This is an optimization exercise on Yosys and OpenROAD, whose aim is small area, not a production implementation. At most, simulation tests tie the RTL to the original design; equivalence was not proved. Some runs may be left out. An edit can pass the tests and still lose a function that they never use. The RTL of run 3 was laid out without a check of its function.

[flow/design.v]
module GetInput(clock, rst, start, high_button, low_button, out_number, done, accept);
	input clock;
	input rst;
	input start;
	input high_button;
	input low_button;
	output reg [3:0] out_number;
	output done;
	output accept;
	reg [4:0] sh;
	reg [12:0] pcnt;
	wire edge_start;
	wire edge_low;
	wire edge_high;
	FallingEdge fe_start(clock, rst, start, edge_start);
	FallingEdge fe_high(clock, rst, high_button, edge_high);
	FallingEdge fe_low(clock, rst, low_button, edge_low);
	assign done = sh[4];
	assign accept = ~pcnt[12];
	always @(posedge clock) begin
		if (rst) begin
			out_number <= 4'b0000;
			sh <= 5'b00000;
			pcnt <= 13'd0;
		end else if (sh[4]) begin
			out_number <= sh[3:0];
			sh <= 5'b00000;
			if (!pcnt[12])
				pcnt <= pcnt + 13'd1;
		end else if (edge_start) begin
			sh <= 5'b00001;
		end else if (edge_high) begin
			if (sh != 5'b00000)
				sh <= {sh[3:0], 1'b1};
		end else if (edge_low) begin
			if (sh != 5'b00000)
				sh <= {sh[3:0], 1'b0};
		end
	end
endmodule
module FallingEdge (clock, rst, signal, edge_signal);
	input clock;
	input rst;
	input signal;
	output reg edge_signal;
	reg past_signal;
	always @(posedge clock) begin
		if(rst) begin
			past_signal <= 1;
			edge_signal <= 0;
		end else begin
			past_signal <= signal;
			edge_signal <= past_signal && !signal;
		end
	end
endmodule
module BufferContainer(clock, rst, in_number, done, accept,
                       recv1, recv2, recv3, recv4, drop1, drop2, drop3, drop4,
                       outc1, outc2, outc3, outc4, cur1, cur2, cur3, cur4,
                       ent1, ent2, ent3, ent4, outputted_buffer_packet);
	localparam OUT_INTERVAL = 1000;
	input clock;
	input rst;
	input [3:0] in_number;
	input done;
	input accept;
	output [11:0] recv1, recv2, recv3, recv4;
	output [11:0] drop1, drop2, drop3, drop4;
	output [11:0] outc1, outc2, outc3, outc4;
	output [2:0] cur1, cur2, cur3, cur4;
	output [11:0] ent1, ent2, ent3, ent4;
	output reg [3:0] outputted_buffer_packet;
	reg [9:0] clock_count;
	reg pend;           
	reg ev;             
	reg [1:0] evb;
	reg evr;            
	reg [1:0] evd;
	wire [1:0] op1, op2, op3, op4;
	Buffer eren    (clock, rst, ev & (evb == 2'd0), evr, evd, cur1, ent1, op1, recv1, drop1, outc1);
	Buffer erenn   (clock, rst, ev & (evb == 2'd1), evr, evd, cur2, ent2, op2, recv2, drop2, outc2);
	Buffer erennn  (clock, rst, ev & (evb == 2'd2), evr, evd, cur3, ent3, op3, recv3, drop3, outc3);
	Buffer erennnn (clock, rst, ev & (evb == 2'd3), evr, evd, cur4, ent4, op4, recv4, drop4, outc4);
	wire [1:0] max_point_buffer;
	Grader canim(cur1, cur2, cur3, cur4, max_point_buffer);
	wire morbin = (clock_count == OUT_INTERVAL);
	reg [2:0] sel_cur;
	reg [1:0] sel_op;
	always @(*) begin
		case (max_point_buffer)
			2'd0: begin sel_cur = cur1; sel_op = op1; end
			2'd1: begin sel_cur = cur2; sel_op = op2; end
			2'd2: begin sel_cur = cur3; sel_op = op3; end
			default: begin sel_cur = cur4; sel_op = op4; end
		endcase
	end
	always @(posedge clock) begin
		if (rst) begin
			clock_count <= 10'd0;
			pend <= 1'b0;
			ev <= 1'b0;
			outputted_buffer_packet <= 4'b0000;
		end else begin
			pend <= done | (pend & morbin);
			ev <= 1'b0;
			if (morbin) begin
				clock_count <= 10'd0;
				if (sel_cur != 3'd0) begin
					outputted_buffer_packet <= {max_point_buffer, sel_op};
					ev <= 1'b1;
					evb <= max_point_buffer;
					evr <= 1'b1;
				end
			end else begin
				clock_count <= clock_count + 10'd1;
				if (pend & accept) begin
					ev <= 1'b1;
					evb <= in_number[3:2];
					evr <= 1'b0;
					evd <= in_number[1:0];
				end
			end
		end
	end
endmodule
module Buffer(clock, rst, ev, rem, val, cur, ent, op, recv, drop, outc);
	input clock;
	input rst;
	input ev;
	input rem;
	input [1:0] val;
	output reg [2:0] cur;
	output reg [11:0] ent;
	output reg [1:0] op;        
	output reg [11:0] recv;
	output reg [11:0] drop;
	output reg [11:0] outc;
	wire act = ev & ~(&(recv ^ outc));
	always @(posedge clock) begin
		if (rst) begin
			cur <= 3'd0;
			recv <= 12'd0;
			drop <= 12'd0;
			outc <= 12'd0;
		end else if (act) begin
			if (rem) begin
				if (cur != 3'd0) begin
					ent <= {val, ent[11:2]};
					cur <= cur - 3'd1;
					outc <= outc + 12'd1;
				end
			end else if (cur < 3'd6) begin
				ent[cur * 2 +: 2] <= val;
				op <= (cur == 3'd0) ? val : ent[1:0];
				recv <= recv + 12'd1;
				cur <= cur + 3'd1;
			end else begin
				recv <= recv + 12'd1;
				drop <= drop + 12'd1;
				op <= ent[3:2];
				ent <= {val, ent[11:2]};
			end
		end
	end
endmodule
module Grader(c1, c2, c3, c4, max_point_buffer);
	input [2:0] c1, c2, c3, c4;
	output [1:0] max_point_buffer;
	function [2:0] t21(input [2:0] k);  
		case (k) 0: t21 = 1; 1: t21 = 3; 2: t21 = 3; 3: t21 = 4; 4: t21 = 4; default: t21 = 5; endcase
	endfunction
	function [2:0] t43(input [2:0] k);  
		case (k) 0: t43 = 1; 1: t43 = 2; 2: t43 = 3; 3: t43 = 4; 4: t43 = 4; 5: t43 = 5; default: t43 = 6; endcase
	endfunction
	function [2:0] t41(input [2:0] k);
		case (k) 0: t41 = 1; 6: t41 = 5; default: t41 = 4; endcase
	endfunction
	function [2:0] t31(input [2:0] k);
		case (k) 0: t31 = 1; 1: t31 = 3; 2: t31 = 4; 3: t31 = 4; 4: t31 = 4; default: t31 = 5; endcase
	endfunction
	wire gt21 = c2 >= t21(c1);
	wire gt43 = c4 >= t43(c3);
	wire gt42 = c4 >= t21(c2);
	wire gt32 = c3 >= t43(c2);
	wire gt41 = c4 >= t41(c1);
	wire gt31 = c3 >= t31(c1);
	assign max_point_buffer = gt21 ? (gt43 ? (gt42 ? 2'b11 : 2'b01) : (gt32 ? 2'b10 : 2'b01))
	                               : (gt43 ? (gt41 ? 2'b11 : 2'b00) : (gt31 ? 2'b10 : 2'b00));
endmodule
module vga_counters(clk, rst, ce, H, V);
	input clk;
	input rst;
	input ce;
	output reg [9:0] H;
	output reg [9:0] V;
	always @(posedge clk) begin
		if (rst) begin
			H <= 10'd0;
			V <= 10'd524;
		end else if (ce) begin
			H <= (H == 10'd799) ? 10'd0 : H + 10'd1;
			if (H == 10'd0)
				V <= (V == 10'd524) ? 10'd0 : V + 10'd1;
		end
	end
endmodule
module digit_rom(input [3:0] s, input [4:0] r, input [4:0] c, output o);
	wire inbox = (r >= 7) && (r <= 21) && (c >= 5) && (c <= 15);
	wire [3:0] rr = r - 7;
	wire [3:0] cc = c - 5;
	reg [10:0] row;
	always @(*) begin
		row = {11{1'bx}};
		case ({s, rr})
			{4'd0, 4'd0}: row = 11'b11100001111;
			{4'd0, 4'd1}: row = 11'b10000000011;
			{4'd0, 4'd2}: row = 11'b10011110011;
			{4'd0, 4'd3}: row = 11'b10011111001;
			{4'd0, 4'd4}: row = 11'b00111111001;
			{4'd0, 4'd5}: row = 11'b00111111001;
			{4'd0, 4'd6}: row = 11'b00111111001;
			{4'd0, 4'd7}: row = 11'b00111111001;
			{4'd0, 4'd8}: row = 11'b00111111001;
			{4'd0, 4'd9}: row = 11'b00111111001;
			{4'd0, 4'd10}: row = 11'b00111111001;
			{4'd0, 4'd11}: row = 11'b10011111001;
			{4'd0, 4'd12}: row = 11'b10011110011;
			{4'd0, 4'd13}: row = 11'b11000100011;
			{4'd0, 4'd14}: row = 11'b11100000111;
			{4'd1, 4'd0}: row = 11'b11111001111;
			{4'd1, 4'd1}: row = 11'b11111000111;
			{4'd1, 4'd2}: row = 11'b11111000001;
			{4'd1, 4'd3}: row = 11'b11111001001;
			{4'd1, 4'd4}: row = 11'b11111001111;
			{4'd1, 4'd5}: row = 11'b11111001111;
			{4'd1, 4'd6}: row = 11'b11111001111;
			{4'd1, 4'd7}: row = 11'b11111001111;
			{4'd1, 4'd8}: row = 11'b11111001111;
			{4'd1, 4'd9}: row = 11'b11111001111;
			{4'd1, 4'd10}: row = 11'b11111001111;
			{4'd1, 4'd11}: row = 11'b11111001111;
			{4'd1, 4'd12}: row = 11'b11111001111;
			{4'd1, 4'd13}: row = 11'b11110000111;
			{4'd1, 4'd14}: row = 11'b11000000001;
			{4'd2, 4'd0}: row = 11'b11110000011;
			{4'd2, 4'd1}: row = 11'b11100000001;
			{4'd2, 4'd2}: row = 11'b11100111101;
			{4'd2, 4'd3}: row = 11'b11000111111;
			{4'd2, 4'd4}: row = 11'b11000111111;
			{4'd2, 4'd5}: row = 11'b11000111111;
			{4'd2, 4'd6}: row = 11'b11100111111;
			{4'd2, 4'd7}: row = 11'b11100011111;
			{4'd2, 4'd8}: row = 11'b11110011111;
			{4'd2, 4'd9}: row = 11'b11111001111;
			{4'd2, 4'd10}: row = 11'b11111100111;
			{4'd2, 4'd11}: row = 11'b11111110011;
			{4'd2, 4'd12}: row = 11'b11111111001;
			{4'd2, 4'd13}: row = 11'b11000000000;
			{4'd2, 4'd14}: row = 11'b11000000000;
			{4'd3, 4'd0}: row = 11'b11110000011;
			{4'd3, 4'd1}: row = 11'b11100000001;
			{4'd3, 4'd2}: row = 11'b11100111101;
			{4'd3, 4'd3}: row = 11'b11000111111;
			{4'd3, 4'd4}: row = 11'b11000111111;
			{4'd3, 4'd5}: row = 11'b11100111111;
			{4'd3, 4'd6}: row = 11'b11110000011;
			{4'd3, 4'd7}: row = 11'b11110000011;
			{4'd3, 4'd8}: row = 11'b11000111111;
			{4'd3, 4'd9}: row = 11'b11001111111;
			{4'd3, 4'd10}: row = 11'b11001111111;
			{4'd3, 4'd11}: row = 11'b11001111111;
			{4'd3, 4'd12}: row = 11'b11001111110;
			{4'd3, 4'd13}: row = 11'b11100010000;
			{4'd3, 4'd14}: row = 11'b11110000001;
			{4'd4, 4'd0}: row = 11'b11100011111;
			{4'd4, 4'd1}: row = 11'b11100001111;
			{4'd4, 4'd2}: row = 11'b11100001111;
			{4'd4, 4'd3}: row = 11'b11100100111;
			{4'd4, 4'd4}: row = 11'b11100100111;
			{4'd4, 4'd5}: row = 11'b11100110011;
			{4'd4, 4'd6}: row = 11'b11100110011;
			{4'd4, 4'd7}: row = 11'b11100111001;
			{4'd4, 4'd8}: row = 11'b11100111101;
			{4'd4, 4'd9}: row = 11'b11100111100;
			{4'd4, 4'd10}: row = 11'b11000001000;
			{4'd4, 4'd11}: row = 11'b10000000000;
			{4'd4, 4'd12}: row = 11'b11100111111;
			{4'd4, 4'd13}: row = 11'b11100111111;
			{4'd4, 4'd14}: row = 11'b11100111111;
			{4'd5, 4'd0}: row = 11'b11100000001;
			{4'd5, 4'd1}: row = 11'b11100000001;
			{4'd5, 4'd2}: row = 11'b11111111001;
			{4'd5, 4'd3}: row = 11'b11111111101;
			{4'd5, 4'd4}: row = 11'b11111111001;
			{4'd5, 4'd5}: row = 11'b11111100001;
			{4'd5, 4'd6}: row = 11'b11100000001;
			{4'd5, 4'd7}: row = 11'b11000111111;
			{4'd5, 4'd8}: row = 11'b11001111111;
			{4'd5, 4'd9}: row = 11'b11001111111;
			{4'd5, 4'd10}: row = 11'b11001111111;
			{4'd5, 4'd11}: row = 11'b11001111111;
			{4'd5, 4'd12}: row = 11'b11000111111;
			{4'd5, 4'd13}: row = 11'b11100000000;
			{4'd5, 4'd14}: row = 11'b11110000001;
			{4'd6, 4'd0}: row = 11'b11000001111;
			{4'd6, 4'd1}: row = 11'b11000000011;
			{4'd6, 4'd2}: row = 11'b11111110001;
			{4'd6, 4'd3}: row = 11'b11111111001;
			{4'd6, 4'd4}: row = 11'b11111111101;
			{4'd6, 4'd5}: row = 11'b11111111100;
			{4'd6, 4'd6}: row = 11'b11100000100;
			{4'd6, 4'd7}: row = 11'b11000000000;
			{4'd6, 4'd8}: row = 11'b10001111100;
			{4'd6, 4'd9}: row = 11'b10011111100;
			{4'd6, 4'd10}: row = 11'b10011111100;
			{4'd6, 4'd11}: row = 11'b10011111101;
			{4'd6, 4'd12}: row = 11'b11001111001;
			{4'd6, 4'd13}: row = 11'b11000000001;
			{4'd6, 4'd14}: row = 11'b11110000011;
			{4'd7, 4'd0}: row = 11'b10000000000;
			{4'd7, 4'd1}: row = 11'b10000000000;
			{4'd7, 4'd2}: row = 11'b11001111111;
			{4'd7, 4'd3}: row = 11'b11001111111;
			{4'd7, 4'd4}: row = 11'b11100111111;
			{4'd7, 4'd5}: row = 11'b11100111111;
			{4'd7, 4'd6}: row = 11'b11110011111;
			{4'd7, 4'd7}: row = 11'b11110011111;
			{4'd7, 4'd8}: row = 11'b11110011111;
			{4'd7, 4'd9}: row = 11'b11111001111;
			{4'd7, 4'd10}: row = 11'b11111001111;
			{4'd7, 4'd11}: row = 11'b11111100111;
			{4'd7, 4'd12}: row = 11'b11111100111;
			{4'd7, 4'd13}: row = 11'b11111100011;
			{4'd7, 4'd14}: row = 11'b11111110011;
			{4'd8, 4'd0}: row = 11'b11100000011;
			{4'd8, 4'd1}: row = 11'b11000000001;
			{4'd8, 4'd2}: row = 11'b11001111001;
			{4'd8, 4'd3}: row = 11'b11001111101;
			{4'd8, 4'd4}: row = 11'b11001111001;
			{4'd8, 4'd5}: row = 11'b11100111001;
			{4'd8, 4'd6}: row = 11'b11110000011;
			{4'd8, 4'd7}: row = 11'b11110000111;
			{4'd8, 4'd8}: row = 11'b11000010001;
			{4'd8, 4'd9}: row = 11'b11001111000;
			{4'd8, 4'd10}: row = 11'b10011111100;
			{4'd8, 4'd11}: row = 11'b10011111100;
			{4'd8, 4'd12}: row = 11'b11001111100;
			{4'd8, 4'd13}: row = 11'b11000000001;
			{4'd8, 4'd14}: row = 11'b11100000011;
			{4'd9, 4'd0}: row = 11'b11100000111;
			{4'd9, 4'd1}: row = 11'b11000000011;
			{4'd9, 4'd2}: row = 11'b10011111001;
			{4'd9, 4'd3}: row = 11'b10011111001;
			{4'd9, 4'd4}: row = 11'b10011111001;
			{4'd9, 4'd5}: row = 11'b00011111001;
			{4'd9, 4'd6}: row = 11'b00011111001;
			{4'd9, 4'd7}: row = 11'b00000000011;
			{4'd9, 4'd8}: row = 11'b10000000111;
			{4'd9, 4'd9}: row = 11'b10011111111;
			{4'd9, 4'd10}: row = 11'b10011111111;
			{4'd9, 4'd11}: row = 11'b10011111111;
			{4'd9, 4'd12}: row = 11'b11001111111;
			{4'd9, 4'd13}: row = 11'b11100010001;
			{4'd9, 4'd14}: row = 11'b11110000011;
		default: ;
		endcase
	end
	assign o = inbox ? row[cc] : 1'b1;
endmodule
module block_rom(input [1:0] s, input [5:0] r, input [5:0] c, output o);
	wire inbox = (r >= 10) && (r <= 29) && (c >= 13) && (c <= 27);
	wire [4:0] rr = r - 10;
	wire [3:0] cc = c - 13;
	reg [14:0] row;
	always @(*) begin
		row = {15{1'bx}};
		case ({s, rr})
			{2'd0, 5'd0}: row = 15'b111110000001111;
			{2'd0, 5'd1}: row = 15'b111000000000111;
			{2'd0, 5'd2}: row = 15'b110000000000011;
			{2'd0, 5'd3}: row = 15'b110000111000001;
			{2'd0, 5'd4}: row = 15'b100000111100001;
			{2'd0, 5'd5}: row = 15'b100001111110000;
			{2'd0, 5'd6}: row = 15'b100001111110000;
			{2'd0, 5'd7}: row = 15'b100001111110000;
			{2'd0, 5'd8}: row = 15'b100001111110000;
			{2'd0, 5'd9}: row = 15'b100001111110000;
			{2'd0, 5'd10}: row = 15'b100001111110000;
			{2'd0, 5'd11}: row = 15'b100001111110000;
			{2'd0, 5'd12}: row = 15'b100001111110000;
			{2'd0, 5'd13}: row = 15'b100001111110000;
			{2'd0, 5'd14}: row = 15'b100001111110000;
			{2'd0, 5'd15}: row = 15'b100000111100000;
			{2'd0, 5'd16}: row = 15'b110000111100001;
			{2'd0, 5'd17}: row = 15'b111000000000001;
			{2'd0, 5'd18}: row = 15'b111000000000011;
			{2'd0, 5'd19}: row = 15'b111110000001111;
			{2'd1, 5'd0}: row = 15'b111100001111111;
			{2'd1, 5'd1}: row = 15'b111100000011111;
			{2'd1, 5'd2}: row = 15'b111100000001111;
			{2'd1, 5'd3}: row = 15'b111100000000111;
			{2'd1, 5'd4}: row = 15'b111100001000011;
			{2'd1, 5'd5}: row = 15'b111100001110011;
			{2'd1, 5'd6}: row = 15'b111100001111111;
			{2'd1, 5'd7}: row = 15'b111100001111111;
			{2'd1, 5'd8}: row = 15'b111100001111111;
			{2'd1, 5'd9}: row = 15'b111100001111111;
			{2'd1, 5'd10}: row = 15'b111100001111111;
			{2'd1, 5'd11}: row = 15'b111100001111111;
			{2'd1, 5'd12}: row = 15'b111100001111111;
			{2'd1, 5'd13}: row = 15'b111100001111111;
			{2'd1, 5'd14}: row = 15'b111100001111111;
			{2'd1, 5'd15}: row = 15'b111100001111111;
			{2'd1, 5'd16}: row = 15'b111100001111111;
			{2'd1, 5'd17}: row = 15'b000000000000111;
			{2'd1, 5'd18}: row = 15'b000000000000111;
			{2'd1, 5'd19}: row = 15'b000000000000111;
			{2'd2, 5'd0}: row = 15'b111110000001111;
			{2'd2, 5'd1}: row = 15'b111000000000011;
			{2'd2, 5'd2}: row = 15'b111000000000001;
			{2'd2, 5'd3}: row = 15'b110000001111001;
			{2'd2, 5'd4}: row = 15'b110000011111101;
			{2'd2, 5'd5}: row = 15'b110000011111111;
			{2'd2, 5'd6}: row = 15'b110000011111111;
			{2'd2, 5'd7}: row = 15'b110000011111111;
			{2'd2, 5'd8}: row = 15'b111000011111111;
			{2'd2, 5'd9}: row = 15'b111000001111111;
			{2'd2, 5'd10}: row = 15'b111100000111111;
			{2'd2, 5'd11}: row = 15'b111100000111111;
			{2'd2, 5'd12}: row = 15'b111110000011111;
			{2'd2, 5'd13}: row = 15'b111111000001111;
			{2'd2, 5'd14}: row = 15'b111111100000111;
			{2'd2, 5'd15}: row = 15'b111111110000011;
			{2'd2, 5'd16}: row = 15'b111111111000001;
			{2'd2, 5'd17}: row = 15'b100000000000000;
			{2'd2, 5'd18}: row = 15'b100000000000000;
			{2'd2, 5'd19}: row = 15'b100000000000000;
			{2'd3, 5'd0}: row = 15'b111110000001111;
			{2'd3, 5'd1}: row = 15'b111000000000011;
			{2'd3, 5'd2}: row = 15'b111000000000001;
			{2'd3, 5'd3}: row = 15'b110000011110001;
			{2'd3, 5'd4}: row = 15'b110000011111101;
			{2'd3, 5'd5}: row = 15'b110000011111111;
			{2'd3, 5'd6}: row = 15'b110000011111111;
			{2'd3, 5'd7}: row = 15'b111000001111111;
			{2'd3, 5'd8}: row = 15'b111100000000011;
			{2'd3, 5'd9}: row = 15'b111100000000011;
			{2'd3, 5'd10}: row = 15'b111000000000011;
			{2'd3, 5'd11}: row = 15'b110000001111111;
			{2'd3, 5'd12}: row = 15'b100000111111111;
			{2'd3, 5'd13}: row = 15'b100000111111111;
			{2'd3, 5'd14}: row = 15'b100000111111111;
			{2'd3, 5'd15}: row = 15'b100000111111111;
			{2'd3, 5'd16}: row = 15'b110000011111100;
			{2'd3, 5'd17}: row = 15'b110000000000000;
			{2'd3, 5'd18}: row = 15'b111000000000000;
			{2'd3, 5'd19}: row = 15'b111111000000011;
		default: ;
		endcase
	end
	assign o = inbox ? row[cc] : 1'b1;
endmodule
module input_text(input [4:0] r, input [6:0] c, output o);
	wire inbox = (r >= 10) && (r <= 21) && (c >= 16) && (c <= 79);
	wire [3:0] rr = r - 10;
	wire [5:0] cc = c - 16;
	reg [63:0] row;
	always @(*) begin
		row = {64{1'bx}};
		case (rr)
			0: row = 64'b1111111111110011111111110000001111110011111111111111111111111100;
			1: row = 64'b1111111111110011111111100111001111110011111111111111111111111100;
			2: row = 64'b0011100011000001000011100111001111000001011100110000011000101100;
			3: row = 64'b0011001101110011001101001111001111110011011100100110011001001100;
			4: row = 64'b1111001111110011001111001111001111110011011101100110011011101100;
			5: row = 64'b1111000001110011000001001111001111110011011100100110010011101100;
			6: row = 64'b1111001100110011001001100111001111110011011101100110010011101100;
			7: row = 64'b0011001100110011001101100111001111110011001101100110010011101100;
			8: row = 64'b0011000001000111000001110000001111000111010001110000010011101100;
			9: row = 64'b1111111111111111111111111111111111111111111111111110011111111111;
			10: row = 64'b1111111111111111111111111111111111111111111111111110011111111111;
			11: row = 64'b1111111111111111111111111111111111111111111111111110011111111111;
		default: ;
		endcase
	end
	assign o = inbox ? row[cc] : 1'b1;
endmodule
module output_text(input [4:0] r, input [6:0] c, output o);
	wire inbox = (r >= 11) && (r <= 22) && (c >= 7) && (c <= 80);
	wire [3:0] rr = r - 11;
	wire [6:0] cc = c - 7;
	reg [73:0] row;
	always @(*) begin
		row = {74{1'bx}};
		case (rr)
			0: row = 74'b11111111111001111111111100000111111001111111111111111110011111111111000011;
			1: row = 74'b11111111111001111111111001100111111001111111111111111110011111111110011100;
			2: row = 74'b00110000110000110000110011100111100000100110011000101000001001100100111100;
			3: row = 74'b00100111011001100110110011100111111001100110010011001110011001100100111110;
			4: row = 74'b11100111111001100111110011100111111001100110010011001110011001100100111100;
			5: row = 74'b11100000111001100000110011100111111001100110010011001110011001100100111110;
			6: row = 74'b11100110011001100110010011100111111001100110010011001110011001100100111100;
			7: row = 74'b00100010011001100110011001100111111001100110010011001110011001100110011100;
			8: row = 74'b00100000110001100000111100000111110011100000111000001000111010001111000001;
			9: row = 74'b11111111111111111111111111111111111111111111111111001111111111111111111111;
			10: row = 74'b11111111111111111111111111111111111111111111111111001111111111111111111111;
			11: row = 74'b11111111111111111111111111111111111111111111111111001111111111111111111111;
		default: ;
		endcase
	end
	assign o = inbox ? row[cc] : 1'b1;
endmodule
module buffer_text(input [3:0] r, input [7:0] c, output o);
	wire inbox = (r >= 0) && (r <= 8) && (c >= 39) && (c <= 218);
	wire [3:0] rr = r - 0;
	wire [7:0] cc = c - 39;
	reg [179:0] row;
	always @(*) begin
		row = {180{1'bx}};
		case (rr)
			0: row = 180'b111111111111111111111001100111111111111111111111111111111111111111100110011111111111111111111111111111111111111110011001111111111111111111111111111111111111111001100111111111111111;
			1: row = 180'b110111111111111111111100110011111111100000111111000111111111111111110011001111111110000011111100011111111111111111001100111111111000001111111011111111111111111100110011111111100000;
			2: row = 180'b110011111111111111111110111011111111101110111110111011111111111111111011101111111110111011111001101111111111111111101110111111111011101111111000111111111111111110111011111111101110;
			3: row = 180'b110101111100001100011000000001011101101110111110011111110000110001100000000101110110111011111011111111000011000110000000010111011011101111111011111100001100011000000001011101101110;
			4: row = 180'b110101111111001101101110111011011101100000111111000111111100110110111011101101110110000011111101111111110011011011101110110111011000001111111011111111001101101110111011011101100000;
			5: row = 180'b110110111111101000001110111011011101101110111110111111111110100000111011101101110110111011111101111111111010000011101110110111011011101111111011111111101000001110111011011101101110;
			6: row = 180'b000000111111101111101110111011011101001110111110111111111110111110111011101101110100111011111110111111111011111011101110110111010011101111111011111111101111101110111011011101001110;
			7: row = 180'b110111111111101111101110111011011101101110111110111011111110111110111011101101110110111011111111001111111011111011101110110111011011101111111011111111101111101110111011011101101110;
			8: row = 180'b110111111111101100011110111011000011100000111111000011111110110001111011101100001110000011111000001111111011000111101110110000111000001111100000111111101100011110111011000011100000;
		default: ;
		endcase
	end
	assign o = inbox ? row[cc] : 1'b1;
endmodule
module top_text(input [6:0] r, input [8:0] c, output o);
	wire inbox = (r >= 2) && (r <= 64) && (c >= 34) && (c <= 343);
	wire [5:0] rr = r - 2;
	wire [8:0] cc = c - 34;
	reg [309:0] row;
	always @(*) begin
		row = {310{1'bx}};
		case (rr)
			0: row = 310'b1111111111111111111111111111111111111111110111111111111111111111111111001111111111111111111111111111111111111111111111111111110111111111111111111111111101111111111111111111111111111111111111111111111111111111111111111100111111111111111111111111111101111111111111111111111111111111111111111111111111111111111111;
			1: row = 310'b1111111111111111111111111111111111111111110111111111111111111111111111100111111111111111111111111111101111111111110111111111110111111111111111111111111101111111111111011101100111111111111111111111111111111111111110111110011111111111111111111111111101111111111111111111011100111111111111111111111111111111111111;
			2: row = 310'b1111111111111111111111111111111111111111110111111111111111111111111111110111111111111111111111111111101111111111110111111111110111111111111111111111111101111111111111011101111111111111111111111111111111111111111110111111011111111111111111111111111101111111111111111111011100111111111111111111111111111111111111;
			3: row = 310'b1111111111111111111111111100001110000111110000111000110000100001100011000010000111000011100001000010000111100001000010001110110110001111000011000001111100001110001100000000101110001000011000011100001110000100001000011100001100011111000011000111000001100010000110111011011000111111111111111111111111111111111111;
			4: row = 310'b1111111111111111111111111111101101111111110111011011011100111001101101110111110110110011011111110011101111111101110110110111010111110110111111011001111101110110110111011101101110110010011111011011001101111111001110111111011011101111110011011011011001101100100110111011010010111111111111111111111111111111111111;
			5: row = 310'b1111111111111111111111111111001100001111110111010000011110111101000001110111100110111011000011111011101111111001110100000111100111110110000111011101111101110100000111011101101110110111011110011011101100001111101110111111010011101111111010000011011101101101110110111011010110111111111111111111111111111111111111;
			6: row = 310'b1111111111111111111111111100111101110111110111011111011110111101111101110110011110111011011101111011101111100111110111110111010111110110111011011101111101110111110111011101101110110111011001111011101101110111101110111111011011101111111011111011011101101101110110111011000110111111111111111111111111111111111111;
			7: row = 310'b1111111111111111111111111101111100110111110111011111011110111101111101110110111110111011001101111011101111101111110111110110110111110110011011011001111101110111110111011101101110110111011011111011101100110111101110111111011011101111111011111011011001101101110110111011001110111111111111111111111111111111111111;
			8: row = 310'b1111111111111111111111111100001100000111110000111000111110111101100011110110000110111011000001111010011111100001001110001100110110001110000011100001111100001110001100110011101110110111011000011011101100000111101001111111011100011111111011000111000001101101110110000111001110111111111111111111111111111111111111;
			9: row = 310'b1111111111111111111111111111111111111111111111111111111111111111111111111111111111111111111111111111111111111111111111111111111111111111111111111101111111111111111111111111111111111111111111111111111111111111111111111111111111111111111111111111111111111111111111111111111111111111111111111111111111111111111111;
			10: row = 310'b1111111111111111111111111111111111111111111111111111111111111111111111111111111111111111111111111111111111111111111111111111111111111111111111111101111111111111111111111111111111111111111111111111111111111111111111111111111111111111111111111111111111111111111111111111111111111111111111111111111111111111111111;
			11: row = 310'b1111111111111111111111111111111111111111111111111111111111111111111111111111111111111111111111111111111111111111111111111111111111111111111111111111111111111111111111111111111111111111111111111111111111111111111111111111111111111111111111111111111111111111111111111111111111111111111111111111111111111111111111;
			12: row = 310'b1111111111111111111111111111111111111111111111111111111111111111111111111111111111111111111111111111111111111111111111111111111111111111111111111111111111111111111111111111111111111111111111111111111111111111111111111111111111111111111111111111111111111111111111111111111111111111111111111111111111111111111111;
			13: row = 310'b1111111111111111111111111111111111111111111111111111111111111111111111111111111111111111111111111111111111111111111111111111111111111111111111111111111111111111111111111111111111111111111111111111111111111111111111111111111111111111111111111111111111111111111111111111111111111111111111111111111111111111111111;
			14: row = 310'b1111111111111111111111111111111111111111111111111111111111111111111111111111111111111111111111111111111111111111111111111111111111111111111111111111111111111111111111111111111111111111111111111111111111111111111111111111111111111111111111111111111111111111111111111111111111111111111111111111111111111111111111;
			15: row = 310'b1111111111111111111111111111111111111111111111111111111111111111111111111111111111111111111111111111111111111111111111111111111111111111111111111111111111111111111111111111111111111111111111111111111111111111111111111111111111111111111111111111111111111111111111111111111111111111111111111111111111111111111111;
			16: row = 310'b1111111111111111111111111111111111111111111111111111111111111111111111111111111111111111111111111111111111111111111111111111111111111111111111111111111111111111111111111111111111111111111111111111111111111111111111111111111111111111111111111111111111111111111111111111111111111111111111111111111111111111111111;
			17: row = 310'b1111111111111111111111111111111111111111111111111111111111111111111111111111111111111111111111111111111111111111111111111111111111111111111111111111111111111111111111111111111111111111111111111111111111111111111111111111111111111111111111111111111111111111111111111111111111111111111111111111111111111111111111;
			18: row = 310'b1111111111111111111111111111111111111111111111111111111111111111111111111111111111111111111111111111111111111111111111111111111111111101111111111111111111111111111111111111111111111111111111111111111111111111111111111111111111111111111111111111111111111111111111111111111111111111111111111111111111111111111111;
			19: row = 310'b1111111111111111111111111111111111111111111111111111111111111111111111111111111111111111111111111111111111111111111111111111011111111101111111111011111111111111111011111111111111111111111111111111111111111111111111111111111111111111111111111111111111111111111111111111111111111111111111111111111111111111111111;
			20: row = 310'b1111111111111111111111111111111111111111111111111111111111111111111111111111111111111111111111111111111111111111111111111111011111111101111111111011111111111111111011111111111111111111111111111111111111111111111111111111111111111111111111111111111111111111111111111111111111111111111111111111111111111111111111;
			21: row = 310'b1111111111111111111111111111111111111111111111111111111111111111111111111111111111111111111111111111111111111111111110000100001100001100001111100001011101100000100001011101110001111111111111111111111111111111111111111111111111111111111111111111111111111111111111111111111111111111111111111111111111111111111111;
			22: row = 310'b1111111111111111111111111111111111111111111111111111111111111111111111111111111111111111111111111111111111111111111101111111011011111101110111111011011101101100111011011101101110111111111111111111111111111111111111111111111111111111111111111111111111111111111111111111111111111111111111111111111111111111111111;
			23: row = 310'b1111111111111111111111111111111111111111111111111111111111111111111111111111111111111111111111111111111111111111111100001111011000011101110111111011011101101110111011011101001110111111111111111111111111111111111111111111111111111111111111111111111111111111111111111111111111111111111111111111111111111111111111;
			24: row = 310'b1111111111111111111111111111111111111111111111111111111111111111111111111111111111111111111111111111111111111111111101110111011011101101110111111011011101101110111011011101101110111111111111111111111111111111111111111111111111111111111111111111111111111111111111111111111111111111111111111111111111111111111111;
			25: row = 310'b1111111111111111111111111111111111111111111111111111111111111111111111111111111111111111111111111111111111111111111100110111011001101101110111111011011101101100111011011101101110111111111111111111111111111111111111111111111111111111111111111111111111111111111111111111111111111111111111111111111111111111111111;
			26: row = 310'b1111111111111111111111111111111111111111111111111111111111111111111111111111111111111111111111111111111111111111111100000100111000001100001111100111000011110000100111000011110001111111111111111111111111111111111111111111111111111111111111111111111111111111111111111111111111111111111111111111111111111111111111;
			27: row = 310'b1111111111111111111111111111111111111111111111111111111111111111111111111111111111111111111111111111111111111111111111111111111111111111111111111111111111111110111111111111111111111111111111111111111111111111111111111111111111111111111111111111111111111111111111111111111111111111111111111111111111111111111111;
			28: row = 310'b1111111111111111111111111111111111111111111111111111111111111111111111111111111111111111111111111111111111111111111111111111111111111111111111111111111111111110111111111111111111111111111111111111111111111111111111111111111111111111111111111111111111111111111111111111111111111111111111111111111111111111111111;
			29: row = 310'b1111111111111111111111111111111111111111111111111111111111111111111111111111111111111111111111111111111111111111111111111111111111111111111111111111111111111111111111111111111111111111111111111111111111111111111111111111111111111111111111111111111111111111111111111111111111111111111111111111111111111111111111;
			30: row = 310'b1111111111111111111111111111111111111111111111111111111111111111111111111111111111111111111111111111111111111111111111111111111111111111111111111111111111111111111111111111111111111111111111111111111111111111111111111111111111111111111111111111111111111111111111111111111111111111111111111111111111111111111111;
			31: row = 310'b1111111111111111111111111111111111111111111111111111111111111111111111111111111111111111111111111111111111111111111111111111111111111111111111111111111111111111111111111111111111111111111111111111111111111111111111111111111111111111111111111111111111111111111111111111111111111111111111111111111111111111111111;
			32: row = 310'b1111111111111111111111111111111111111111111111111111111111111111111111111111111111111111111111111111111111111111111111111111111111111111111111111111111111111111111111111111111111111111111111111111111111111111111111111111111111111111111111111111111111111111111111111111111111111111111111111111111111111111111111;
			33: row = 310'b1111111111111111111111111111111111111111111111111111111111111111111111111111111111111111111111111111111111111111111111111111111111111111111111111111111111111111111111111111111111111111111111111111111111111111111111111111111111111111111111111111111111111111111111111111111111111111111111111111111111111111111111;
			34: row = 310'b1111111111111111111111111111111111111111111111111111111111111111111111111111111111111111111111111111111111111111111111111111111111111111111111111111111111111111111111111111111111111111111111111111111111111111111111111111111111111111111111111111111111111111111111111111111111111111111111111111111111111111111111;
			35: row = 310'b1111111111111111111111111111111111111111111111111111111111111111111111111111111111111111111111111111111111111111111111111111111111111111111111111111111111111111111111111111111111111111111111111111111111111111111111111111111111111111111111111111111111111111111111111111111111111111111111111111111111111111111111;
			36: row = 310'b1111111111111111111111111111111111111111111111111111111111111111111111111111111111111111111111111111111111111111111111111111111111111111111111111111111111111111111111111111111111111111111111111111111111111111111111111111111111111111111111111111111111111111111111111111111111111111111111111111111111111111111111;
			37: row = 310'b1111111111111111111111111111111111111111111111111111111111111111111111111111111111111111111111111111111111111111111111111111111111111111111111111111111111111111111111111111111111111111111111111111111111111111111111111111111111111111111111111111111111111111111111111111111111111111111111111111111111111111111111;
			38: row = 310'b1111111111111111111111111111111111111111111111111111111111111111111111111111111111111111111111111111111111111111111111111111111111111111111111111111111111111111111111111111111111111111111111111111111111111111111111111111111111111111111111111111111111111111111111111111111111111111111111111111111111111111111111;
			39: row = 310'b1111111111111111111111111111111111111111111111111111111111111111111111111111111111111111111111111111111111111111111111111111111111111111111111111111111111111111111111111111111111111111111111111111111111111111111111111111111111111111111111111111111111111111111111111111111111111111111111111111111111111111111111;
			40: row = 310'b1111111111111111111111111111111111111111111111111111111111111111111111111111111111111111111111111111111111111111111111111111111111111111111111111111111111111111111111111111111111111111111111111111111111111111111111111111111111111111111111111111111111111111111111111111111111111111111111111111111111111111111111;
			41: row = 310'b1111111111111111111111111111111111111111111111111111111111111111111111111111111111111111111111111111111111111111111111111111111111111111111111111111111111111111111111111111111111111111111111111111111111111111111111111111111111111111111111111111111111111111111111111111111111111111111111111111111111111111111111;
			42: row = 310'b1111111111111111111111111111111111111111111111111111111111111111111111111111111111111111111111111111111111111111111111111111111111111111111111111111111111111111111111111111111111111111111111111111111111111111111111111111111111111111111111111111111111111111111111111111111111111111111111111111111111111111111111;
			43: row = 310'b1111111111111111111111111111111111111111111111111111111111111111111111111111111111111111111111111111111111111111111111111111111111111111111111111111111111111111111111111111111111111111111111111111111111111111111111111111111111111111111111111111111111111111111111111111111111111111111111111111111111111111111111;
			44: row = 310'b1111111111111111111111111111111111111111111111111111111111111111111111111111111111111111111111111111111111111111111111111111111111111111111111111111111111111111111111111111111111111111111111111111111111111111111111111111111111111111111111111111111111111111111111111111111111111111111111111111111111111111111111;
			45: row = 310'b1111111111111111111111111111111111111111111111111111111111111111111111111111111111111111111111111111111111111111111111111111111111111111111111111111111111111111111111111111111111111111111111111111111111111111111111111111111111111111111111111111111111111111111111111111111111111111111111111111111111111111111111;
			46: row = 310'b1111111111111111111111111111111111111111111111111111111111111111111111111111111111111111111111111111111111111111111111111111111111111111111111111111111111111111111111111111111111111111111111111111111111111111111111111111111111111111111111111111111111111111111111111111111111111111111111111111111111111111111111;
			47: row = 310'b1111111111111111111111111111111111111111111111111111111111111111111111111111111111111111111111111111111111111111111111111111111111111111111111111111111111111111111111111111111111111111111111111111111111111111111111111111111111111111111111111111111111111111111111111111111111111111111111111111111111111111111111;
			48: row = 310'b1111111111111111111111111111111111111111111111111111111111111111111111111111111111111111111111111111111111111111111111111111111111111111111111111111111111111111111111111111111111111111111111111111111111111111111111111111111111111111111111111111111111111111111111111111111111111111111111111111111111111111111111;
			49: row = 310'b1111111111111111111111111111111111111111111111111111111111111111111111111111111111111111111111111111111111111111111111111111111111111111111111111111111111111111111111111111111111111111111111111111111111111111111111111111111111111111111111111111111111111111111111111111111111111111111111111111111111111111111111;
			50: row = 310'b1111111111111111111111111111111111111111111111111111111111111111111111111111111111111111111111111111111111111111111111111111111111111111111111111111111111111111111111111111111111111111111111111111111111111111111111111111111111111111111111111111111111111111111111111111111111111111111111111111111111111111111111;
			51: row = 310'b1111111111111111111111111111111111111111111111111111111111111111111111111111111111111111111111111111111111111111111111111111111111111111111111111111111111111111111111111111111111111111111111111111111111111111111111111111111111111111111111111111111111111111111111111111111111111111111111111111111111111111111111;
			52: row = 310'b1111111111111111111111111111111111111111111111111111111111111111111111111111111111111111111111111111111111111111111111111111111111111111111111111111111111111111111111111111111111111111111111111111111111111111111111111111111111111111111111111111111111111111111111111111111111111111111111111111111111111111111111;
			53: row = 310'b1111111111111111111111111111111111111111111111111111111111111111111111111111111111111111111111111111111111111111111111111111111111111111111111111111111111111111111111111111111111111111111111111111111111111111111111111111111111111111111111111111111111111111111111111111111111111111111111111111111111111111111111;
			54: row = 310'b0111111111111111111111111111111111111111111111111111111111111111111111111111100110011111111111111111111111111111111111111111111111111111111111111110011001111111111111111111111111111111111111111111111111111111111111111100110011111111111111111111111111111111111111111111111111111111111111111001100111111111111111;
			55: row = 310'b0111111111110111111110000001111111111111111111111111111111011111111111111111110011001111111110000011111111111111111111111111111100011111111111111111001100111111111000001111111111111111111111111111111000111111111111111110011001111111110000011111111111111111111111111111111011111111111111111100110011111111100000;
			56: row = 310'b0111111111110111111111101111111111111111111111111111111111001111111111111111111011101111111110111011111111111111111111111111111011101111111111111111101110111111111011101111111111111111111111111111110011011111111111111111011101111111110111011111111111111111111111111111111000111111111111111110111011111111101110;
			57: row = 310'b0111100001000011000111101111111111111111111111111111111111010111110000110001100000000101110110111011111111111111111111111111111001111111000011000110000000010111011011101111111111111111111111111111110111111110000110001100000000101110110111011111111111111111111111111111111011111100001100011000000001011101101110;
			58: row = 310'b0111011111110110111011101111111111111111111111111111111111010111111100110110111011101101110110000011111111111111111111111111111100011111110011011011101110110111011000001111111111111111111111111111111011111111100110110111011101101110110000011111111111111111111111111111111011111111001101101110111011011101100000;
			59: row = 310'b0111000011110100111011101111111111111111111111111111111111011011111110100000111011101101110110111011111111111111111111111111111011111111111010000011101110110111011011101111111111111111111111111111111011111111110100000111011101101110110111011111111111111111111111111111111011111111101000001110111011011101101110;
			60: row = 310'b0111011101110110111011101111111111111111111111111111111100000011111110111110111011101101110100111011111111111111111111111111111011111111111011111011101110110111010011101111111111111111111111111111111101111111110111110111011101101110100111011111111111111111111111111111111011111111101111101110111011011101001110;
			61: row = 310'b0111001101110110111011101111111111111111111111111111111111011111111110111110111011101101110110111011111111111111111111111111111011101111111011111011101110110111011011101111111111111111111111111111111110011111110111110111011101101110110111011111111111111111111111111111111011111111101111101110111011011101101110;
			62: row = 310'b0111000001001111000111101111111111111111111111111111111111011111111110110001111011101100001110000011111111111111111111111111111100001111111011000111101110110000111000001111111111111111111111111111110000011111110110001111011101100001110000011111111111111111111111111111100000111111101100011110111011000011100000;
		default: ;
		endcase
	end
	assign o = inbox ? row[cc] : 1'b1;
endmodule
module mid_text(input [5:0] r, input [8:0] c, output o);
	wire inbox = (r >= 2) && (r <= 40) && (c >= 37) && (c <= 346);
	wire [5:0] rr = r - 2;
	wire [8:0] cc = c - 37;
	reg [309:0] row;
	always @(*) begin
		row = {310{1'bx}};
		case (rr)
			0: row = 310'b1111111111111111111111111111111111111111111111111111111111111111111110111111111111111111111111111111111111111111111111111111111001111111111111111111111111011111111111111111111111110111111111111111111111111111111111111111111111110011111111111111111111111111110111111111111111111111111111111111111111111111111111;
			1: row = 310'b1111111111111111111111111111111111111111111111111110111011111111111110111111001111000011110000010000011111111111111111111111111100111111111111011111111111011111111111111111111111110111111111111111111001111111111111111111111111111001111111111111111111111111110111111111111111111101110011111111111111111111111111;
			2: row = 310'b1111111111111111111111111111111111111111111111111110111011111111111110111111001111011100110111011111011111111111111111111111111110111111111111011111111111011111111111111111111111110111111111111111111111111111111111111111111111111101111111111111111111111111110111111111111111111101110011111111111111111111111111;
			3: row = 310'b1111111111111111111111111111110000111000011100011000000001011101100000111111010111111110100111011111011111000100001110001100001000011110000100001000111011011000111100001100000111110000111000110111001011100011100011100011000011110000110001111100001100011100000110001000011011101101100011111111111111111111111111;
			4: row = 310'b1111111111111111111111111111111110110110011011101110111011011101101100111110110111111110110111011000011111011001001101110111001110111111110111011011011101011111011011111101100111110111011011011011011011101101111101101101110011111101101110111111001101101101100110110010011011101101001011111111111111111111111111;
			5: row = 310'b1111111111111111111111111111111100110111010011101110111011011101101110111110110111000110111000011111011111011011101001110111101110111111100111010000011110011111011000011101110111110111010000011011011011000001111101000001111011111101001110111111101000001101110110110111011011101101011011111111111111111111111111;
			6: row = 310'b1111111111111111111111111111110011110111011011101110111011011101101110111100000011011110111111011111011111011011101101110111101110111110011111011111011101011111011011101101110111110111011111011010011011111101111101111101111011111101101110111111101111101101110110110111011011101100011011111111111111111111111111;
			7: row = 310'b1111111111111111111111111111110111110111011011101110111011011101101100111101111011011100111111011111011111011011101101110111101110111110111111011111011011011111011001101101100111110111011111011100111011111101111101111101111011111101101110111111101111101101100110110111011011101100111011111111111111111111111111;
			8: row = 310'b1111111111111111111111111111110000110111011100011001100111000011100000111101111001000001111111011111011111011011101110001111101110111110000100111000110011011000111000001110000111110000111000111100111011100011100011100011111011111101110001111111101100011100010110110111011000011100111011111111111111111111111111;
			9: row = 310'b1111111111111111111111111111111111111111111111111111111111111111111111111111111111111111111111111111111111111111111111111111111111111111111111111111111111111111111111111111110111111111111111111111111111111111111111111111111111111111111111111111111111111111111111111111111111111111111111111111111111111111111111;
			10: row = 310'b1111111111111111111111111111111111111111111111111111111111111111111111111111111111111111111111111111111111111111111111111111111111111111111111111111111111111111111111111111110111111111111111111111111111111111111111111111111111111111111111111111111111111111111111111111111111111111111111111111111111111111111111;
			11: row = 310'b1111111111111111111111111111111111111111111111111111111111111111111111111111111111111111111111111111111111111111111111111111111111111111111111111111111111111111111111111111111111111111111111111111111111111111111111111111111111111111111111111111111111111111111111111111111111111111111111111111111111111111111111;
			12: row = 310'b1111111111111111111111111111111111111111111111111111111111111111111111111111111111111111111111111111111111111111111111111111111111111111111111111111111111111111111111111111111111111111111111111111111111111111111111111111111111111111111111111111111111111111111111111111111111111111111111111111111111111111111111;
			13: row = 310'b1111111111111111111111111111111111111111111111111111111111111111111111111111111111111111111111111111111111111111111111111111111111111111111111111111111111111111111111111111111111111111111111111111111111111111111111111111111111111111111111111111111111111111111111111111111111111111111111111111111111111111111111;
			14: row = 310'b1111111111111111111111111111111111111111111111111111111111111111111111111111111111111111111111111111111111111111111111111111111111111111111111111111111111111111111111111111111111111111111111111111111111111111111111111111111111111111111111111111111111111111111111111111111111111111111111111111111111111111111111;
			15: row = 310'b1111111111111111111111111111111111111111111111111111111111111111111111111111111111111111111111111111111111111111111111111111111111111111111111111111111111111111111111111111111111111111111111111111111111111111111111111111111111111111111111111111111111111111111111111111111111111111111111111111111111111111111111;
			16: row = 310'b1111111111111111111111111111111111111111111111111111111111111111111111111111111111111111111111111111111111111111111111111111111111111111111111111111111111111111111111111111111111111111111111111111111111111111111111111111111111111111111111111111111111111111111111111111111111111111111111111111111111111111111111;
			17: row = 310'b1111111111111111111111111111111111111111111111111111111111111111111111111111111111111111111111111111111111111111111111111111111111111111111111111111111111111111111111111111111111111111111111111111111111111111111111111111111111111111111111111111111111111111111111111111111111111111111111111111111111111111111111;
			18: row = 310'b1111111111111111111111111111111111111111111111111111111111111111111111111111111111111111111111111111111111111111111111111111111111111111111111111111111111111111111111111111111111111111111111111111111111111111111111111111111111111111111111111111111111111111111111111111111111111111111111111111111111111111111111;
			19: row = 310'b1111111111111111111111111111111111111111111111111111111111111111111111111111111111111111111111111111111111111111111111111111111111111111111111111111111111111111111111111111111111111111111111111111111111111111111111111111111111111111111111111111111111111111111111111111111111111111111111111111111111111111111111;
			20: row = 310'b1111111111111111111111111111111111111111111111111111111111111111111111111111111111111111111111111111111111111111111111111111111111111111111111111111111111111111111111111111111111111111111111111111111111111111111111111111111111111111111111111111111111111111111111111111111111111111111111111111111111111111111111;
			21: row = 310'b1111111111111111111111111111111111111111111111111111111111111111111111111111111111111111111111111111111111111111111111111111111111111111111111111111111111111111111111111111111111111111111111111111111111111111111111111111111111111111111111111111111111111111111111111111111111111111111111111111111111111111111111;
			22: row = 310'b1111111111111111111111111111111111111111111111111111111111111111111111111111111111111111111111111111111111111111111111111111111111111111111111111111111111111111111111111111111111111111111111111111111111111111111111111111111111111111111111111111111111111111111111111111111111111111111111111111111111111111111111;
			23: row = 310'b1111111111111111111111111111111111111111111111111111111111111111111111111111111111111111111111111111111111111111111111111111111111111111111111111111111111111111111111111111111111111111111111111111111111111111111111111111111111111111111111111111111111111111111111111111111111111111111111111111111111111111111111;
			24: row = 310'b1111111111111111111111111111111111111111111111111111111111111111111111111111111111111111111111111111111111111111111111111111111111111111111111111111111111111111111111111111111111111111111111111111111111111111111111111111111111111111111111111111111111111111111111111111111111111111111111111111111111111111111111;
			25: row = 310'b1111111111111111111111111111111111111111111111111111111111111111111111111111111111111111111111111111111111111111111111111111111111111111111111111111111111111111111111111111111111111111111111111111111111111111111111111111111111111111111111111111111111111111111111111111111111111111111111111111111111111111111111;
			26: row = 310'b1111111111111111111111111111111111111111111111111111111111111111111111111111111111111111111111111111111111111111111111111111111111111111111111111111111111111111111111111111111111111111111111111111111111111111111111111111111111111111111111111111111111111111111111111111111111111111111111111111111111111111111111;
			27: row = 310'b1111111111111111111111111111111111111111111111111111111111111111111111111111111111111111111111111111111111111111111111111111111111111111111111111111111111111111111111111111111111111111111111111111111111111111111111111111111111111111111111111111111111111111111111111111111111111111111111111111111111111111111111;
			28: row = 310'b1111111111111111111111111111111111111111111111111111111111111111111111111111111111111111111111111111111111111111111111111111111111111111111111111111111111111111111111111111111111111111111111111111111111111111111111111111111111111111111111111111111111111111111111111111111111111111111111111111111111111111111111;
			29: row = 310'b1111111111111111111111111111111111111111111111111111111111111111111111111111111111111111111111111111111111111111111111111111111111111111111111111111111111111111111111111111111111111111111111111111111111111111111111111111111111111111111111111111111111111111111111111111111111111111111111111111111111111111111111;
			30: row = 310'b0111111111111111111111111111111111111111111111111111111111111111111111111111100110011111111111111111111111111111111111111111111111111111111111111110011001111111111111111111111111111111111111111111111111111111111111111100110011111111111111111111111111111111111111111111111111111111111111111001100111111111111111;
			31: row = 310'b0111111111110111111110000001111111111111111111111111111111011111111111111111110011001111111110000011111111111111111111111111111100011111111111111111001100111111111000001111111111111111111111111111111000111111111111111110011001111111110000011111111111111111111111111111111011111111111111111100110011111111100000;
			32: row = 310'b0111111111110111111111101111111111111111111111111111111111001111111111111111111011101111111110111011111111111111111111111111111011101111111111111111101110111111111011101111111111111111111111111111110011011111111111111111011101111111110111011111111111111111111111111111111000111111111111111110111011111111101110;
			33: row = 310'b0111100001000011000111101111111111111111111111111111111111010111110000110001100000000101110110111011111111111111111111111111111001111111000011000110000000010111011011101111111111111111111111111111110111111110000110001100000000101110110111011111111111111111111111111111111011111100001100011000000001011101101110;
			34: row = 310'b0111011111110110111011101111111111111111111111111111111111010111111100110110111011101101110110000011111111111111111111111111111100011111110011011011101110110111011000001111111111111111111111111111111011111111100110110111011101101110110000011111111111111111111111111111111011111111001101101110111011011101100000;
			35: row = 310'b0111000011110100111011101111111111111111111111111111111111011011111110100000111011101101110110111011111111111111111111111111111011111111111010000011101110110111011011101111111111111111111111111111111011111111110100000111011101101110110111011111111111111111111111111111111011111111101000001110111011011101101110;
			36: row = 310'b0111011101110110111011101111111111111111111111111111111100000011111110111110111011101101110100111011111111111111111111111111111011111111111011111011101110110111010011101111111111111111111111111111111101111111110111110111011101101110100111011111111111111111111111111111111011111111101111101110111011011101001110;
			37: row = 310'b0111001101110110111011101111111111111111111111111111111111011111111110111110111011101101110110111011111111111111111111111111111011101111111011111011101110110111011011101111111111111111111111111111111110011111110111110111011101101110110111011111111111111111111111111111111011111111101111101110111011011101101110;
			38: row = 310'b0111000001001111000111101111111111111111111111111111111111011111111110110001111011101100001110000011111111111111111111111111111100001111111011000111101110110000111000001111111111111111111111111111110000011111110110001111011101100001110000011111111111111111111111111111100000111111101100011110111011000011100000;
		default: ;
		endcase
	end
	assign o = inbox ? row[cc] : 1'b1;
endmodule
module bot_text(input [5:0] r, input [8:0] c, output o);
	wire inbox = (r >= 2) && (r <= 38) && (c >= 36) && (c <= 345);
	wire [5:0] rr = r - 2;
	wire [8:0] cc = c - 36;
	reg [309:0] row;
	always @(*) begin
		row = {310{1'bx}};
		case (rr)
			0: row = 310'b1111111111111111111111111111111111111111111111111111111111111111111111111111111111111111111111111111111111111110111111111111111111111111101111111111111111111111111111111111111101111111100111111111111111111111111111101111111111111111111111111111111111111111111111111111111111111111111111111111111111111111111111;
			1: row = 310'b1111111111111111111111111111111111111111111111111111111111111111111111111111111111111111111111111110111111111110111111111111111111111111101111111111111111111111111111111111111101111111110011111111111111111111111111101111111111111111111011100111111111111111111111111111111111111111111111111111111111111111111111;
			2: row = 310'b1111111111111111111111111111111111111111111111111111111111111111111111111111111111111111111111111110111111111110111111111111111111111111101111111111111111111111111111111111111101111111111011111111111111111111111111101111111111111111111011100111111111111111111111111111111111111111111111111111111111111111111111;
			3: row = 310'b1111111111111111111111111111111111111111111111111111111111111111111111111111111111111111111100001000010001110110110001111000011000001111100001110001110000011000001110001100001100001111100001100011111000011000111000001100010000110111011011000111111111111111111111111111111111111111111111111111111111111111111111;
			4: row = 310'b1111111111111111111111111111111111111111111111111111111111111111111111111111111111111111111111101110110110111010111110110111111011001111101110110110110110011011001101110111001101110111111011011101111110011011011011001101100100110111011010010111111111111111111111111111111111111111111111111111111111111111111111;
			5: row = 310'b1111111111111111111111111111111111111111111111111111111111111111111111111111111111111111111111001110100000111100111110110000111011101111101110100000110111011011101001110111101101110111111010011101111111010000011011101101101110110111011010110111111111111111111111111111111111111111111111111111111111111111111111;
			6: row = 310'b1111111111111111111111111111111111111111111111111111111111111111111111111111111111111111111100111110111110111010111110110111011011101111101110111110110111011011101101110111101101110111111011011101111111011111011011101101101110110111011000110111111111111111111111111111111111111111111111111111111111111111111111;
			7: row = 310'b1111111111111111111111111111111111111111111111111111111111111111111111111111111111111111111101111110111110110110111110110011011011001111101110111110110110011011001101110111101101110111111011011101111111011111011011001101101110110111011001110111111111111111111111111111111111111111111111111111111111111111111111;
			8: row = 310'b1111111111111111111111111111111111111111111111111111111111111111111111111111111111111111111100001001110001100110110001110000011100001111100001110001111000011100001110001111101100001111111011100011111111011000111000001101101110110000111001110111111111111111111111111111111111111111111111111111111111111111111111;
			9: row = 310'b1111111111111111111111111111111111111111111111111111111111111111111111111111111111111111111111111111111111111111111111111111111111101111111111111111111111011111101111111111111111111111111111111111111111111111111111111111111111111111111111111111111111111111111111111111111111111111111111111111111111111111111111;
			10: row = 310'b1111111111111111111111111111111111111111111111111111111111111111111111111111111111111111111111111111111111111111111111111111111111101111111111111111111111011111101111111111111111111111111111111111111111111111111111111111111111111111111111111111111111111111111111111111111111111111111111111111111111111111111111;
			11: row = 310'b1111111111111111111111111111111111111111111111111111111111111111111111111111111111111111111111111111111111111111111111111111111111111111111111111111111111111111111111111111111111111111111111111111111111111111111111111111111111111111111111111111111111111111111111111111111111111111111111111111111111111111111111;
			12: row = 310'b1111111111111111111111111111111111111111111111111111111111111111111111111111111111111111111111111111111111111111111111111111111111111111111111111111111111111111111111111111111111111111111111111111111111111111111111111111111111111111111111111111111111111111111111111111111111111111111111111111111111111111111111;
			13: row = 310'b1111111111111111111111111111111111111111111111111111111111111111111111111111111111111111111111111111111111111111111111111111111111111111111111111111111111111111111111111111111111111111111111111111111111111111111111111111111111111111111111111111111111111111111111111111111111111111111111111111111111111111111111;
			14: row = 310'b1111111111111111111111111111111111111111111111111111111111111111111111111111111111111111111111111111111111111111111111111111111111111111111111111111111111111111111111111111111111111111111111111111111111111111111111111111111111111111111111111111111111111111111111111111111111111111111111111111111111111111111111;
			15: row = 310'b1111111111111111111111111111111111111111111111111111111111111111111111111111111111111111111111111111111111111111111111111111111111111111111111111111111111111111111111111111111111111111111111111111111111111111111111111111111111111111111111111111111111111111111111111111111111111111111111111111111111111111111111;
			16: row = 310'b1111111111111111111111111111111111111111111111111111111111111111111111111111111111111111111111111111111111111111111111111111111111111111111111111111111111111111111111111111111111111111111111111111111111111111111111111111111111111111111111111111111111111111111111111111111111111111111111111111111111111111111111;
			17: row = 310'b1111111111111111111111111111111111111111111111111111111111111111111111111111111111111111111111111111111111111111111111111111111111111111111111111111111111111111111111111111111111111111111111111111111111111111111111111111111111111111111111111111111111111111111111111111111111111111111111111111111111111111111111;
			18: row = 310'b1111111111111111111111111111111111111111111111111111111111111111111111111111111111111111111111111111111111111111111111111111111111111111111111111111111111111111111111111111111111111111111111111111111111111111111111111111111111111111111111111111111111111111111111111111111111111111111111111111111111111111111111;
			19: row = 310'b1111111111111111111111111111111111111111111111111111111111111111111111111111111111111111111111111111111111111111111111111111111111111111111111111111111111111111111111111111111111111111111111111111111111111111111111111111111111111111111111111111111111111111111111111111111111111111111111111111111111111111111111;
			20: row = 310'b1111111111111111111111111111111111111111111111111111111111111111111111111111111111111111111111111111111111111111111111111111111111111111111111111111111111111111111111111111111111111111111111111111111111111111111111111111111111111111111111111111111111111111111111111111111111111111111111111111111111111111111111;
			21: row = 310'b1111111111111111111111111111111111111111111111111111111111111111111111111111111111111111111111111111111111111111111111111111111111111111111111111111111111111111111111111111111111111111111111111111111111111111111111111111111111111111111111111111111111111111111111111111111111111111111111111111111111111111111111;
			22: row = 310'b1111111111111111111111111111111111111111111111111111111111111111111111111111111111111111111111111111111111111111111111111111111111111111111111111111111111111111111111111111111111111111111111111111111111111111111111111111111111111111111111111111111111111111111111111111111111111111111111111111111111111111111111;
			23: row = 310'b1111111111111111111111111111111111111111111111111111111111111111111111111111111111111111111111111111111111111111111111111111111111111111111111111111111111111111111111111111111111111111111111111111111111111111111111111111111111111111111111111111111111111111111111111111111111111111111111111111111111111111111111;
			24: row = 310'b1111111111111111111111111111111111111111111111111111111111111111111111111111111111111111111111111111111111111111111111111111111111111111111111111111111111111111111111111111111111111111111111111111111111111111111111111111111111111111111111111111111111111111111111111111111111111111111111111111111111111111111111;
			25: row = 310'b1111111111111111111111111111111111111111111111111111111111111111111111111111111111111111111111111111111111111111111111111111111111111111111111111111111111111111111111111111111111111111111111111111111111111111111111111111111111111111111111111111111111111111111111111111111111111111111111111111111111111111111111;
			26: row = 310'b1111111111111111111111111111111111111111111111111111111111111111111111111111111111111111111111111111111111111111111111111111111111111111111111111111111111111111111111111111111111111111111111111111111111111111111111111111111111111111111111111111111111111111111111111111111111111111111111111111111111111111111111;
			27: row = 310'b1111111111111111111111111111111111111111111111111111111111111111111111111111111111111111111111111111111111111111111111111111111111111111111111111111111111111111111111111111111111111111111111111111111111111111111111111111111111111111111111111111111111111111111111111111111111111111111111111111111111111111111111;
			28: row = 310'b0111111111111111111111111111111111111111111111111111111111111111111111111111100110011111111111111111111111111111111111111111111111111111111111111110011001111111111111111111111111111111111111111111111111111111111111111100110011111111111111111111111111111111111111111111111111111111111111111001100111111111111111;
			29: row = 310'b0111111111110111111110000001111111111111111111111111111111011111111111111111110011001111111110000011111111111111111111111111111100011111111111111111001100111111111000001111111111111111111111111111111000111111111111111110011001111111110000011111111111111111111111111111111011111111111111111100110011111111100000;
			30: row = 310'b0111111111110111111111101111111111111111111111111111111111001111111111111111111011101111111110111011111111111111111111111111111011101111111111111111101110111111111011101111111111111111111111111111110011011111111111111111011101111111110111011111111111111111111111111111111000111111111111111110111011111111101110;
			31: row = 310'b0111100001000011000111101111111111111111111111111111111111010111110000110001100000000101110110111011111111111111111111111111111001111111000011000110000000010111011011101111111111111111111111111111110111111110000110001100000000101110110111011111111111111111111111111111111011111100001100011000000001011101101110;
			32: row = 310'b0111011111110110111011101111111111111111111111111111111111010111111100110110111011101101110110000011111111111111111111111111111100011111110011011011101110110111011000001111111111111111111111111111111011111111100110110111011101101110110000011111111111111111111111111111111011111111001101101110111011011101100000;
			33: row = 310'b0111000011110100111011101111111111111111111111111111111111011011111110100000111011101101110110111011111111111111111111111111111011111111111010000011101110110111011011101111111111111111111111111111111011111111110100000111011101101110110111011111111111111111111111111111111011111111101000001110111011011101101110;
			34: row = 310'b0111011101110110111011101111111111111111111111111111111100000011111110111110111011101101110100111011111111111111111111111111111011111111111011111011101110110111010011101111111111111111111111111111111101111111110111110111011101101110100111011111111111111111111111111111111011111111101111101110111011011101001110;
			35: row = 310'b0111001101110110111011101111111111111111111111111111111111011111111110111110111011101101110110111011111111111111111111111111111011101111111011111011101110110111011011101111111111111111111111111111111110011111110111110111011101101110110111011111111111111111111111111111111011111111101111101110111011011101101110;
			36: row = 310'b0111000001001111000111101111111111111111111111111111111111011111111110110001111011101100001110000011111111111111111111111111111100001111111011000111101110110000111000001111111111111111111111111111110000011111110110001111011101100001110000011111111111111111111111111111100000111111101100011110111011000011100000;
		default: ;
		endcase
	end
	assign o = inbox ? row[cc] : 1'b1;
endmodule
module DisplayM(clock_50, rst, clock_25, in_number,
                recv1, recv2, recv3, recv4, drop1, drop2, drop3, drop4,
                outc1, outc2, outc3, outc4,
                cur1, cur2, cur3, cur4, ent1, ent2, ent3, ent4,
                outputted_buffer_packet, red_sig, green_sig, blue_sig, hsync, vsync);
	input clock_50;
	input rst;
	input clock_25;
	input [3:0] in_number;
	input [11:0] recv1, recv2, recv3, recv4;
	input [11:0] drop1, drop2, drop3, drop4;
	input [11:0] outc1, outc2, outc3, outc4;
	input [2:0] cur1, cur2, cur3, cur4;
	input [11:0] ent1, ent2, ent3, ent4;
	input [3:0] outputted_buffer_packet;
	output red_sig, green_sig, blue_sig;
	output hsync, vsync;
	reg red, green, blue;
	wire [9:0] H, V;
	vga_counters u_cnt(clock_50, rst, ~clock_25, H, V);
	assign hsync = (H > 655) && (H < 751);
	assign vsync = (V == 490);
	wire vis = (H != 0) && (H <= 639) && (V != 0) && (V <= 479);
	assign red_sig = vis & red;
	assign green_sig = vis & green;
	assign blue_sig = vis & blue;
	wire left_box  = (H >= 1) && (H <= 239);
	wire right_box = (H >= 240) && (H <= 640);
	wire in_box   = (V >= 1) && (V <= 119);
	wire buf_box  = (V >= 120) && (V <= 366);
	wire btxt_box = (V >= 367) && (V <= 381);
	wire out_box  = (V >= 382) && (V <= 480);
	wire in_rows  = (V >= 46) && (V <= 75);
	wire out_rows = (V >= 406) && (V <= 435);
	wire io_text_cols = (H >= 31) && (H <= 120);
	wire io_dig_cols  = (H >= 121) && (H <= 200);
	wire top_text_rows = (V >= 29) && (V <= 95);
	wire top_dig_rows  = (V >= 96) && (V <= 125);
	wire mid_text_rows = (V >= 195) && (V <= 237);
	wire mid_dig_rows  = (V >= 238) && (V <= 267);
	wire bot_text_rows = (V >= 334) && (V <= 374);
	wire bot_dig_rows  = (V >= 375) && (V <= 404);
	wire dig_rows = top_dig_rows | mid_dig_rows | bot_dig_rows;
	wire t_in, t_out, t_buf, t_top, t_mid, t_bot;
	input_text  u_t_in (5'(V - 46), 7'(H - 31), t_in);
	output_text u_t_out(5'(V - 406), 7'(H - 31), t_out);
	buffer_text u_t_buf(4'(V - 371), 8'(H - 1), t_buf);
	top_text    u_t_top(7'(V - 29), 9'(H - 240), t_top);
	mid_text    u_t_mid(6'(V - 195), 9'(H - 240), t_mid);
	bot_text    u_t_bot(6'(V - 334), 9'(H - 240), t_bot);
	wire [1:0] io_cell = (H <= 140) ? 2'd3 : (H <= 160) ? 2'd2 : (H <= 180) ? 2'd1 : 2'd0;
	wire [4:0] io_c = (H <= 140) ? 5'(H - 121) : (H <= 160) ? 5'(H - 141) : (H <= 180) ? 5'(H - 161) : 5'(H - 181);
	wire [3:0] io_bits = in_box ? in_number : outputted_buffer_packet;
	wire io_bit = io_bits[io_cell];
	wire g1 = (H >= 271) && (H <= 330);
	wire g2 = (H >= 342) && (H <= 401);
	wire g3 = (H >= 413) && (H <= 472);
	wire g4 = (H >= 483) && (H <= 542);
	wire g5 = (H >= 555) && (H <= 614);
	wire any_g = g1 | g2 | g3 | g4 | g5;
	reg [1:0] dcell;
	reg [4:0] rc;
	always @(*) begin
		dcell = 2'd0; rc = 5'd0;
		if (H <= 290)      begin dcell = 2'd2; rc = 5'(H - 271); end
		else if (H <= 310) begin dcell = 2'd1; rc = 5'(H - 291); end
		else if (H <= 330) begin dcell = 2'd0; rc = 5'(H - 311); end
		else if (H <= 361) begin dcell = 2'd2; rc = 5'(H - 342); end
		else if (H <= 381) begin dcell = 2'd1; rc = 5'(H - 362); end
		else if (H <= 401) begin dcell = 2'd0; rc = 5'(H - 382); end
		else if (H <= 432) begin dcell = 2'd2; rc = 5'(H - 413); end
		else if (H <= 452) begin dcell = 2'd1; rc = 5'(H - 433); end
		else if (H <= 472) begin dcell = 2'd0; rc = 5'(H - 453); end
		else if (H <= 502) begin dcell = 2'd2; rc = 5'(H - 483); end
		else if (H <= 522) begin dcell = 2'd1; rc = 5'(H - 503); end
		else if (H <= 542) begin dcell = 2'd0; rc = 5'(H - 523); end
		else if (H <= 574) begin dcell = 2'd2; rc = 5'(H - 555); end
		else if (H <= 594) begin dcell = 2'd1; rc = 5'(H - 575); end
		else               begin dcell = 2'd0; rc = 5'(H - 595); end
	end
	wire [11:0] k1 = top_dig_rows ? outc1 : mid_dig_rows ? recv1 : drop1;
	wire [11:0] k2 = top_dig_rows ? outc2 : mid_dig_rows ? recv2 : drop2;
	wire [11:0] k3 = top_dig_rows ? outc3 : mid_dig_rows ? recv3 : drop3;
	wire [11:0] k4 = top_dig_rows ? outc4 : mid_dig_rows ? recv4 : drop4;
	wire [13:0] ktot = k1 + k2 + k3 + k4;
	wire [13:0] x = g1 ? {2'b00, k1} : g2 ? {2'b00, k2} : g3 ? {2'b00, k3} : g4 ? {2'b00, k4} : ktot;
	wire [3:0] d_u, d_t, d_h;
	bin2dec u_b2d(x, d_u, d_t, d_h);
	wire big = (x >= 14'd1000);
	wire [3:0] cnt_digit = (dcell == 2'd2) ? d_h : (dcell == 2'd1) ? d_t : d_u;
	wire [4:0] dig_r = left_box ? (in_box ? 5'(V - 46) : 5'(V - 406)) :
	                   top_dig_rows ? 5'(V - 96) : mid_dig_rows ? 5'(V - 238) : 5'(V - 375);
	wire [4:0] dig_c = left_box ? io_c : rc;
	wire [3:0] dig_v = left_box ? {3'b000, io_bit} : cnt_digit;
	wire t_dig;
	digit_rom u_dig(dig_v, dig_r, dig_c, t_dig);
	wire b1c = (H >= 40) && (H <= 81);
	wire b2c = (H >= 85) && (H <= 126);
	wire b3c = (H >= 130) && (H <= 171);
	wire b4c = (H >= 175) && (H <= 216);
	wire any_bc = b1c | b2c | b3c | b4c;
	wire edge_col = (H == 40) || (H == 81) || (H == 85) || (H == 126) ||
	                (H == 130) || (H == 171) || (H == 175) || (H == 216);
	wire line_row = (V == 120) || (V == 161) || (V == 202) || (V == 243) ||
	                (V == 284) || (V == 325) || (V == 366);
	reg [2:0] eidx;
	reg [5:0] br;
	always @(*) begin
		if (V <= 160)      begin eidx = 3'd5; br = 6'(V - 121); end
		else if (V <= 201) begin eidx = 3'd4; br = 6'(V - 162); end
		else if (V <= 242) begin eidx = 3'd3; br = 6'(V - 203); end
		else if (V <= 283) begin eidx = 3'd2; br = 6'(V - 244); end
		else if (V <= 324) begin eidx = 3'd1; br = 6'(V - 285); end
		else               begin eidx = 3'd0; br = 6'(V - 326); end
	end
	wire [5:0] bc = b1c ? 6'(H - 41) : b2c ? 6'(H - 86) : b3c ? 6'(H - 131) : 6'(H - 176);
	wire [2:0] bcur = b1c ? cur1 : b2c ? cur2 : b3c ? cur3 : cur4;
	wire [11:0] bent = b1c ? ent1 : b2c ? ent2 : b3c ? ent3 : ent4;
	wire [1:0] bval = bent[eidx * 2 +: 2];
	wire bempty = (eidx >= bcur);
	wire t_blk;
	block_rom u_blk(bval, br, bc, t_blk);
	wire [2:0] bmask = b1c ? 3'b100 : b2c ? 3'b001 : b3c ? 3'b110 : 3'b010;
	reg upd;
	reg p;
	reg [2:0] mask;
	always @(*) begin
		upd = 1'b1; p = 1'b1; mask = 3'b111;
		if (left_box) begin
			if (in_box | out_box) begin
				if (io_text_cols)
					p = (in_box ? in_rows : out_rows) ? (in_box ? t_in : t_out) : 1'b1;
				else if (io_dig_cols)
					p = (in_box ? in_rows : out_rows) ? t_dig : 1'b1;
			end else if (buf_box) begin
				if (any_bc) begin
					if (edge_col | line_row)
						p = 1'b0;
					else if (!bempty) begin
						p = t_blk;
						mask = bmask;
					end
				end
			end else if (btxt_box) begin
				if (H <= 227)
					p = (V >= 371) ? t_buf : 1'b1;
				else
					upd = 1'b0;
			end
		end else if (right_box) begin
			if (top_text_rows) p = t_top;
			else if (mid_text_rows) p = t_mid;
			else if (bot_text_rows) p = t_bot;
			else if (dig_rows & any_g) begin
				if ((dcell == 2'd2) & big) upd = 1'b0;
				else p = t_dig;
			end
		end else
			upd = 1'b0;
	end
	always @(posedge clock_50) begin
		if (rst) begin
			red <= 1'b1;
			green <= 1'b1;
			blue <= 1'b1;
		end else if (upd) begin
			red <= p & mask[2];
			green <= p & mask[1];
			blue <= p & mask[0];
		end
	end
endmodule
module bin2dec(x, d_u, d_t, d_h);
	input [13:0] x;
	output [3:0] d_u, d_t, d_h;
	reg [11:0] bcd;
	integer i;
	always @(*) begin
		bcd = 12'd0;
		for (i = 13; i >= 0; i = i - 1) begin
			if (bcd[3:0] >= 5) bcd[3:0] = bcd[3:0] + 4'd3;
			if (bcd[7:4] >= 5) bcd[7:4] = bcd[7:4] + 4'd3;
			if (bcd[11:8] >= 5) bcd[11:8] = bcd[11:8] + 4'd3;
			bcd = {bcd[10:0], x[i]};
		end
	end
	assign d_u = bcd[3:0];
	assign d_t = bcd[7:4];
	assign d_h = bcd[11:8];
endmodule
module manyakproject(clock_50, rst, clock_25, start, high_button, low_button,
							red_out, blue_out, green_out, hsync, vsync, nsync);
	input clock_50;
	input rst;
	output reg clock_25;
	input start;
	input high_button;
	input low_button;
	output wire [7:0] blue_out;
	output wire [7:0] red_out;
	output wire [7:0] green_out;
	output wire hsync;
	output wire vsync;
	output wire nsync;
	wire red_sig, green_sig, blue_sig;
	wire [3:0] packet;
	wire done, accept;
	wire [11:0] recv1, recv2, recv3, recv4;
	wire [11:0] drop1, drop2, drop3, drop4;
	wire [11:0] outc1, outc2, outc3, outc4;
	wire [2:0] cur1, cur2, cur3, cur4;
	wire [11:0] ent1, ent2, ent3, ent4;
	wire [3:0] outputted_buffer_packet;
	assign blue_out = {8{blue_sig}};
	assign red_out = {8{red_sig}};
	assign green_out = {8{green_sig}};
	assign nsync = 1'b1;
	always @(posedge clock_50) begin
		if (rst)
			clock_25 <= 1'b0;
		else
			clock_25 <= ~clock_25;
	end
	GetInput u_input(clock_50, rst, start, high_button, low_button, packet, done, accept);
	BufferContainer u_buffers(clock_50, rst, packet, done, accept,
		recv1, recv2, recv3, recv4, drop1, drop2, drop3, drop4,
		outc1, outc2, outc3, outc4, cur1, cur2, cur3, cur4,
		ent1, ent2, ent3, ent4, outputted_buffer_packet);
	DisplayM u_display(clock_50, rst, clock_25, packet,
		recv1, recv2, recv3, recv4, drop1, drop2, drop3, drop4,
		outc1, outc2, outc3, outc4, cur1, cur2, cur3, cur4,
		ent1, ent2, ent3, ent4, outputted_buffer_packet,
		red_sig, green_sig, blue_sig, hsync, vsync);
endmodule
[flow/run.sh]
#!/bin/bash
# synth_recipe.tcl (not shown) runs the flow's synth.tcl, then flattens the netlist and writes it again
# the make line also repeats each setting of config.mk as NAME=value (left out here)
make -C /OpenROAD-flow-scripts/flow DESIGN_CONFIG=/design/flow/config.mk WORK_HOME=/design/flow/orfs CLKGATE_MAP_FILE= SYNTH_SCRIPT=/design/flow/synth_recipe.tcl finish
[flow/config.mk]
export PLATFORM = sky130hd
export DESIGN_NAME = manyakproject
export DESIGN_NICKNAME = manyakproject
export VERILOG_FILES = /design/flow/design.v
export SDC_FILE = /design/flow/constraint.sdc
export NUM_CORES = 8
export LEC_CHECK = 0
export CAP_MARGIN = 20
export CORE_MARGIN = 2
export CORE_UTILIZATION = 40
export SLEW_MARGIN = 20
export SYNTH_MEMORY_MAX_BITS = 131072
[flow/constraint.sdc]
create_clock -name core_clock -period 25.0 [get_ports {clock_50}]
set_input_delay 5.0000 -clock core_clock [delete_from_list [all_inputs] [get_ports {clock_50}]]
set_output_delay 5.0000 -clock core_clock [all_outputs]
set_load 0.01 [all_outputs]
Run 1, signal wires on met1:
(2 px per um) Supply wires on this layer in gray.
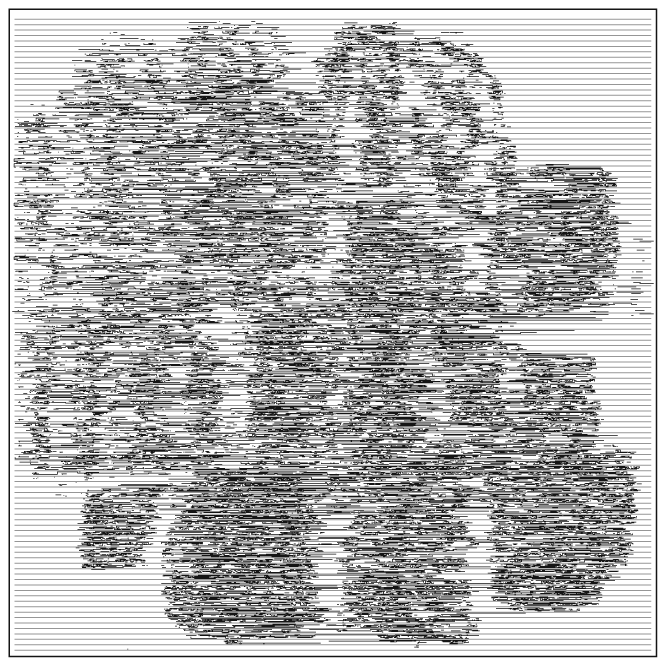
5649 nets have wire on it. The layer holds 42% of the routed length.

Run 1, metal 2:
(1 px per um) Cells faint in the background.
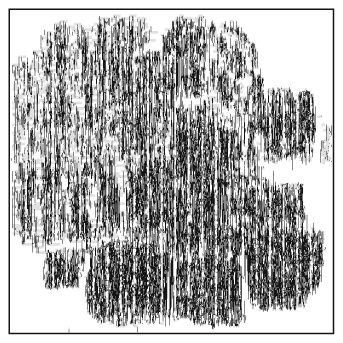
The wires run mostly vertical. The longest straight run is 81.3 um. 4755 nets have wire on it. The layer carries 71.9 mm of wire. The layer holds 43% of the routed length.

Run 1, the metal 3 layer:
(2 px per um) Cells faint in the background.
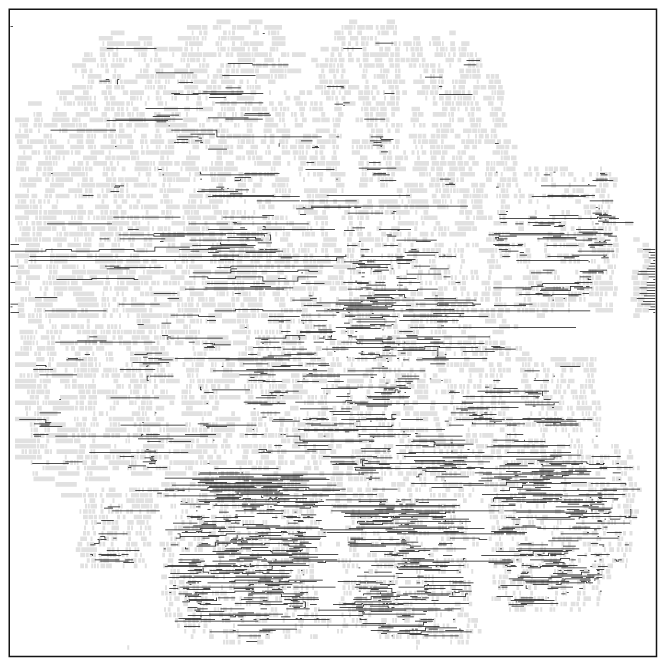
The layer carries 17700 um of wire. 815 nets have wire on it. The wires run mostly horizontal. The layer holds 11% of the routed length. The longest straight run is 158 um.

Run 1, met4 routing:
(1.5 px per um) Supply wires on this layer in gray.
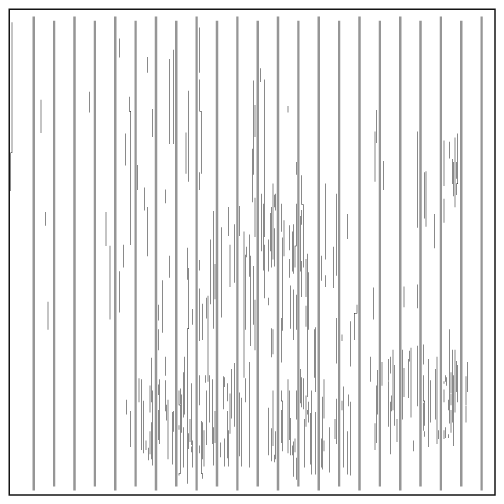
The layer carries 7400 um of wire. The layer holds 4.4% of the routed length. The wires run mostly vertical. The longest straight run is 105 um. 204 nets have wire on it.

==> notes.md, run 1 <==
The run finished with no timing, DRC or antenna violations. The worst hold slack came out at 407 ps. The core outline area is between 100000 and 150000 um2. The via count of the first global-routing pass is 43.5k. Registers take ~6300 um2. The worst setup margin is around 1700 ps. The clock buffer and inverter area fraction after layout came out at around 2.6%. The hold buffer count at cts is 0.

The final count of hold timing violations came to 0. The worst register-to-register path ends at u_display.red$_SDFFE_PP1P_.

dfxtp_1 takes more of the synthesized area than any other cell. The fraction of met3 tracks used by global routing came out at 6.22%.

The number of nets in the finished design came out at just over 6k. The worst clock skew on the final layout is approximately 16 ps. The average instance area after synthesis came out at between 6 and 7 um2. After Yosys synthesis, XOR and XNOR cells account for under 10% of the synthesized area.

The number of inserted filler cells in the final layout is approximately 11k. The number of well taps is ~1.4k. The number of antenna violations at the first check in global routing came to 3. The overall global routing resource usage is 30.8%. The multi-input gate share of the layout cell area is approximately three quarters.

The register bank with the most flops is u_input.pcnt. The library cell used most frequently in the layout, excluding fill and tap cells, is nor2_1. Data on the critical path is required at its endpoint by between 20000 and 30000 ps. The portion of synthesized cell area occupied by the leading cell type came out at between 10% and 20%. The placed cell count came out at roughly 7k.

The first-pass GRT wire length came out at 258 mm. The startpoint of the worst setup timing path is u_display.u_cnt.V[3]$_SDFFE_PP1P_. The clock tree from TritonCTS is yes.
Run 1, routing view:
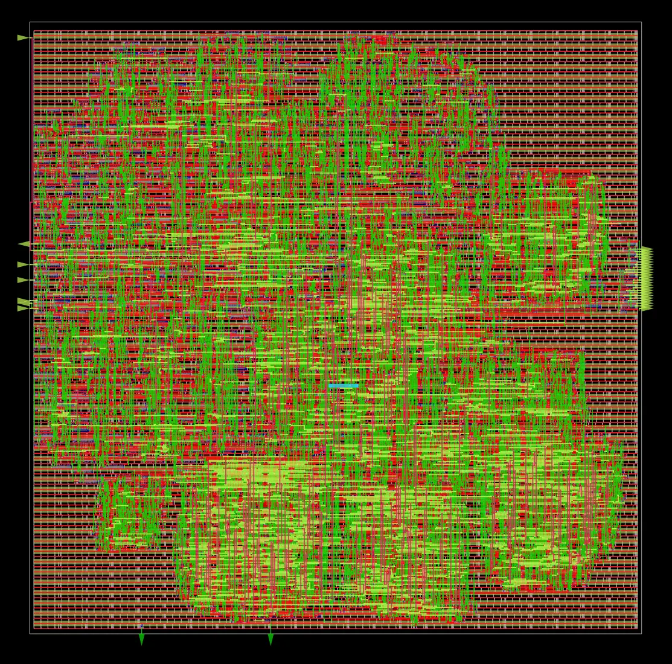

## Run 2: files that changed since run 1, shown whole
==> flow/design.v <==
module GetInput(clock, rst, start, high_button, low_button, out_number, done, accept);
	input clock;
	input rst;
	input start;
	input high_button;
	input low_button;
	output reg [3:0] out_number;
	output done;
	output accept;
	reg [4:0] sh;
	reg [12:0] pcnt;
	wire edge_start;
	wire edge_low;
	wire edge_high;
	FallingEdge fe_start(clock, rst, start, edge_start);
	FallingEdge fe_high(clock, rst, high_button, edge_high);
	FallingEdge fe_low(clock, rst, low_button, edge_low);
	assign done = sh[4];
	reg [12:0] pcnt_inc;
	reg pc;
	integer i;
	always @(*) begin
		pc = ~pcnt[12];
		for (i = 0; i < 13; i = i + 1) begin
			pcnt_inc[i] = pcnt[i] ^ pc;
			pc = pc & pcnt[i];
		end
	end
	assign accept = ~pcnt[12];
	always @(posedge clock) begin
		if (rst) begin
			out_number <= 4'b0000;
			sh <= 5'b00000;
			pcnt <= 13'd0;
		end else if (sh[4]) begin
			out_number <= sh[3:0];
			sh <= 5'b00000;
			pcnt <= pcnt_inc;
		end else if (edge_start) begin
			sh <= 5'b00001;
		end else if (edge_high) begin
			if (sh != 5'b00000)
				sh <= {sh[3:0], 1'b1};
		end else if (edge_low) begin
			if (sh != 5'b00000)
				sh <= {sh[3:0], 1'b0};
		end
	end
endmodule
module FallingEdge (clock, rst, signal, edge_signal);
	input clock;
	input rst;
	input signal;
	output reg edge_signal;
	reg past_signal;
	always @(posedge clock) begin
		if(rst) begin
			past_signal <= 1;
			edge_signal <= 0;
		end else begin
			past_signal <= signal;
			edge_signal <= past_signal && !signal;
		end
	end
endmodule
module BufferContainer(clock, rst, in_number, done, accept,
                       recv1, recv2, recv3, recv4, drop1, drop2, drop3, drop4,
                       outc1, outc2, outc3, outc4, cur1, cur2, cur3, cur4,
                       ent1, ent2, ent3, ent4, outputted_buffer_packet,
                       recv1_d, recv2_d, recv3_d, recv4_d, drop1_d, drop2_d, drop3_d, drop4_d,
                       outc1_d, outc2_d, outc3_d, outc4_d);
	localparam OUT_INTERVAL = 1000;
	input clock;
	input rst;
	input [3:0] in_number;
	input done;
	input accept;
	output [11:0] recv1, recv2, recv3, recv4;
	output [11:0] drop1, drop2, drop3, drop4;
	output [11:0] outc1, outc2, outc3, outc4;
	output [2:0] cur1, cur2, cur3, cur4;
	output [11:0] ent1, ent2, ent3, ent4;
	output reg [3:0] outputted_buffer_packet;
	output [11:0] recv1_d, recv2_d, recv3_d, recv4_d;
	output [11:0] drop1_d, drop2_d, drop3_d, drop4_d;
	output [11:0] outc1_d, outc2_d, outc3_d, outc4_d;
	reg [9:0] clock_count;
	reg pend;           
	reg ev;             
	reg [1:0] evb;
	reg evr;            
	reg [1:0] evd;
	wire [1:0] op1, op2, op3, op4;
	Buffer eren    (clock, rst, ev & (evb == 2'd0), evr, evd, cur1, ent1, op1, recv1, drop1, outc1,
		recv1_d, drop1_d, outc1_d);
	Buffer erenn   (clock, rst, ev & (evb == 2'd1), evr, evd, cur2, ent2, op2, recv2, drop2, outc2,
		recv2_d, drop2_d, outc2_d);
	Buffer erennn  (clock, rst, ev & (evb == 2'd2), evr, evd, cur3, ent3, op3, recv3, drop3, outc3,
		recv3_d, drop3_d, outc3_d);
	Buffer erennnn (clock, rst, ev & (evb == 2'd3), evr, evd, cur4, ent4, op4, recv4, drop4, outc4,
		recv4_d, drop4_d, outc4_d);
	wire [1:0] max_point_buffer;
	Grader canim(cur1, cur2, cur3, cur4, max_point_buffer);
	wire morbin = (clock_count == OUT_INTERVAL);
	wire [9:0] cc_inc;
	inc10 u_cci(clock_count, 1'b1, cc_inc);
	reg [2:0] sel_cur;
	reg [1:0] sel_op;
	always @(*) begin
		case (max_point_buffer)
			2'd0: begin sel_cur = cur1; sel_op = op1; end
			2'd1: begin sel_cur = cur2; sel_op = op2; end
			2'd2: begin sel_cur = cur3; sel_op = op3; end
			default: begin sel_cur = cur4; sel_op = op4; end
		endcase
	end
	always @(posedge clock) begin
		if (rst) begin
			clock_count <= 10'd0;
			pend <= 1'b0;
			ev <= 1'b0;
			outputted_buffer_packet <= 4'b0000;
		end else begin
			pend <= done | (pend & morbin);
			ev <= 1'b0;
			if (morbin) begin
				clock_count <= 10'd0;
				if (sel_cur != 3'd0) begin
					outputted_buffer_packet <= {max_point_buffer, sel_op};
					ev <= 1'b1;
					evb <= max_point_buffer;
					evr <= 1'b1;
				end
			end else begin
				clock_count <= cc_inc;
				if (pend & accept) begin
					ev <= 1'b1;
					evb <= in_number[3:2];
					evr <= 1'b0;
					evd <= in_number[1:0];
				end
			end
		end
	end
endmodule
module Buffer(clock, rst, ev, rem, val, cur, ent, op, recv, drop, outc, recv_d, drop_d, outc_d);
	input clock;
	input rst;
	input ev;
	input rem;
	input [1:0] val;
	output reg [2:0] cur;
	output reg [11:0] ent;
	output reg [1:0] op;        
	output reg [11:0] recv;
	output reg [11:0] drop;
	output reg [11:0] outc;
	output [11:0] recv_d, drop_d, outc_d;
	function [11:0] inc12(input [11:0] q, input en);
		reg c;
		integer i;
		begin
			c = en;
			for (i = 0; i < 12; i = i + 1) begin
				inc12[i] = q[i] ^ c;
				c = c & q[i];
			end
		end
	endfunction
	wire act = ev & ~(&(recv ^ outc));
	wire full = cur[2] & cur[1];
	wire empty = (cur == 3'd0);
	wire do_rem = act & rem & ~empty;
	wire do_ins = act & ~rem;
	wire do_drop = do_ins & full;
	assign recv_d = rst ? 12'd0 : inc12(recv, do_ins);
	assign drop_d = rst ? 12'd0 : inc12(drop, do_drop);
	assign outc_d = rst ? 12'd0 : inc12(outc, do_rem);
	always @(posedge clock) begin
		recv <= recv_d;
		drop <= drop_d;
		outc <= outc_d;
	end
	always @(posedge clock) begin
		if (rst)
			cur <= 3'd0;
		else if (do_rem)
			cur <= cur - 3'd1;
		else if (do_ins & ~full)
			cur <= cur + 3'd1;
	end
	always @(posedge clock) begin
		if (do_rem | do_drop)
			ent <= {val, ent[11:2]};
		else if (do_ins)
			ent[cur * 2 +: 2] <= val;
		if (do_ins)
			op <= full ? ent[3:2] : empty ? val : ent[1:0];
	end
endmodule
module Grader(c1, c2, c3, c4, max_point_buffer);
	input [2:0] c1, c2, c3, c4;
	output [1:0] max_point_buffer;
	function [2:0] t21(input [2:0] k);  
		case (k) 0: t21 = 1; 1: t21 = 3; 2: t21 = 3; 3: t21 = 4; 4: t21 = 4; default: t21 = 5; endcase
	endfunction
	function [2:0] t43(input [2:0] k);  
		case (k) 0: t43 = 1; 1: t43 = 2; 2: t43 = 3; 3: t43 = 4; 4: t43 = 4; 5: t43 = 5; default: t43 = 6; endcase
	endfunction
	function [2:0] t41(input [2:0] k);
		case (k) 0: t41 = 1; 6: t41 = 5; default: t41 = 4; endcase
	endfunction
	function [2:0] t31(input [2:0] k);
		case (k) 0: t31 = 1; 1: t31 = 3; 2: t31 = 4; 3: t31 = 4; 4: t31 = 4; default: t31 = 5; endcase
	endfunction
	wire gt21 = c2 >= t21(c1);
	wire gt43 = c4 >= t43(c3);
	wire gt42 = c4 >= t21(c2);
	wire gt32 = c3 >= t43(c2);
	wire gt41 = c4 >= t41(c1);
	wire gt31 = c3 >= t31(c1);
	assign max_point_buffer = gt21 ? (gt43 ? (gt42 ? 2'b11 : 2'b01) : (gt32 ? 2'b10 : 2'b01))
	                               : (gt43 ? (gt41 ? 2'b11 : 2'b00) : (gt31 ? 2'b10 : 2'b00));
endmodule
module vga_counters(clk, rst, ce, H, V, H_d, V_d);
	input clk;
	input rst;
	input ce;
	output reg [9:0] H;
	output reg [9:0] V;
	output [9:0] H_d;
	output [9:0] V_d;
	wire h_end = (H == 10'd799);
	wire v_end = (V == 10'd524);
	wire v_step = ce & (H == 10'd0);
	wire [9:0] h_inc, v_inc;
	inc10 u_hi(H, ce, h_inc);
	inc10 u_vi(V, v_step, v_inc);
	assign H_d = (rst | (ce & h_end)) ? 10'd0 : h_inc;
	assign V_d = rst ? 10'd524 : (v_step & v_end) ? 10'd0 : v_inc;
	always @(posedge clk) begin
		H <= H_d;
		V <= V_d;
	end
endmodule
module inc10(a, en, y);
	input [9:0] a;
	input en;
	output [9:0] y;
	wire [10:0] c;
	assign c[0] = en;
	genvar i;
	generate for (i = 0; i < 10; i = i + 1) begin : g
		assign y[i] = a[i] ^ c[i];
		assign c[i + 1] = a[i] & c[i];
	end endgenerate
endmodule
module digit_rom(input [3:0] s, input [4:0] r, input [4:0] c, output o);
	wire inbox = (r >= 7) && (r <= 21) && (c >= 5) && (c <= 15);
	wire [3:0] rr = r - 7;
	wire [3:0] cc = c - 5;
	reg [10:0] row;
	always @(*) begin
		row = {11{1'bx}};
		case ({s, rr})
			{4'd0, 4'd0}: row = 11'b11100001111;
			{4'd0, 4'd1}: row = 11'b10000000011;
			{4'd0, 4'd2}: row = 11'b10011110011;
			{4'd0, 4'd3}: row = 11'b10011111001;
			{4'd0, 4'd4}: row = 11'b00111111001;
			{4'd0, 4'd5}: row = 11'b00111111001;
			{4'd0, 4'd6}: row = 11'b00111111001;
			{4'd0, 4'd7}: row = 11'b00111111001;
			{4'd0, 4'd8}: row = 11'b00111111001;
			{4'd0, 4'd9}: row = 11'b00111111001;
			{4'd0, 4'd10}: row = 11'b00111111001;
			{4'd0, 4'd11}: row = 11'b10011111001;
			{4'd0, 4'd12}: row = 11'b10011110011;
			{4'd0, 4'd13}: row = 11'b11000100011;
			{4'd0, 4'd14}: row = 11'b11100000111;
			{4'd1, 4'd0}: row = 11'b11111001111;
			{4'd1, 4'd1}: row = 11'b11111000111;
			{4'd1, 4'd2}: row = 11'b11111000001;
			{4'd1, 4'd3}: row = 11'b11111001001;
			{4'd1, 4'd4}: row = 11'b11111001111;
			{4'd1, 4'd5}: row = 11'b11111001111;
			{4'd1, 4'd6}: row = 11'b11111001111;
			{4'd1, 4'd7}: row = 11'b11111001111;
			{4'd1, 4'd8}: row = 11'b11111001111;
			{4'd1, 4'd9}: row = 11'b11111001111;
			{4'd1, 4'd10}: row = 11'b11111001111;
			{4'd1, 4'd11}: row = 11'b11111001111;
			{4'd1, 4'd12}: row = 11'b11111001111;
			{4'd1, 4'd13}: row = 11'b11110000111;
			{4'd1, 4'd14}: row = 11'b11000000001;
			{4'd2, 4'd0}: row = 11'b11110000011;
			{4'd2, 4'd1}: row = 11'b11100000001;
			{4'd2, 4'd2}: row = 11'b11100111101;
			{4'd2, 4'd3}: row = 11'b11000111111;
			{4'd2, 4'd4}: row = 11'b11000111111;
			{4'd2, 4'd5}: row = 11'b11000111111;
			{4'd2, 4'd6}: row = 11'b11100111111;
			{4'd2, 4'd7}: row = 11'b11100011111;
			{4'd2, 4'd8}: row = 11'b11110011111;
			{4'd2, 4'd9}: row = 11'b11111001111;
			{4'd2, 4'd10}: row = 11'b11111100111;
			{4'd2, 4'd11}: row = 11'b11111110011;
			{4'd2, 4'd12}: row = 11'b11111111001;
			{4'd2, 4'd13}: row = 11'b11000000000;
			{4'd2, 4'd14}: row = 11'b11000000000;
			{4'd3, 4'd0}: row = 11'b11110000011;
			{4'd3, 4'd1}: row = 11'b11100000001;
			{4'd3, 4'd2}: row = 11'b11100111101;
			{4'd3, 4'd3}: row = 11'b11000111111;
			{4'd3, 4'd4}: row = 11'b11000111111;
			{4'd3, 4'd5}: row = 11'b11100111111;
			{4'd3, 4'd6}: row = 11'b11110000011;
			{4'd3, 4'd7}: row = 11'b11110000011;
			{4'd3, 4'd8}: row = 11'b11000111111;
			{4'd3, 4'd9}: row = 11'b11001111111;
			{4'd3, 4'd10}: row = 11'b11001111111;
			{4'd3, 4'd11}: row = 11'b11001111111;
			{4'd3, 4'd12}: row = 11'b11001111110;
			{4'd3, 4'd13}: row = 11'b11100010000;
			{4'd3, 4'd14}: row = 11'b11110000001;
			{4'd4, 4'd0}: row = 11'b11100011111;
			{4'd4, 4'd1}: row = 11'b11100001111;
			{4'd4, 4'd2}: row = 11'b11100001111;
			{4'd4, 4'd3}: row = 11'b11100100111;
			{4'd4, 4'd4}: row = 11'b11100100111;
			{4'd4, 4'd5}: row = 11'b11100110011;
			{4'd4, 4'd6}: row = 11'b11100110011;
			{4'd4, 4'd7}: row = 11'b11100111001;
			{4'd4, 4'd8}: row = 11'b11100111101;
			{4'd4, 4'd9}: row = 11'b11100111100;
			{4'd4, 4'd10}: row = 11'b11000001000;
			{4'd4, 4'd11}: row = 11'b10000000000;
			{4'd4, 4'd12}: row = 11'b11100111111;
			{4'd4, 4'd13}: row = 11'b11100111111;
			{4'd4, 4'd14}: row = 11'b11100111111;
			{4'd5, 4'd0}: row = 11'b11100000001;
			{4'd5, 4'd1}: row = 11'b11100000001;
			{4'd5, 4'd2}: row = 11'b11111111001;
			{4'd5, 4'd3}: row = 11'b11111111101;
			{4'd5, 4'd4}: row = 11'b11111111001;
			{4'd5, 4'd5}: row = 11'b11111100001;
			{4'd5, 4'd6}: row = 11'b11100000001;
			{4'd5, 4'd7}: row = 11'b11000111111;
			{4'd5, 4'd8}: row = 11'b11001111111;
			{4'd5, 4'd9}: row = 11'b11001111111;
			{4'd5, 4'd10}: row = 11'b11001111111;
			{4'd5, 4'd11}: row = 11'b11001111111;
			{4'd5, 4'd12}: row = 11'b11000111111;
			{4'd5, 4'd13}: row = 11'b11100000000;
			{4'd5, 4'd14}: row = 11'b11110000001;
			{4'd6, 4'd0}: row = 11'b11000001111;
			{4'd6, 4'd1}: row = 11'b11000000011;
			{4'd6, 4'd2}: row = 11'b11111110001;
			{4'd6, 4'd3}: row = 11'b11111111001;
			{4'd6, 4'd4}: row = 11'b11111111101;
			{4'd6, 4'd5}: row = 11'b11111111100;
			{4'd6, 4'd6}: row = 11'b11100000100;
			{4'd6, 4'd7}: row = 11'b11000000000;
			{4'd6, 4'd8}: row = 11'b10001111100;
			{4'd6, 4'd9}: row = 11'b10011111100;
			{4'd6, 4'd10}: row = 11'b10011111100;
			{4'd6, 4'd11}: row = 11'b10011111101;
			{4'd6, 4'd12}: row = 11'b11001111001;
			{4'd6, 4'd13}: row = 11'b11000000001;
			{4'd6, 4'd14}: row = 11'b11110000011;
			{4'd7, 4'd0}: row = 11'b10000000000;
			{4'd7, 4'd1}: row = 11'b10000000000;
			{4'd7, 4'd2}: row = 11'b11001111111;
			{4'd7, 4'd3}: row = 11'b11001111111;
			{4'd7, 4'd4}: row = 11'b11100111111;
			{4'd7, 4'd5}: row = 11'b11100111111;
			{4'd7, 4'd6}: row = 11'b11110011111;
			{4'd7, 4'd7}: row = 11'b11110011111;
			{4'd7, 4'd8}: row = 11'b11110011111;
			{4'd7, 4'd9}: row = 11'b11111001111;
			{4'd7, 4'd10}: row = 11'b11111001111;
			{4'd7, 4'd11}: row = 11'b11111100111;
			{4'd7, 4'd12}: row = 11'b11111100111;
			{4'd7, 4'd13}: row = 11'b11111100011;
			{4'd7, 4'd14}: row = 11'b11111110011;
			{4'd8, 4'd0}: row = 11'b11100000011;
			{4'd8, 4'd1}: row = 11'b11000000001;
			{4'd8, 4'd2}: row = 11'b11001111001;
			{4'd8, 4'd3}: row = 11'b11001111101;
			{4'd8, 4'd4}: row = 11'b11001111001;
			{4'd8, 4'd5}: row = 11'b11100111001;
			{4'd8, 4'd6}: row = 11'b11110000011;
			{4'd8, 4'd7}: row = 11'b11110000111;
			{4'd8, 4'd8}: row = 11'b11000010001;
			{4'd8, 4'd9}: row = 11'b11001111000;
			{4'd8, 4'd10}: row = 11'b10011111100;
			{4'd8, 4'd11}: row = 11'b10011111100;
			{4'd8, 4'd12}: row = 11'b11001111100;
			{4'd8, 4'd13}: row = 11'b11000000001;
			{4'd8, 4'd14}: row = 11'b11100000011;
			{4'd9, 4'd0}: row = 11'b11100000111;
			{4'd9, 4'd1}: row = 11'b11000000011;
			{4'd9, 4'd2}: row = 11'b10011111001;
			{4'd9, 4'd3}: row = 11'b10011111001;
			{4'd9, 4'd4}: row = 11'b10011111001;
			{4'd9, 4'd5}: row = 11'b00011111001;
			{4'd9, 4'd6}: row = 11'b00011111001;
			{4'd9, 4'd7}: row = 11'b00000000011;
			{4'd9, 4'd8}: row = 11'b10000000111;
			{4'd9, 4'd9}: row = 11'b10011111111;
			{4'd9, 4'd10}: row = 11'b10011111111;
			{4'd9, 4'd11}: row = 11'b10011111111;
			{4'd9, 4'd12}: row = 11'b11001111111;
			{4'd9, 4'd13}: row = 11'b11100010001;
			{4'd9, 4'd14}: row = 11'b11110000011;
		default: ;
		endcase
	end
	assign o = inbox ? row[cc] : 1'b1;
endmodule
module block_rom(input [1:0] s, input [5:0] r, input [5:0] c, output o);
	wire inbox = (r >= 10) && (r <= 29) && (c >= 13) && (c <= 27);
	wire [4:0] rr = r - 10;
	wire [3:0] cc = c - 13;
	reg [14:0] row;
	always @(*) begin
		row = {15{1'bx}};
		case ({s, rr})
			{2'd0, 5'd0}: row = 15'b111110000001111;
			{2'd0, 5'd1}: row = 15'b111000000000111;
			{2'd0, 5'd2}: row = 15'b110000000000011;
			{2'd0, 5'd3}: row = 15'b110000111000001;
			{2'd0, 5'd4}: row = 15'b100000111100001;
			{2'd0, 5'd5}: row = 15'b100001111110000;
			{2'd0, 5'd6}: row = 15'b100001111110000;
			{2'd0, 5'd7}: row = 15'b100001111110000;
			{2'd0, 5'd8}: row = 15'b100001111110000;
			{2'd0, 5'd9}: row = 15'b100001111110000;
			{2'd0, 5'd10}: row = 15'b100001111110000;
			{2'd0, 5'd11}: row = 15'b100001111110000;
			{2'd0, 5'd12}: row = 15'b100001111110000;
			{2'd0, 5'd13}: row = 15'b100001111110000;
			{2'd0, 5'd14}: row = 15'b100001111110000;
			{2'd0, 5'd15}: row = 15'b100000111100000;
			{2'd0, 5'd16}: row = 15'b110000111100001;
			{2'd0, 5'd17}: row = 15'b111000000000001;
			{2'd0, 5'd18}: row = 15'b111000000000011;
			{2'd0, 5'd19}: row = 15'b111110000001111;
			{2'd1, 5'd0}: row = 15'b111100001111111;
			{2'd1, 5'd1}: row = 15'b111100000011111;
			{2'd1, 5'd2}: row = 15'b111100000001111;
			{2'd1, 5'd3}: row = 15'b111100000000111;
			{2'd1, 5'd4}: row = 15'b111100001000011;
			{2'd1, 5'd5}: row = 15'b111100001110011;
			{2'd1, 5'd6}: row = 15'b111100001111111;
			{2'd1, 5'd7}: row = 15'b111100001111111;
			{2'd1, 5'd8}: row = 15'b111100001111111;
			{2'd1, 5'd9}: row = 15'b111100001111111;
			{2'd1, 5'd10}: row = 15'b111100001111111;
			{2'd1, 5'd11}: row = 15'b111100001111111;
			{2'd1, 5'd12}: row = 15'b111100001111111;
			{2'd1, 5'd13}: row = 15'b111100001111111;
			{2'd1, 5'd14}: row = 15'b111100001111111;
			{2'd1, 5'd15}: row = 15'b111100001111111;
			{2'd1, 5'd16}: row = 15'b111100001111111;
			{2'd1, 5'd17}: row = 15'b000000000000111;
			{2'd1, 5'd18}: row = 15'b000000000000111;
			{2'd1, 5'd19}: row = 15'b000000000000111;
			{2'd2, 5'd0}: row = 15'b111110000001111;
			{2'd2, 5'd1}: row = 15'b111000000000011;
			{2'd2, 5'd2}: row = 15'b111000000000001;
			{2'd2, 5'd3}: row = 15'b110000001111001;
			{2'd2, 5'd4}: row = 15'b110000011111101;
			{2'd2, 5'd5}: row = 15'b110000011111111;
			{2'd2, 5'd6}: row = 15'b110000011111111;
			{2'd2, 5'd7}: row = 15'b110000011111111;
			{2'd2, 5'd8}: row = 15'b111000011111111;
			{2'd2, 5'd9}: row = 15'b111000001111111;
			{2'd2, 5'd10}: row = 15'b111100000111111;
			{2'd2, 5'd11}: row = 15'b111100000111111;
			{2'd2, 5'd12}: row = 15'b111110000011111;
			{2'd2, 5'd13}: row = 15'b111111000001111;
			{2'd2, 5'd14}: row = 15'b111111100000111;
			{2'd2, 5'd15}: row = 15'b111111110000011;
			{2'd2, 5'd16}: row = 15'b111111111000001;
			{2'd2, 5'd17}: row = 15'b100000000000000;
			{2'd2, 5'd18}: row = 15'b100000000000000;
			{2'd2, 5'd19}: row = 15'b100000000000000;
			{2'd3, 5'd0}: row = 15'b111110000001111;
			{2'd3, 5'd1}: row = 15'b111000000000011;
			{2'd3, 5'd2}: row = 15'b111000000000001;
			{2'd3, 5'd3}: row = 15'b110000011110001;
			{2'd3, 5'd4}: row = 15'b110000011111101;
			{2'd3, 5'd5}: row = 15'b110000011111111;
			{2'd3, 5'd6}: row = 15'b110000011111111;
			{2'd3, 5'd7}: row = 15'b111000001111111;
			{2'd3, 5'd8}: row = 15'b111100000000011;
			{2'd3, 5'd9}: row = 15'b111100000000011;
			{2'd3, 5'd10}: row = 15'b111000000000011;
			{2'd3, 5'd11}: row = 15'b110000001111111;
			{2'd3, 5'd12}: row = 15'b100000111111111;
			{2'd3, 5'd13}: row = 15'b100000111111111;
			{2'd3, 5'd14}: row = 15'b100000111111111;
			{2'd3, 5'd15}: row = 15'b100000111111111;
			{2'd3, 5'd16}: row = 15'b110000011111100;
			{2'd3, 5'd17}: row = 15'b110000000000000;
			{2'd3, 5'd18}: row = 15'b111000000000000;
			{2'd3, 5'd19}: row = 15'b111111000000011;
		default: ;
		endcase
	end
	assign o = inbox ? row[cc] : 1'b1;
endmodule
module text_engine(clk, rst, ce, H, V, px);
	input clk, rst, ce;
	input [9:0] H, V;
	output px;
	reg [7:0] idx;
	reg [3:0] col;
	reg [5:0] gid;
	reg [3:0] am1;
	always @(*) begin
		case (idx)
			0: begin gid = 0; am1 = 0; end
			1: begin gid = 2; am1 = 7; end
			2: begin gid = 3; am1 = 6; end
			3: begin gid = 4; am1 = 9; end
			4: begin gid = 5; am1 = 6; end
			5: begin gid = 6; am1 = 5; end
			6: begin gid = 7; am1 = 7; end
			7: begin gid = 8; am1 = 12; end
			8: begin gid = 9; am1 = 4; end
			9: begin gid = 7; am1 = 4; end
			10: begin gid = 10; am1 = 6; end
			11: begin gid = 11; am1 = 6; end
			12: begin gid = 12; am1 = 5; end
			13: begin gid = 4; am1 = 9; end
			14: begin gid = 13; am1 = 2; end
			15: begin gid = 14; am1 = 8; end
			16: begin gid = 6; am1 = 5; end
			17: begin gid = 15; am1 = 9; end
			18: begin gid = 16; am1 = 6; end
			19: begin gid = 10; am1 = 6; end
			20: begin gid = 17; am1 = 5; end
			21: begin gid = 18; am1 = 5; end
			22: begin gid = 19; am1 = 9; end
			23: begin gid = 12; am1 = 7; end
			24: begin gid = 9; am1 = 4; end
			25: begin gid = 7; am1 = 4; end
			26: begin gid = 10; am1 = 6; end
			27: begin gid = 11; am1 = 6; end
			28: begin gid = 12; am1 = 4; end
			29: begin gid = 20; am1 = 4; end
			30: begin gid = 6; am1 = 5; end
			31: begin gid = 7; am1 = 4; end
			32: begin gid = 7; am1 = 4; end
			33: begin gid = 6; am1 = 5; end
			34: begin gid = 15; am1 = 9; end
			35: begin gid = 10; am1 = 6; end
			36: begin gid = 12; am1 = 3; end
			37: begin gid = 0; am1 = 0; end
			38: begin gid = 21; am1 = 6; end
			39: begin gid = 3; am1 = 5; end
			40: begin gid = 9; am1 = 4; end
			41: begin gid = 16; am1 = 6; end
			42: begin gid = 3; am1 = 5; end
			43: begin gid = 9; am1 = 7; end
			44: begin gid = 15; am1 = 6; end
			45: begin gid = 10; am1 = 5; end
			46: begin gid = 9; am1 = 4; end
			47: begin gid = 10; am1 = 4; end
			48: begin gid = 0; am1 = 0; end
			49: begin gid = 22; am1 = 6; end
			50: begin gid = 3; am1 = 5; end
			51: begin gid = 23; am1 = 8; end
			52: begin gid = 6; am1 = 5; end
			53: begin gid = 7; am1 = 7; end
			54: begin gid = 24; am1 = 15; end
			55: begin gid = 1; am1 = 15; end
			56: begin gid = 1; am1 = 2; end
			57: begin gid = 22; am1 = 6; end
			58: begin gid = 3; am1 = 5; end
			59: begin gid = 23; am1 = 8; end
			60: begin gid = 6; am1 = 5; end
			61: begin gid = 7; am1 = 7; end
			62: begin gid = 25; am1 = 15; end
			63: begin gid = 1; am1 = 15; end
			64: begin gid = 1; am1 = 2; end
			65: begin gid = 22; am1 = 6; end
			66: begin gid = 3; am1 = 5; end
			67: begin gid = 23; am1 = 8; end
			68: begin gid = 6; am1 = 5; end
			69: begin gid = 7; am1 = 7; end
			70: begin gid = 26; am1 = 15; end
			71: begin gid = 1; am1 = 15; end
			72: begin gid = 1; am1 = 1; end
			73: begin gid = 22; am1 = 6; end
			74: begin gid = 3; am1 = 5; end
			75: begin gid = 23; am1 = 8; end
			76: begin gid = 6; am1 = 5; end
			77: begin gid = 7; am1 = 7; end
			78: begin gid = 27; am1 = 15; end
			79: begin gid = 1; am1 = 15; end
			80: begin gid = 1; am1 = 2; end
			81: begin gid = 28; am1 = 6; end
			82: begin gid = 29; am1 = 10; end
			83: begin gid = 10; am1 = 7; end
			84: begin gid = 30; am1 = 0; end
			85: begin gid = 0; am1 = 0; end
			86: begin gid = 2; am1 = 7; end
			87: begin gid = 3; am1 = 6; end
			88: begin gid = 4; am1 = 9; end
			89: begin gid = 31; am1 = 6; end
			90: begin gid = 6; am1 = 5; end
			91: begin gid = 7; am1 = 7; end
			92: begin gid = 8; am1 = 13; end
			93: begin gid = 7; am1 = 4; end
			94: begin gid = 6; am1 = 5; end
			95: begin gid = 17; am1 = 5; end
			96: begin gid = 6; am1 = 5; end
			97: begin gid = 13; am1 = 2; end
			98: begin gid = 32; am1 = 6; end
			99: begin gid = 6; am1 = 5; end
			100: begin gid = 15; am1 = 9; end
			101: begin gid = 16; am1 = 6; end
			102: begin gid = 10; am1 = 6; end
			103: begin gid = 17; am1 = 5; end
			104: begin gid = 18; am1 = 5; end
			105: begin gid = 19; am1 = 9; end
			106: begin gid = 12; am1 = 7; end
			107: begin gid = 20; am1 = 4; end
			108: begin gid = 7; am1 = 4; end
			109: begin gid = 21; am1 = 6; end
			110: begin gid = 4; am1 = 12; end
			111: begin gid = 33; am1 = 5; end
			112: begin gid = 34; am1 = 6; end
			113: begin gid = 35; am1 = 6; end
			114: begin gid = 36; am1 = 10; end
			115: begin gid = 5; am1 = 6; end
			116: begin gid = 3; am1 = 5; end
			117: begin gid = 14; am1 = 8; end
			118: begin gid = 21; am1 = 6; end
			119: begin gid = 11; am1 = 6; end
			120: begin gid = 12; am1 = 3; end
			121: begin gid = 0; am1 = 0; end
			122: begin gid = 2; am1 = 7; end
			123: begin gid = 3; am1 = 6; end
			124: begin gid = 4; am1 = 9; end
			125: begin gid = 5; am1 = 6; end
			126: begin gid = 6; am1 = 5; end
			127: begin gid = 7; am1 = 7; end
			128: begin gid = 8; am1 = 13; end
			129: begin gid = 15; am1 = 6; end
			130: begin gid = 7; am1 = 4; end
			131: begin gid = 21; am1 = 6; end
			132: begin gid = 16; am1 = 6; end
			133: begin gid = 16; am1 = 6; end
			134: begin gid = 6; am1 = 5; end
			135: begin gid = 15; am1 = 9; end
			136: begin gid = 16; am1 = 6; end
			137: begin gid = 10; am1 = 6; end
			138: begin gid = 17; am1 = 5; end
			139: begin gid = 18; am1 = 5; end
			140: begin gid = 19; am1 = 9; end
			141: begin gid = 12; am1 = 3; end
			142: begin gid = 0; am1 = 0; end
			143: begin gid = 37; am1 = 3; end
			144: begin gid = 38; am1 = 6; end
			145: begin gid = 39; am1 = 6; end
			146: begin gid = 40; am1 = 6; end
			147: begin gid = 41; am1 = 8; end
			148: begin gid = 42; am1 = 8; end
			149: begin gid = 43; am1 = 5; end
			150: begin gid = 44; am1 = 12; end
			151: begin gid = 45; am1 = 1; end
			152: begin gid = 0; am1 = 0; end
			153: begin gid = 46; am1 = 8; end
			154: begin gid = 47; am1 = 6; end
			155: begin gid = 41; am1 = 5; end
			156: begin gid = 48; am1 = 6; end
			157: begin gid = 49; am1 = 6; end
			158: begin gid = 50; am1 = 8; end
			159: begin gid = 51; am1 = 7; end
			160: begin gid = 52; am1 = 6; end
			161: begin gid = 53; am1 = 4; end
			162: begin gid = 54; am1 = 6; end
			163: begin gid = 45; am1 = 1; end
			164: begin gid = 0; am1 = 0; end
			165: begin gid = 22; am1 = 6; end
			166: begin gid = 3; am1 = 5; end
			167: begin gid = 23; am1 = 8; end
			168: begin gid = 6; am1 = 5; end
			169: begin gid = 7; am1 = 7; end
			170: begin gid = 24; am1 = 9; end
			171: begin gid = 22; am1 = 6; end
			172: begin gid = 3; am1 = 5; end
			173: begin gid = 23; am1 = 8; end
			174: begin gid = 6; am1 = 5; end
			175: begin gid = 7; am1 = 7; end
			176: begin gid = 25; am1 = 9; end
			177: begin gid = 22; am1 = 6; end
			178: begin gid = 3; am1 = 5; end
			179: begin gid = 23; am1 = 8; end
			180: begin gid = 6; am1 = 5; end
			181: begin gid = 7; am1 = 7; end
			182: begin gid = 26; am1 = 9; end
			183: begin gid = 22; am1 = 6; end
			184: begin gid = 3; am1 = 5; end
			185: begin gid = 23; am1 = 8; end
			186: begin gid = 6; am1 = 5; end
			187: begin gid = 7; am1 = 7; end
			188: begin gid = 27; am1 = 5; end
			189: begin gid = 0; am1 = 0; end
			default: begin gid = {6{1'bx}}; am1 = 4'bx; end
		endcase
	end
	reg ldL, ldR;
	reg [9:0] xL, xR;
	reg [7:0] sL, sR;
	reg [3:0] rL, rR;
	always @(*) begin
		ldL = 1'b0; xL = 10'bx; sL = {8{1'bx}}; rL = 4'bx;
		ldR = 1'b0; xR = 10'bx; sR = {8{1'bx}}; rR = 4'bx;
		if (V >= 56 && V <= 67) begin ldL = 1'b1; xL = 46; sL = 143; rL = 4'(V - 56); end
		if (V >= 417 && V <= 428) begin ldL = 1'b1; xL = 37; sL = 153; rL = 4'(V - 417); end
		if (V >= 371 && V <= 379) begin ldL = 1'b1; xL = 39; sL = 165; rL = 4'(V - 371); end
		if (V >= 31 && V <= 41) begin ldR = 1'b1; xR = 309; sR = 1; rR = 4'(V - 31); end
		if (V >= 49 && V <= 59) begin ldR = 1'b1; xR = 405; sR = 38; rR = 4'(V - 49); end
		if (V >= 85 && V <= 93) begin ldR = 1'b1; xR = 273; sR = 49; rR = 4'(V - 85); end
		if (V >= 197 && V <= 207) begin ldR = 1'b1; xR = 302; sR = 86; rR = 4'(V - 197); end
		if (V >= 227 && V <= 235) begin ldR = 1'b1; xR = 276; sR = 49; rR = 4'(V - 227); end
		if (V >= 336 && V <= 346) begin ldR = 1'b1; xR = 344; sR = 122; rR = 4'(V - 336); end
		if (V >= 364 && V <= 372) begin ldR = 1'b1; xR = 275; sR = 49; rR = 4'(V - 364); end
	end
	wire load = (ldL && H == xL) || (ldR && H == xR);
	reg [7:0] idx_inc;
	reg [3:0] col_inc;
	reg ic;
	integer i;
	always @(*) begin
		ic = 1'b1;
		for (i = 0; i < 8; i = i + 1) begin idx_inc[i] = idx[i] ^ ic; ic = ic & idx[i]; end
		ic = 1'b1;
		for (i = 0; i < 4; i = i + 1) begin col_inc[i] = col[i] ^ ic; ic = ic & col[i]; end
	end
	wire [7:0] snew = (ldL && H == xL) ? sL : sR;
	always @(posedge clk) begin
		if (rst) begin
			idx <= 8'd0;
			col <= 4'd0;
		end else if (ce) begin
			if (load) begin
				idx <= snew;
				col <= 4'd0;
			end else if (gid != 0 && col == am1) begin
				idx <= idx_inc;
				col <= 4'd0;
			end else
				col <= col_inc;
		end
	end
	wire [3:0] row = (H < 240) ? rL : rR;
	reg [10:0] bits;
	always @(*) begin
		bits = {11{1'b1}};
		case ({gid, row})
			{6'd2, 4'd1}: bits = 11'b11111011100;
			{6'd2, 4'd2}: bits = 11'b11111011100;
			{6'd2, 4'd3}: bits = 11'b11111011000;
			{6'd2, 4'd4}: bits = 11'b11111010010;
			{6'd2, 4'd5}: bits = 11'b11111010110;
			{6'd2, 4'd6}: bits = 11'b11111000110;
			{6'd2, 4'd7}: bits = 11'b11111001110;
			{6'd2, 4'd8}: bits = 11'b11111001110;
			{6'd3, 4'd3}: bits = 11'b11111101110;
			{6'd3, 4'd4}: bits = 11'b11111101110;
			{6'd3, 4'd5}: bits = 11'b11111101110;
			{6'd3, 4'd6}: bits = 11'b11111101110;
			{6'd3, 4'd7}: bits = 11'b11111101110;
			{6'd3, 4'd8}: bits = 11'b11111100001;
			{6'd4, 4'd3}: bits = 11'b11100010000;
			{6'd4, 4'd4}: bits = 11'b11101100100;
			{6'd4, 4'd5}: bits = 11'b11101101110;
			{6'd4, 4'd6}: bits = 11'b11101101110;
			{6'd4, 4'd7}: bits = 11'b11101101110;
			{6'd4, 4'd8}: bits = 11'b11101101110;
			{6'd5, 4'd0}: bits = 11'b11111111110;
			{6'd5, 4'd1}: bits = 11'b11111111110;
			{6'd5, 4'd2}: bits = 11'b11111111110;
			{6'd5, 4'd3}: bits = 11'b11111100000;
			{6'd5, 4'd4}: bits = 11'b11111101100;
			{6'd5, 4'd5}: bits = 11'b11111101110;
			{6'd5, 4'd6}: bits = 11'b11111101110;
			{6'd5, 4'd7}: bits = 11'b11111101100;
			{6'd5, 4'd8}: bits = 11'b11111100000;
			{6'd6, 4'd3}: bits = 11'b11111110001;
			{6'd6, 4'd4}: bits = 11'b11111110110;
			{6'd6, 4'd5}: bits = 11'b11111100000;
			{6'd6, 4'd6}: bits = 11'b11111111110;
			{6'd6, 4'd7}: bits = 11'b11111111110;
			{6'd6, 4'd8}: bits = 11'b11111110001;
			{6'd7, 4'd3}: bits = 11'b11111110000;
			{6'd7, 4'd4}: bits = 11'b11111111100;
			{6'd7, 4'd5}: bits = 11'b11111111110;
			{6'd7, 4'd6}: bits = 11'b11111111110;
			{6'd7, 4'd7}: bits = 11'b11111111110;
			{6'd7, 4'd8}: bits = 11'b11111111110;
			{6'd8, 4'd0}: bits = 11'b10011111111;
			{6'd8, 4'd1}: bits = 11'b11001111111;
			{6'd8, 4'd2}: bits = 11'b11101111111;
			{6'd8, 4'd3}: bits = 11'b10000110001;
			{6'd8, 4'd4}: bits = 11'b11101101110;
			{6'd8, 4'd5}: bits = 11'b11101001110;
			{6'd8, 4'd6}: bits = 11'b11101101110;
			{6'd8, 4'd7}: bits = 11'b11101101110;
			{6'd8, 4'd8}: bits = 11'b11101110001;
			{6'd9, 4'd1}: bits = 11'b11111111101;
			{6'd9, 4'd2}: bits = 11'b11111111101;
			{6'd9, 4'd3}: bits = 11'b11111110000;
			{6'd9, 4'd4}: bits = 11'b11111111101;
			{6'd9, 4'd5}: bits = 11'b11111111101;
			{6'd9, 4'd6}: bits = 11'b11111111101;
			{6'd9, 4'd7}: bits = 11'b11111111101;
			{6'd9, 4'd8}: bits = 11'b11111110011;
			{6'd10, 4'd3}: bits = 11'b11111110000;
			{6'd10, 4'd4}: bits = 11'b11111101111;
			{6'd10, 4'd5}: bits = 11'b11111100001;
			{6'd10, 4'd6}: bits = 11'b11111101110;
			{6'd10, 4'd7}: bits = 11'b11111100110;
			{6'd10, 4'd8}: bits = 11'b11111100000;
			{6'd11, 4'd3}: bits = 11'b11111110000;
			{6'd11, 4'd4}: bits = 11'b11111101100;
			{6'd11, 4'd5}: bits = 11'b11111101110;
			{6'd11, 4'd6}: bits = 11'b11111101110;
			{6'd11, 4'd7}: bits = 11'b11111101110;
			{6'd11, 4'd8}: bits = 11'b11111101110;
			{6'd12, 4'd3}: bits = 11'b11111110000;
			{6'd12, 4'd4}: bits = 11'b11111111110;
			{6'd12, 4'd5}: bits = 11'b11111111100;
			{6'd12, 4'd6}: bits = 11'b11111110011;
			{6'd12, 4'd7}: bits = 11'b11111110111;
			{6'd12, 4'd8}: bits = 11'b11111110000;
			{6'd13, 4'd1}: bits = 11'b11111111100;
			{6'd13, 4'd3}: bits = 11'b11111111101;
			{6'd13, 4'd4}: bits = 11'b11111111101;
			{6'd13, 4'd5}: bits = 11'b11111111101;
			{6'd13, 4'd6}: bits = 11'b11111111101;
			{6'd13, 4'd7}: bits = 11'b11111111101;
			{6'd13, 4'd8}: bits = 11'b11111111101;
			{6'd14, 4'd1}: bits = 11'b11111011101;
			{6'd14, 4'd2}: bits = 11'b11111011101;
			{6'd14, 4'd3}: bits = 11'b11100000000;
			{6'd14, 4'd4}: bits = 11'b11111011101;
			{6'd14, 4'd5}: bits = 11'b11111011101;
			{6'd14, 4'd6}: bits = 11'b11111011101;
			{6'd14, 4'd7}: bits = 11'b11111011101;
			{6'd14, 4'd8}: bits = 11'b11100110011;
			{6'd15, 4'd0}: bits = 11'b11111101111;
			{6'd15, 4'd1}: bits = 11'b11111101111;
			{6'd15, 4'd2}: bits = 11'b11111101111;
			{6'd15, 4'd3}: bits = 11'b11111100001;
			{6'd15, 4'd4}: bits = 11'b11111101110;
			{6'd15, 4'd5}: bits = 11'b11111101110;
			{6'd15, 4'd6}: bits = 11'b11111101110;
			{6'd15, 4'd7}: bits = 11'b11111101110;
			{6'd15, 4'd8}: bits = 11'b11111100001;
			{6'd16, 4'd3}: bits = 11'b11111100000;
			{6'd16, 4'd4}: bits = 11'b11111101100;
			{6'd16, 4'd5}: bits = 11'b11111101110;
			{6'd16, 4'd6}: bits = 11'b11111101110;
			{6'd16, 4'd7}: bits = 11'b11111101100;
			{6'd16, 4'd8}: bits = 11'b11111110000;
			{6'd16, 4'd9}: bits = 11'b11111111110;
			{6'd16, 4'd10}: bits = 11'b11111111110;
			{6'd17, 4'd3}: bits = 11'b11111110001;
			{6'd17, 4'd4}: bits = 11'b11111111110;
			{6'd17, 4'd5}: bits = 11'b11111111110;
			{6'd17, 4'd6}: bits = 11'b11111111110;
			{6'd17, 4'd7}: bits = 11'b11111111110;
			{6'd17, 4'd8}: bits = 11'b11111110001;
			{6'd18, 4'd0}: bits = 11'b11111111110;
			{6'd18, 4'd1}: bits = 11'b11111111110;
			{6'd18, 4'd2}: bits = 11'b11111111110;
			{6'd18, 4'd3}: bits = 11'b11111110110;
			{6'd18, 4'd4}: bits = 11'b11111111010;
			{6'd18, 4'd5}: bits = 11'b11111111100;
			{6'd18, 4'd6}: bits = 11'b11111111010;
			{6'd18, 4'd7}: bits = 11'b11111110110;
			{6'd18, 4'd8}: bits = 11'b11111100110;
			{6'd19, 4'd1}: bits = 11'b11110111111;
			{6'd19, 4'd2}: bits = 11'b11110111111;
			{6'd19, 4'd3}: bits = 11'b11000010001;
			{6'd19, 4'd4}: bits = 11'b11110110110;
			{6'd19, 4'd5}: bits = 11'b11110100000;
			{6'd19, 4'd6}: bits = 11'b11110111110;
			{6'd19, 4'd7}: bits = 11'b11110111110;
			{6'd19, 4'd8}: bits = 11'b11001110001;
			{6'd20, 4'd0}: bits = 11'b11111110011;
			{6'd20, 4'd1}: bits = 11'b11111111001;
			{6'd20, 4'd2}: bits = 11'b11111111101;
			{6'd20, 4'd3}: bits = 11'b11111110000;
			{6'd20, 4'd4}: bits = 11'b11111111101;
			{6'd20, 4'd5}: bits = 11'b11111111101;
			{6'd20, 4'd6}: bits = 11'b11111111101;
			{6'd20, 4'd7}: bits = 11'b11111111101;
			{6'd20, 4'd8}: bits = 11'b11111111101;
			{6'd21, 4'd3}: bits = 11'b11111110001;
			{6'd21, 4'd4}: bits = 11'b11111101110;
			{6'd21, 4'd5}: bits = 11'b11111001110;
			{6'd21, 4'd6}: bits = 11'b11111101110;
			{6'd21, 4'd7}: bits = 11'b11111101110;
			{6'd21, 4'd8}: bits = 11'b11111110001;
			{6'd22, 4'd1}: bits = 11'b11111100000;
			{6'd22, 4'd2}: bits = 11'b11111101110;
			{6'd22, 4'd3}: bits = 11'b11111101110;
			{6'd22, 4'd4}: bits = 11'b11111100000;
			{6'd22, 4'd5}: bits = 11'b11111101110;
			{6'd22, 4'd6}: bits = 11'b11111001110;
			{6'd22, 4'd7}: bits = 11'b11111101110;
			{6'd22, 4'd8}: bits = 11'b11111100000;
			{6'd23, 4'd0}: bits = 11'b11100110011;
			{6'd23, 4'd1}: bits = 11'b11110011001;
			{6'd23, 4'd2}: bits = 11'b11111011101;
			{6'd23, 4'd3}: bits = 11'b11100000000;
			{6'd23, 4'd4}: bits = 11'b11111011101;
			{6'd23, 4'd5}: bits = 11'b11111011101;
			{6'd23, 4'd6}: bits = 11'b11111011101;
			{6'd23, 4'd7}: bits = 11'b11111011101;
			{6'd23, 4'd8}: bits = 11'b11111011101;
			{6'd24, 4'd1}: bits = 11'b11111111011;
			{6'd24, 4'd2}: bits = 11'b11111111000;
			{6'd24, 4'd3}: bits = 11'b11111111011;
			{6'd24, 4'd4}: bits = 11'b11111111011;
			{6'd24, 4'd5}: bits = 11'b11111111011;
			{6'd24, 4'd6}: bits = 11'b11111111011;
			{6'd24, 4'd7}: bits = 11'b11111111011;
			{6'd24, 4'd8}: bits = 11'b11111100000;
			{6'd25, 4'd1}: bits = 11'b11111110001;
			{6'd25, 4'd2}: bits = 11'b11111100110;
			{6'd25, 4'd3}: bits = 11'b11111101111;
			{6'd25, 4'd4}: bits = 11'b11111110111;
			{6'd25, 4'd5}: bits = 11'b11111110111;
			{6'd25, 4'd6}: bits = 11'b11111111011;
			{6'd25, 4'd7}: bits = 11'b11111111100;
			{6'd25, 4'd8}: bits = 11'b11111100000;
			{6'd26, 4'd1}: bits = 11'b11111110001;
			{6'd26, 4'd2}: bits = 11'b11111101110;
			{6'd26, 4'd3}: bits = 11'b11111100111;
			{6'd26, 4'd4}: bits = 11'b11111110001;
			{6'd26, 4'd5}: bits = 11'b11111101111;
			{6'd26, 4'd6}: bits = 11'b11111101111;
			{6'd26, 4'd7}: bits = 11'b11111101110;
			{6'd26, 4'd8}: bits = 11'b11111110000;
			{6'd27, 4'd1}: bits = 11'b11111110111;
			{6'd27, 4'd2}: bits = 11'b11111110011;
			{6'd27, 4'd3}: bits = 11'b11111110101;
			{6'd27, 4'd4}: bits = 11'b11111110101;
			{6'd27, 4'd5}: bits = 11'b11111110110;
			{6'd27, 4'd6}: bits = 11'b11111000000;
			{6'd27, 4'd7}: bits = 11'b11111110111;
			{6'd27, 4'd8}: bits = 11'b11111110111;
			{6'd28, 4'd1}: bits = 11'b11111000000;
			{6'd28, 4'd2}: bits = 11'b11111110111;
			{6'd28, 4'd3}: bits = 11'b11111110111;
			{6'd28, 4'd4}: bits = 11'b11111110111;
			{6'd28, 4'd5}: bits = 11'b11111110111;
			{6'd28, 4'd6}: bits = 11'b11111110111;
			{6'd28, 4'd7}: bits = 11'b11111110111;
			{6'd28, 4'd8}: bits = 11'b11111110111;
			{6'd29, 4'd1}: bits = 11'b11101111111;
			{6'd29, 4'd2}: bits = 11'b11101111111;
			{6'd29, 4'd3}: bits = 11'b10000110001;
			{6'd29, 4'd4}: bits = 11'b11101101110;
			{6'd29, 4'd5}: bits = 11'b11101001110;
			{6'd29, 4'd6}: bits = 11'b11101101110;
			{6'd29, 4'd7}: bits = 11'b11101101110;
			{6'd29, 4'd8}: bits = 11'b10011110001;
			{6'd30, 4'd0}: bits = 11'b11111111110;
			{6'd30, 4'd1}: bits = 11'b11111111110;
			{6'd30, 4'd2}: bits = 11'b11111111110;
			{6'd30, 4'd3}: bits = 11'b11111111110;
			{6'd30, 4'd4}: bits = 11'b11111111110;
			{6'd30, 4'd5}: bits = 11'b11111111110;
			{6'd30, 4'd6}: bits = 11'b11111111110;
			{6'd30, 4'd7}: bits = 11'b11111111110;
			{6'd30, 4'd8}: bits = 11'b11111111110;
			{6'd31, 4'd0}: bits = 11'b11111111110;
			{6'd31, 4'd1}: bits = 11'b11111111110;
			{6'd31, 4'd2}: bits = 11'b11111111110;
			{6'd31, 4'd3}: bits = 11'b11111100000;
			{6'd31, 4'd4}: bits = 11'b11111101100;
			{6'd31, 4'd5}: bits = 11'b11111101110;
			{6'd31, 4'd6}: bits = 11'b11111101110;
			{6'd31, 4'd7}: bits = 11'b11111101100;
			{6'd31, 4'd8}: bits = 11'b11111100010;
			{6'd32, 4'd3}: bits = 11'b11111011100;
			{6'd32, 4'd4}: bits = 11'b11111101101;
			{6'd32, 4'd5}: bits = 11'b11111101101;
			{6'd32, 4'd6}: bits = 11'b11111101001;
			{6'd32, 4'd7}: bits = 11'b11111110011;
			{6'd32, 4'd8}: bits = 11'b11111110011;
			{6'd33, 4'd1}: bits = 11'b11111100000;
			{6'd33, 4'd2}: bits = 11'b11111111110;
			{6'd33, 4'd3}: bits = 11'b11111111110;
			{6'd33, 4'd4}: bits = 11'b11111110000;
			{6'd33, 4'd5}: bits = 11'b11111111110;
			{6'd33, 4'd6}: bits = 11'b11111111110;
			{6'd33, 4'd7}: bits = 11'b11111111110;
			{6'd33, 4'd8}: bits = 11'b11111111110;
			{6'd34, 4'd1}: bits = 11'b11111100000;
			{6'd34, 4'd2}: bits = 11'b11111101110;
			{6'd34, 4'd3}: bits = 11'b11111001110;
			{6'd34, 4'd4}: bits = 11'b11111101110;
			{6'd34, 4'd5}: bits = 11'b11111110000;
			{6'd34, 4'd6}: bits = 11'b11111111110;
			{6'd34, 4'd7}: bits = 11'b11111111110;
			{6'd34, 4'd8}: bits = 11'b11111111110;
			{6'd35, 4'd1}: bits = 11'b11111000011;
			{6'd35, 4'd2}: bits = 11'b11111011100;
			{6'd35, 4'd3}: bits = 11'b11111111110;
			{6'd35, 4'd4}: bits = 11'b11111111110;
			{6'd35, 4'd5}: bits = 11'b11111000110;
			{6'd35, 4'd6}: bits = 11'b11111011110;
			{6'd35, 4'd7}: bits = 11'b11111011100;
			{6'd35, 4'd8}: bits = 11'b11111000001;
			{6'd36, 4'd1}: bits = 11'b11111100111;
			{6'd36, 4'd2}: bits = 11'b11111100111;
			{6'd36, 4'd3}: bits = 11'b11111101011;
			{6'd36, 4'd4}: bits = 11'b11111011011;
			{6'd36, 4'd5}: bits = 11'b11111011011;
			{6'd36, 4'd6}: bits = 11'b11110000001;
			{6'd36, 4'd7}: bits = 11'b11110111101;
			{6'd36, 4'd8}: bits = 11'b11110111100;
			{6'd37, 4'd0}: bits = 11'b11111111100;
			{6'd37, 4'd1}: bits = 11'b11111111100;
			{6'd37, 4'd2}: bits = 11'b11111111100;
			{6'd37, 4'd3}: bits = 11'b11111111100;
			{6'd37, 4'd4}: bits = 11'b11111111100;
			{6'd37, 4'd5}: bits = 11'b11111111100;
			{6'd37, 4'd6}: bits = 11'b11111111100;
			{6'd37, 4'd7}: bits = 11'b11111111100;
			{6'd37, 4'd8}: bits = 11'b11111111100;
			{6'd38, 4'd2}: bits = 11'b11111100010;
			{6'd38, 4'd3}: bits = 11'b11111100100;
			{6'd38, 4'd4}: bits = 11'b11111101110;
			{6'd38, 4'd5}: bits = 11'b11111001110;
			{6'd38, 4'd6}: bits = 11'b11111001110;
			{6'd38, 4'd7}: bits = 11'b11111001110;
			{6'd38, 4'd8}: bits = 11'b11111001110;
			{6'd39, 4'd2}: bits = 11'b11111100000;
			{6'd39, 4'd3}: bits = 11'b11111001100;
			{6'd39, 4'd4}: bits = 11'b11111001100;
			{6'd39, 4'd5}: bits = 11'b11111001100;
			{6'd39, 4'd6}: bits = 11'b11111001100;
			{6'd39, 4'd7}: bits = 11'b11111001100;
			{6'd39, 4'd8}: bits = 11'b11111100000;
			{6'd39, 4'd9}: bits = 11'b11111111100;
			{6'd39, 4'd10}: bits = 11'b11111111100;
			{6'd39, 4'd11}: bits = 11'b11111111100;
			{6'd40, 4'd2}: bits = 11'b11111011100;
			{6'd40, 4'd3}: bits = 11'b11111011100;
			{6'd40, 4'd4}: bits = 11'b11111011101;
			{6'd40, 4'd5}: bits = 11'b11111011100;
			{6'd40, 4'd6}: bits = 11'b11111011101;
			{6'd40, 4'd7}: bits = 11'b11111001101;
			{6'd40, 4'd8}: bits = 11'b11111010001;
			{6'd41, 4'd0}: bits = 11'b11111111001;
			{6'd41, 4'd1}: bits = 11'b11111111001;
			{6'd41, 4'd2}: bits = 11'b11111100000;
			{6'd41, 4'd3}: bits = 11'b11111111001;
			{6'd41, 4'd4}: bits = 11'b11111111001;
			{6'd41, 4'd5}: bits = 11'b11111111001;
			{6'd41, 4'd6}: bits = 11'b11111111001;
			{6'd41, 4'd7}: bits = 11'b11111111001;
			{6'd41, 4'd8}: bits = 11'b11111100011;
			{6'd42, 4'd0}: bits = 11'b11111000000;
			{6'd42, 4'd1}: bits = 11'b11110011100;
			{6'd42, 4'd2}: bits = 11'b11110011100;
			{6'd42, 4'd3}: bits = 11'b11100111100;
			{6'd42, 4'd4}: bits = 11'b11100111100;
			{6'd42, 4'd5}: bits = 11'b11100111100;
			{6'd42, 4'd6}: bits = 11'b11110011100;
			{6'd42, 4'd7}: bits = 11'b11110011100;
			{6'd42, 4'd8}: bits = 11'b11111000000;
			{6'd43, 4'd2}: bits = 11'b11111100001;
			{6'd43, 4'd3}: bits = 11'b11111100110;
			{6'd43, 4'd4}: bits = 11'b11111100111;
			{6'd43, 4'd5}: bits = 11'b11111100000;
			{6'd43, 4'd6}: bits = 11'b11111100100;
			{6'd43, 4'd7}: bits = 11'b11111100110;
			{6'd43, 4'd8}: bits = 11'b11111100000;
			{6'd44, 4'd0}: bits = 11'b11111111001;
			{6'd44, 4'd1}: bits = 11'b11111111001;
			{6'd44, 4'd2}: bits = 11'b10001100000;
			{6'd44, 4'd3}: bits = 11'b00110111001;
			{6'd44, 4'd4}: bits = 11'b00111111001;
			{6'd44, 4'd5}: bits = 11'b00000111001;
			{6'd44, 4'd6}: bits = 11'b00110011001;
			{6'd44, 4'd7}: bits = 11'b00110011001;
			{6'd44, 4'd8}: bits = 11'b00000100011;
			{6'd45, 4'd2}: bits = 11'b11111111100;
			{6'd45, 4'd3}: bits = 11'b11111111100;
			{6'd45, 4'd7}: bits = 11'b11111111100;
			{6'd45, 4'd8}: bits = 11'b11111111100;
			{6'd46, 4'd0}: bits = 11'b11111000011;
			{6'd46, 4'd1}: bits = 11'b11110011100;
			{6'd46, 4'd2}: bits = 11'b11100111100;
			{6'd46, 4'd3}: bits = 11'b11100111110;
			{6'd46, 4'd4}: bits = 11'b11100111100;
			{6'd46, 4'd5}: bits = 11'b11100111110;
			{6'd46, 4'd6}: bits = 11'b11100111100;
			{6'd46, 4'd7}: bits = 11'b11110011100;
			{6'd46, 4'd8}: bits = 11'b11111000001;
			{6'd47, 4'd2}: bits = 11'b11111001100;
			{6'd47, 4'd3}: bits = 11'b11111001100;
			{6'd47, 4'd4}: bits = 11'b11111001100;
			{6'd47, 4'd5}: bits = 11'b11111001100;
			{6'd47, 4'd6}: bits = 11'b11111001100;
			{6'd47, 4'd7}: bits = 11'b11111001100;
			{6'd47, 4'd8}: bits = 11'b11111010001;
			{6'd48, 4'd2}: bits = 11'b11111100010;
			{6'd48, 4'd3}: bits = 11'b11111001100;
			{6'd48, 4'd4}: bits = 11'b11111001100;
			{6'd48, 4'd5}: bits = 11'b11111001100;
			{6'd48, 4'd6}: bits = 11'b11111001100;
			{6'd48, 4'd7}: bits = 11'b11111001100;
			{6'd48, 4'd8}: bits = 11'b11111100000;
			{6'd48, 4'd9}: bits = 11'b11111111100;
			{6'd48, 4'd10}: bits = 11'b11111111100;
			{6'd48, 4'd11}: bits = 11'b11111111100;
			{6'd49, 4'd2}: bits = 11'b11111001100;
			{6'd49, 4'd3}: bits = 11'b11111001100;
			{6'd49, 4'd4}: bits = 11'b11111001100;
			{6'd49, 4'd5}: bits = 11'b11111001100;
			{6'd49, 4'd6}: bits = 11'b11111001100;
			{6'd49, 4'd7}: bits = 11'b11111001100;
			{6'd49, 4'd8}: bits = 11'b11111000001;
			{6'd50, 4'd0}: bits = 11'b11111111001;
			{6'd50, 4'd1}: bits = 11'b11111111001;
			{6'd50, 4'd2}: bits = 11'b11111100000;
			{6'd50, 4'd3}: bits = 11'b11111111001;
			{6'd50, 4'd4}: bits = 11'b11111111001;
			{6'd50, 4'd5}: bits = 11'b11111111001;
			{6'd50, 4'd6}: bits = 11'b11111111001;
			{6'd50, 4'd7}: bits = 11'b11111111001;
			{6'd50, 4'd8}: bits = 11'b11111110011;
			{6'd51, 4'd0}: bits = 11'b11111100000;
			{6'd51, 4'd1}: bits = 11'b11111001100;
			{6'd51, 4'd2}: bits = 11'b11110011100;
			{6'd51, 4'd3}: bits = 11'b11110011100;
			{6'd51, 4'd4}: bits = 11'b11110011100;
			{6'd51, 4'd5}: bits = 11'b11110011100;
			{6'd51, 4'd6}: bits = 11'b11110011100;
			{6'd51, 4'd7}: bits = 11'b11111001100;
			{6'd51, 4'd8}: bits = 11'b11111100000;
			{6'd52, 4'd2}: bits = 11'b11111100001;
			{6'd52, 4'd3}: bits = 11'b11111001101;
			{6'd52, 4'd4}: bits = 11'b11111001111;
			{6'd52, 4'd5}: bits = 11'b11111000001;
			{6'd52, 4'd6}: bits = 11'b11111001100;
			{6'd52, 4'd7}: bits = 11'b11111001100;
			{6'd52, 4'd8}: bits = 11'b11111000001;
			{6'd53, 4'd0}: bits = 11'b11111111001;
			{6'd53, 4'd1}: bits = 11'b11111111001;
			{6'd53, 4'd2}: bits = 11'b11111110000;
			{6'd53, 4'd3}: bits = 11'b11111111001;
			{6'd53, 4'd4}: bits = 11'b11111111001;
			{6'd53, 4'd5}: bits = 11'b11111111001;
			{6'd53, 4'd6}: bits = 11'b11111111001;
			{6'd53, 4'd7}: bits = 11'b11111111001;
			{6'd53, 4'd8}: bits = 11'b11111110001;
			{6'd54, 4'd2}: bits = 11'b11111100001;
			{6'd54, 4'd3}: bits = 11'b11111001110;
			{6'd54, 4'd4}: bits = 11'b11111001111;
			{6'd54, 4'd5}: bits = 11'b11111000001;
			{6'd54, 4'd6}: bits = 11'b11111001100;
			{6'd54, 4'd7}: bits = 11'b11111000100;
			{6'd54, 4'd8}: bits = 11'b11111000001;
			default: ;
		endcase
	end
	assign px = (col < 11) ? bits[col] : 1'b1;
endmodule
module DisplayM(clock_50, rst, clock_25, in_number,
                recv1, recv2, recv3, recv4, drop1, drop2, drop3, drop4,
                outc1, outc2, outc3, outc4,
                cur1, cur2, cur3, cur4, ent1, ent2, ent3, ent4,
                outputted_buffer_packet, red_sig, green_sig, blue_sig, hsync, vsync,
                recv1_d, recv2_d, recv3_d, recv4_d, drop1_d, drop2_d, drop3_d, drop4_d,
                outc1_d, outc2_d, outc3_d, outc4_d);
	input clock_50;
	input rst;
	input clock_25;
	input [3:0] in_number;
	input [11:0] recv1, recv2, recv3, recv4;
	input [11:0] drop1, drop2, drop3, drop4;
	input [11:0] outc1, outc2, outc3, outc4;
	input [2:0] cur1, cur2, cur3, cur4;
	input [11:0] ent1, ent2, ent3, ent4;
	input [3:0] outputted_buffer_packet;
	output red_sig, green_sig, blue_sig;
	output hsync, vsync;
	input [11:0] recv1_d, recv2_d, recv3_d, recv4_d;
	input [11:0] drop1_d, drop2_d, drop3_d, drop4_d;
	input [11:0] outc1_d, outc2_d, outc3_d, outc4_d;
	reg red, green, blue;
	wire [9:0] H, V, H_d, V_d;
	vga_counters u_cnt(clock_50, rst, ~clock_25, H, V, H_d, V_d);
	wire [3:0] digit_n;
	wire dhold_n;
	reg [3:0] digit;
	reg dhold;
	DigitCalc u_dc(H_d, V_d, recv1_d, recv2_d, recv3_d, recv4_d, drop1_d, drop2_d, drop3_d, drop4_d,
		outc1_d, outc2_d, outc3_d, outc4_d, digit_n, dhold_n);
	always @(posedge clock_50) begin
		digit <= digit_n;
		dhold <= dhold_n;
	end
	assign hsync = (H > 655) && (H < 751);
	assign vsync = (V == 490);
	wire vis = (H != 0) && (H <= 639) && (V != 0) && (V <= 479);
	assign red_sig = vis & red;
	assign green_sig = vis & green;
	assign blue_sig = vis & blue;
	wire t_txt;
	text_engine u_txt(clock_50, rst, ~clock_25, H, V, t_txt);
	wire upd;
	wire [2:0] rgb;
	DispCore u_core(H, V, t_txt, digit, dhold, in_number, cur1, cur2, cur3, cur4, ent1, ent2, ent3, ent4,
		outputted_buffer_packet, upd, rgb);
	always @(posedge clock_50) begin
		if (rst) begin
			red <= 1'b1;
			green <= 1'b1;
			blue <= 1'b1;
		end else if (upd) begin
			red <= rgb[2];
			green <= rgb[1];
			blue <= rgb[0];
		end
	end
endmodule
module DispCore(H, V, t_txt, digit, dhold, in_number, cur1, cur2, cur3, cur4, ent1, ent2, ent3, ent4,
                outputted_buffer_packet, upd, rgb);
	input [9:0] H, V;
	input t_txt;
	input [3:0] digit;
	input dhold;
	input [3:0] in_number;
	input [2:0] cur1, cur2, cur3, cur4;
	input [11:0] ent1, ent2, ent3, ent4;
	input [3:0] outputted_buffer_packet;
	output reg upd;
	output [2:0] rgb;
	wire left_box  = (H >= 1) && (H <= 239);
	wire right_box = (H >= 240) && (H <= 640);
	wire in_box   = (V >= 1) && (V <= 119);
	wire buf_box  = (V >= 120) && (V <= 366);
	wire btxt_box = (V >= 367) && (V <= 381);
	wire out_box  = (V >= 382) && (V <= 480);
	wire io_rows  = in_box ? ((V >= 46) && (V <= 75)) : ((V >= 406) && (V <= 435));
	wire io_text_cols = (H >= 31) && (H <= 120);
	wire io_dig_cols  = (H >= 121) && (H <= 200);
	wire text_rows = ((V >= 29) && (V <= 95)) || ((V >= 195) && (V <= 237)) || ((V >= 334) && (V <= 374));
	wire top_dig_rows  = (V >= 96) && (V <= 125);
	wire mid_dig_rows  = (V >= 238) && (V <= 267);
	wire bot_dig_rows  = (V >= 375) && (V <= 404);
	wire dig_rows = top_dig_rows | mid_dig_rows | bot_dig_rows;
	reg [1:0] io_cell;
	reg [4:0] io_off;
	always @(*) begin
		if (H <= 140)      begin io_cell = 2'd3; io_off = 5'd25; end   
		else if (H <= 160) begin io_cell = 2'd2; io_off = 5'd13; end   
		else if (H <= 180) begin io_cell = 2'd1; io_off = 5'd1;  end   
		else               begin io_cell = 2'd0; io_off = 5'd21; end   
	end
	wire [3:0] io_bits = in_box ? in_number : outputted_buffer_packet;
	wire io_bit = io_bits[io_cell];
	wire any_grp = ((H >= 271) && (H <= 330)) || ((H >= 342) && (H <= 401)) || ((H >= 413) && (H <= 472)) ||
	               ((H >= 483) && (H <= 542)) || ((H >= 555) && (H <= 614));
	reg [4:0] rc_off;   
	always @(*) begin
		if (H <= 290)      rc_off = 5'd15;  
		else if (H <= 310) rc_off = 5'd3;   
		else if (H <= 330) rc_off = 5'd23;  
		else if (H <= 361) rc_off = 5'd22;  
		else if (H <= 381) rc_off = 5'd10;  
		else if (H <= 401) rc_off = 5'd30;  
		else if (H <= 432) rc_off = 5'd29;  
		else if (H <= 452) rc_off = 5'd17;  
		else if (H <= 472) rc_off = 5'd5;   
		else if (H <= 502) rc_off = 5'd3;   
		else if (H <= 522) rc_off = 5'd23;  
		else if (H <= 542) rc_off = 5'd11;  
		else if (H <= 574) rc_off = 5'd11;  
		else if (H <= 594) rc_off = 5'd31;  
		else               rc_off = 5'd19;  
	end
	wire [4:0] r_off = left_box ? (in_box ? 5'd14 : 5'd22) :        
	                   top_dig_rows ? 5'd0 : mid_dig_rows ? 5'd14 : 5'd23;   
	wire [4:0] dig_r = V[4:0] - r_off;
	wire [4:0] dig_c = H[4:0] - (left_box ? io_off : rc_off);
	wire [3:0] dig_v = left_box ? {3'b000, io_bit} : digit;
	wire t_dig;
	digit_rom u_dig(dig_v, dig_r, dig_c, t_dig);
	reg [1:0] bsel;
	reg any_bc, edge_col;
	reg [5:0] bc_off;
	always @(*) begin
		bsel = 2'd0; any_bc = 1'b1; bc_off = 6'd41;
		if (H >= 40 && H <= 81) begin bsel = 2'd0; bc_off = 6'd41; end        
		else if (H >= 85 && H <= 126) begin bsel = 2'd1; bc_off = 6'd22; end  
		else if (H >= 130 && H <= 171) begin bsel = 2'd2; bc_off = 6'd3; end  
		else if (H >= 175 && H <= 216) begin bsel = 2'd3; bc_off = 6'd48; end  
		else any_bc = 1'b0;
		edge_col = (H == 40) || (H == 81) || (H == 85) || (H == 126) ||
		           (H == 130) || (H == 171) || (H == 175) || (H == 216);
	end
	wire line_row = (V == 120) || (V == 161) || (V == 202) || (V == 243) ||
	                (V == 284) || (V == 325) || (V == 366);
	reg [2:0] eidx;
	reg [5:0] br_off;
	always @(*) begin
		if (V <= 160)      begin eidx = 3'd5; br_off = 6'd57; end  
		else if (V <= 201) begin eidx = 3'd4; br_off = 6'd34; end  
		else if (V <= 242) begin eidx = 3'd3; br_off = 6'd11; end  
		else if (V <= 283) begin eidx = 3'd2; br_off = 6'd52; end  
		else if (V <= 324) begin eidx = 3'd1; br_off = 6'd29; end  
		else               begin eidx = 3'd0; br_off = 6'd6;  end  
	end
	wire [5:0] br = V[5:0] - br_off;
	wire [5:0] bc = H[5:0] - bc_off;
	reg [2:0] bcur;
	reg [11:0] bent;
	reg [2:0] bmask;    
	always @(*) begin
		case (bsel)
			2'd0: begin bcur = cur1; bent = ent1; bmask = 3'b100; end
			2'd1: begin bcur = cur2; bent = ent2; bmask = 3'b001; end
			2'd2: begin bcur = cur3; bent = ent3; bmask = 3'b110; end
			default: begin bcur = cur4; bent = ent4; bmask = 3'b010; end
		endcase
	end
	reg [1:0] bval;
	always @(*) begin
		case (eidx)
			3'd0: bval = bent[1:0];
			3'd1: bval = bent[3:2];
			3'd2: bval = bent[5:4];
			3'd3: bval = bent[7:6];
			3'd4: bval = bent[9:8];
			default: bval = bent[11:10];
		endcase
	end
	wire bempty = (eidx >= bcur);
	wire t_blk;
	block_rom u_blk(bval, br, bc, t_blk);
	reg p;
	reg [2:0] mask;
	always @(*) begin
		upd = 1'b1; p = 1'b1; mask = 3'b111;
		if (left_box) begin
			if (in_box | out_box) begin
				if (io_text_cols)
					p = io_rows ? t_txt : 1'b1;
				else if (io_dig_cols)
					p = io_rows ? t_dig : 1'b1;
			end else if (buf_box) begin
				if (any_bc) begin
					if (edge_col | line_row)
						p = 1'b0;
					else if (!bempty) begin
						p = t_blk;
						mask = bmask;
					end
				end
			end else if (btxt_box) begin
				if (H <= 227)
					p = (V >= 371) ? t_txt : 1'b1;
				else
					upd = 1'b0;
			end
		end else if (right_box) begin
			if (text_rows) p = t_txt;
			else if (dig_rows && any_grp) begin
				if (dhold) upd = 1'b0;
				else p = t_dig;
			end
		end else
			upd = 1'b0;
	end
	assign rgb = {p & mask[2], p & mask[1], p & mask[0]};
endmodule
module DigitCalc(H, V, recv1, recv2, recv3, recv4, drop1, drop2, drop3, drop4,
                 outc1, outc2, outc3, outc4, digit, hold);
	input [9:0] H, V;
	input [11:0] recv1, recv2, recv3, recv4;
	input [11:0] drop1, drop2, drop3, drop4;
	input [11:0] outc1, outc2, outc3, outc4;
	output [3:0] digit;
	output hold;
	wire top_dig_rows = (V >= 96) && (V <= 125);
	wire mid_dig_rows = (V >= 238) && (V <= 267);
	reg [2:0] grp;
	reg [1:0] dcell;
	always @(*) begin
		if (H <= 330) grp = 3'd1;
		else if (H <= 401) grp = 3'd2;
		else if (H <= 472) grp = 3'd3;
		else if (H <= 542) grp = 3'd4;
		else grp = 3'd5;
		if (H <= 290)      dcell = 2'd2;
		else if (H <= 310) dcell = 2'd1;
		else if (H <= 330) dcell = 2'd0;
		else if (H <= 361) dcell = 2'd2;
		else if (H <= 381) dcell = 2'd1;
		else if (H <= 401) dcell = 2'd0;
		else if (H <= 432) dcell = 2'd2;
		else if (H <= 452) dcell = 2'd1;
		else if (H <= 472) dcell = 2'd0;
		else if (H <= 502) dcell = 2'd2;
		else if (H <= 522) dcell = 2'd1;
		else if (H <= 542) dcell = 2'd0;
		else if (H <= 574) dcell = 2'd2;
		else if (H <= 594) dcell = 2'd1;
		else               dcell = 2'd0;
	end
	wire [11:0] k1 = top_dig_rows ? outc1 : mid_dig_rows ? recv1 : drop1;
	wire [11:0] k2 = top_dig_rows ? outc2 : mid_dig_rows ? recv2 : drop2;
	wire [11:0] k3 = top_dig_rows ? outc3 : mid_dig_rows ? recv3 : drop3;
	wire [11:0] k4 = top_dig_rows ? outc4 : mid_dig_rows ? recv4 : drop4;
	wire [13:0] ktot;
	add4x12 u_add(k1, k2, k3, k4, ktot);
	reg [13:0] x;
	always @(*) begin
		case (grp)
			3'd1: x = {2'b00, k1};
			3'd2: x = {2'b00, k2};
			3'd3: x = {2'b00, k3};
			3'd4: x = {2'b00, k4};
			default: x = ktot;
		endcase
	end
	wire [3:0] d_u, d_t, d_h;
	bin2dec u_b2d(x, d_u, d_t, d_h);
	assign digit = (dcell == 2'd2) ? d_h : (dcell == 2'd1) ? d_t : d_u;
	assign hold = (dcell == 2'd2) && (x >= 14'd1000);
endmodule
module bin2dec(x, d_u, d_t, d_h);
	input [13:0] x;
	output [3:0] d_u, d_t, d_h;
	reg [11:0] bcd;
	integer i;
	always @(*) begin
		bcd = 12'd0;
		for (i = 13; i >= 0; i = i - 1) begin
			if (bcd[3:0] >= 5) bcd[3:0] = bcd[3:0] + 4'd3;
			if (bcd[7:4] >= 5) bcd[7:4] = bcd[7:4] + 4'd3;
			if (bcd[11:8] >= 5) bcd[11:8] = bcd[11:8] + 4'd3;
			bcd = {bcd[10:0], x[i]};
		end
	end
	assign d_u = bcd[3:0];
	assign d_t = bcd[7:4];
	assign d_h = bcd[11:8];
endmodule
module add4x12(a, b, c, d, s);
	input [11:0] a, b, c, d;
	output [13:0] s;
	wire [12:0] s1 = {1'b0, a ^ b ^ c};
	wire [12:0] c1 = {(a & b) | (a & c) | (b & c), 1'b0};
	wire [12:0] d1 = {1'b0, d};
	wire [12:0] s2 = s1 ^ c1 ^ d1;
	wire [13:0] c2 = {(s1 & c1) | (s1 & d1) | (c1 & d1), 1'b0};
	wire [13:0] p = {1'b0, s2};
	wire [14:0] cy;
	assign cy[0] = 1'b0;
	genvar i;
	generate for (i = 0; i < 14; i = i + 1) begin : rc
		assign s[i] = p[i] ^ c2[i] ^ cy[i];
		assign cy[i + 1] = (p[i] & c2[i]) | (p[i] & cy[i]) | (c2[i] & cy[i]);
	end endgenerate
endmodule
module manyakproject(clock_50, rst, clock_25, start, high_button, low_button,
							red_out, blue_out, green_out, hsync, vsync, nsync);
	input clock_50;
	input rst;
	output reg clock_25;
	input start;
	input high_button;
	input low_button;
	output wire [7:0] blue_out;
	output wire [7:0] red_out;
	output wire [7:0] green_out;
	output wire hsync;
	output wire vsync;
	output wire nsync;
	wire red_sig, green_sig, blue_sig;
	wire [3:0] packet;
	wire done, accept;
	wire [11:0] recv1, recv2, recv3, recv4;
	wire [11:0] drop1, drop2, drop3, drop4;
	wire [11:0] outc1, outc2, outc3, outc4;
	wire [2:0] cur1, cur2, cur3, cur4;
	wire [11:0] ent1, ent2, ent3, ent4;
	wire [3:0] outputted_buffer_packet;
	wire [11:0] recv1_d, recv2_d, recv3_d, recv4_d;
	wire [11:0] drop1_d, drop2_d, drop3_d, drop4_d;
	wire [11:0] outc1_d, outc2_d, outc3_d, outc4_d;
	assign blue_out = {8{blue_sig}};
	assign red_out = {8{red_sig}};
	assign green_out = {8{green_sig}};
	assign nsync = 1'b1;
	always @(posedge clock_50) begin
		if (rst)
			clock_25 <= 1'b0;
		else
			clock_25 <= ~clock_25;
	end
	GetInput u_input(clock_50, rst, start, high_button, low_button, packet, done, accept);
	BufferContainer u_buffers(clock_50, rst, packet, done, accept,
		recv1, recv2, recv3, recv4, drop1, drop2, drop3, drop4,
		outc1, outc2, outc3, outc4, cur1, cur2, cur3, cur4,
		ent1, ent2, ent3, ent4, outputted_buffer_packet,
		recv1_d, recv2_d, recv3_d, recv4_d, drop1_d, drop2_d, drop3_d, drop4_d,
		outc1_d, outc2_d, outc3_d, outc4_d);
	DisplayM u_display(clock_50, rst, clock_25, packet,
		recv1, recv2, recv3, recv4, drop1, drop2, drop3, drop4,
		outc1, outc2, outc3, outc4, cur1, cur2, cur3, cur4,
		ent1, ent2, ent3, ent4, outputted_buffer_packet,
		red_sig, green_sig, blue_sig, hsync, vsync,
		recv1_d, recv2_d, recv3_d, recv4_d, drop1_d, drop2_d, drop3_d, drop4_d,
		outc1_d, outc2_d, outc3_d, outc4_d);
endmodule
==> flow/config.mk <==
export PLATFORM = sky130hd
export DESIGN_NAME = manyakproject
export DESIGN_NICKNAME = manyakproject
export VERILOG_FILES = /design/flow/design.v
export SDC_FILE = /design/flow/constraint.sdc
export NUM_CORES = 8
export LEC_CHECK = 0
export ABC_AREA = 1
export CAP_MARGIN = 20
export CORE_MARGIN = 2
export CORE_UTILIZATION = 40
export SLEW_MARGIN = 20
export SYNTH_MEMORY_MAX_BITS = 131072
Run 2, routing view:
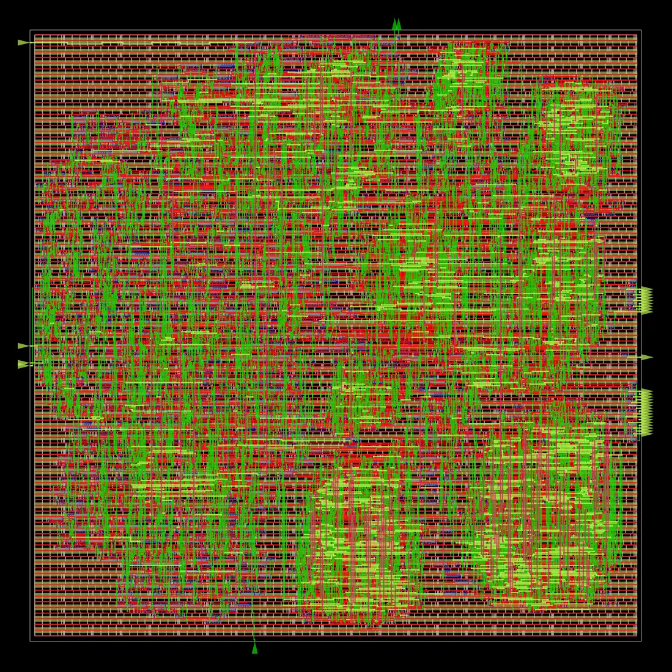
via count: 35.5k
highest metal layer used by the detailed router: met4
Total Wirelength: 121 mm

Run 2, the metal 3 layer:
(2 px per um) Cells faint in the background.
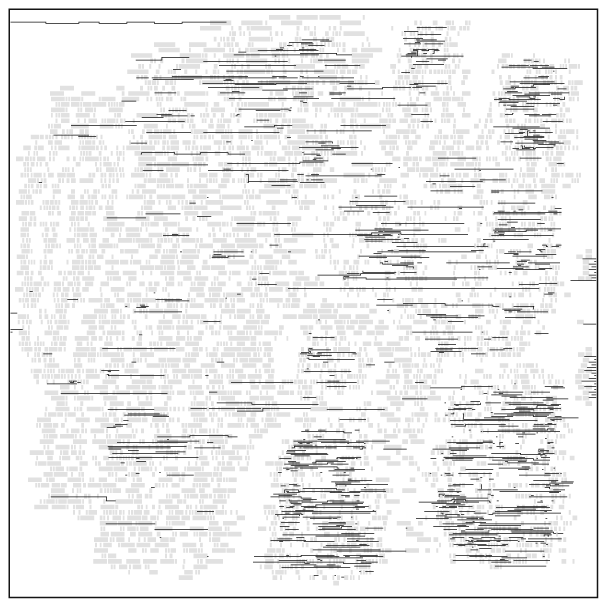
met3 capacity usage during global routing: 3.32%

==> notes.md, run 2 <==
The run finished with no timing, DRC or antenna violations. The first-pass GRT wire length is 190 mm (-26%). The clock buffer and inverter area fraction after layout is 3.41% (+0.83 points). The number of antenna violations at the first check in global routing came out at 2 (-1). The number of well taps is 1080 (-20%). The placed cell count came to 6140 (-13%).

The number of nets in the finished design came to 5485 (-9.1%). The leading cell type in the layout, fill and taps excluded is nand2_1. The hold buffer count at cts is 0 (unchanged).

The critical path capture point is u_display.digit[2]$_DFF_P_. The critical path data required time came to 25440 ps (-20 ps). In the final design, more cell area goes to multi-input gates than to any other class. The area taken by flip-flops and latches is 6860 um2 (+8.2%). The core outline area came to 83300 um2 (-17%).

The worst hold slack is 406 ps (-0.706 ps). For hold timing, the worst endpoint is u_input.fe_high.edge_signal$_SDFF_PP0_. The clock tree from TritonCTS is yes. The final count of hold timing violations was 0 (unchanged). The number of port buffers is 31. The met1 layer usage reported by global route is around 36%. The overall global routing resource usage came to 27.5% (-3.4 points). The number of inserted filler cells in the final layout came out at 8927 (-16%). The average instance area after synthesis came to 6.47 um2 (-4.2%). Buffers added to address setup during post-CTS repair amount to 0.

Yosys instantiated no cell more often than nand2_1. The worst reg2reg path endpoint is u_display.digit[2]$_DFF_P_. The via count of the first global-routing pass came out at 33.6k (-23%). The portion of synthesized cell area occupied by the leading cell type is 15.0% (+4.0 points). The multi-input gate share of the layout cell area is 63.3% (-11 points). The worst hold path depth is 2. In the layout the commonest cells are nand2_1, inv_1, nor2_1, o21ai_0, ha_1.

The leading area contributor after synthesis is dfxtp_1. In the final routing, the length of wire on met1 measures slightly above 50 mm. The worst clock skew on the final layout came to 15.8 ps (+0.238 ps). The register-to-register setup slack is 5980 ps. The worst setup margin came out at 3870 ps (+2130 ps). The xor/xnor cell area share of the yosys netlist is 2.46% (-4.7 points). Tracing the worst setup path back leads to its startpoint at rst.

The final number of setup-violating endpoints came out at 0. The cell type of the slowest stage on the worst timing path is fa_1. The overall die area came out at about 86000 um2. The register with the most flip-flops in the final layout is u_input.pcnt. The routed design uses about 9.7 mm of met3 wire.

The fraction of final layout cells with drive strength greater than 1 is 5.13%. In the post-synthesis netlist, the biggest area contributors are dfxtp_1, ha_1, nand2_1, inv_1, nor2_1.
Run 2, metal 2:
(1 px per um) Cells faint in the background.
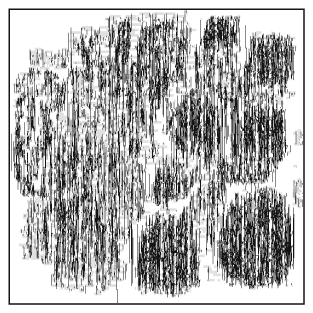
The longest straight run is 105 um. 4266 nets have wire on it. The layer holds 45% of the routed length. The layer carries 54.9 mm of wire.

Run 2, met4 routing:
(1.5 px per um) Supply wires on this layer in gray.
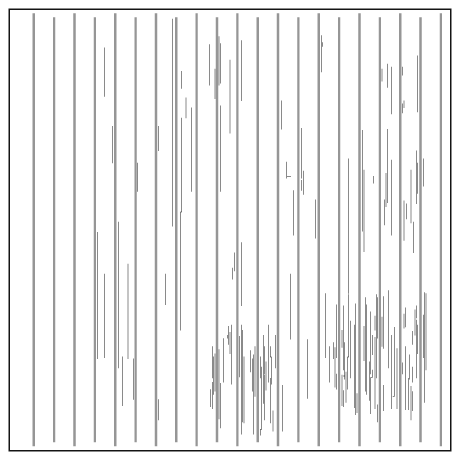

Run 2, signal wires on met1:
(2 px per um) Supply wires on this layer in gray.
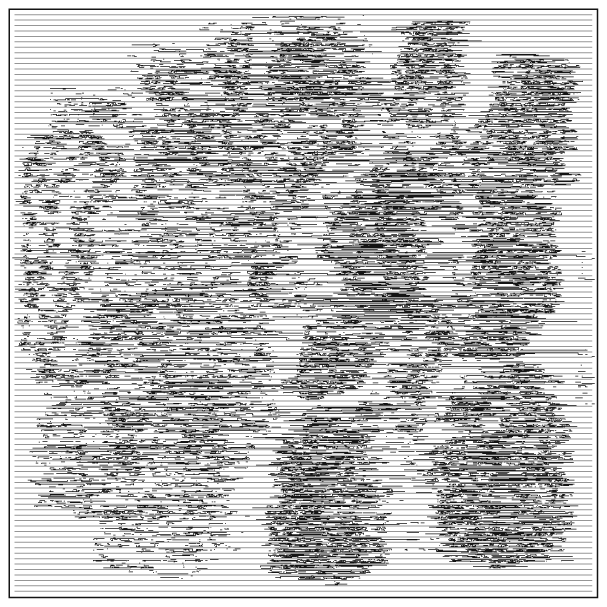

==> run 3: too many edits to list; what changed since run 2 <==
flow/design.v: 1534 -> 9980 lines; modules unchanged: 0
  manyakproject: edited, 51 -> 9980 lines
  removed: GetInput, FallingEdge, BufferContainer, Buffer, Grader, vga_counters, inc10, digit_rom, block_rom, text_engine, DisplayM, DispCore, DigitCalc, bin2dec, add4x12
==> flow/flow/run.sh (new file) <==
#!/bin/bash
# Own layout flow: the standard synthesis, then the combinational logic is
# re-mapped with ABC's area mapper (registers untouched), then the standard
# layout from floorplan to finish on that netlist.
set -euo pipefail
W=$(pwd)
R=orfs/results/$FLOW_PLATFORM/manyakproject/base
LIB=$FLOW_HOME/platforms/$FLOW_PLATFORM/lib/sky130_fd_sc_hd__tt_025C_1v80.lib
YOSYS=$(command -v yosys || true)
[[ -n "$YOSYS" ]] || YOSYS=$FLOW_HOME/../tools/install/yosys/bin/yosys

# 1. standard synthesis
bash standard.sh synth > log_1_standard_synth.txt 2>&1
cp $R/1_2_yosys.v std_1_2_yosys.v

# 2. re-map the logic between the registers
sed -e "s|@LIB@|$LIB|g" -e "s|@IN@|$W/std_1_2_yosys.v|" -e "s|@OUT@|$W/$R/1_2_yosys.v|" \
    -e "s|@ABC@|$W/flow/remap.abc|" -e "s|@TOP@|$FLOW_TOP|" flow/remap.ys.in > remap.ys
"$YOSYS" -l log_2_remap.txt -q remap.ys > /dev/null

# 3. standard layout on the new netlist (1_synth.odb is rebuilt from it)
rm -f $R/1_synth.odb $R/1_synth.sdc
bash standard.sh > log_3_standard_layout.txt 2>&1
==> flow/flow/remap.abc (new file) <==
strash
&get -n
&deepsyn -T 120
&put
dch -f
amap -m
topo
==> flow/flow/remap.ys.in (new file) <==
# Re-maps the combinational cells of the standard synthesis netlist with ABC's
# area mapper. Every register instance keeps its name and cell: the register
# cells are black boxes here, the other cells are read as their functions.
read_liberty -ignore_miss_func @LIB@
blackbox sky130_fd_sc_hd__*df* sky130_fd_sc_hd__*dl*
read_verilog @IN@
hierarchy -top @TOP@
flatten
opt_clean
abc -liberty @LIB@ -script @ABC@ -dont_use sky130_fd_sc_hd__probe_p_8 -dont_use sky130_fd_sc_hd__probec_p_8 -dont_use sky130_fd_sc_hd__lpflow_*
opt_clean -purge
hilomap -singleton -hicell sky130_fd_sc_hd__conb_1 HI -locell sky130_fd_sc_hd__conb_1 LO
insbuf -buf sky130_fd_sc_hd__buf_1 A X
tee -o remap_stat.txt stat -liberty @LIB@
write_verilog -noattr -noexpr -nohex -nodec @OUT@
==> flow/standard.sh (new file) <==
#!/bin/bash
# synth_recipe.tcl (not shown) runs the flow's synth.tcl, then flattens the netlist and writes it again
# the make line also repeats each setting of config.mk as NAME=value (left out here)
make -C /OpenROAD-flow-scripts/flow DESIGN_CONFIG=/design/flow/config.mk WORK_HOME=/design/flow/orfs CLKGATE_MAP_FILE= SYNTH_SCRIPT=/design/flow/synth_recipe.tcl "${@:-finish}"
removed: flow/run.sh
Run 3, signal wires on met1:
(2 px per um) Supply wires on this layer in gray.
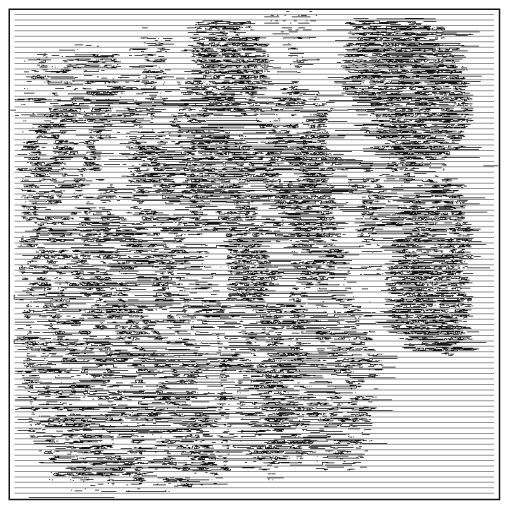
The layer holds 40% of the routed length. The longest straight run is 53.4 um. The wires run mostly horizontal.

Run 3, met4 routing:
(2 px per um) Supply wires on this layer in gray.
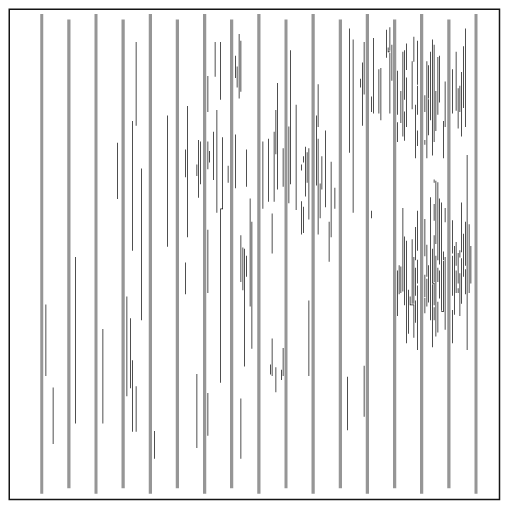
160 nets have wire on it. The wires run mostly vertical. The longest straight run is 97.2 um. The layer carries 4920 um of wire. The layer holds 5.3% of the routed length.

==> notes.md, run 3 <==
The fraction of final layout cells with drive strength greater than 1 came out at 3.13% (-2.0 points). The number of port buffers was 31 (unchanged). The multi-input gate share of the layout cell area came out at 56.8% (-6.5 points). Among all stages on the critical path, the largest delay is contributed by clkinv_1. The highest layer used for signal routing is met4. The worst reg2reg path endpoint is u_display.digit[2]$_DFF_P_.

The core outline area is 57400 um2 (-31%). The first-pass GRT wire length is 144 mm (-24%). TritonCTS built the clock tree. The routed wire length on met3 came out at 9.35 mm (-3.8%). The capture endpoint of the worst hold path is u_buffers.clock_count[0]$_SDFF_PP0_.

The biggest slice of the area belongs to multi-input gates. The top cell types in the final layout, fill and taps aside, are nor2_1, clkinv_1, o21ai_0, nand2_1, dfxtp_1. The area taken by flip-flops and latches is 6660 um2 (-2.9%). The placed cell count was 4349 (-29%). The worst hold path depth came out at 1 (-1). The number of well taps came out at 765 (-29%). The met1 layer usage reported by global route was 38.9% (+2.4 points). u_input.pcnt holds more flip-flops than any other register. The buffer count from post-CTS setup fixing was 0 (unchanged). The run finished with no timing, DRC or antenna violations. The final count of hold timing violations is 0 (unchanged). The average instance area after synthesis came out at 6.55 um2 (+1.2%).

The hold buffer count at cts is 0 (unchanged). The overall global routing resource usage came out at 30.2% (+2.7 points). The number of nets in the finished design is 3626 (-34%).

Leaving out fill and tap cells, the most frequent cell in the layout is nor2_1. The startpoint of the worst setup timing path is rst. The final number of setup-violating endpoints was 0 (unchanged). The worst setup margin came out at 5450 ps (+1580 ps). The critical path data required time came out at 25460 ps (+20 ps). The clock buffer and inverter area fraction after layout is 4.78% (+1.4 points). The worst clock skew on the final layout came out at 32.4 ps (+16.6 ps). The number of antenna violations at the first check in global routing is 0 (-2).
Run 3, metal 2:
(1.5 px per um) Cells faint in the background.
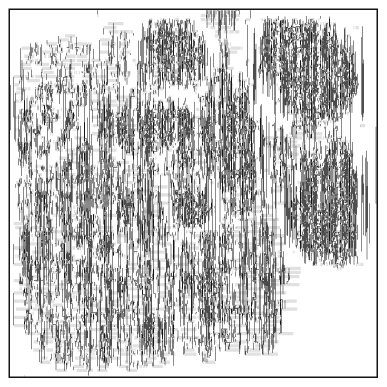
The layer holds 45% of the routed length. The longest straight run is 81.5 um. The wires run mostly vertical.

Run 3, the metal 3 layer:
(3 px per um) Cells faint in the background.
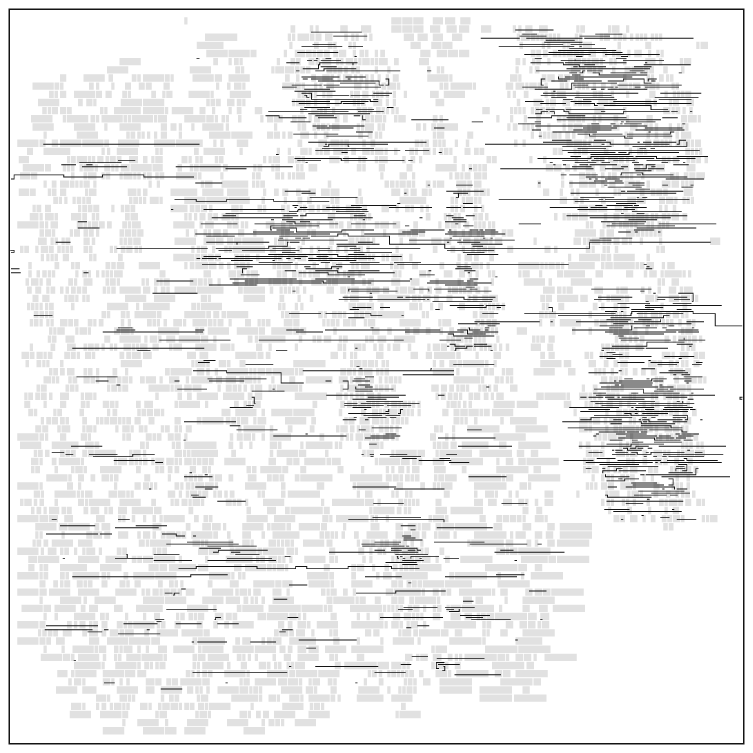
Total Wirelength: 93.2 mm
via count: 27.6k
met3 capacity usage during global routing: 5.10%

Run 3, routing view:
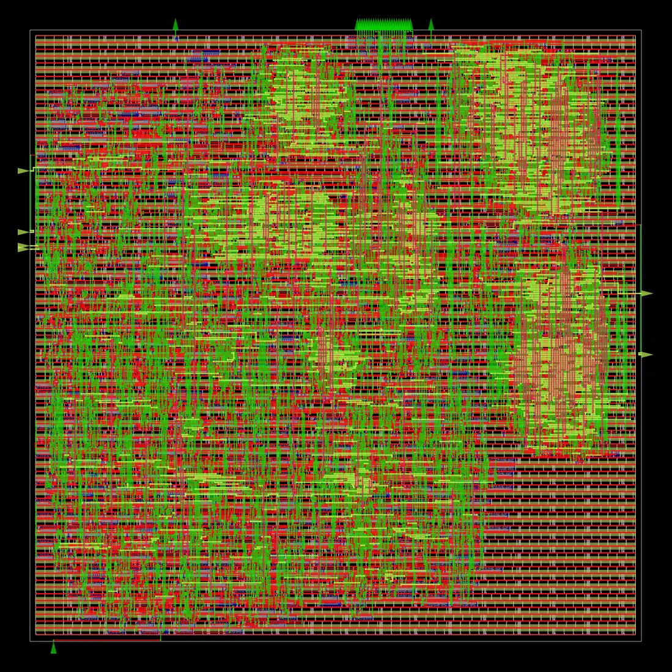

==> run 4: too many edits to list; what changed since run 3 <==
flow/design.v: 9980 -> 10141 lines; modules unchanged: 0
  manyakproject: edited, 9980 -> 10141 lines
==> flow/run.sh (new file) <==
#!/bin/bash
# synth_recipe.tcl (not shown) runs the flow's synth.tcl, then flattens the netlist and writes it again
# the make line also repeats each setting of config.mk as NAME=value (left out here)
make -C /OpenROAD-flow-scripts/flow DESIGN_CONFIG=/design/flow/config.mk WORK_HOME=/design/flow/orfs CLKGATE_MAP_FILE= SYNTH_SCRIPT=/design/flow/synth_recipe.tcl finish
--- a/flow/config.mk
+++ b/flow/config.mk
@@ -10,4 +10,5 @@
 export CORE_MARGIN = 2
 export CORE_UTILIZATION = 40
+export CTS_BUF_LIST = sky130_fd_sc_hd__clkbuf_4
 export SLEW_MARGIN = 20
 export SYNTH_MEMORY_MAX_BITS = 131072
removed: flow/flow/run.sh
removed: flow/flow/remap.abc
removed: flow/flow/remap.ys.in
removed: flow/standard.sh
Run 4, routing view:
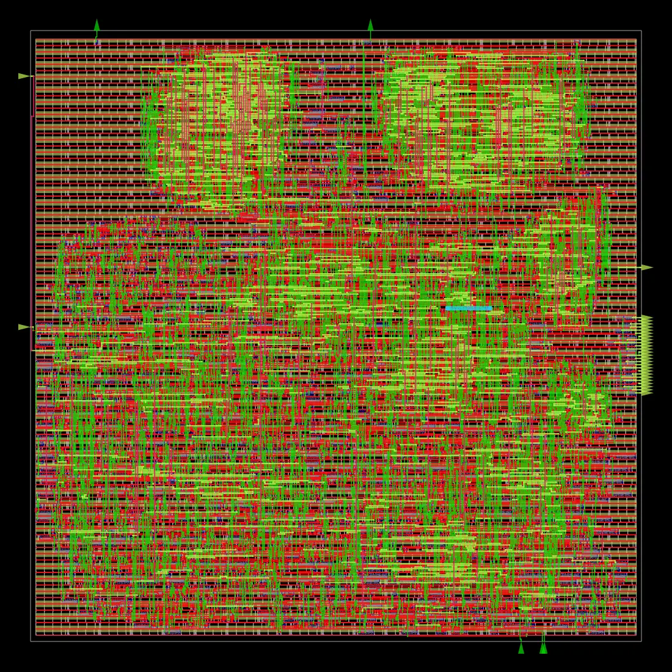
Total Wirelength: 107 mm
mean routed wirelength per cell: 20.2 um
Met3 Wirelength: 11.3 mm

Run 4, met4 routing:
(2 px per um) Supply wires on this layer in gray.
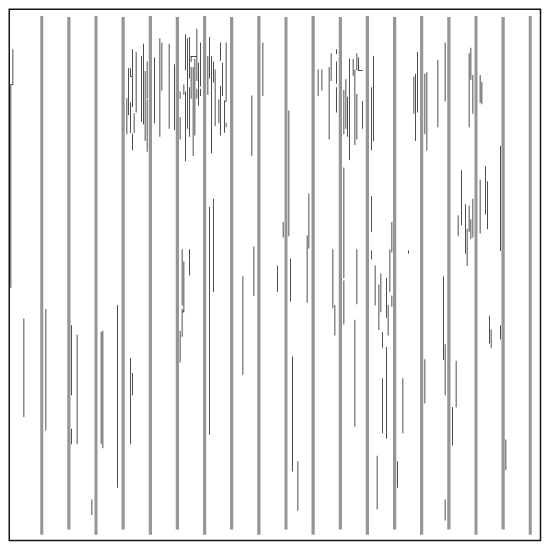
The layer holds 3.7% of the routed length. The layer carries 3910 um of wire.

Run 4, signal wires on met1:
(2 px per um) Supply wires on this layer in gray.
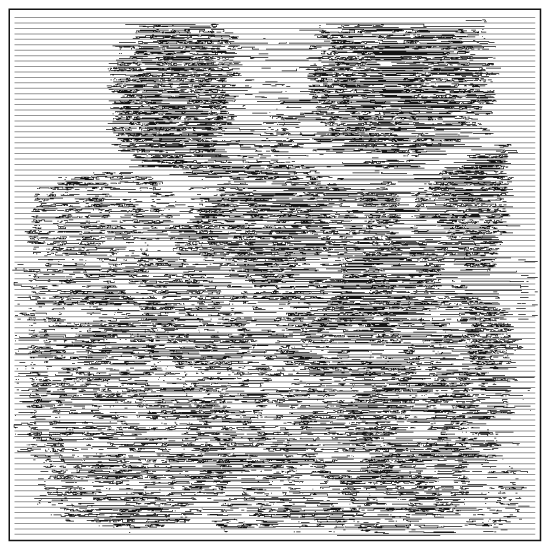
The longest straight run is 73.6 um. The wires run mostly horizontal. The layer holds 44% of the routed length.

Run 4, metal 2:
(1.5 px per um) Cells faint in the background.
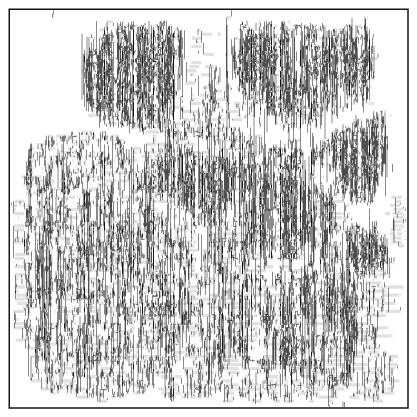
met2 layer usage reported by global route: 44.4%
via count: 30.4k

==> notes.md, run 4 <==
The flow ran to the end and the layout has no timing, DRC or antenna violations. After technology mapping, the gate count stands at around 4.3k. The post-synthesis compound-gate area fraction came out at 21.8%. Sorting the synthesized cells by area gives the leading types as dfxtp_1, nand2_1, inv_1, nor2_1, o21ai_0.

The average instance area after synthesis is 6.31 um2 (-3.6%). The number of nets in the finished design is 4486 (+24%). In this run the critical register-to-register path is captured at u_display.digit[2]$_DFF_P_. The final number of setup-violating endpoints came to 0 (unchanged). The area taken by flip-flops and latches is 6860 um2 (+3.0%). The most prevalent standard cell on the critical path is nand2_1. More flip-flops sit in one register than any other, and that register is u_input.pcnt.

Once detail routing completed, the nets flagged for antenna violations numbered 0. The number of flip-flops in the largest register is 13. The largest individual stage delay along the critical path comes from the cell buf_4.

The number of antenna violations at the first check in global routing came to 3 (+3). The worst register-to-register path has a depth of 84. The overall global routing resource usage came out at 29.7% (-0.51 points). The core outline area is 67300 um2 (+17%). The worst clock skew on the final layout is 106 ps (+73.8 ps). The critical path data required time came out at 25710 ps (+250 ps).

The worst hold path depth came out at 2 (+1). The final design area excluding fillers came out at 29400 um2. The number of well taps is 873 (+14%). The buffer count from post-CTS setup fixing came to 0 (unchanged).

The clock tree from TritonCTS is yes. For this block, wires on met1 add up to 47.2 mm. The fraction of final layout cells with drive strength greater than 1 came to 8.18% (+5.1 points). The worst setup margin is 8510 ps (+3060 ps).

Tracing the worst setup path back leads to its startpoint at rst. The hold buffer count at cts came out at 0 (unchanged). The met1 layer usage reported by global route came out at 41.9% (+3.0 points).

The proportion of cell area occupied by registers came out at between 20% and 30%. The final count of hold timing violations came out at 0 (unchanged). The multi-input gate share of the layout cell area came out at 57.7% (+0.92 points).

The clock buffer and inverter area fraction after layout is 4.03% (-0.75 points). The highest layer used for signal routing is met5. The number of remaining DRC errors came out at 0. The worst setup path is captured at a flip-flop. Leaving out fill and tap cells, the most frequent cell in the layout is nand2_1. The first-iteration detailed-routing DRC count came out at 3993. The number of non-clock buffers is 59. The number of synthesis warnings is 1.

The number of port buffers was 31 (unchanged). Leaving out fill and tap cells, the most frequent cells in the layout are nand2_1, inv_1, nor2_1, o21ai_0, dfxtp_1. The placed cell count came to 5120 (+18%). By area, the class that comes first in the final layout consists of multi-input gates. The fraction of met3 tracks used by global routing came out at 6.37% (+1.3 points). The routability congestion estimate is 1.06. Prior to clock tree synthesis, the placed netlist has a worst setup slack of approximately 7700 ps. The starting density of the core is 40.5%. The path with the worst hold slack has its endpoint at u_input.edge_high$_SDFF_PP0_. The first-pass GRT wire length is 164 mm (+14%). The largest delay contributor family on the critical path is adder cells.
Run 4, the metal 3 layer:
(3 px per um) Cells faint in the background.
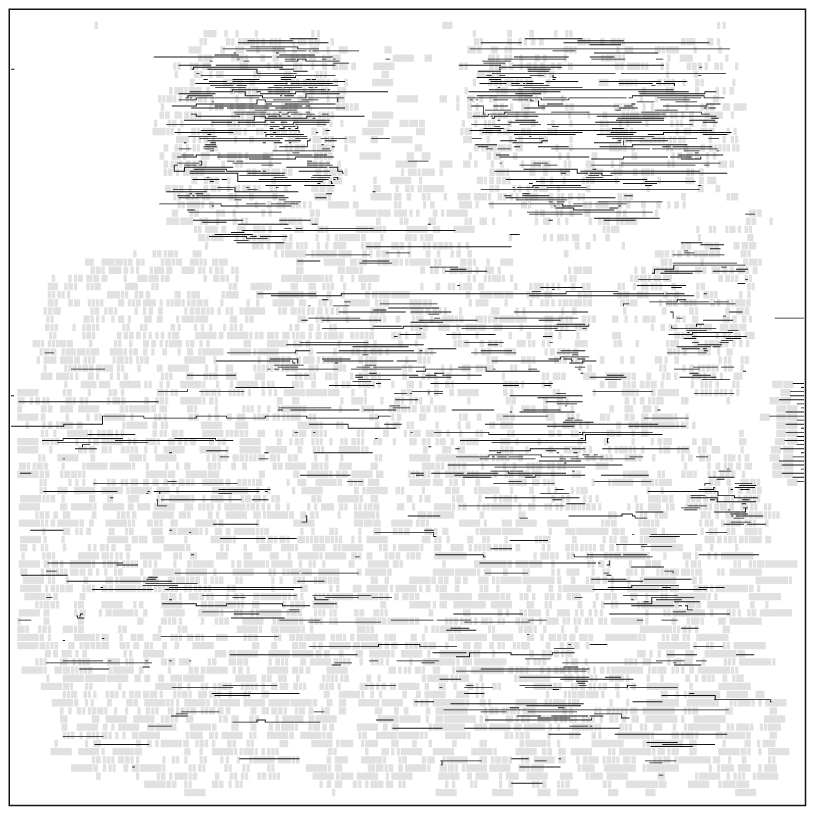

==> run 4 -> run 5 <==
--- a/flow/config.mk
+++ b/flow/config.mk
@@ -11,3 +11,2 @@
 export CORE_UTILIZATION = 40
-export CTS_BUF_LIST = sky130_fd_sc_hd__clkbuf_4
 export SLEW_MARGIN = 20
Run 5, the metal 3 layer:
(3 px per um) Cells faint in the background.
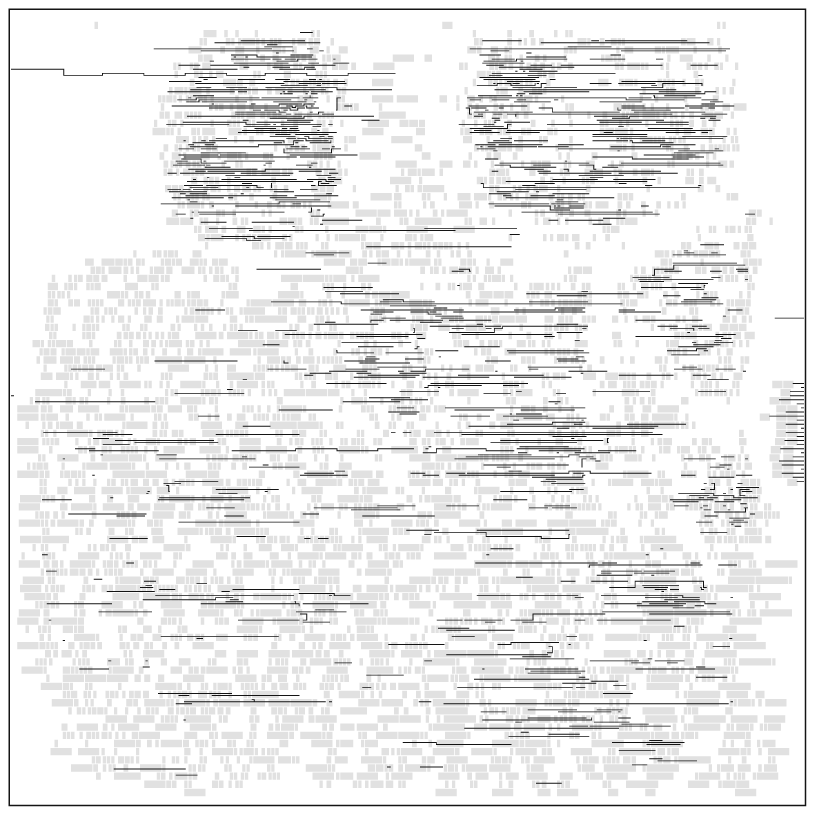
601 nets have wire on it. The longest straight run is 94.8 um. The layer holds 10% of the routed length. The wires run mostly horizontal.

Run 5, routing view:
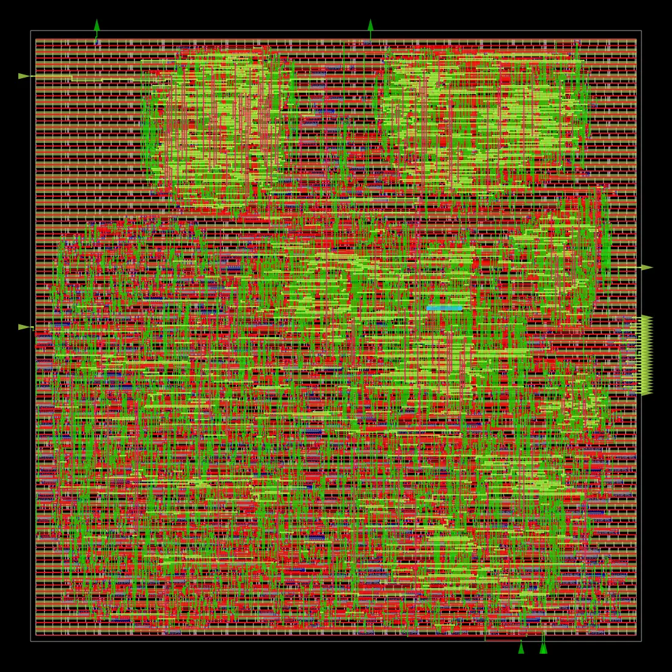
M1 wire length: 47.5 mm
highest metal layer used by the detailed router: met5
Total Wirelength: 106 mm
Met3 Wirelength: 11.0 mm
via count: 30.2k

==> notes.md, run 5 <==
The flow ran to the end and the layout has no timing, DRC or antenna violations. The worst setup margin is 8210 ps (-306 ps). The number of remaining DRC errors came to 0 (unchanged).

The buffer count from post-CTS setup fixing came out at 0 (unchanged). The number of nets in the finished design is 4435 (-1.1%). The top cell types in the final layout, fill and taps aside, are nand2_1, inv_1, nor2_1, o21ai_0, dfxtp_1. TritonCTS built the clock tree. The worst clock skew on the final layout is 22.4 ps (-83.8 ps). The post-synthesis compound-gate area fraction is 21.8% (unchanged). The number of antenna violations at the first check in global routing is 2 (-1). The met2 usage in global routing is 44.3% (-0.13 points). The number of synthesis warnings came out at 1 (unchanged). The count of cells along the worst register-to-register path came to 86 (+2.4%). The hold buffer count at cts is 0 (unchanged).

The setup slack after placement came out at 7690 ps (unchanged). The met1 layer usage reported by global route is 42.5% (+0.61 points). Counting every net in the synthesized netlist gives about 4.5k. The routability congestion estimate came out at 1.06 (unchanged).

The clock buffer and inverter area fraction after layout came out at 4.46% (+0.44 points). The path with the worst hold slack has its endpoint at u_input.edge_high$_SDFF_PP0_. The fraction of final layout cells with drive strength greater than 1 is 6.35% (-1.8 points). The proportion of cell area occupied by registers is 23.2% (-0.10 points). The average instance area after synthesis was 6.31 um2 (unchanged). The worst setup path is captured at a flip-flop. The first-pass GRT wire length came to 164 mm (-0.31%). The worst register-to-register path ends at u_display.digit[2]$_DFF_P_. The number of non-clock buffers came to 59 (unchanged). For this design, the slowest cell found on the critical path is fa_1.

The cell area reported after detailed placement came out at between 20000 and 30000 um2. The core outline area is 67300 um2 (unchanged). The number of port buffers was 31 (unchanged). The number of flip-flops in the largest register is 13 (unchanged). The worst hold path depth came to 2 (unchanged). The register with the most flip-flops in the final layout is u_input.pcnt.

The placed cell count is 5120 (unchanged). The multi-input gate share of the layout cell area is 57.5% (-0.26 points).

The library cell used most frequently in the layout, excluding fill and tap cells, is nand2_1. The cell count after synthesis is 4314 (unchanged). The critical path data required time is 25430 ps (-280 ps). The area taken by flip-flops and latches is 6860 um2 (unchanged).

The first-iteration detailed-routing DRC count is 3992 (-0.025%). The cell family contributing the most delay on the critical path is simple AND/OR/NAND/NOR gates. The final count of hold timing violations was 0 (unchanged). The routed wirelength normalized by instance count came to 20.4 um (+1.2%).
Run 5, metal 2:
(1.5 px per um) Cells faint in the background.
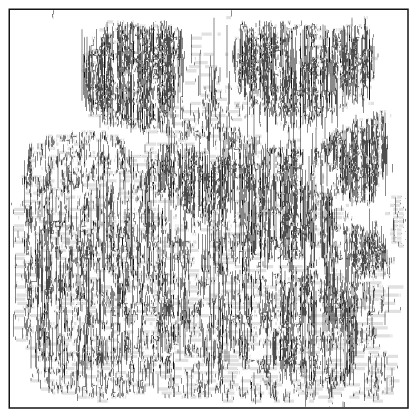
The layer holds 41% of the routed length. 3510 nets have wire on it. The wires run mostly vertical. The longest straight run is 91.5 um. The layer carries 43.9 mm of wire.

Run 5, met4 routing:
(2 px per um) Supply wires on this layer in gray.
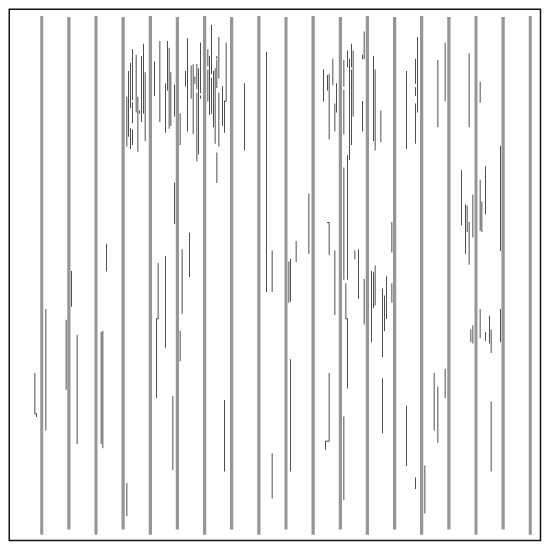
The longest straight run is 120 um. The wires run mostly vertical. The layer carries 3600 um of wire. The layer holds 3.4% of the routed length.

-- afterwards: timing with drivers on the ports --
Ports are ideal in the flow. The routed layouts listed here were re-timed in OpenROAD. Step 1 assumes that a clkbuf_16 drives the clock port and a buf_2 every other input. Step 2 times the ports against the registers' clock, not the clock port: input delays grow and output delays shrink by t, the midpoint of the rising clock arrivals with the driver on. Three values: ideal ports, drivers, drivers and shift; two values: the first two.
run	t (ns)	slack for setup (ns)	slew at the worst register clock pin (ns)	worst slew at a driven data input, ns	pins driven straight from the clock port
run 1	0.607	1.741 / 1.741 / 1.741	0.07 / 0.07	0.04	1
run 2	0.610	3.873 / 3.872 / 3.262	0.06 / 0.06	0.09	1
run 3	0.601	5.448 / 5.448 / 4.847	0.07 / 0.07	0.05	1
run 4	0.901	8.513 / 8.548 / 7.647	0.08 / 0.08	0.05	1
run 5	0.617	8.208 / 8.252 / 7.635	0.06 / 0.06	0.04	1
After both steps every run listed still meets setup and hold. For run 4, which loses most, drivers alone change the setup slack by +0.035 ns; drivers and shift together by -0.866 ns.
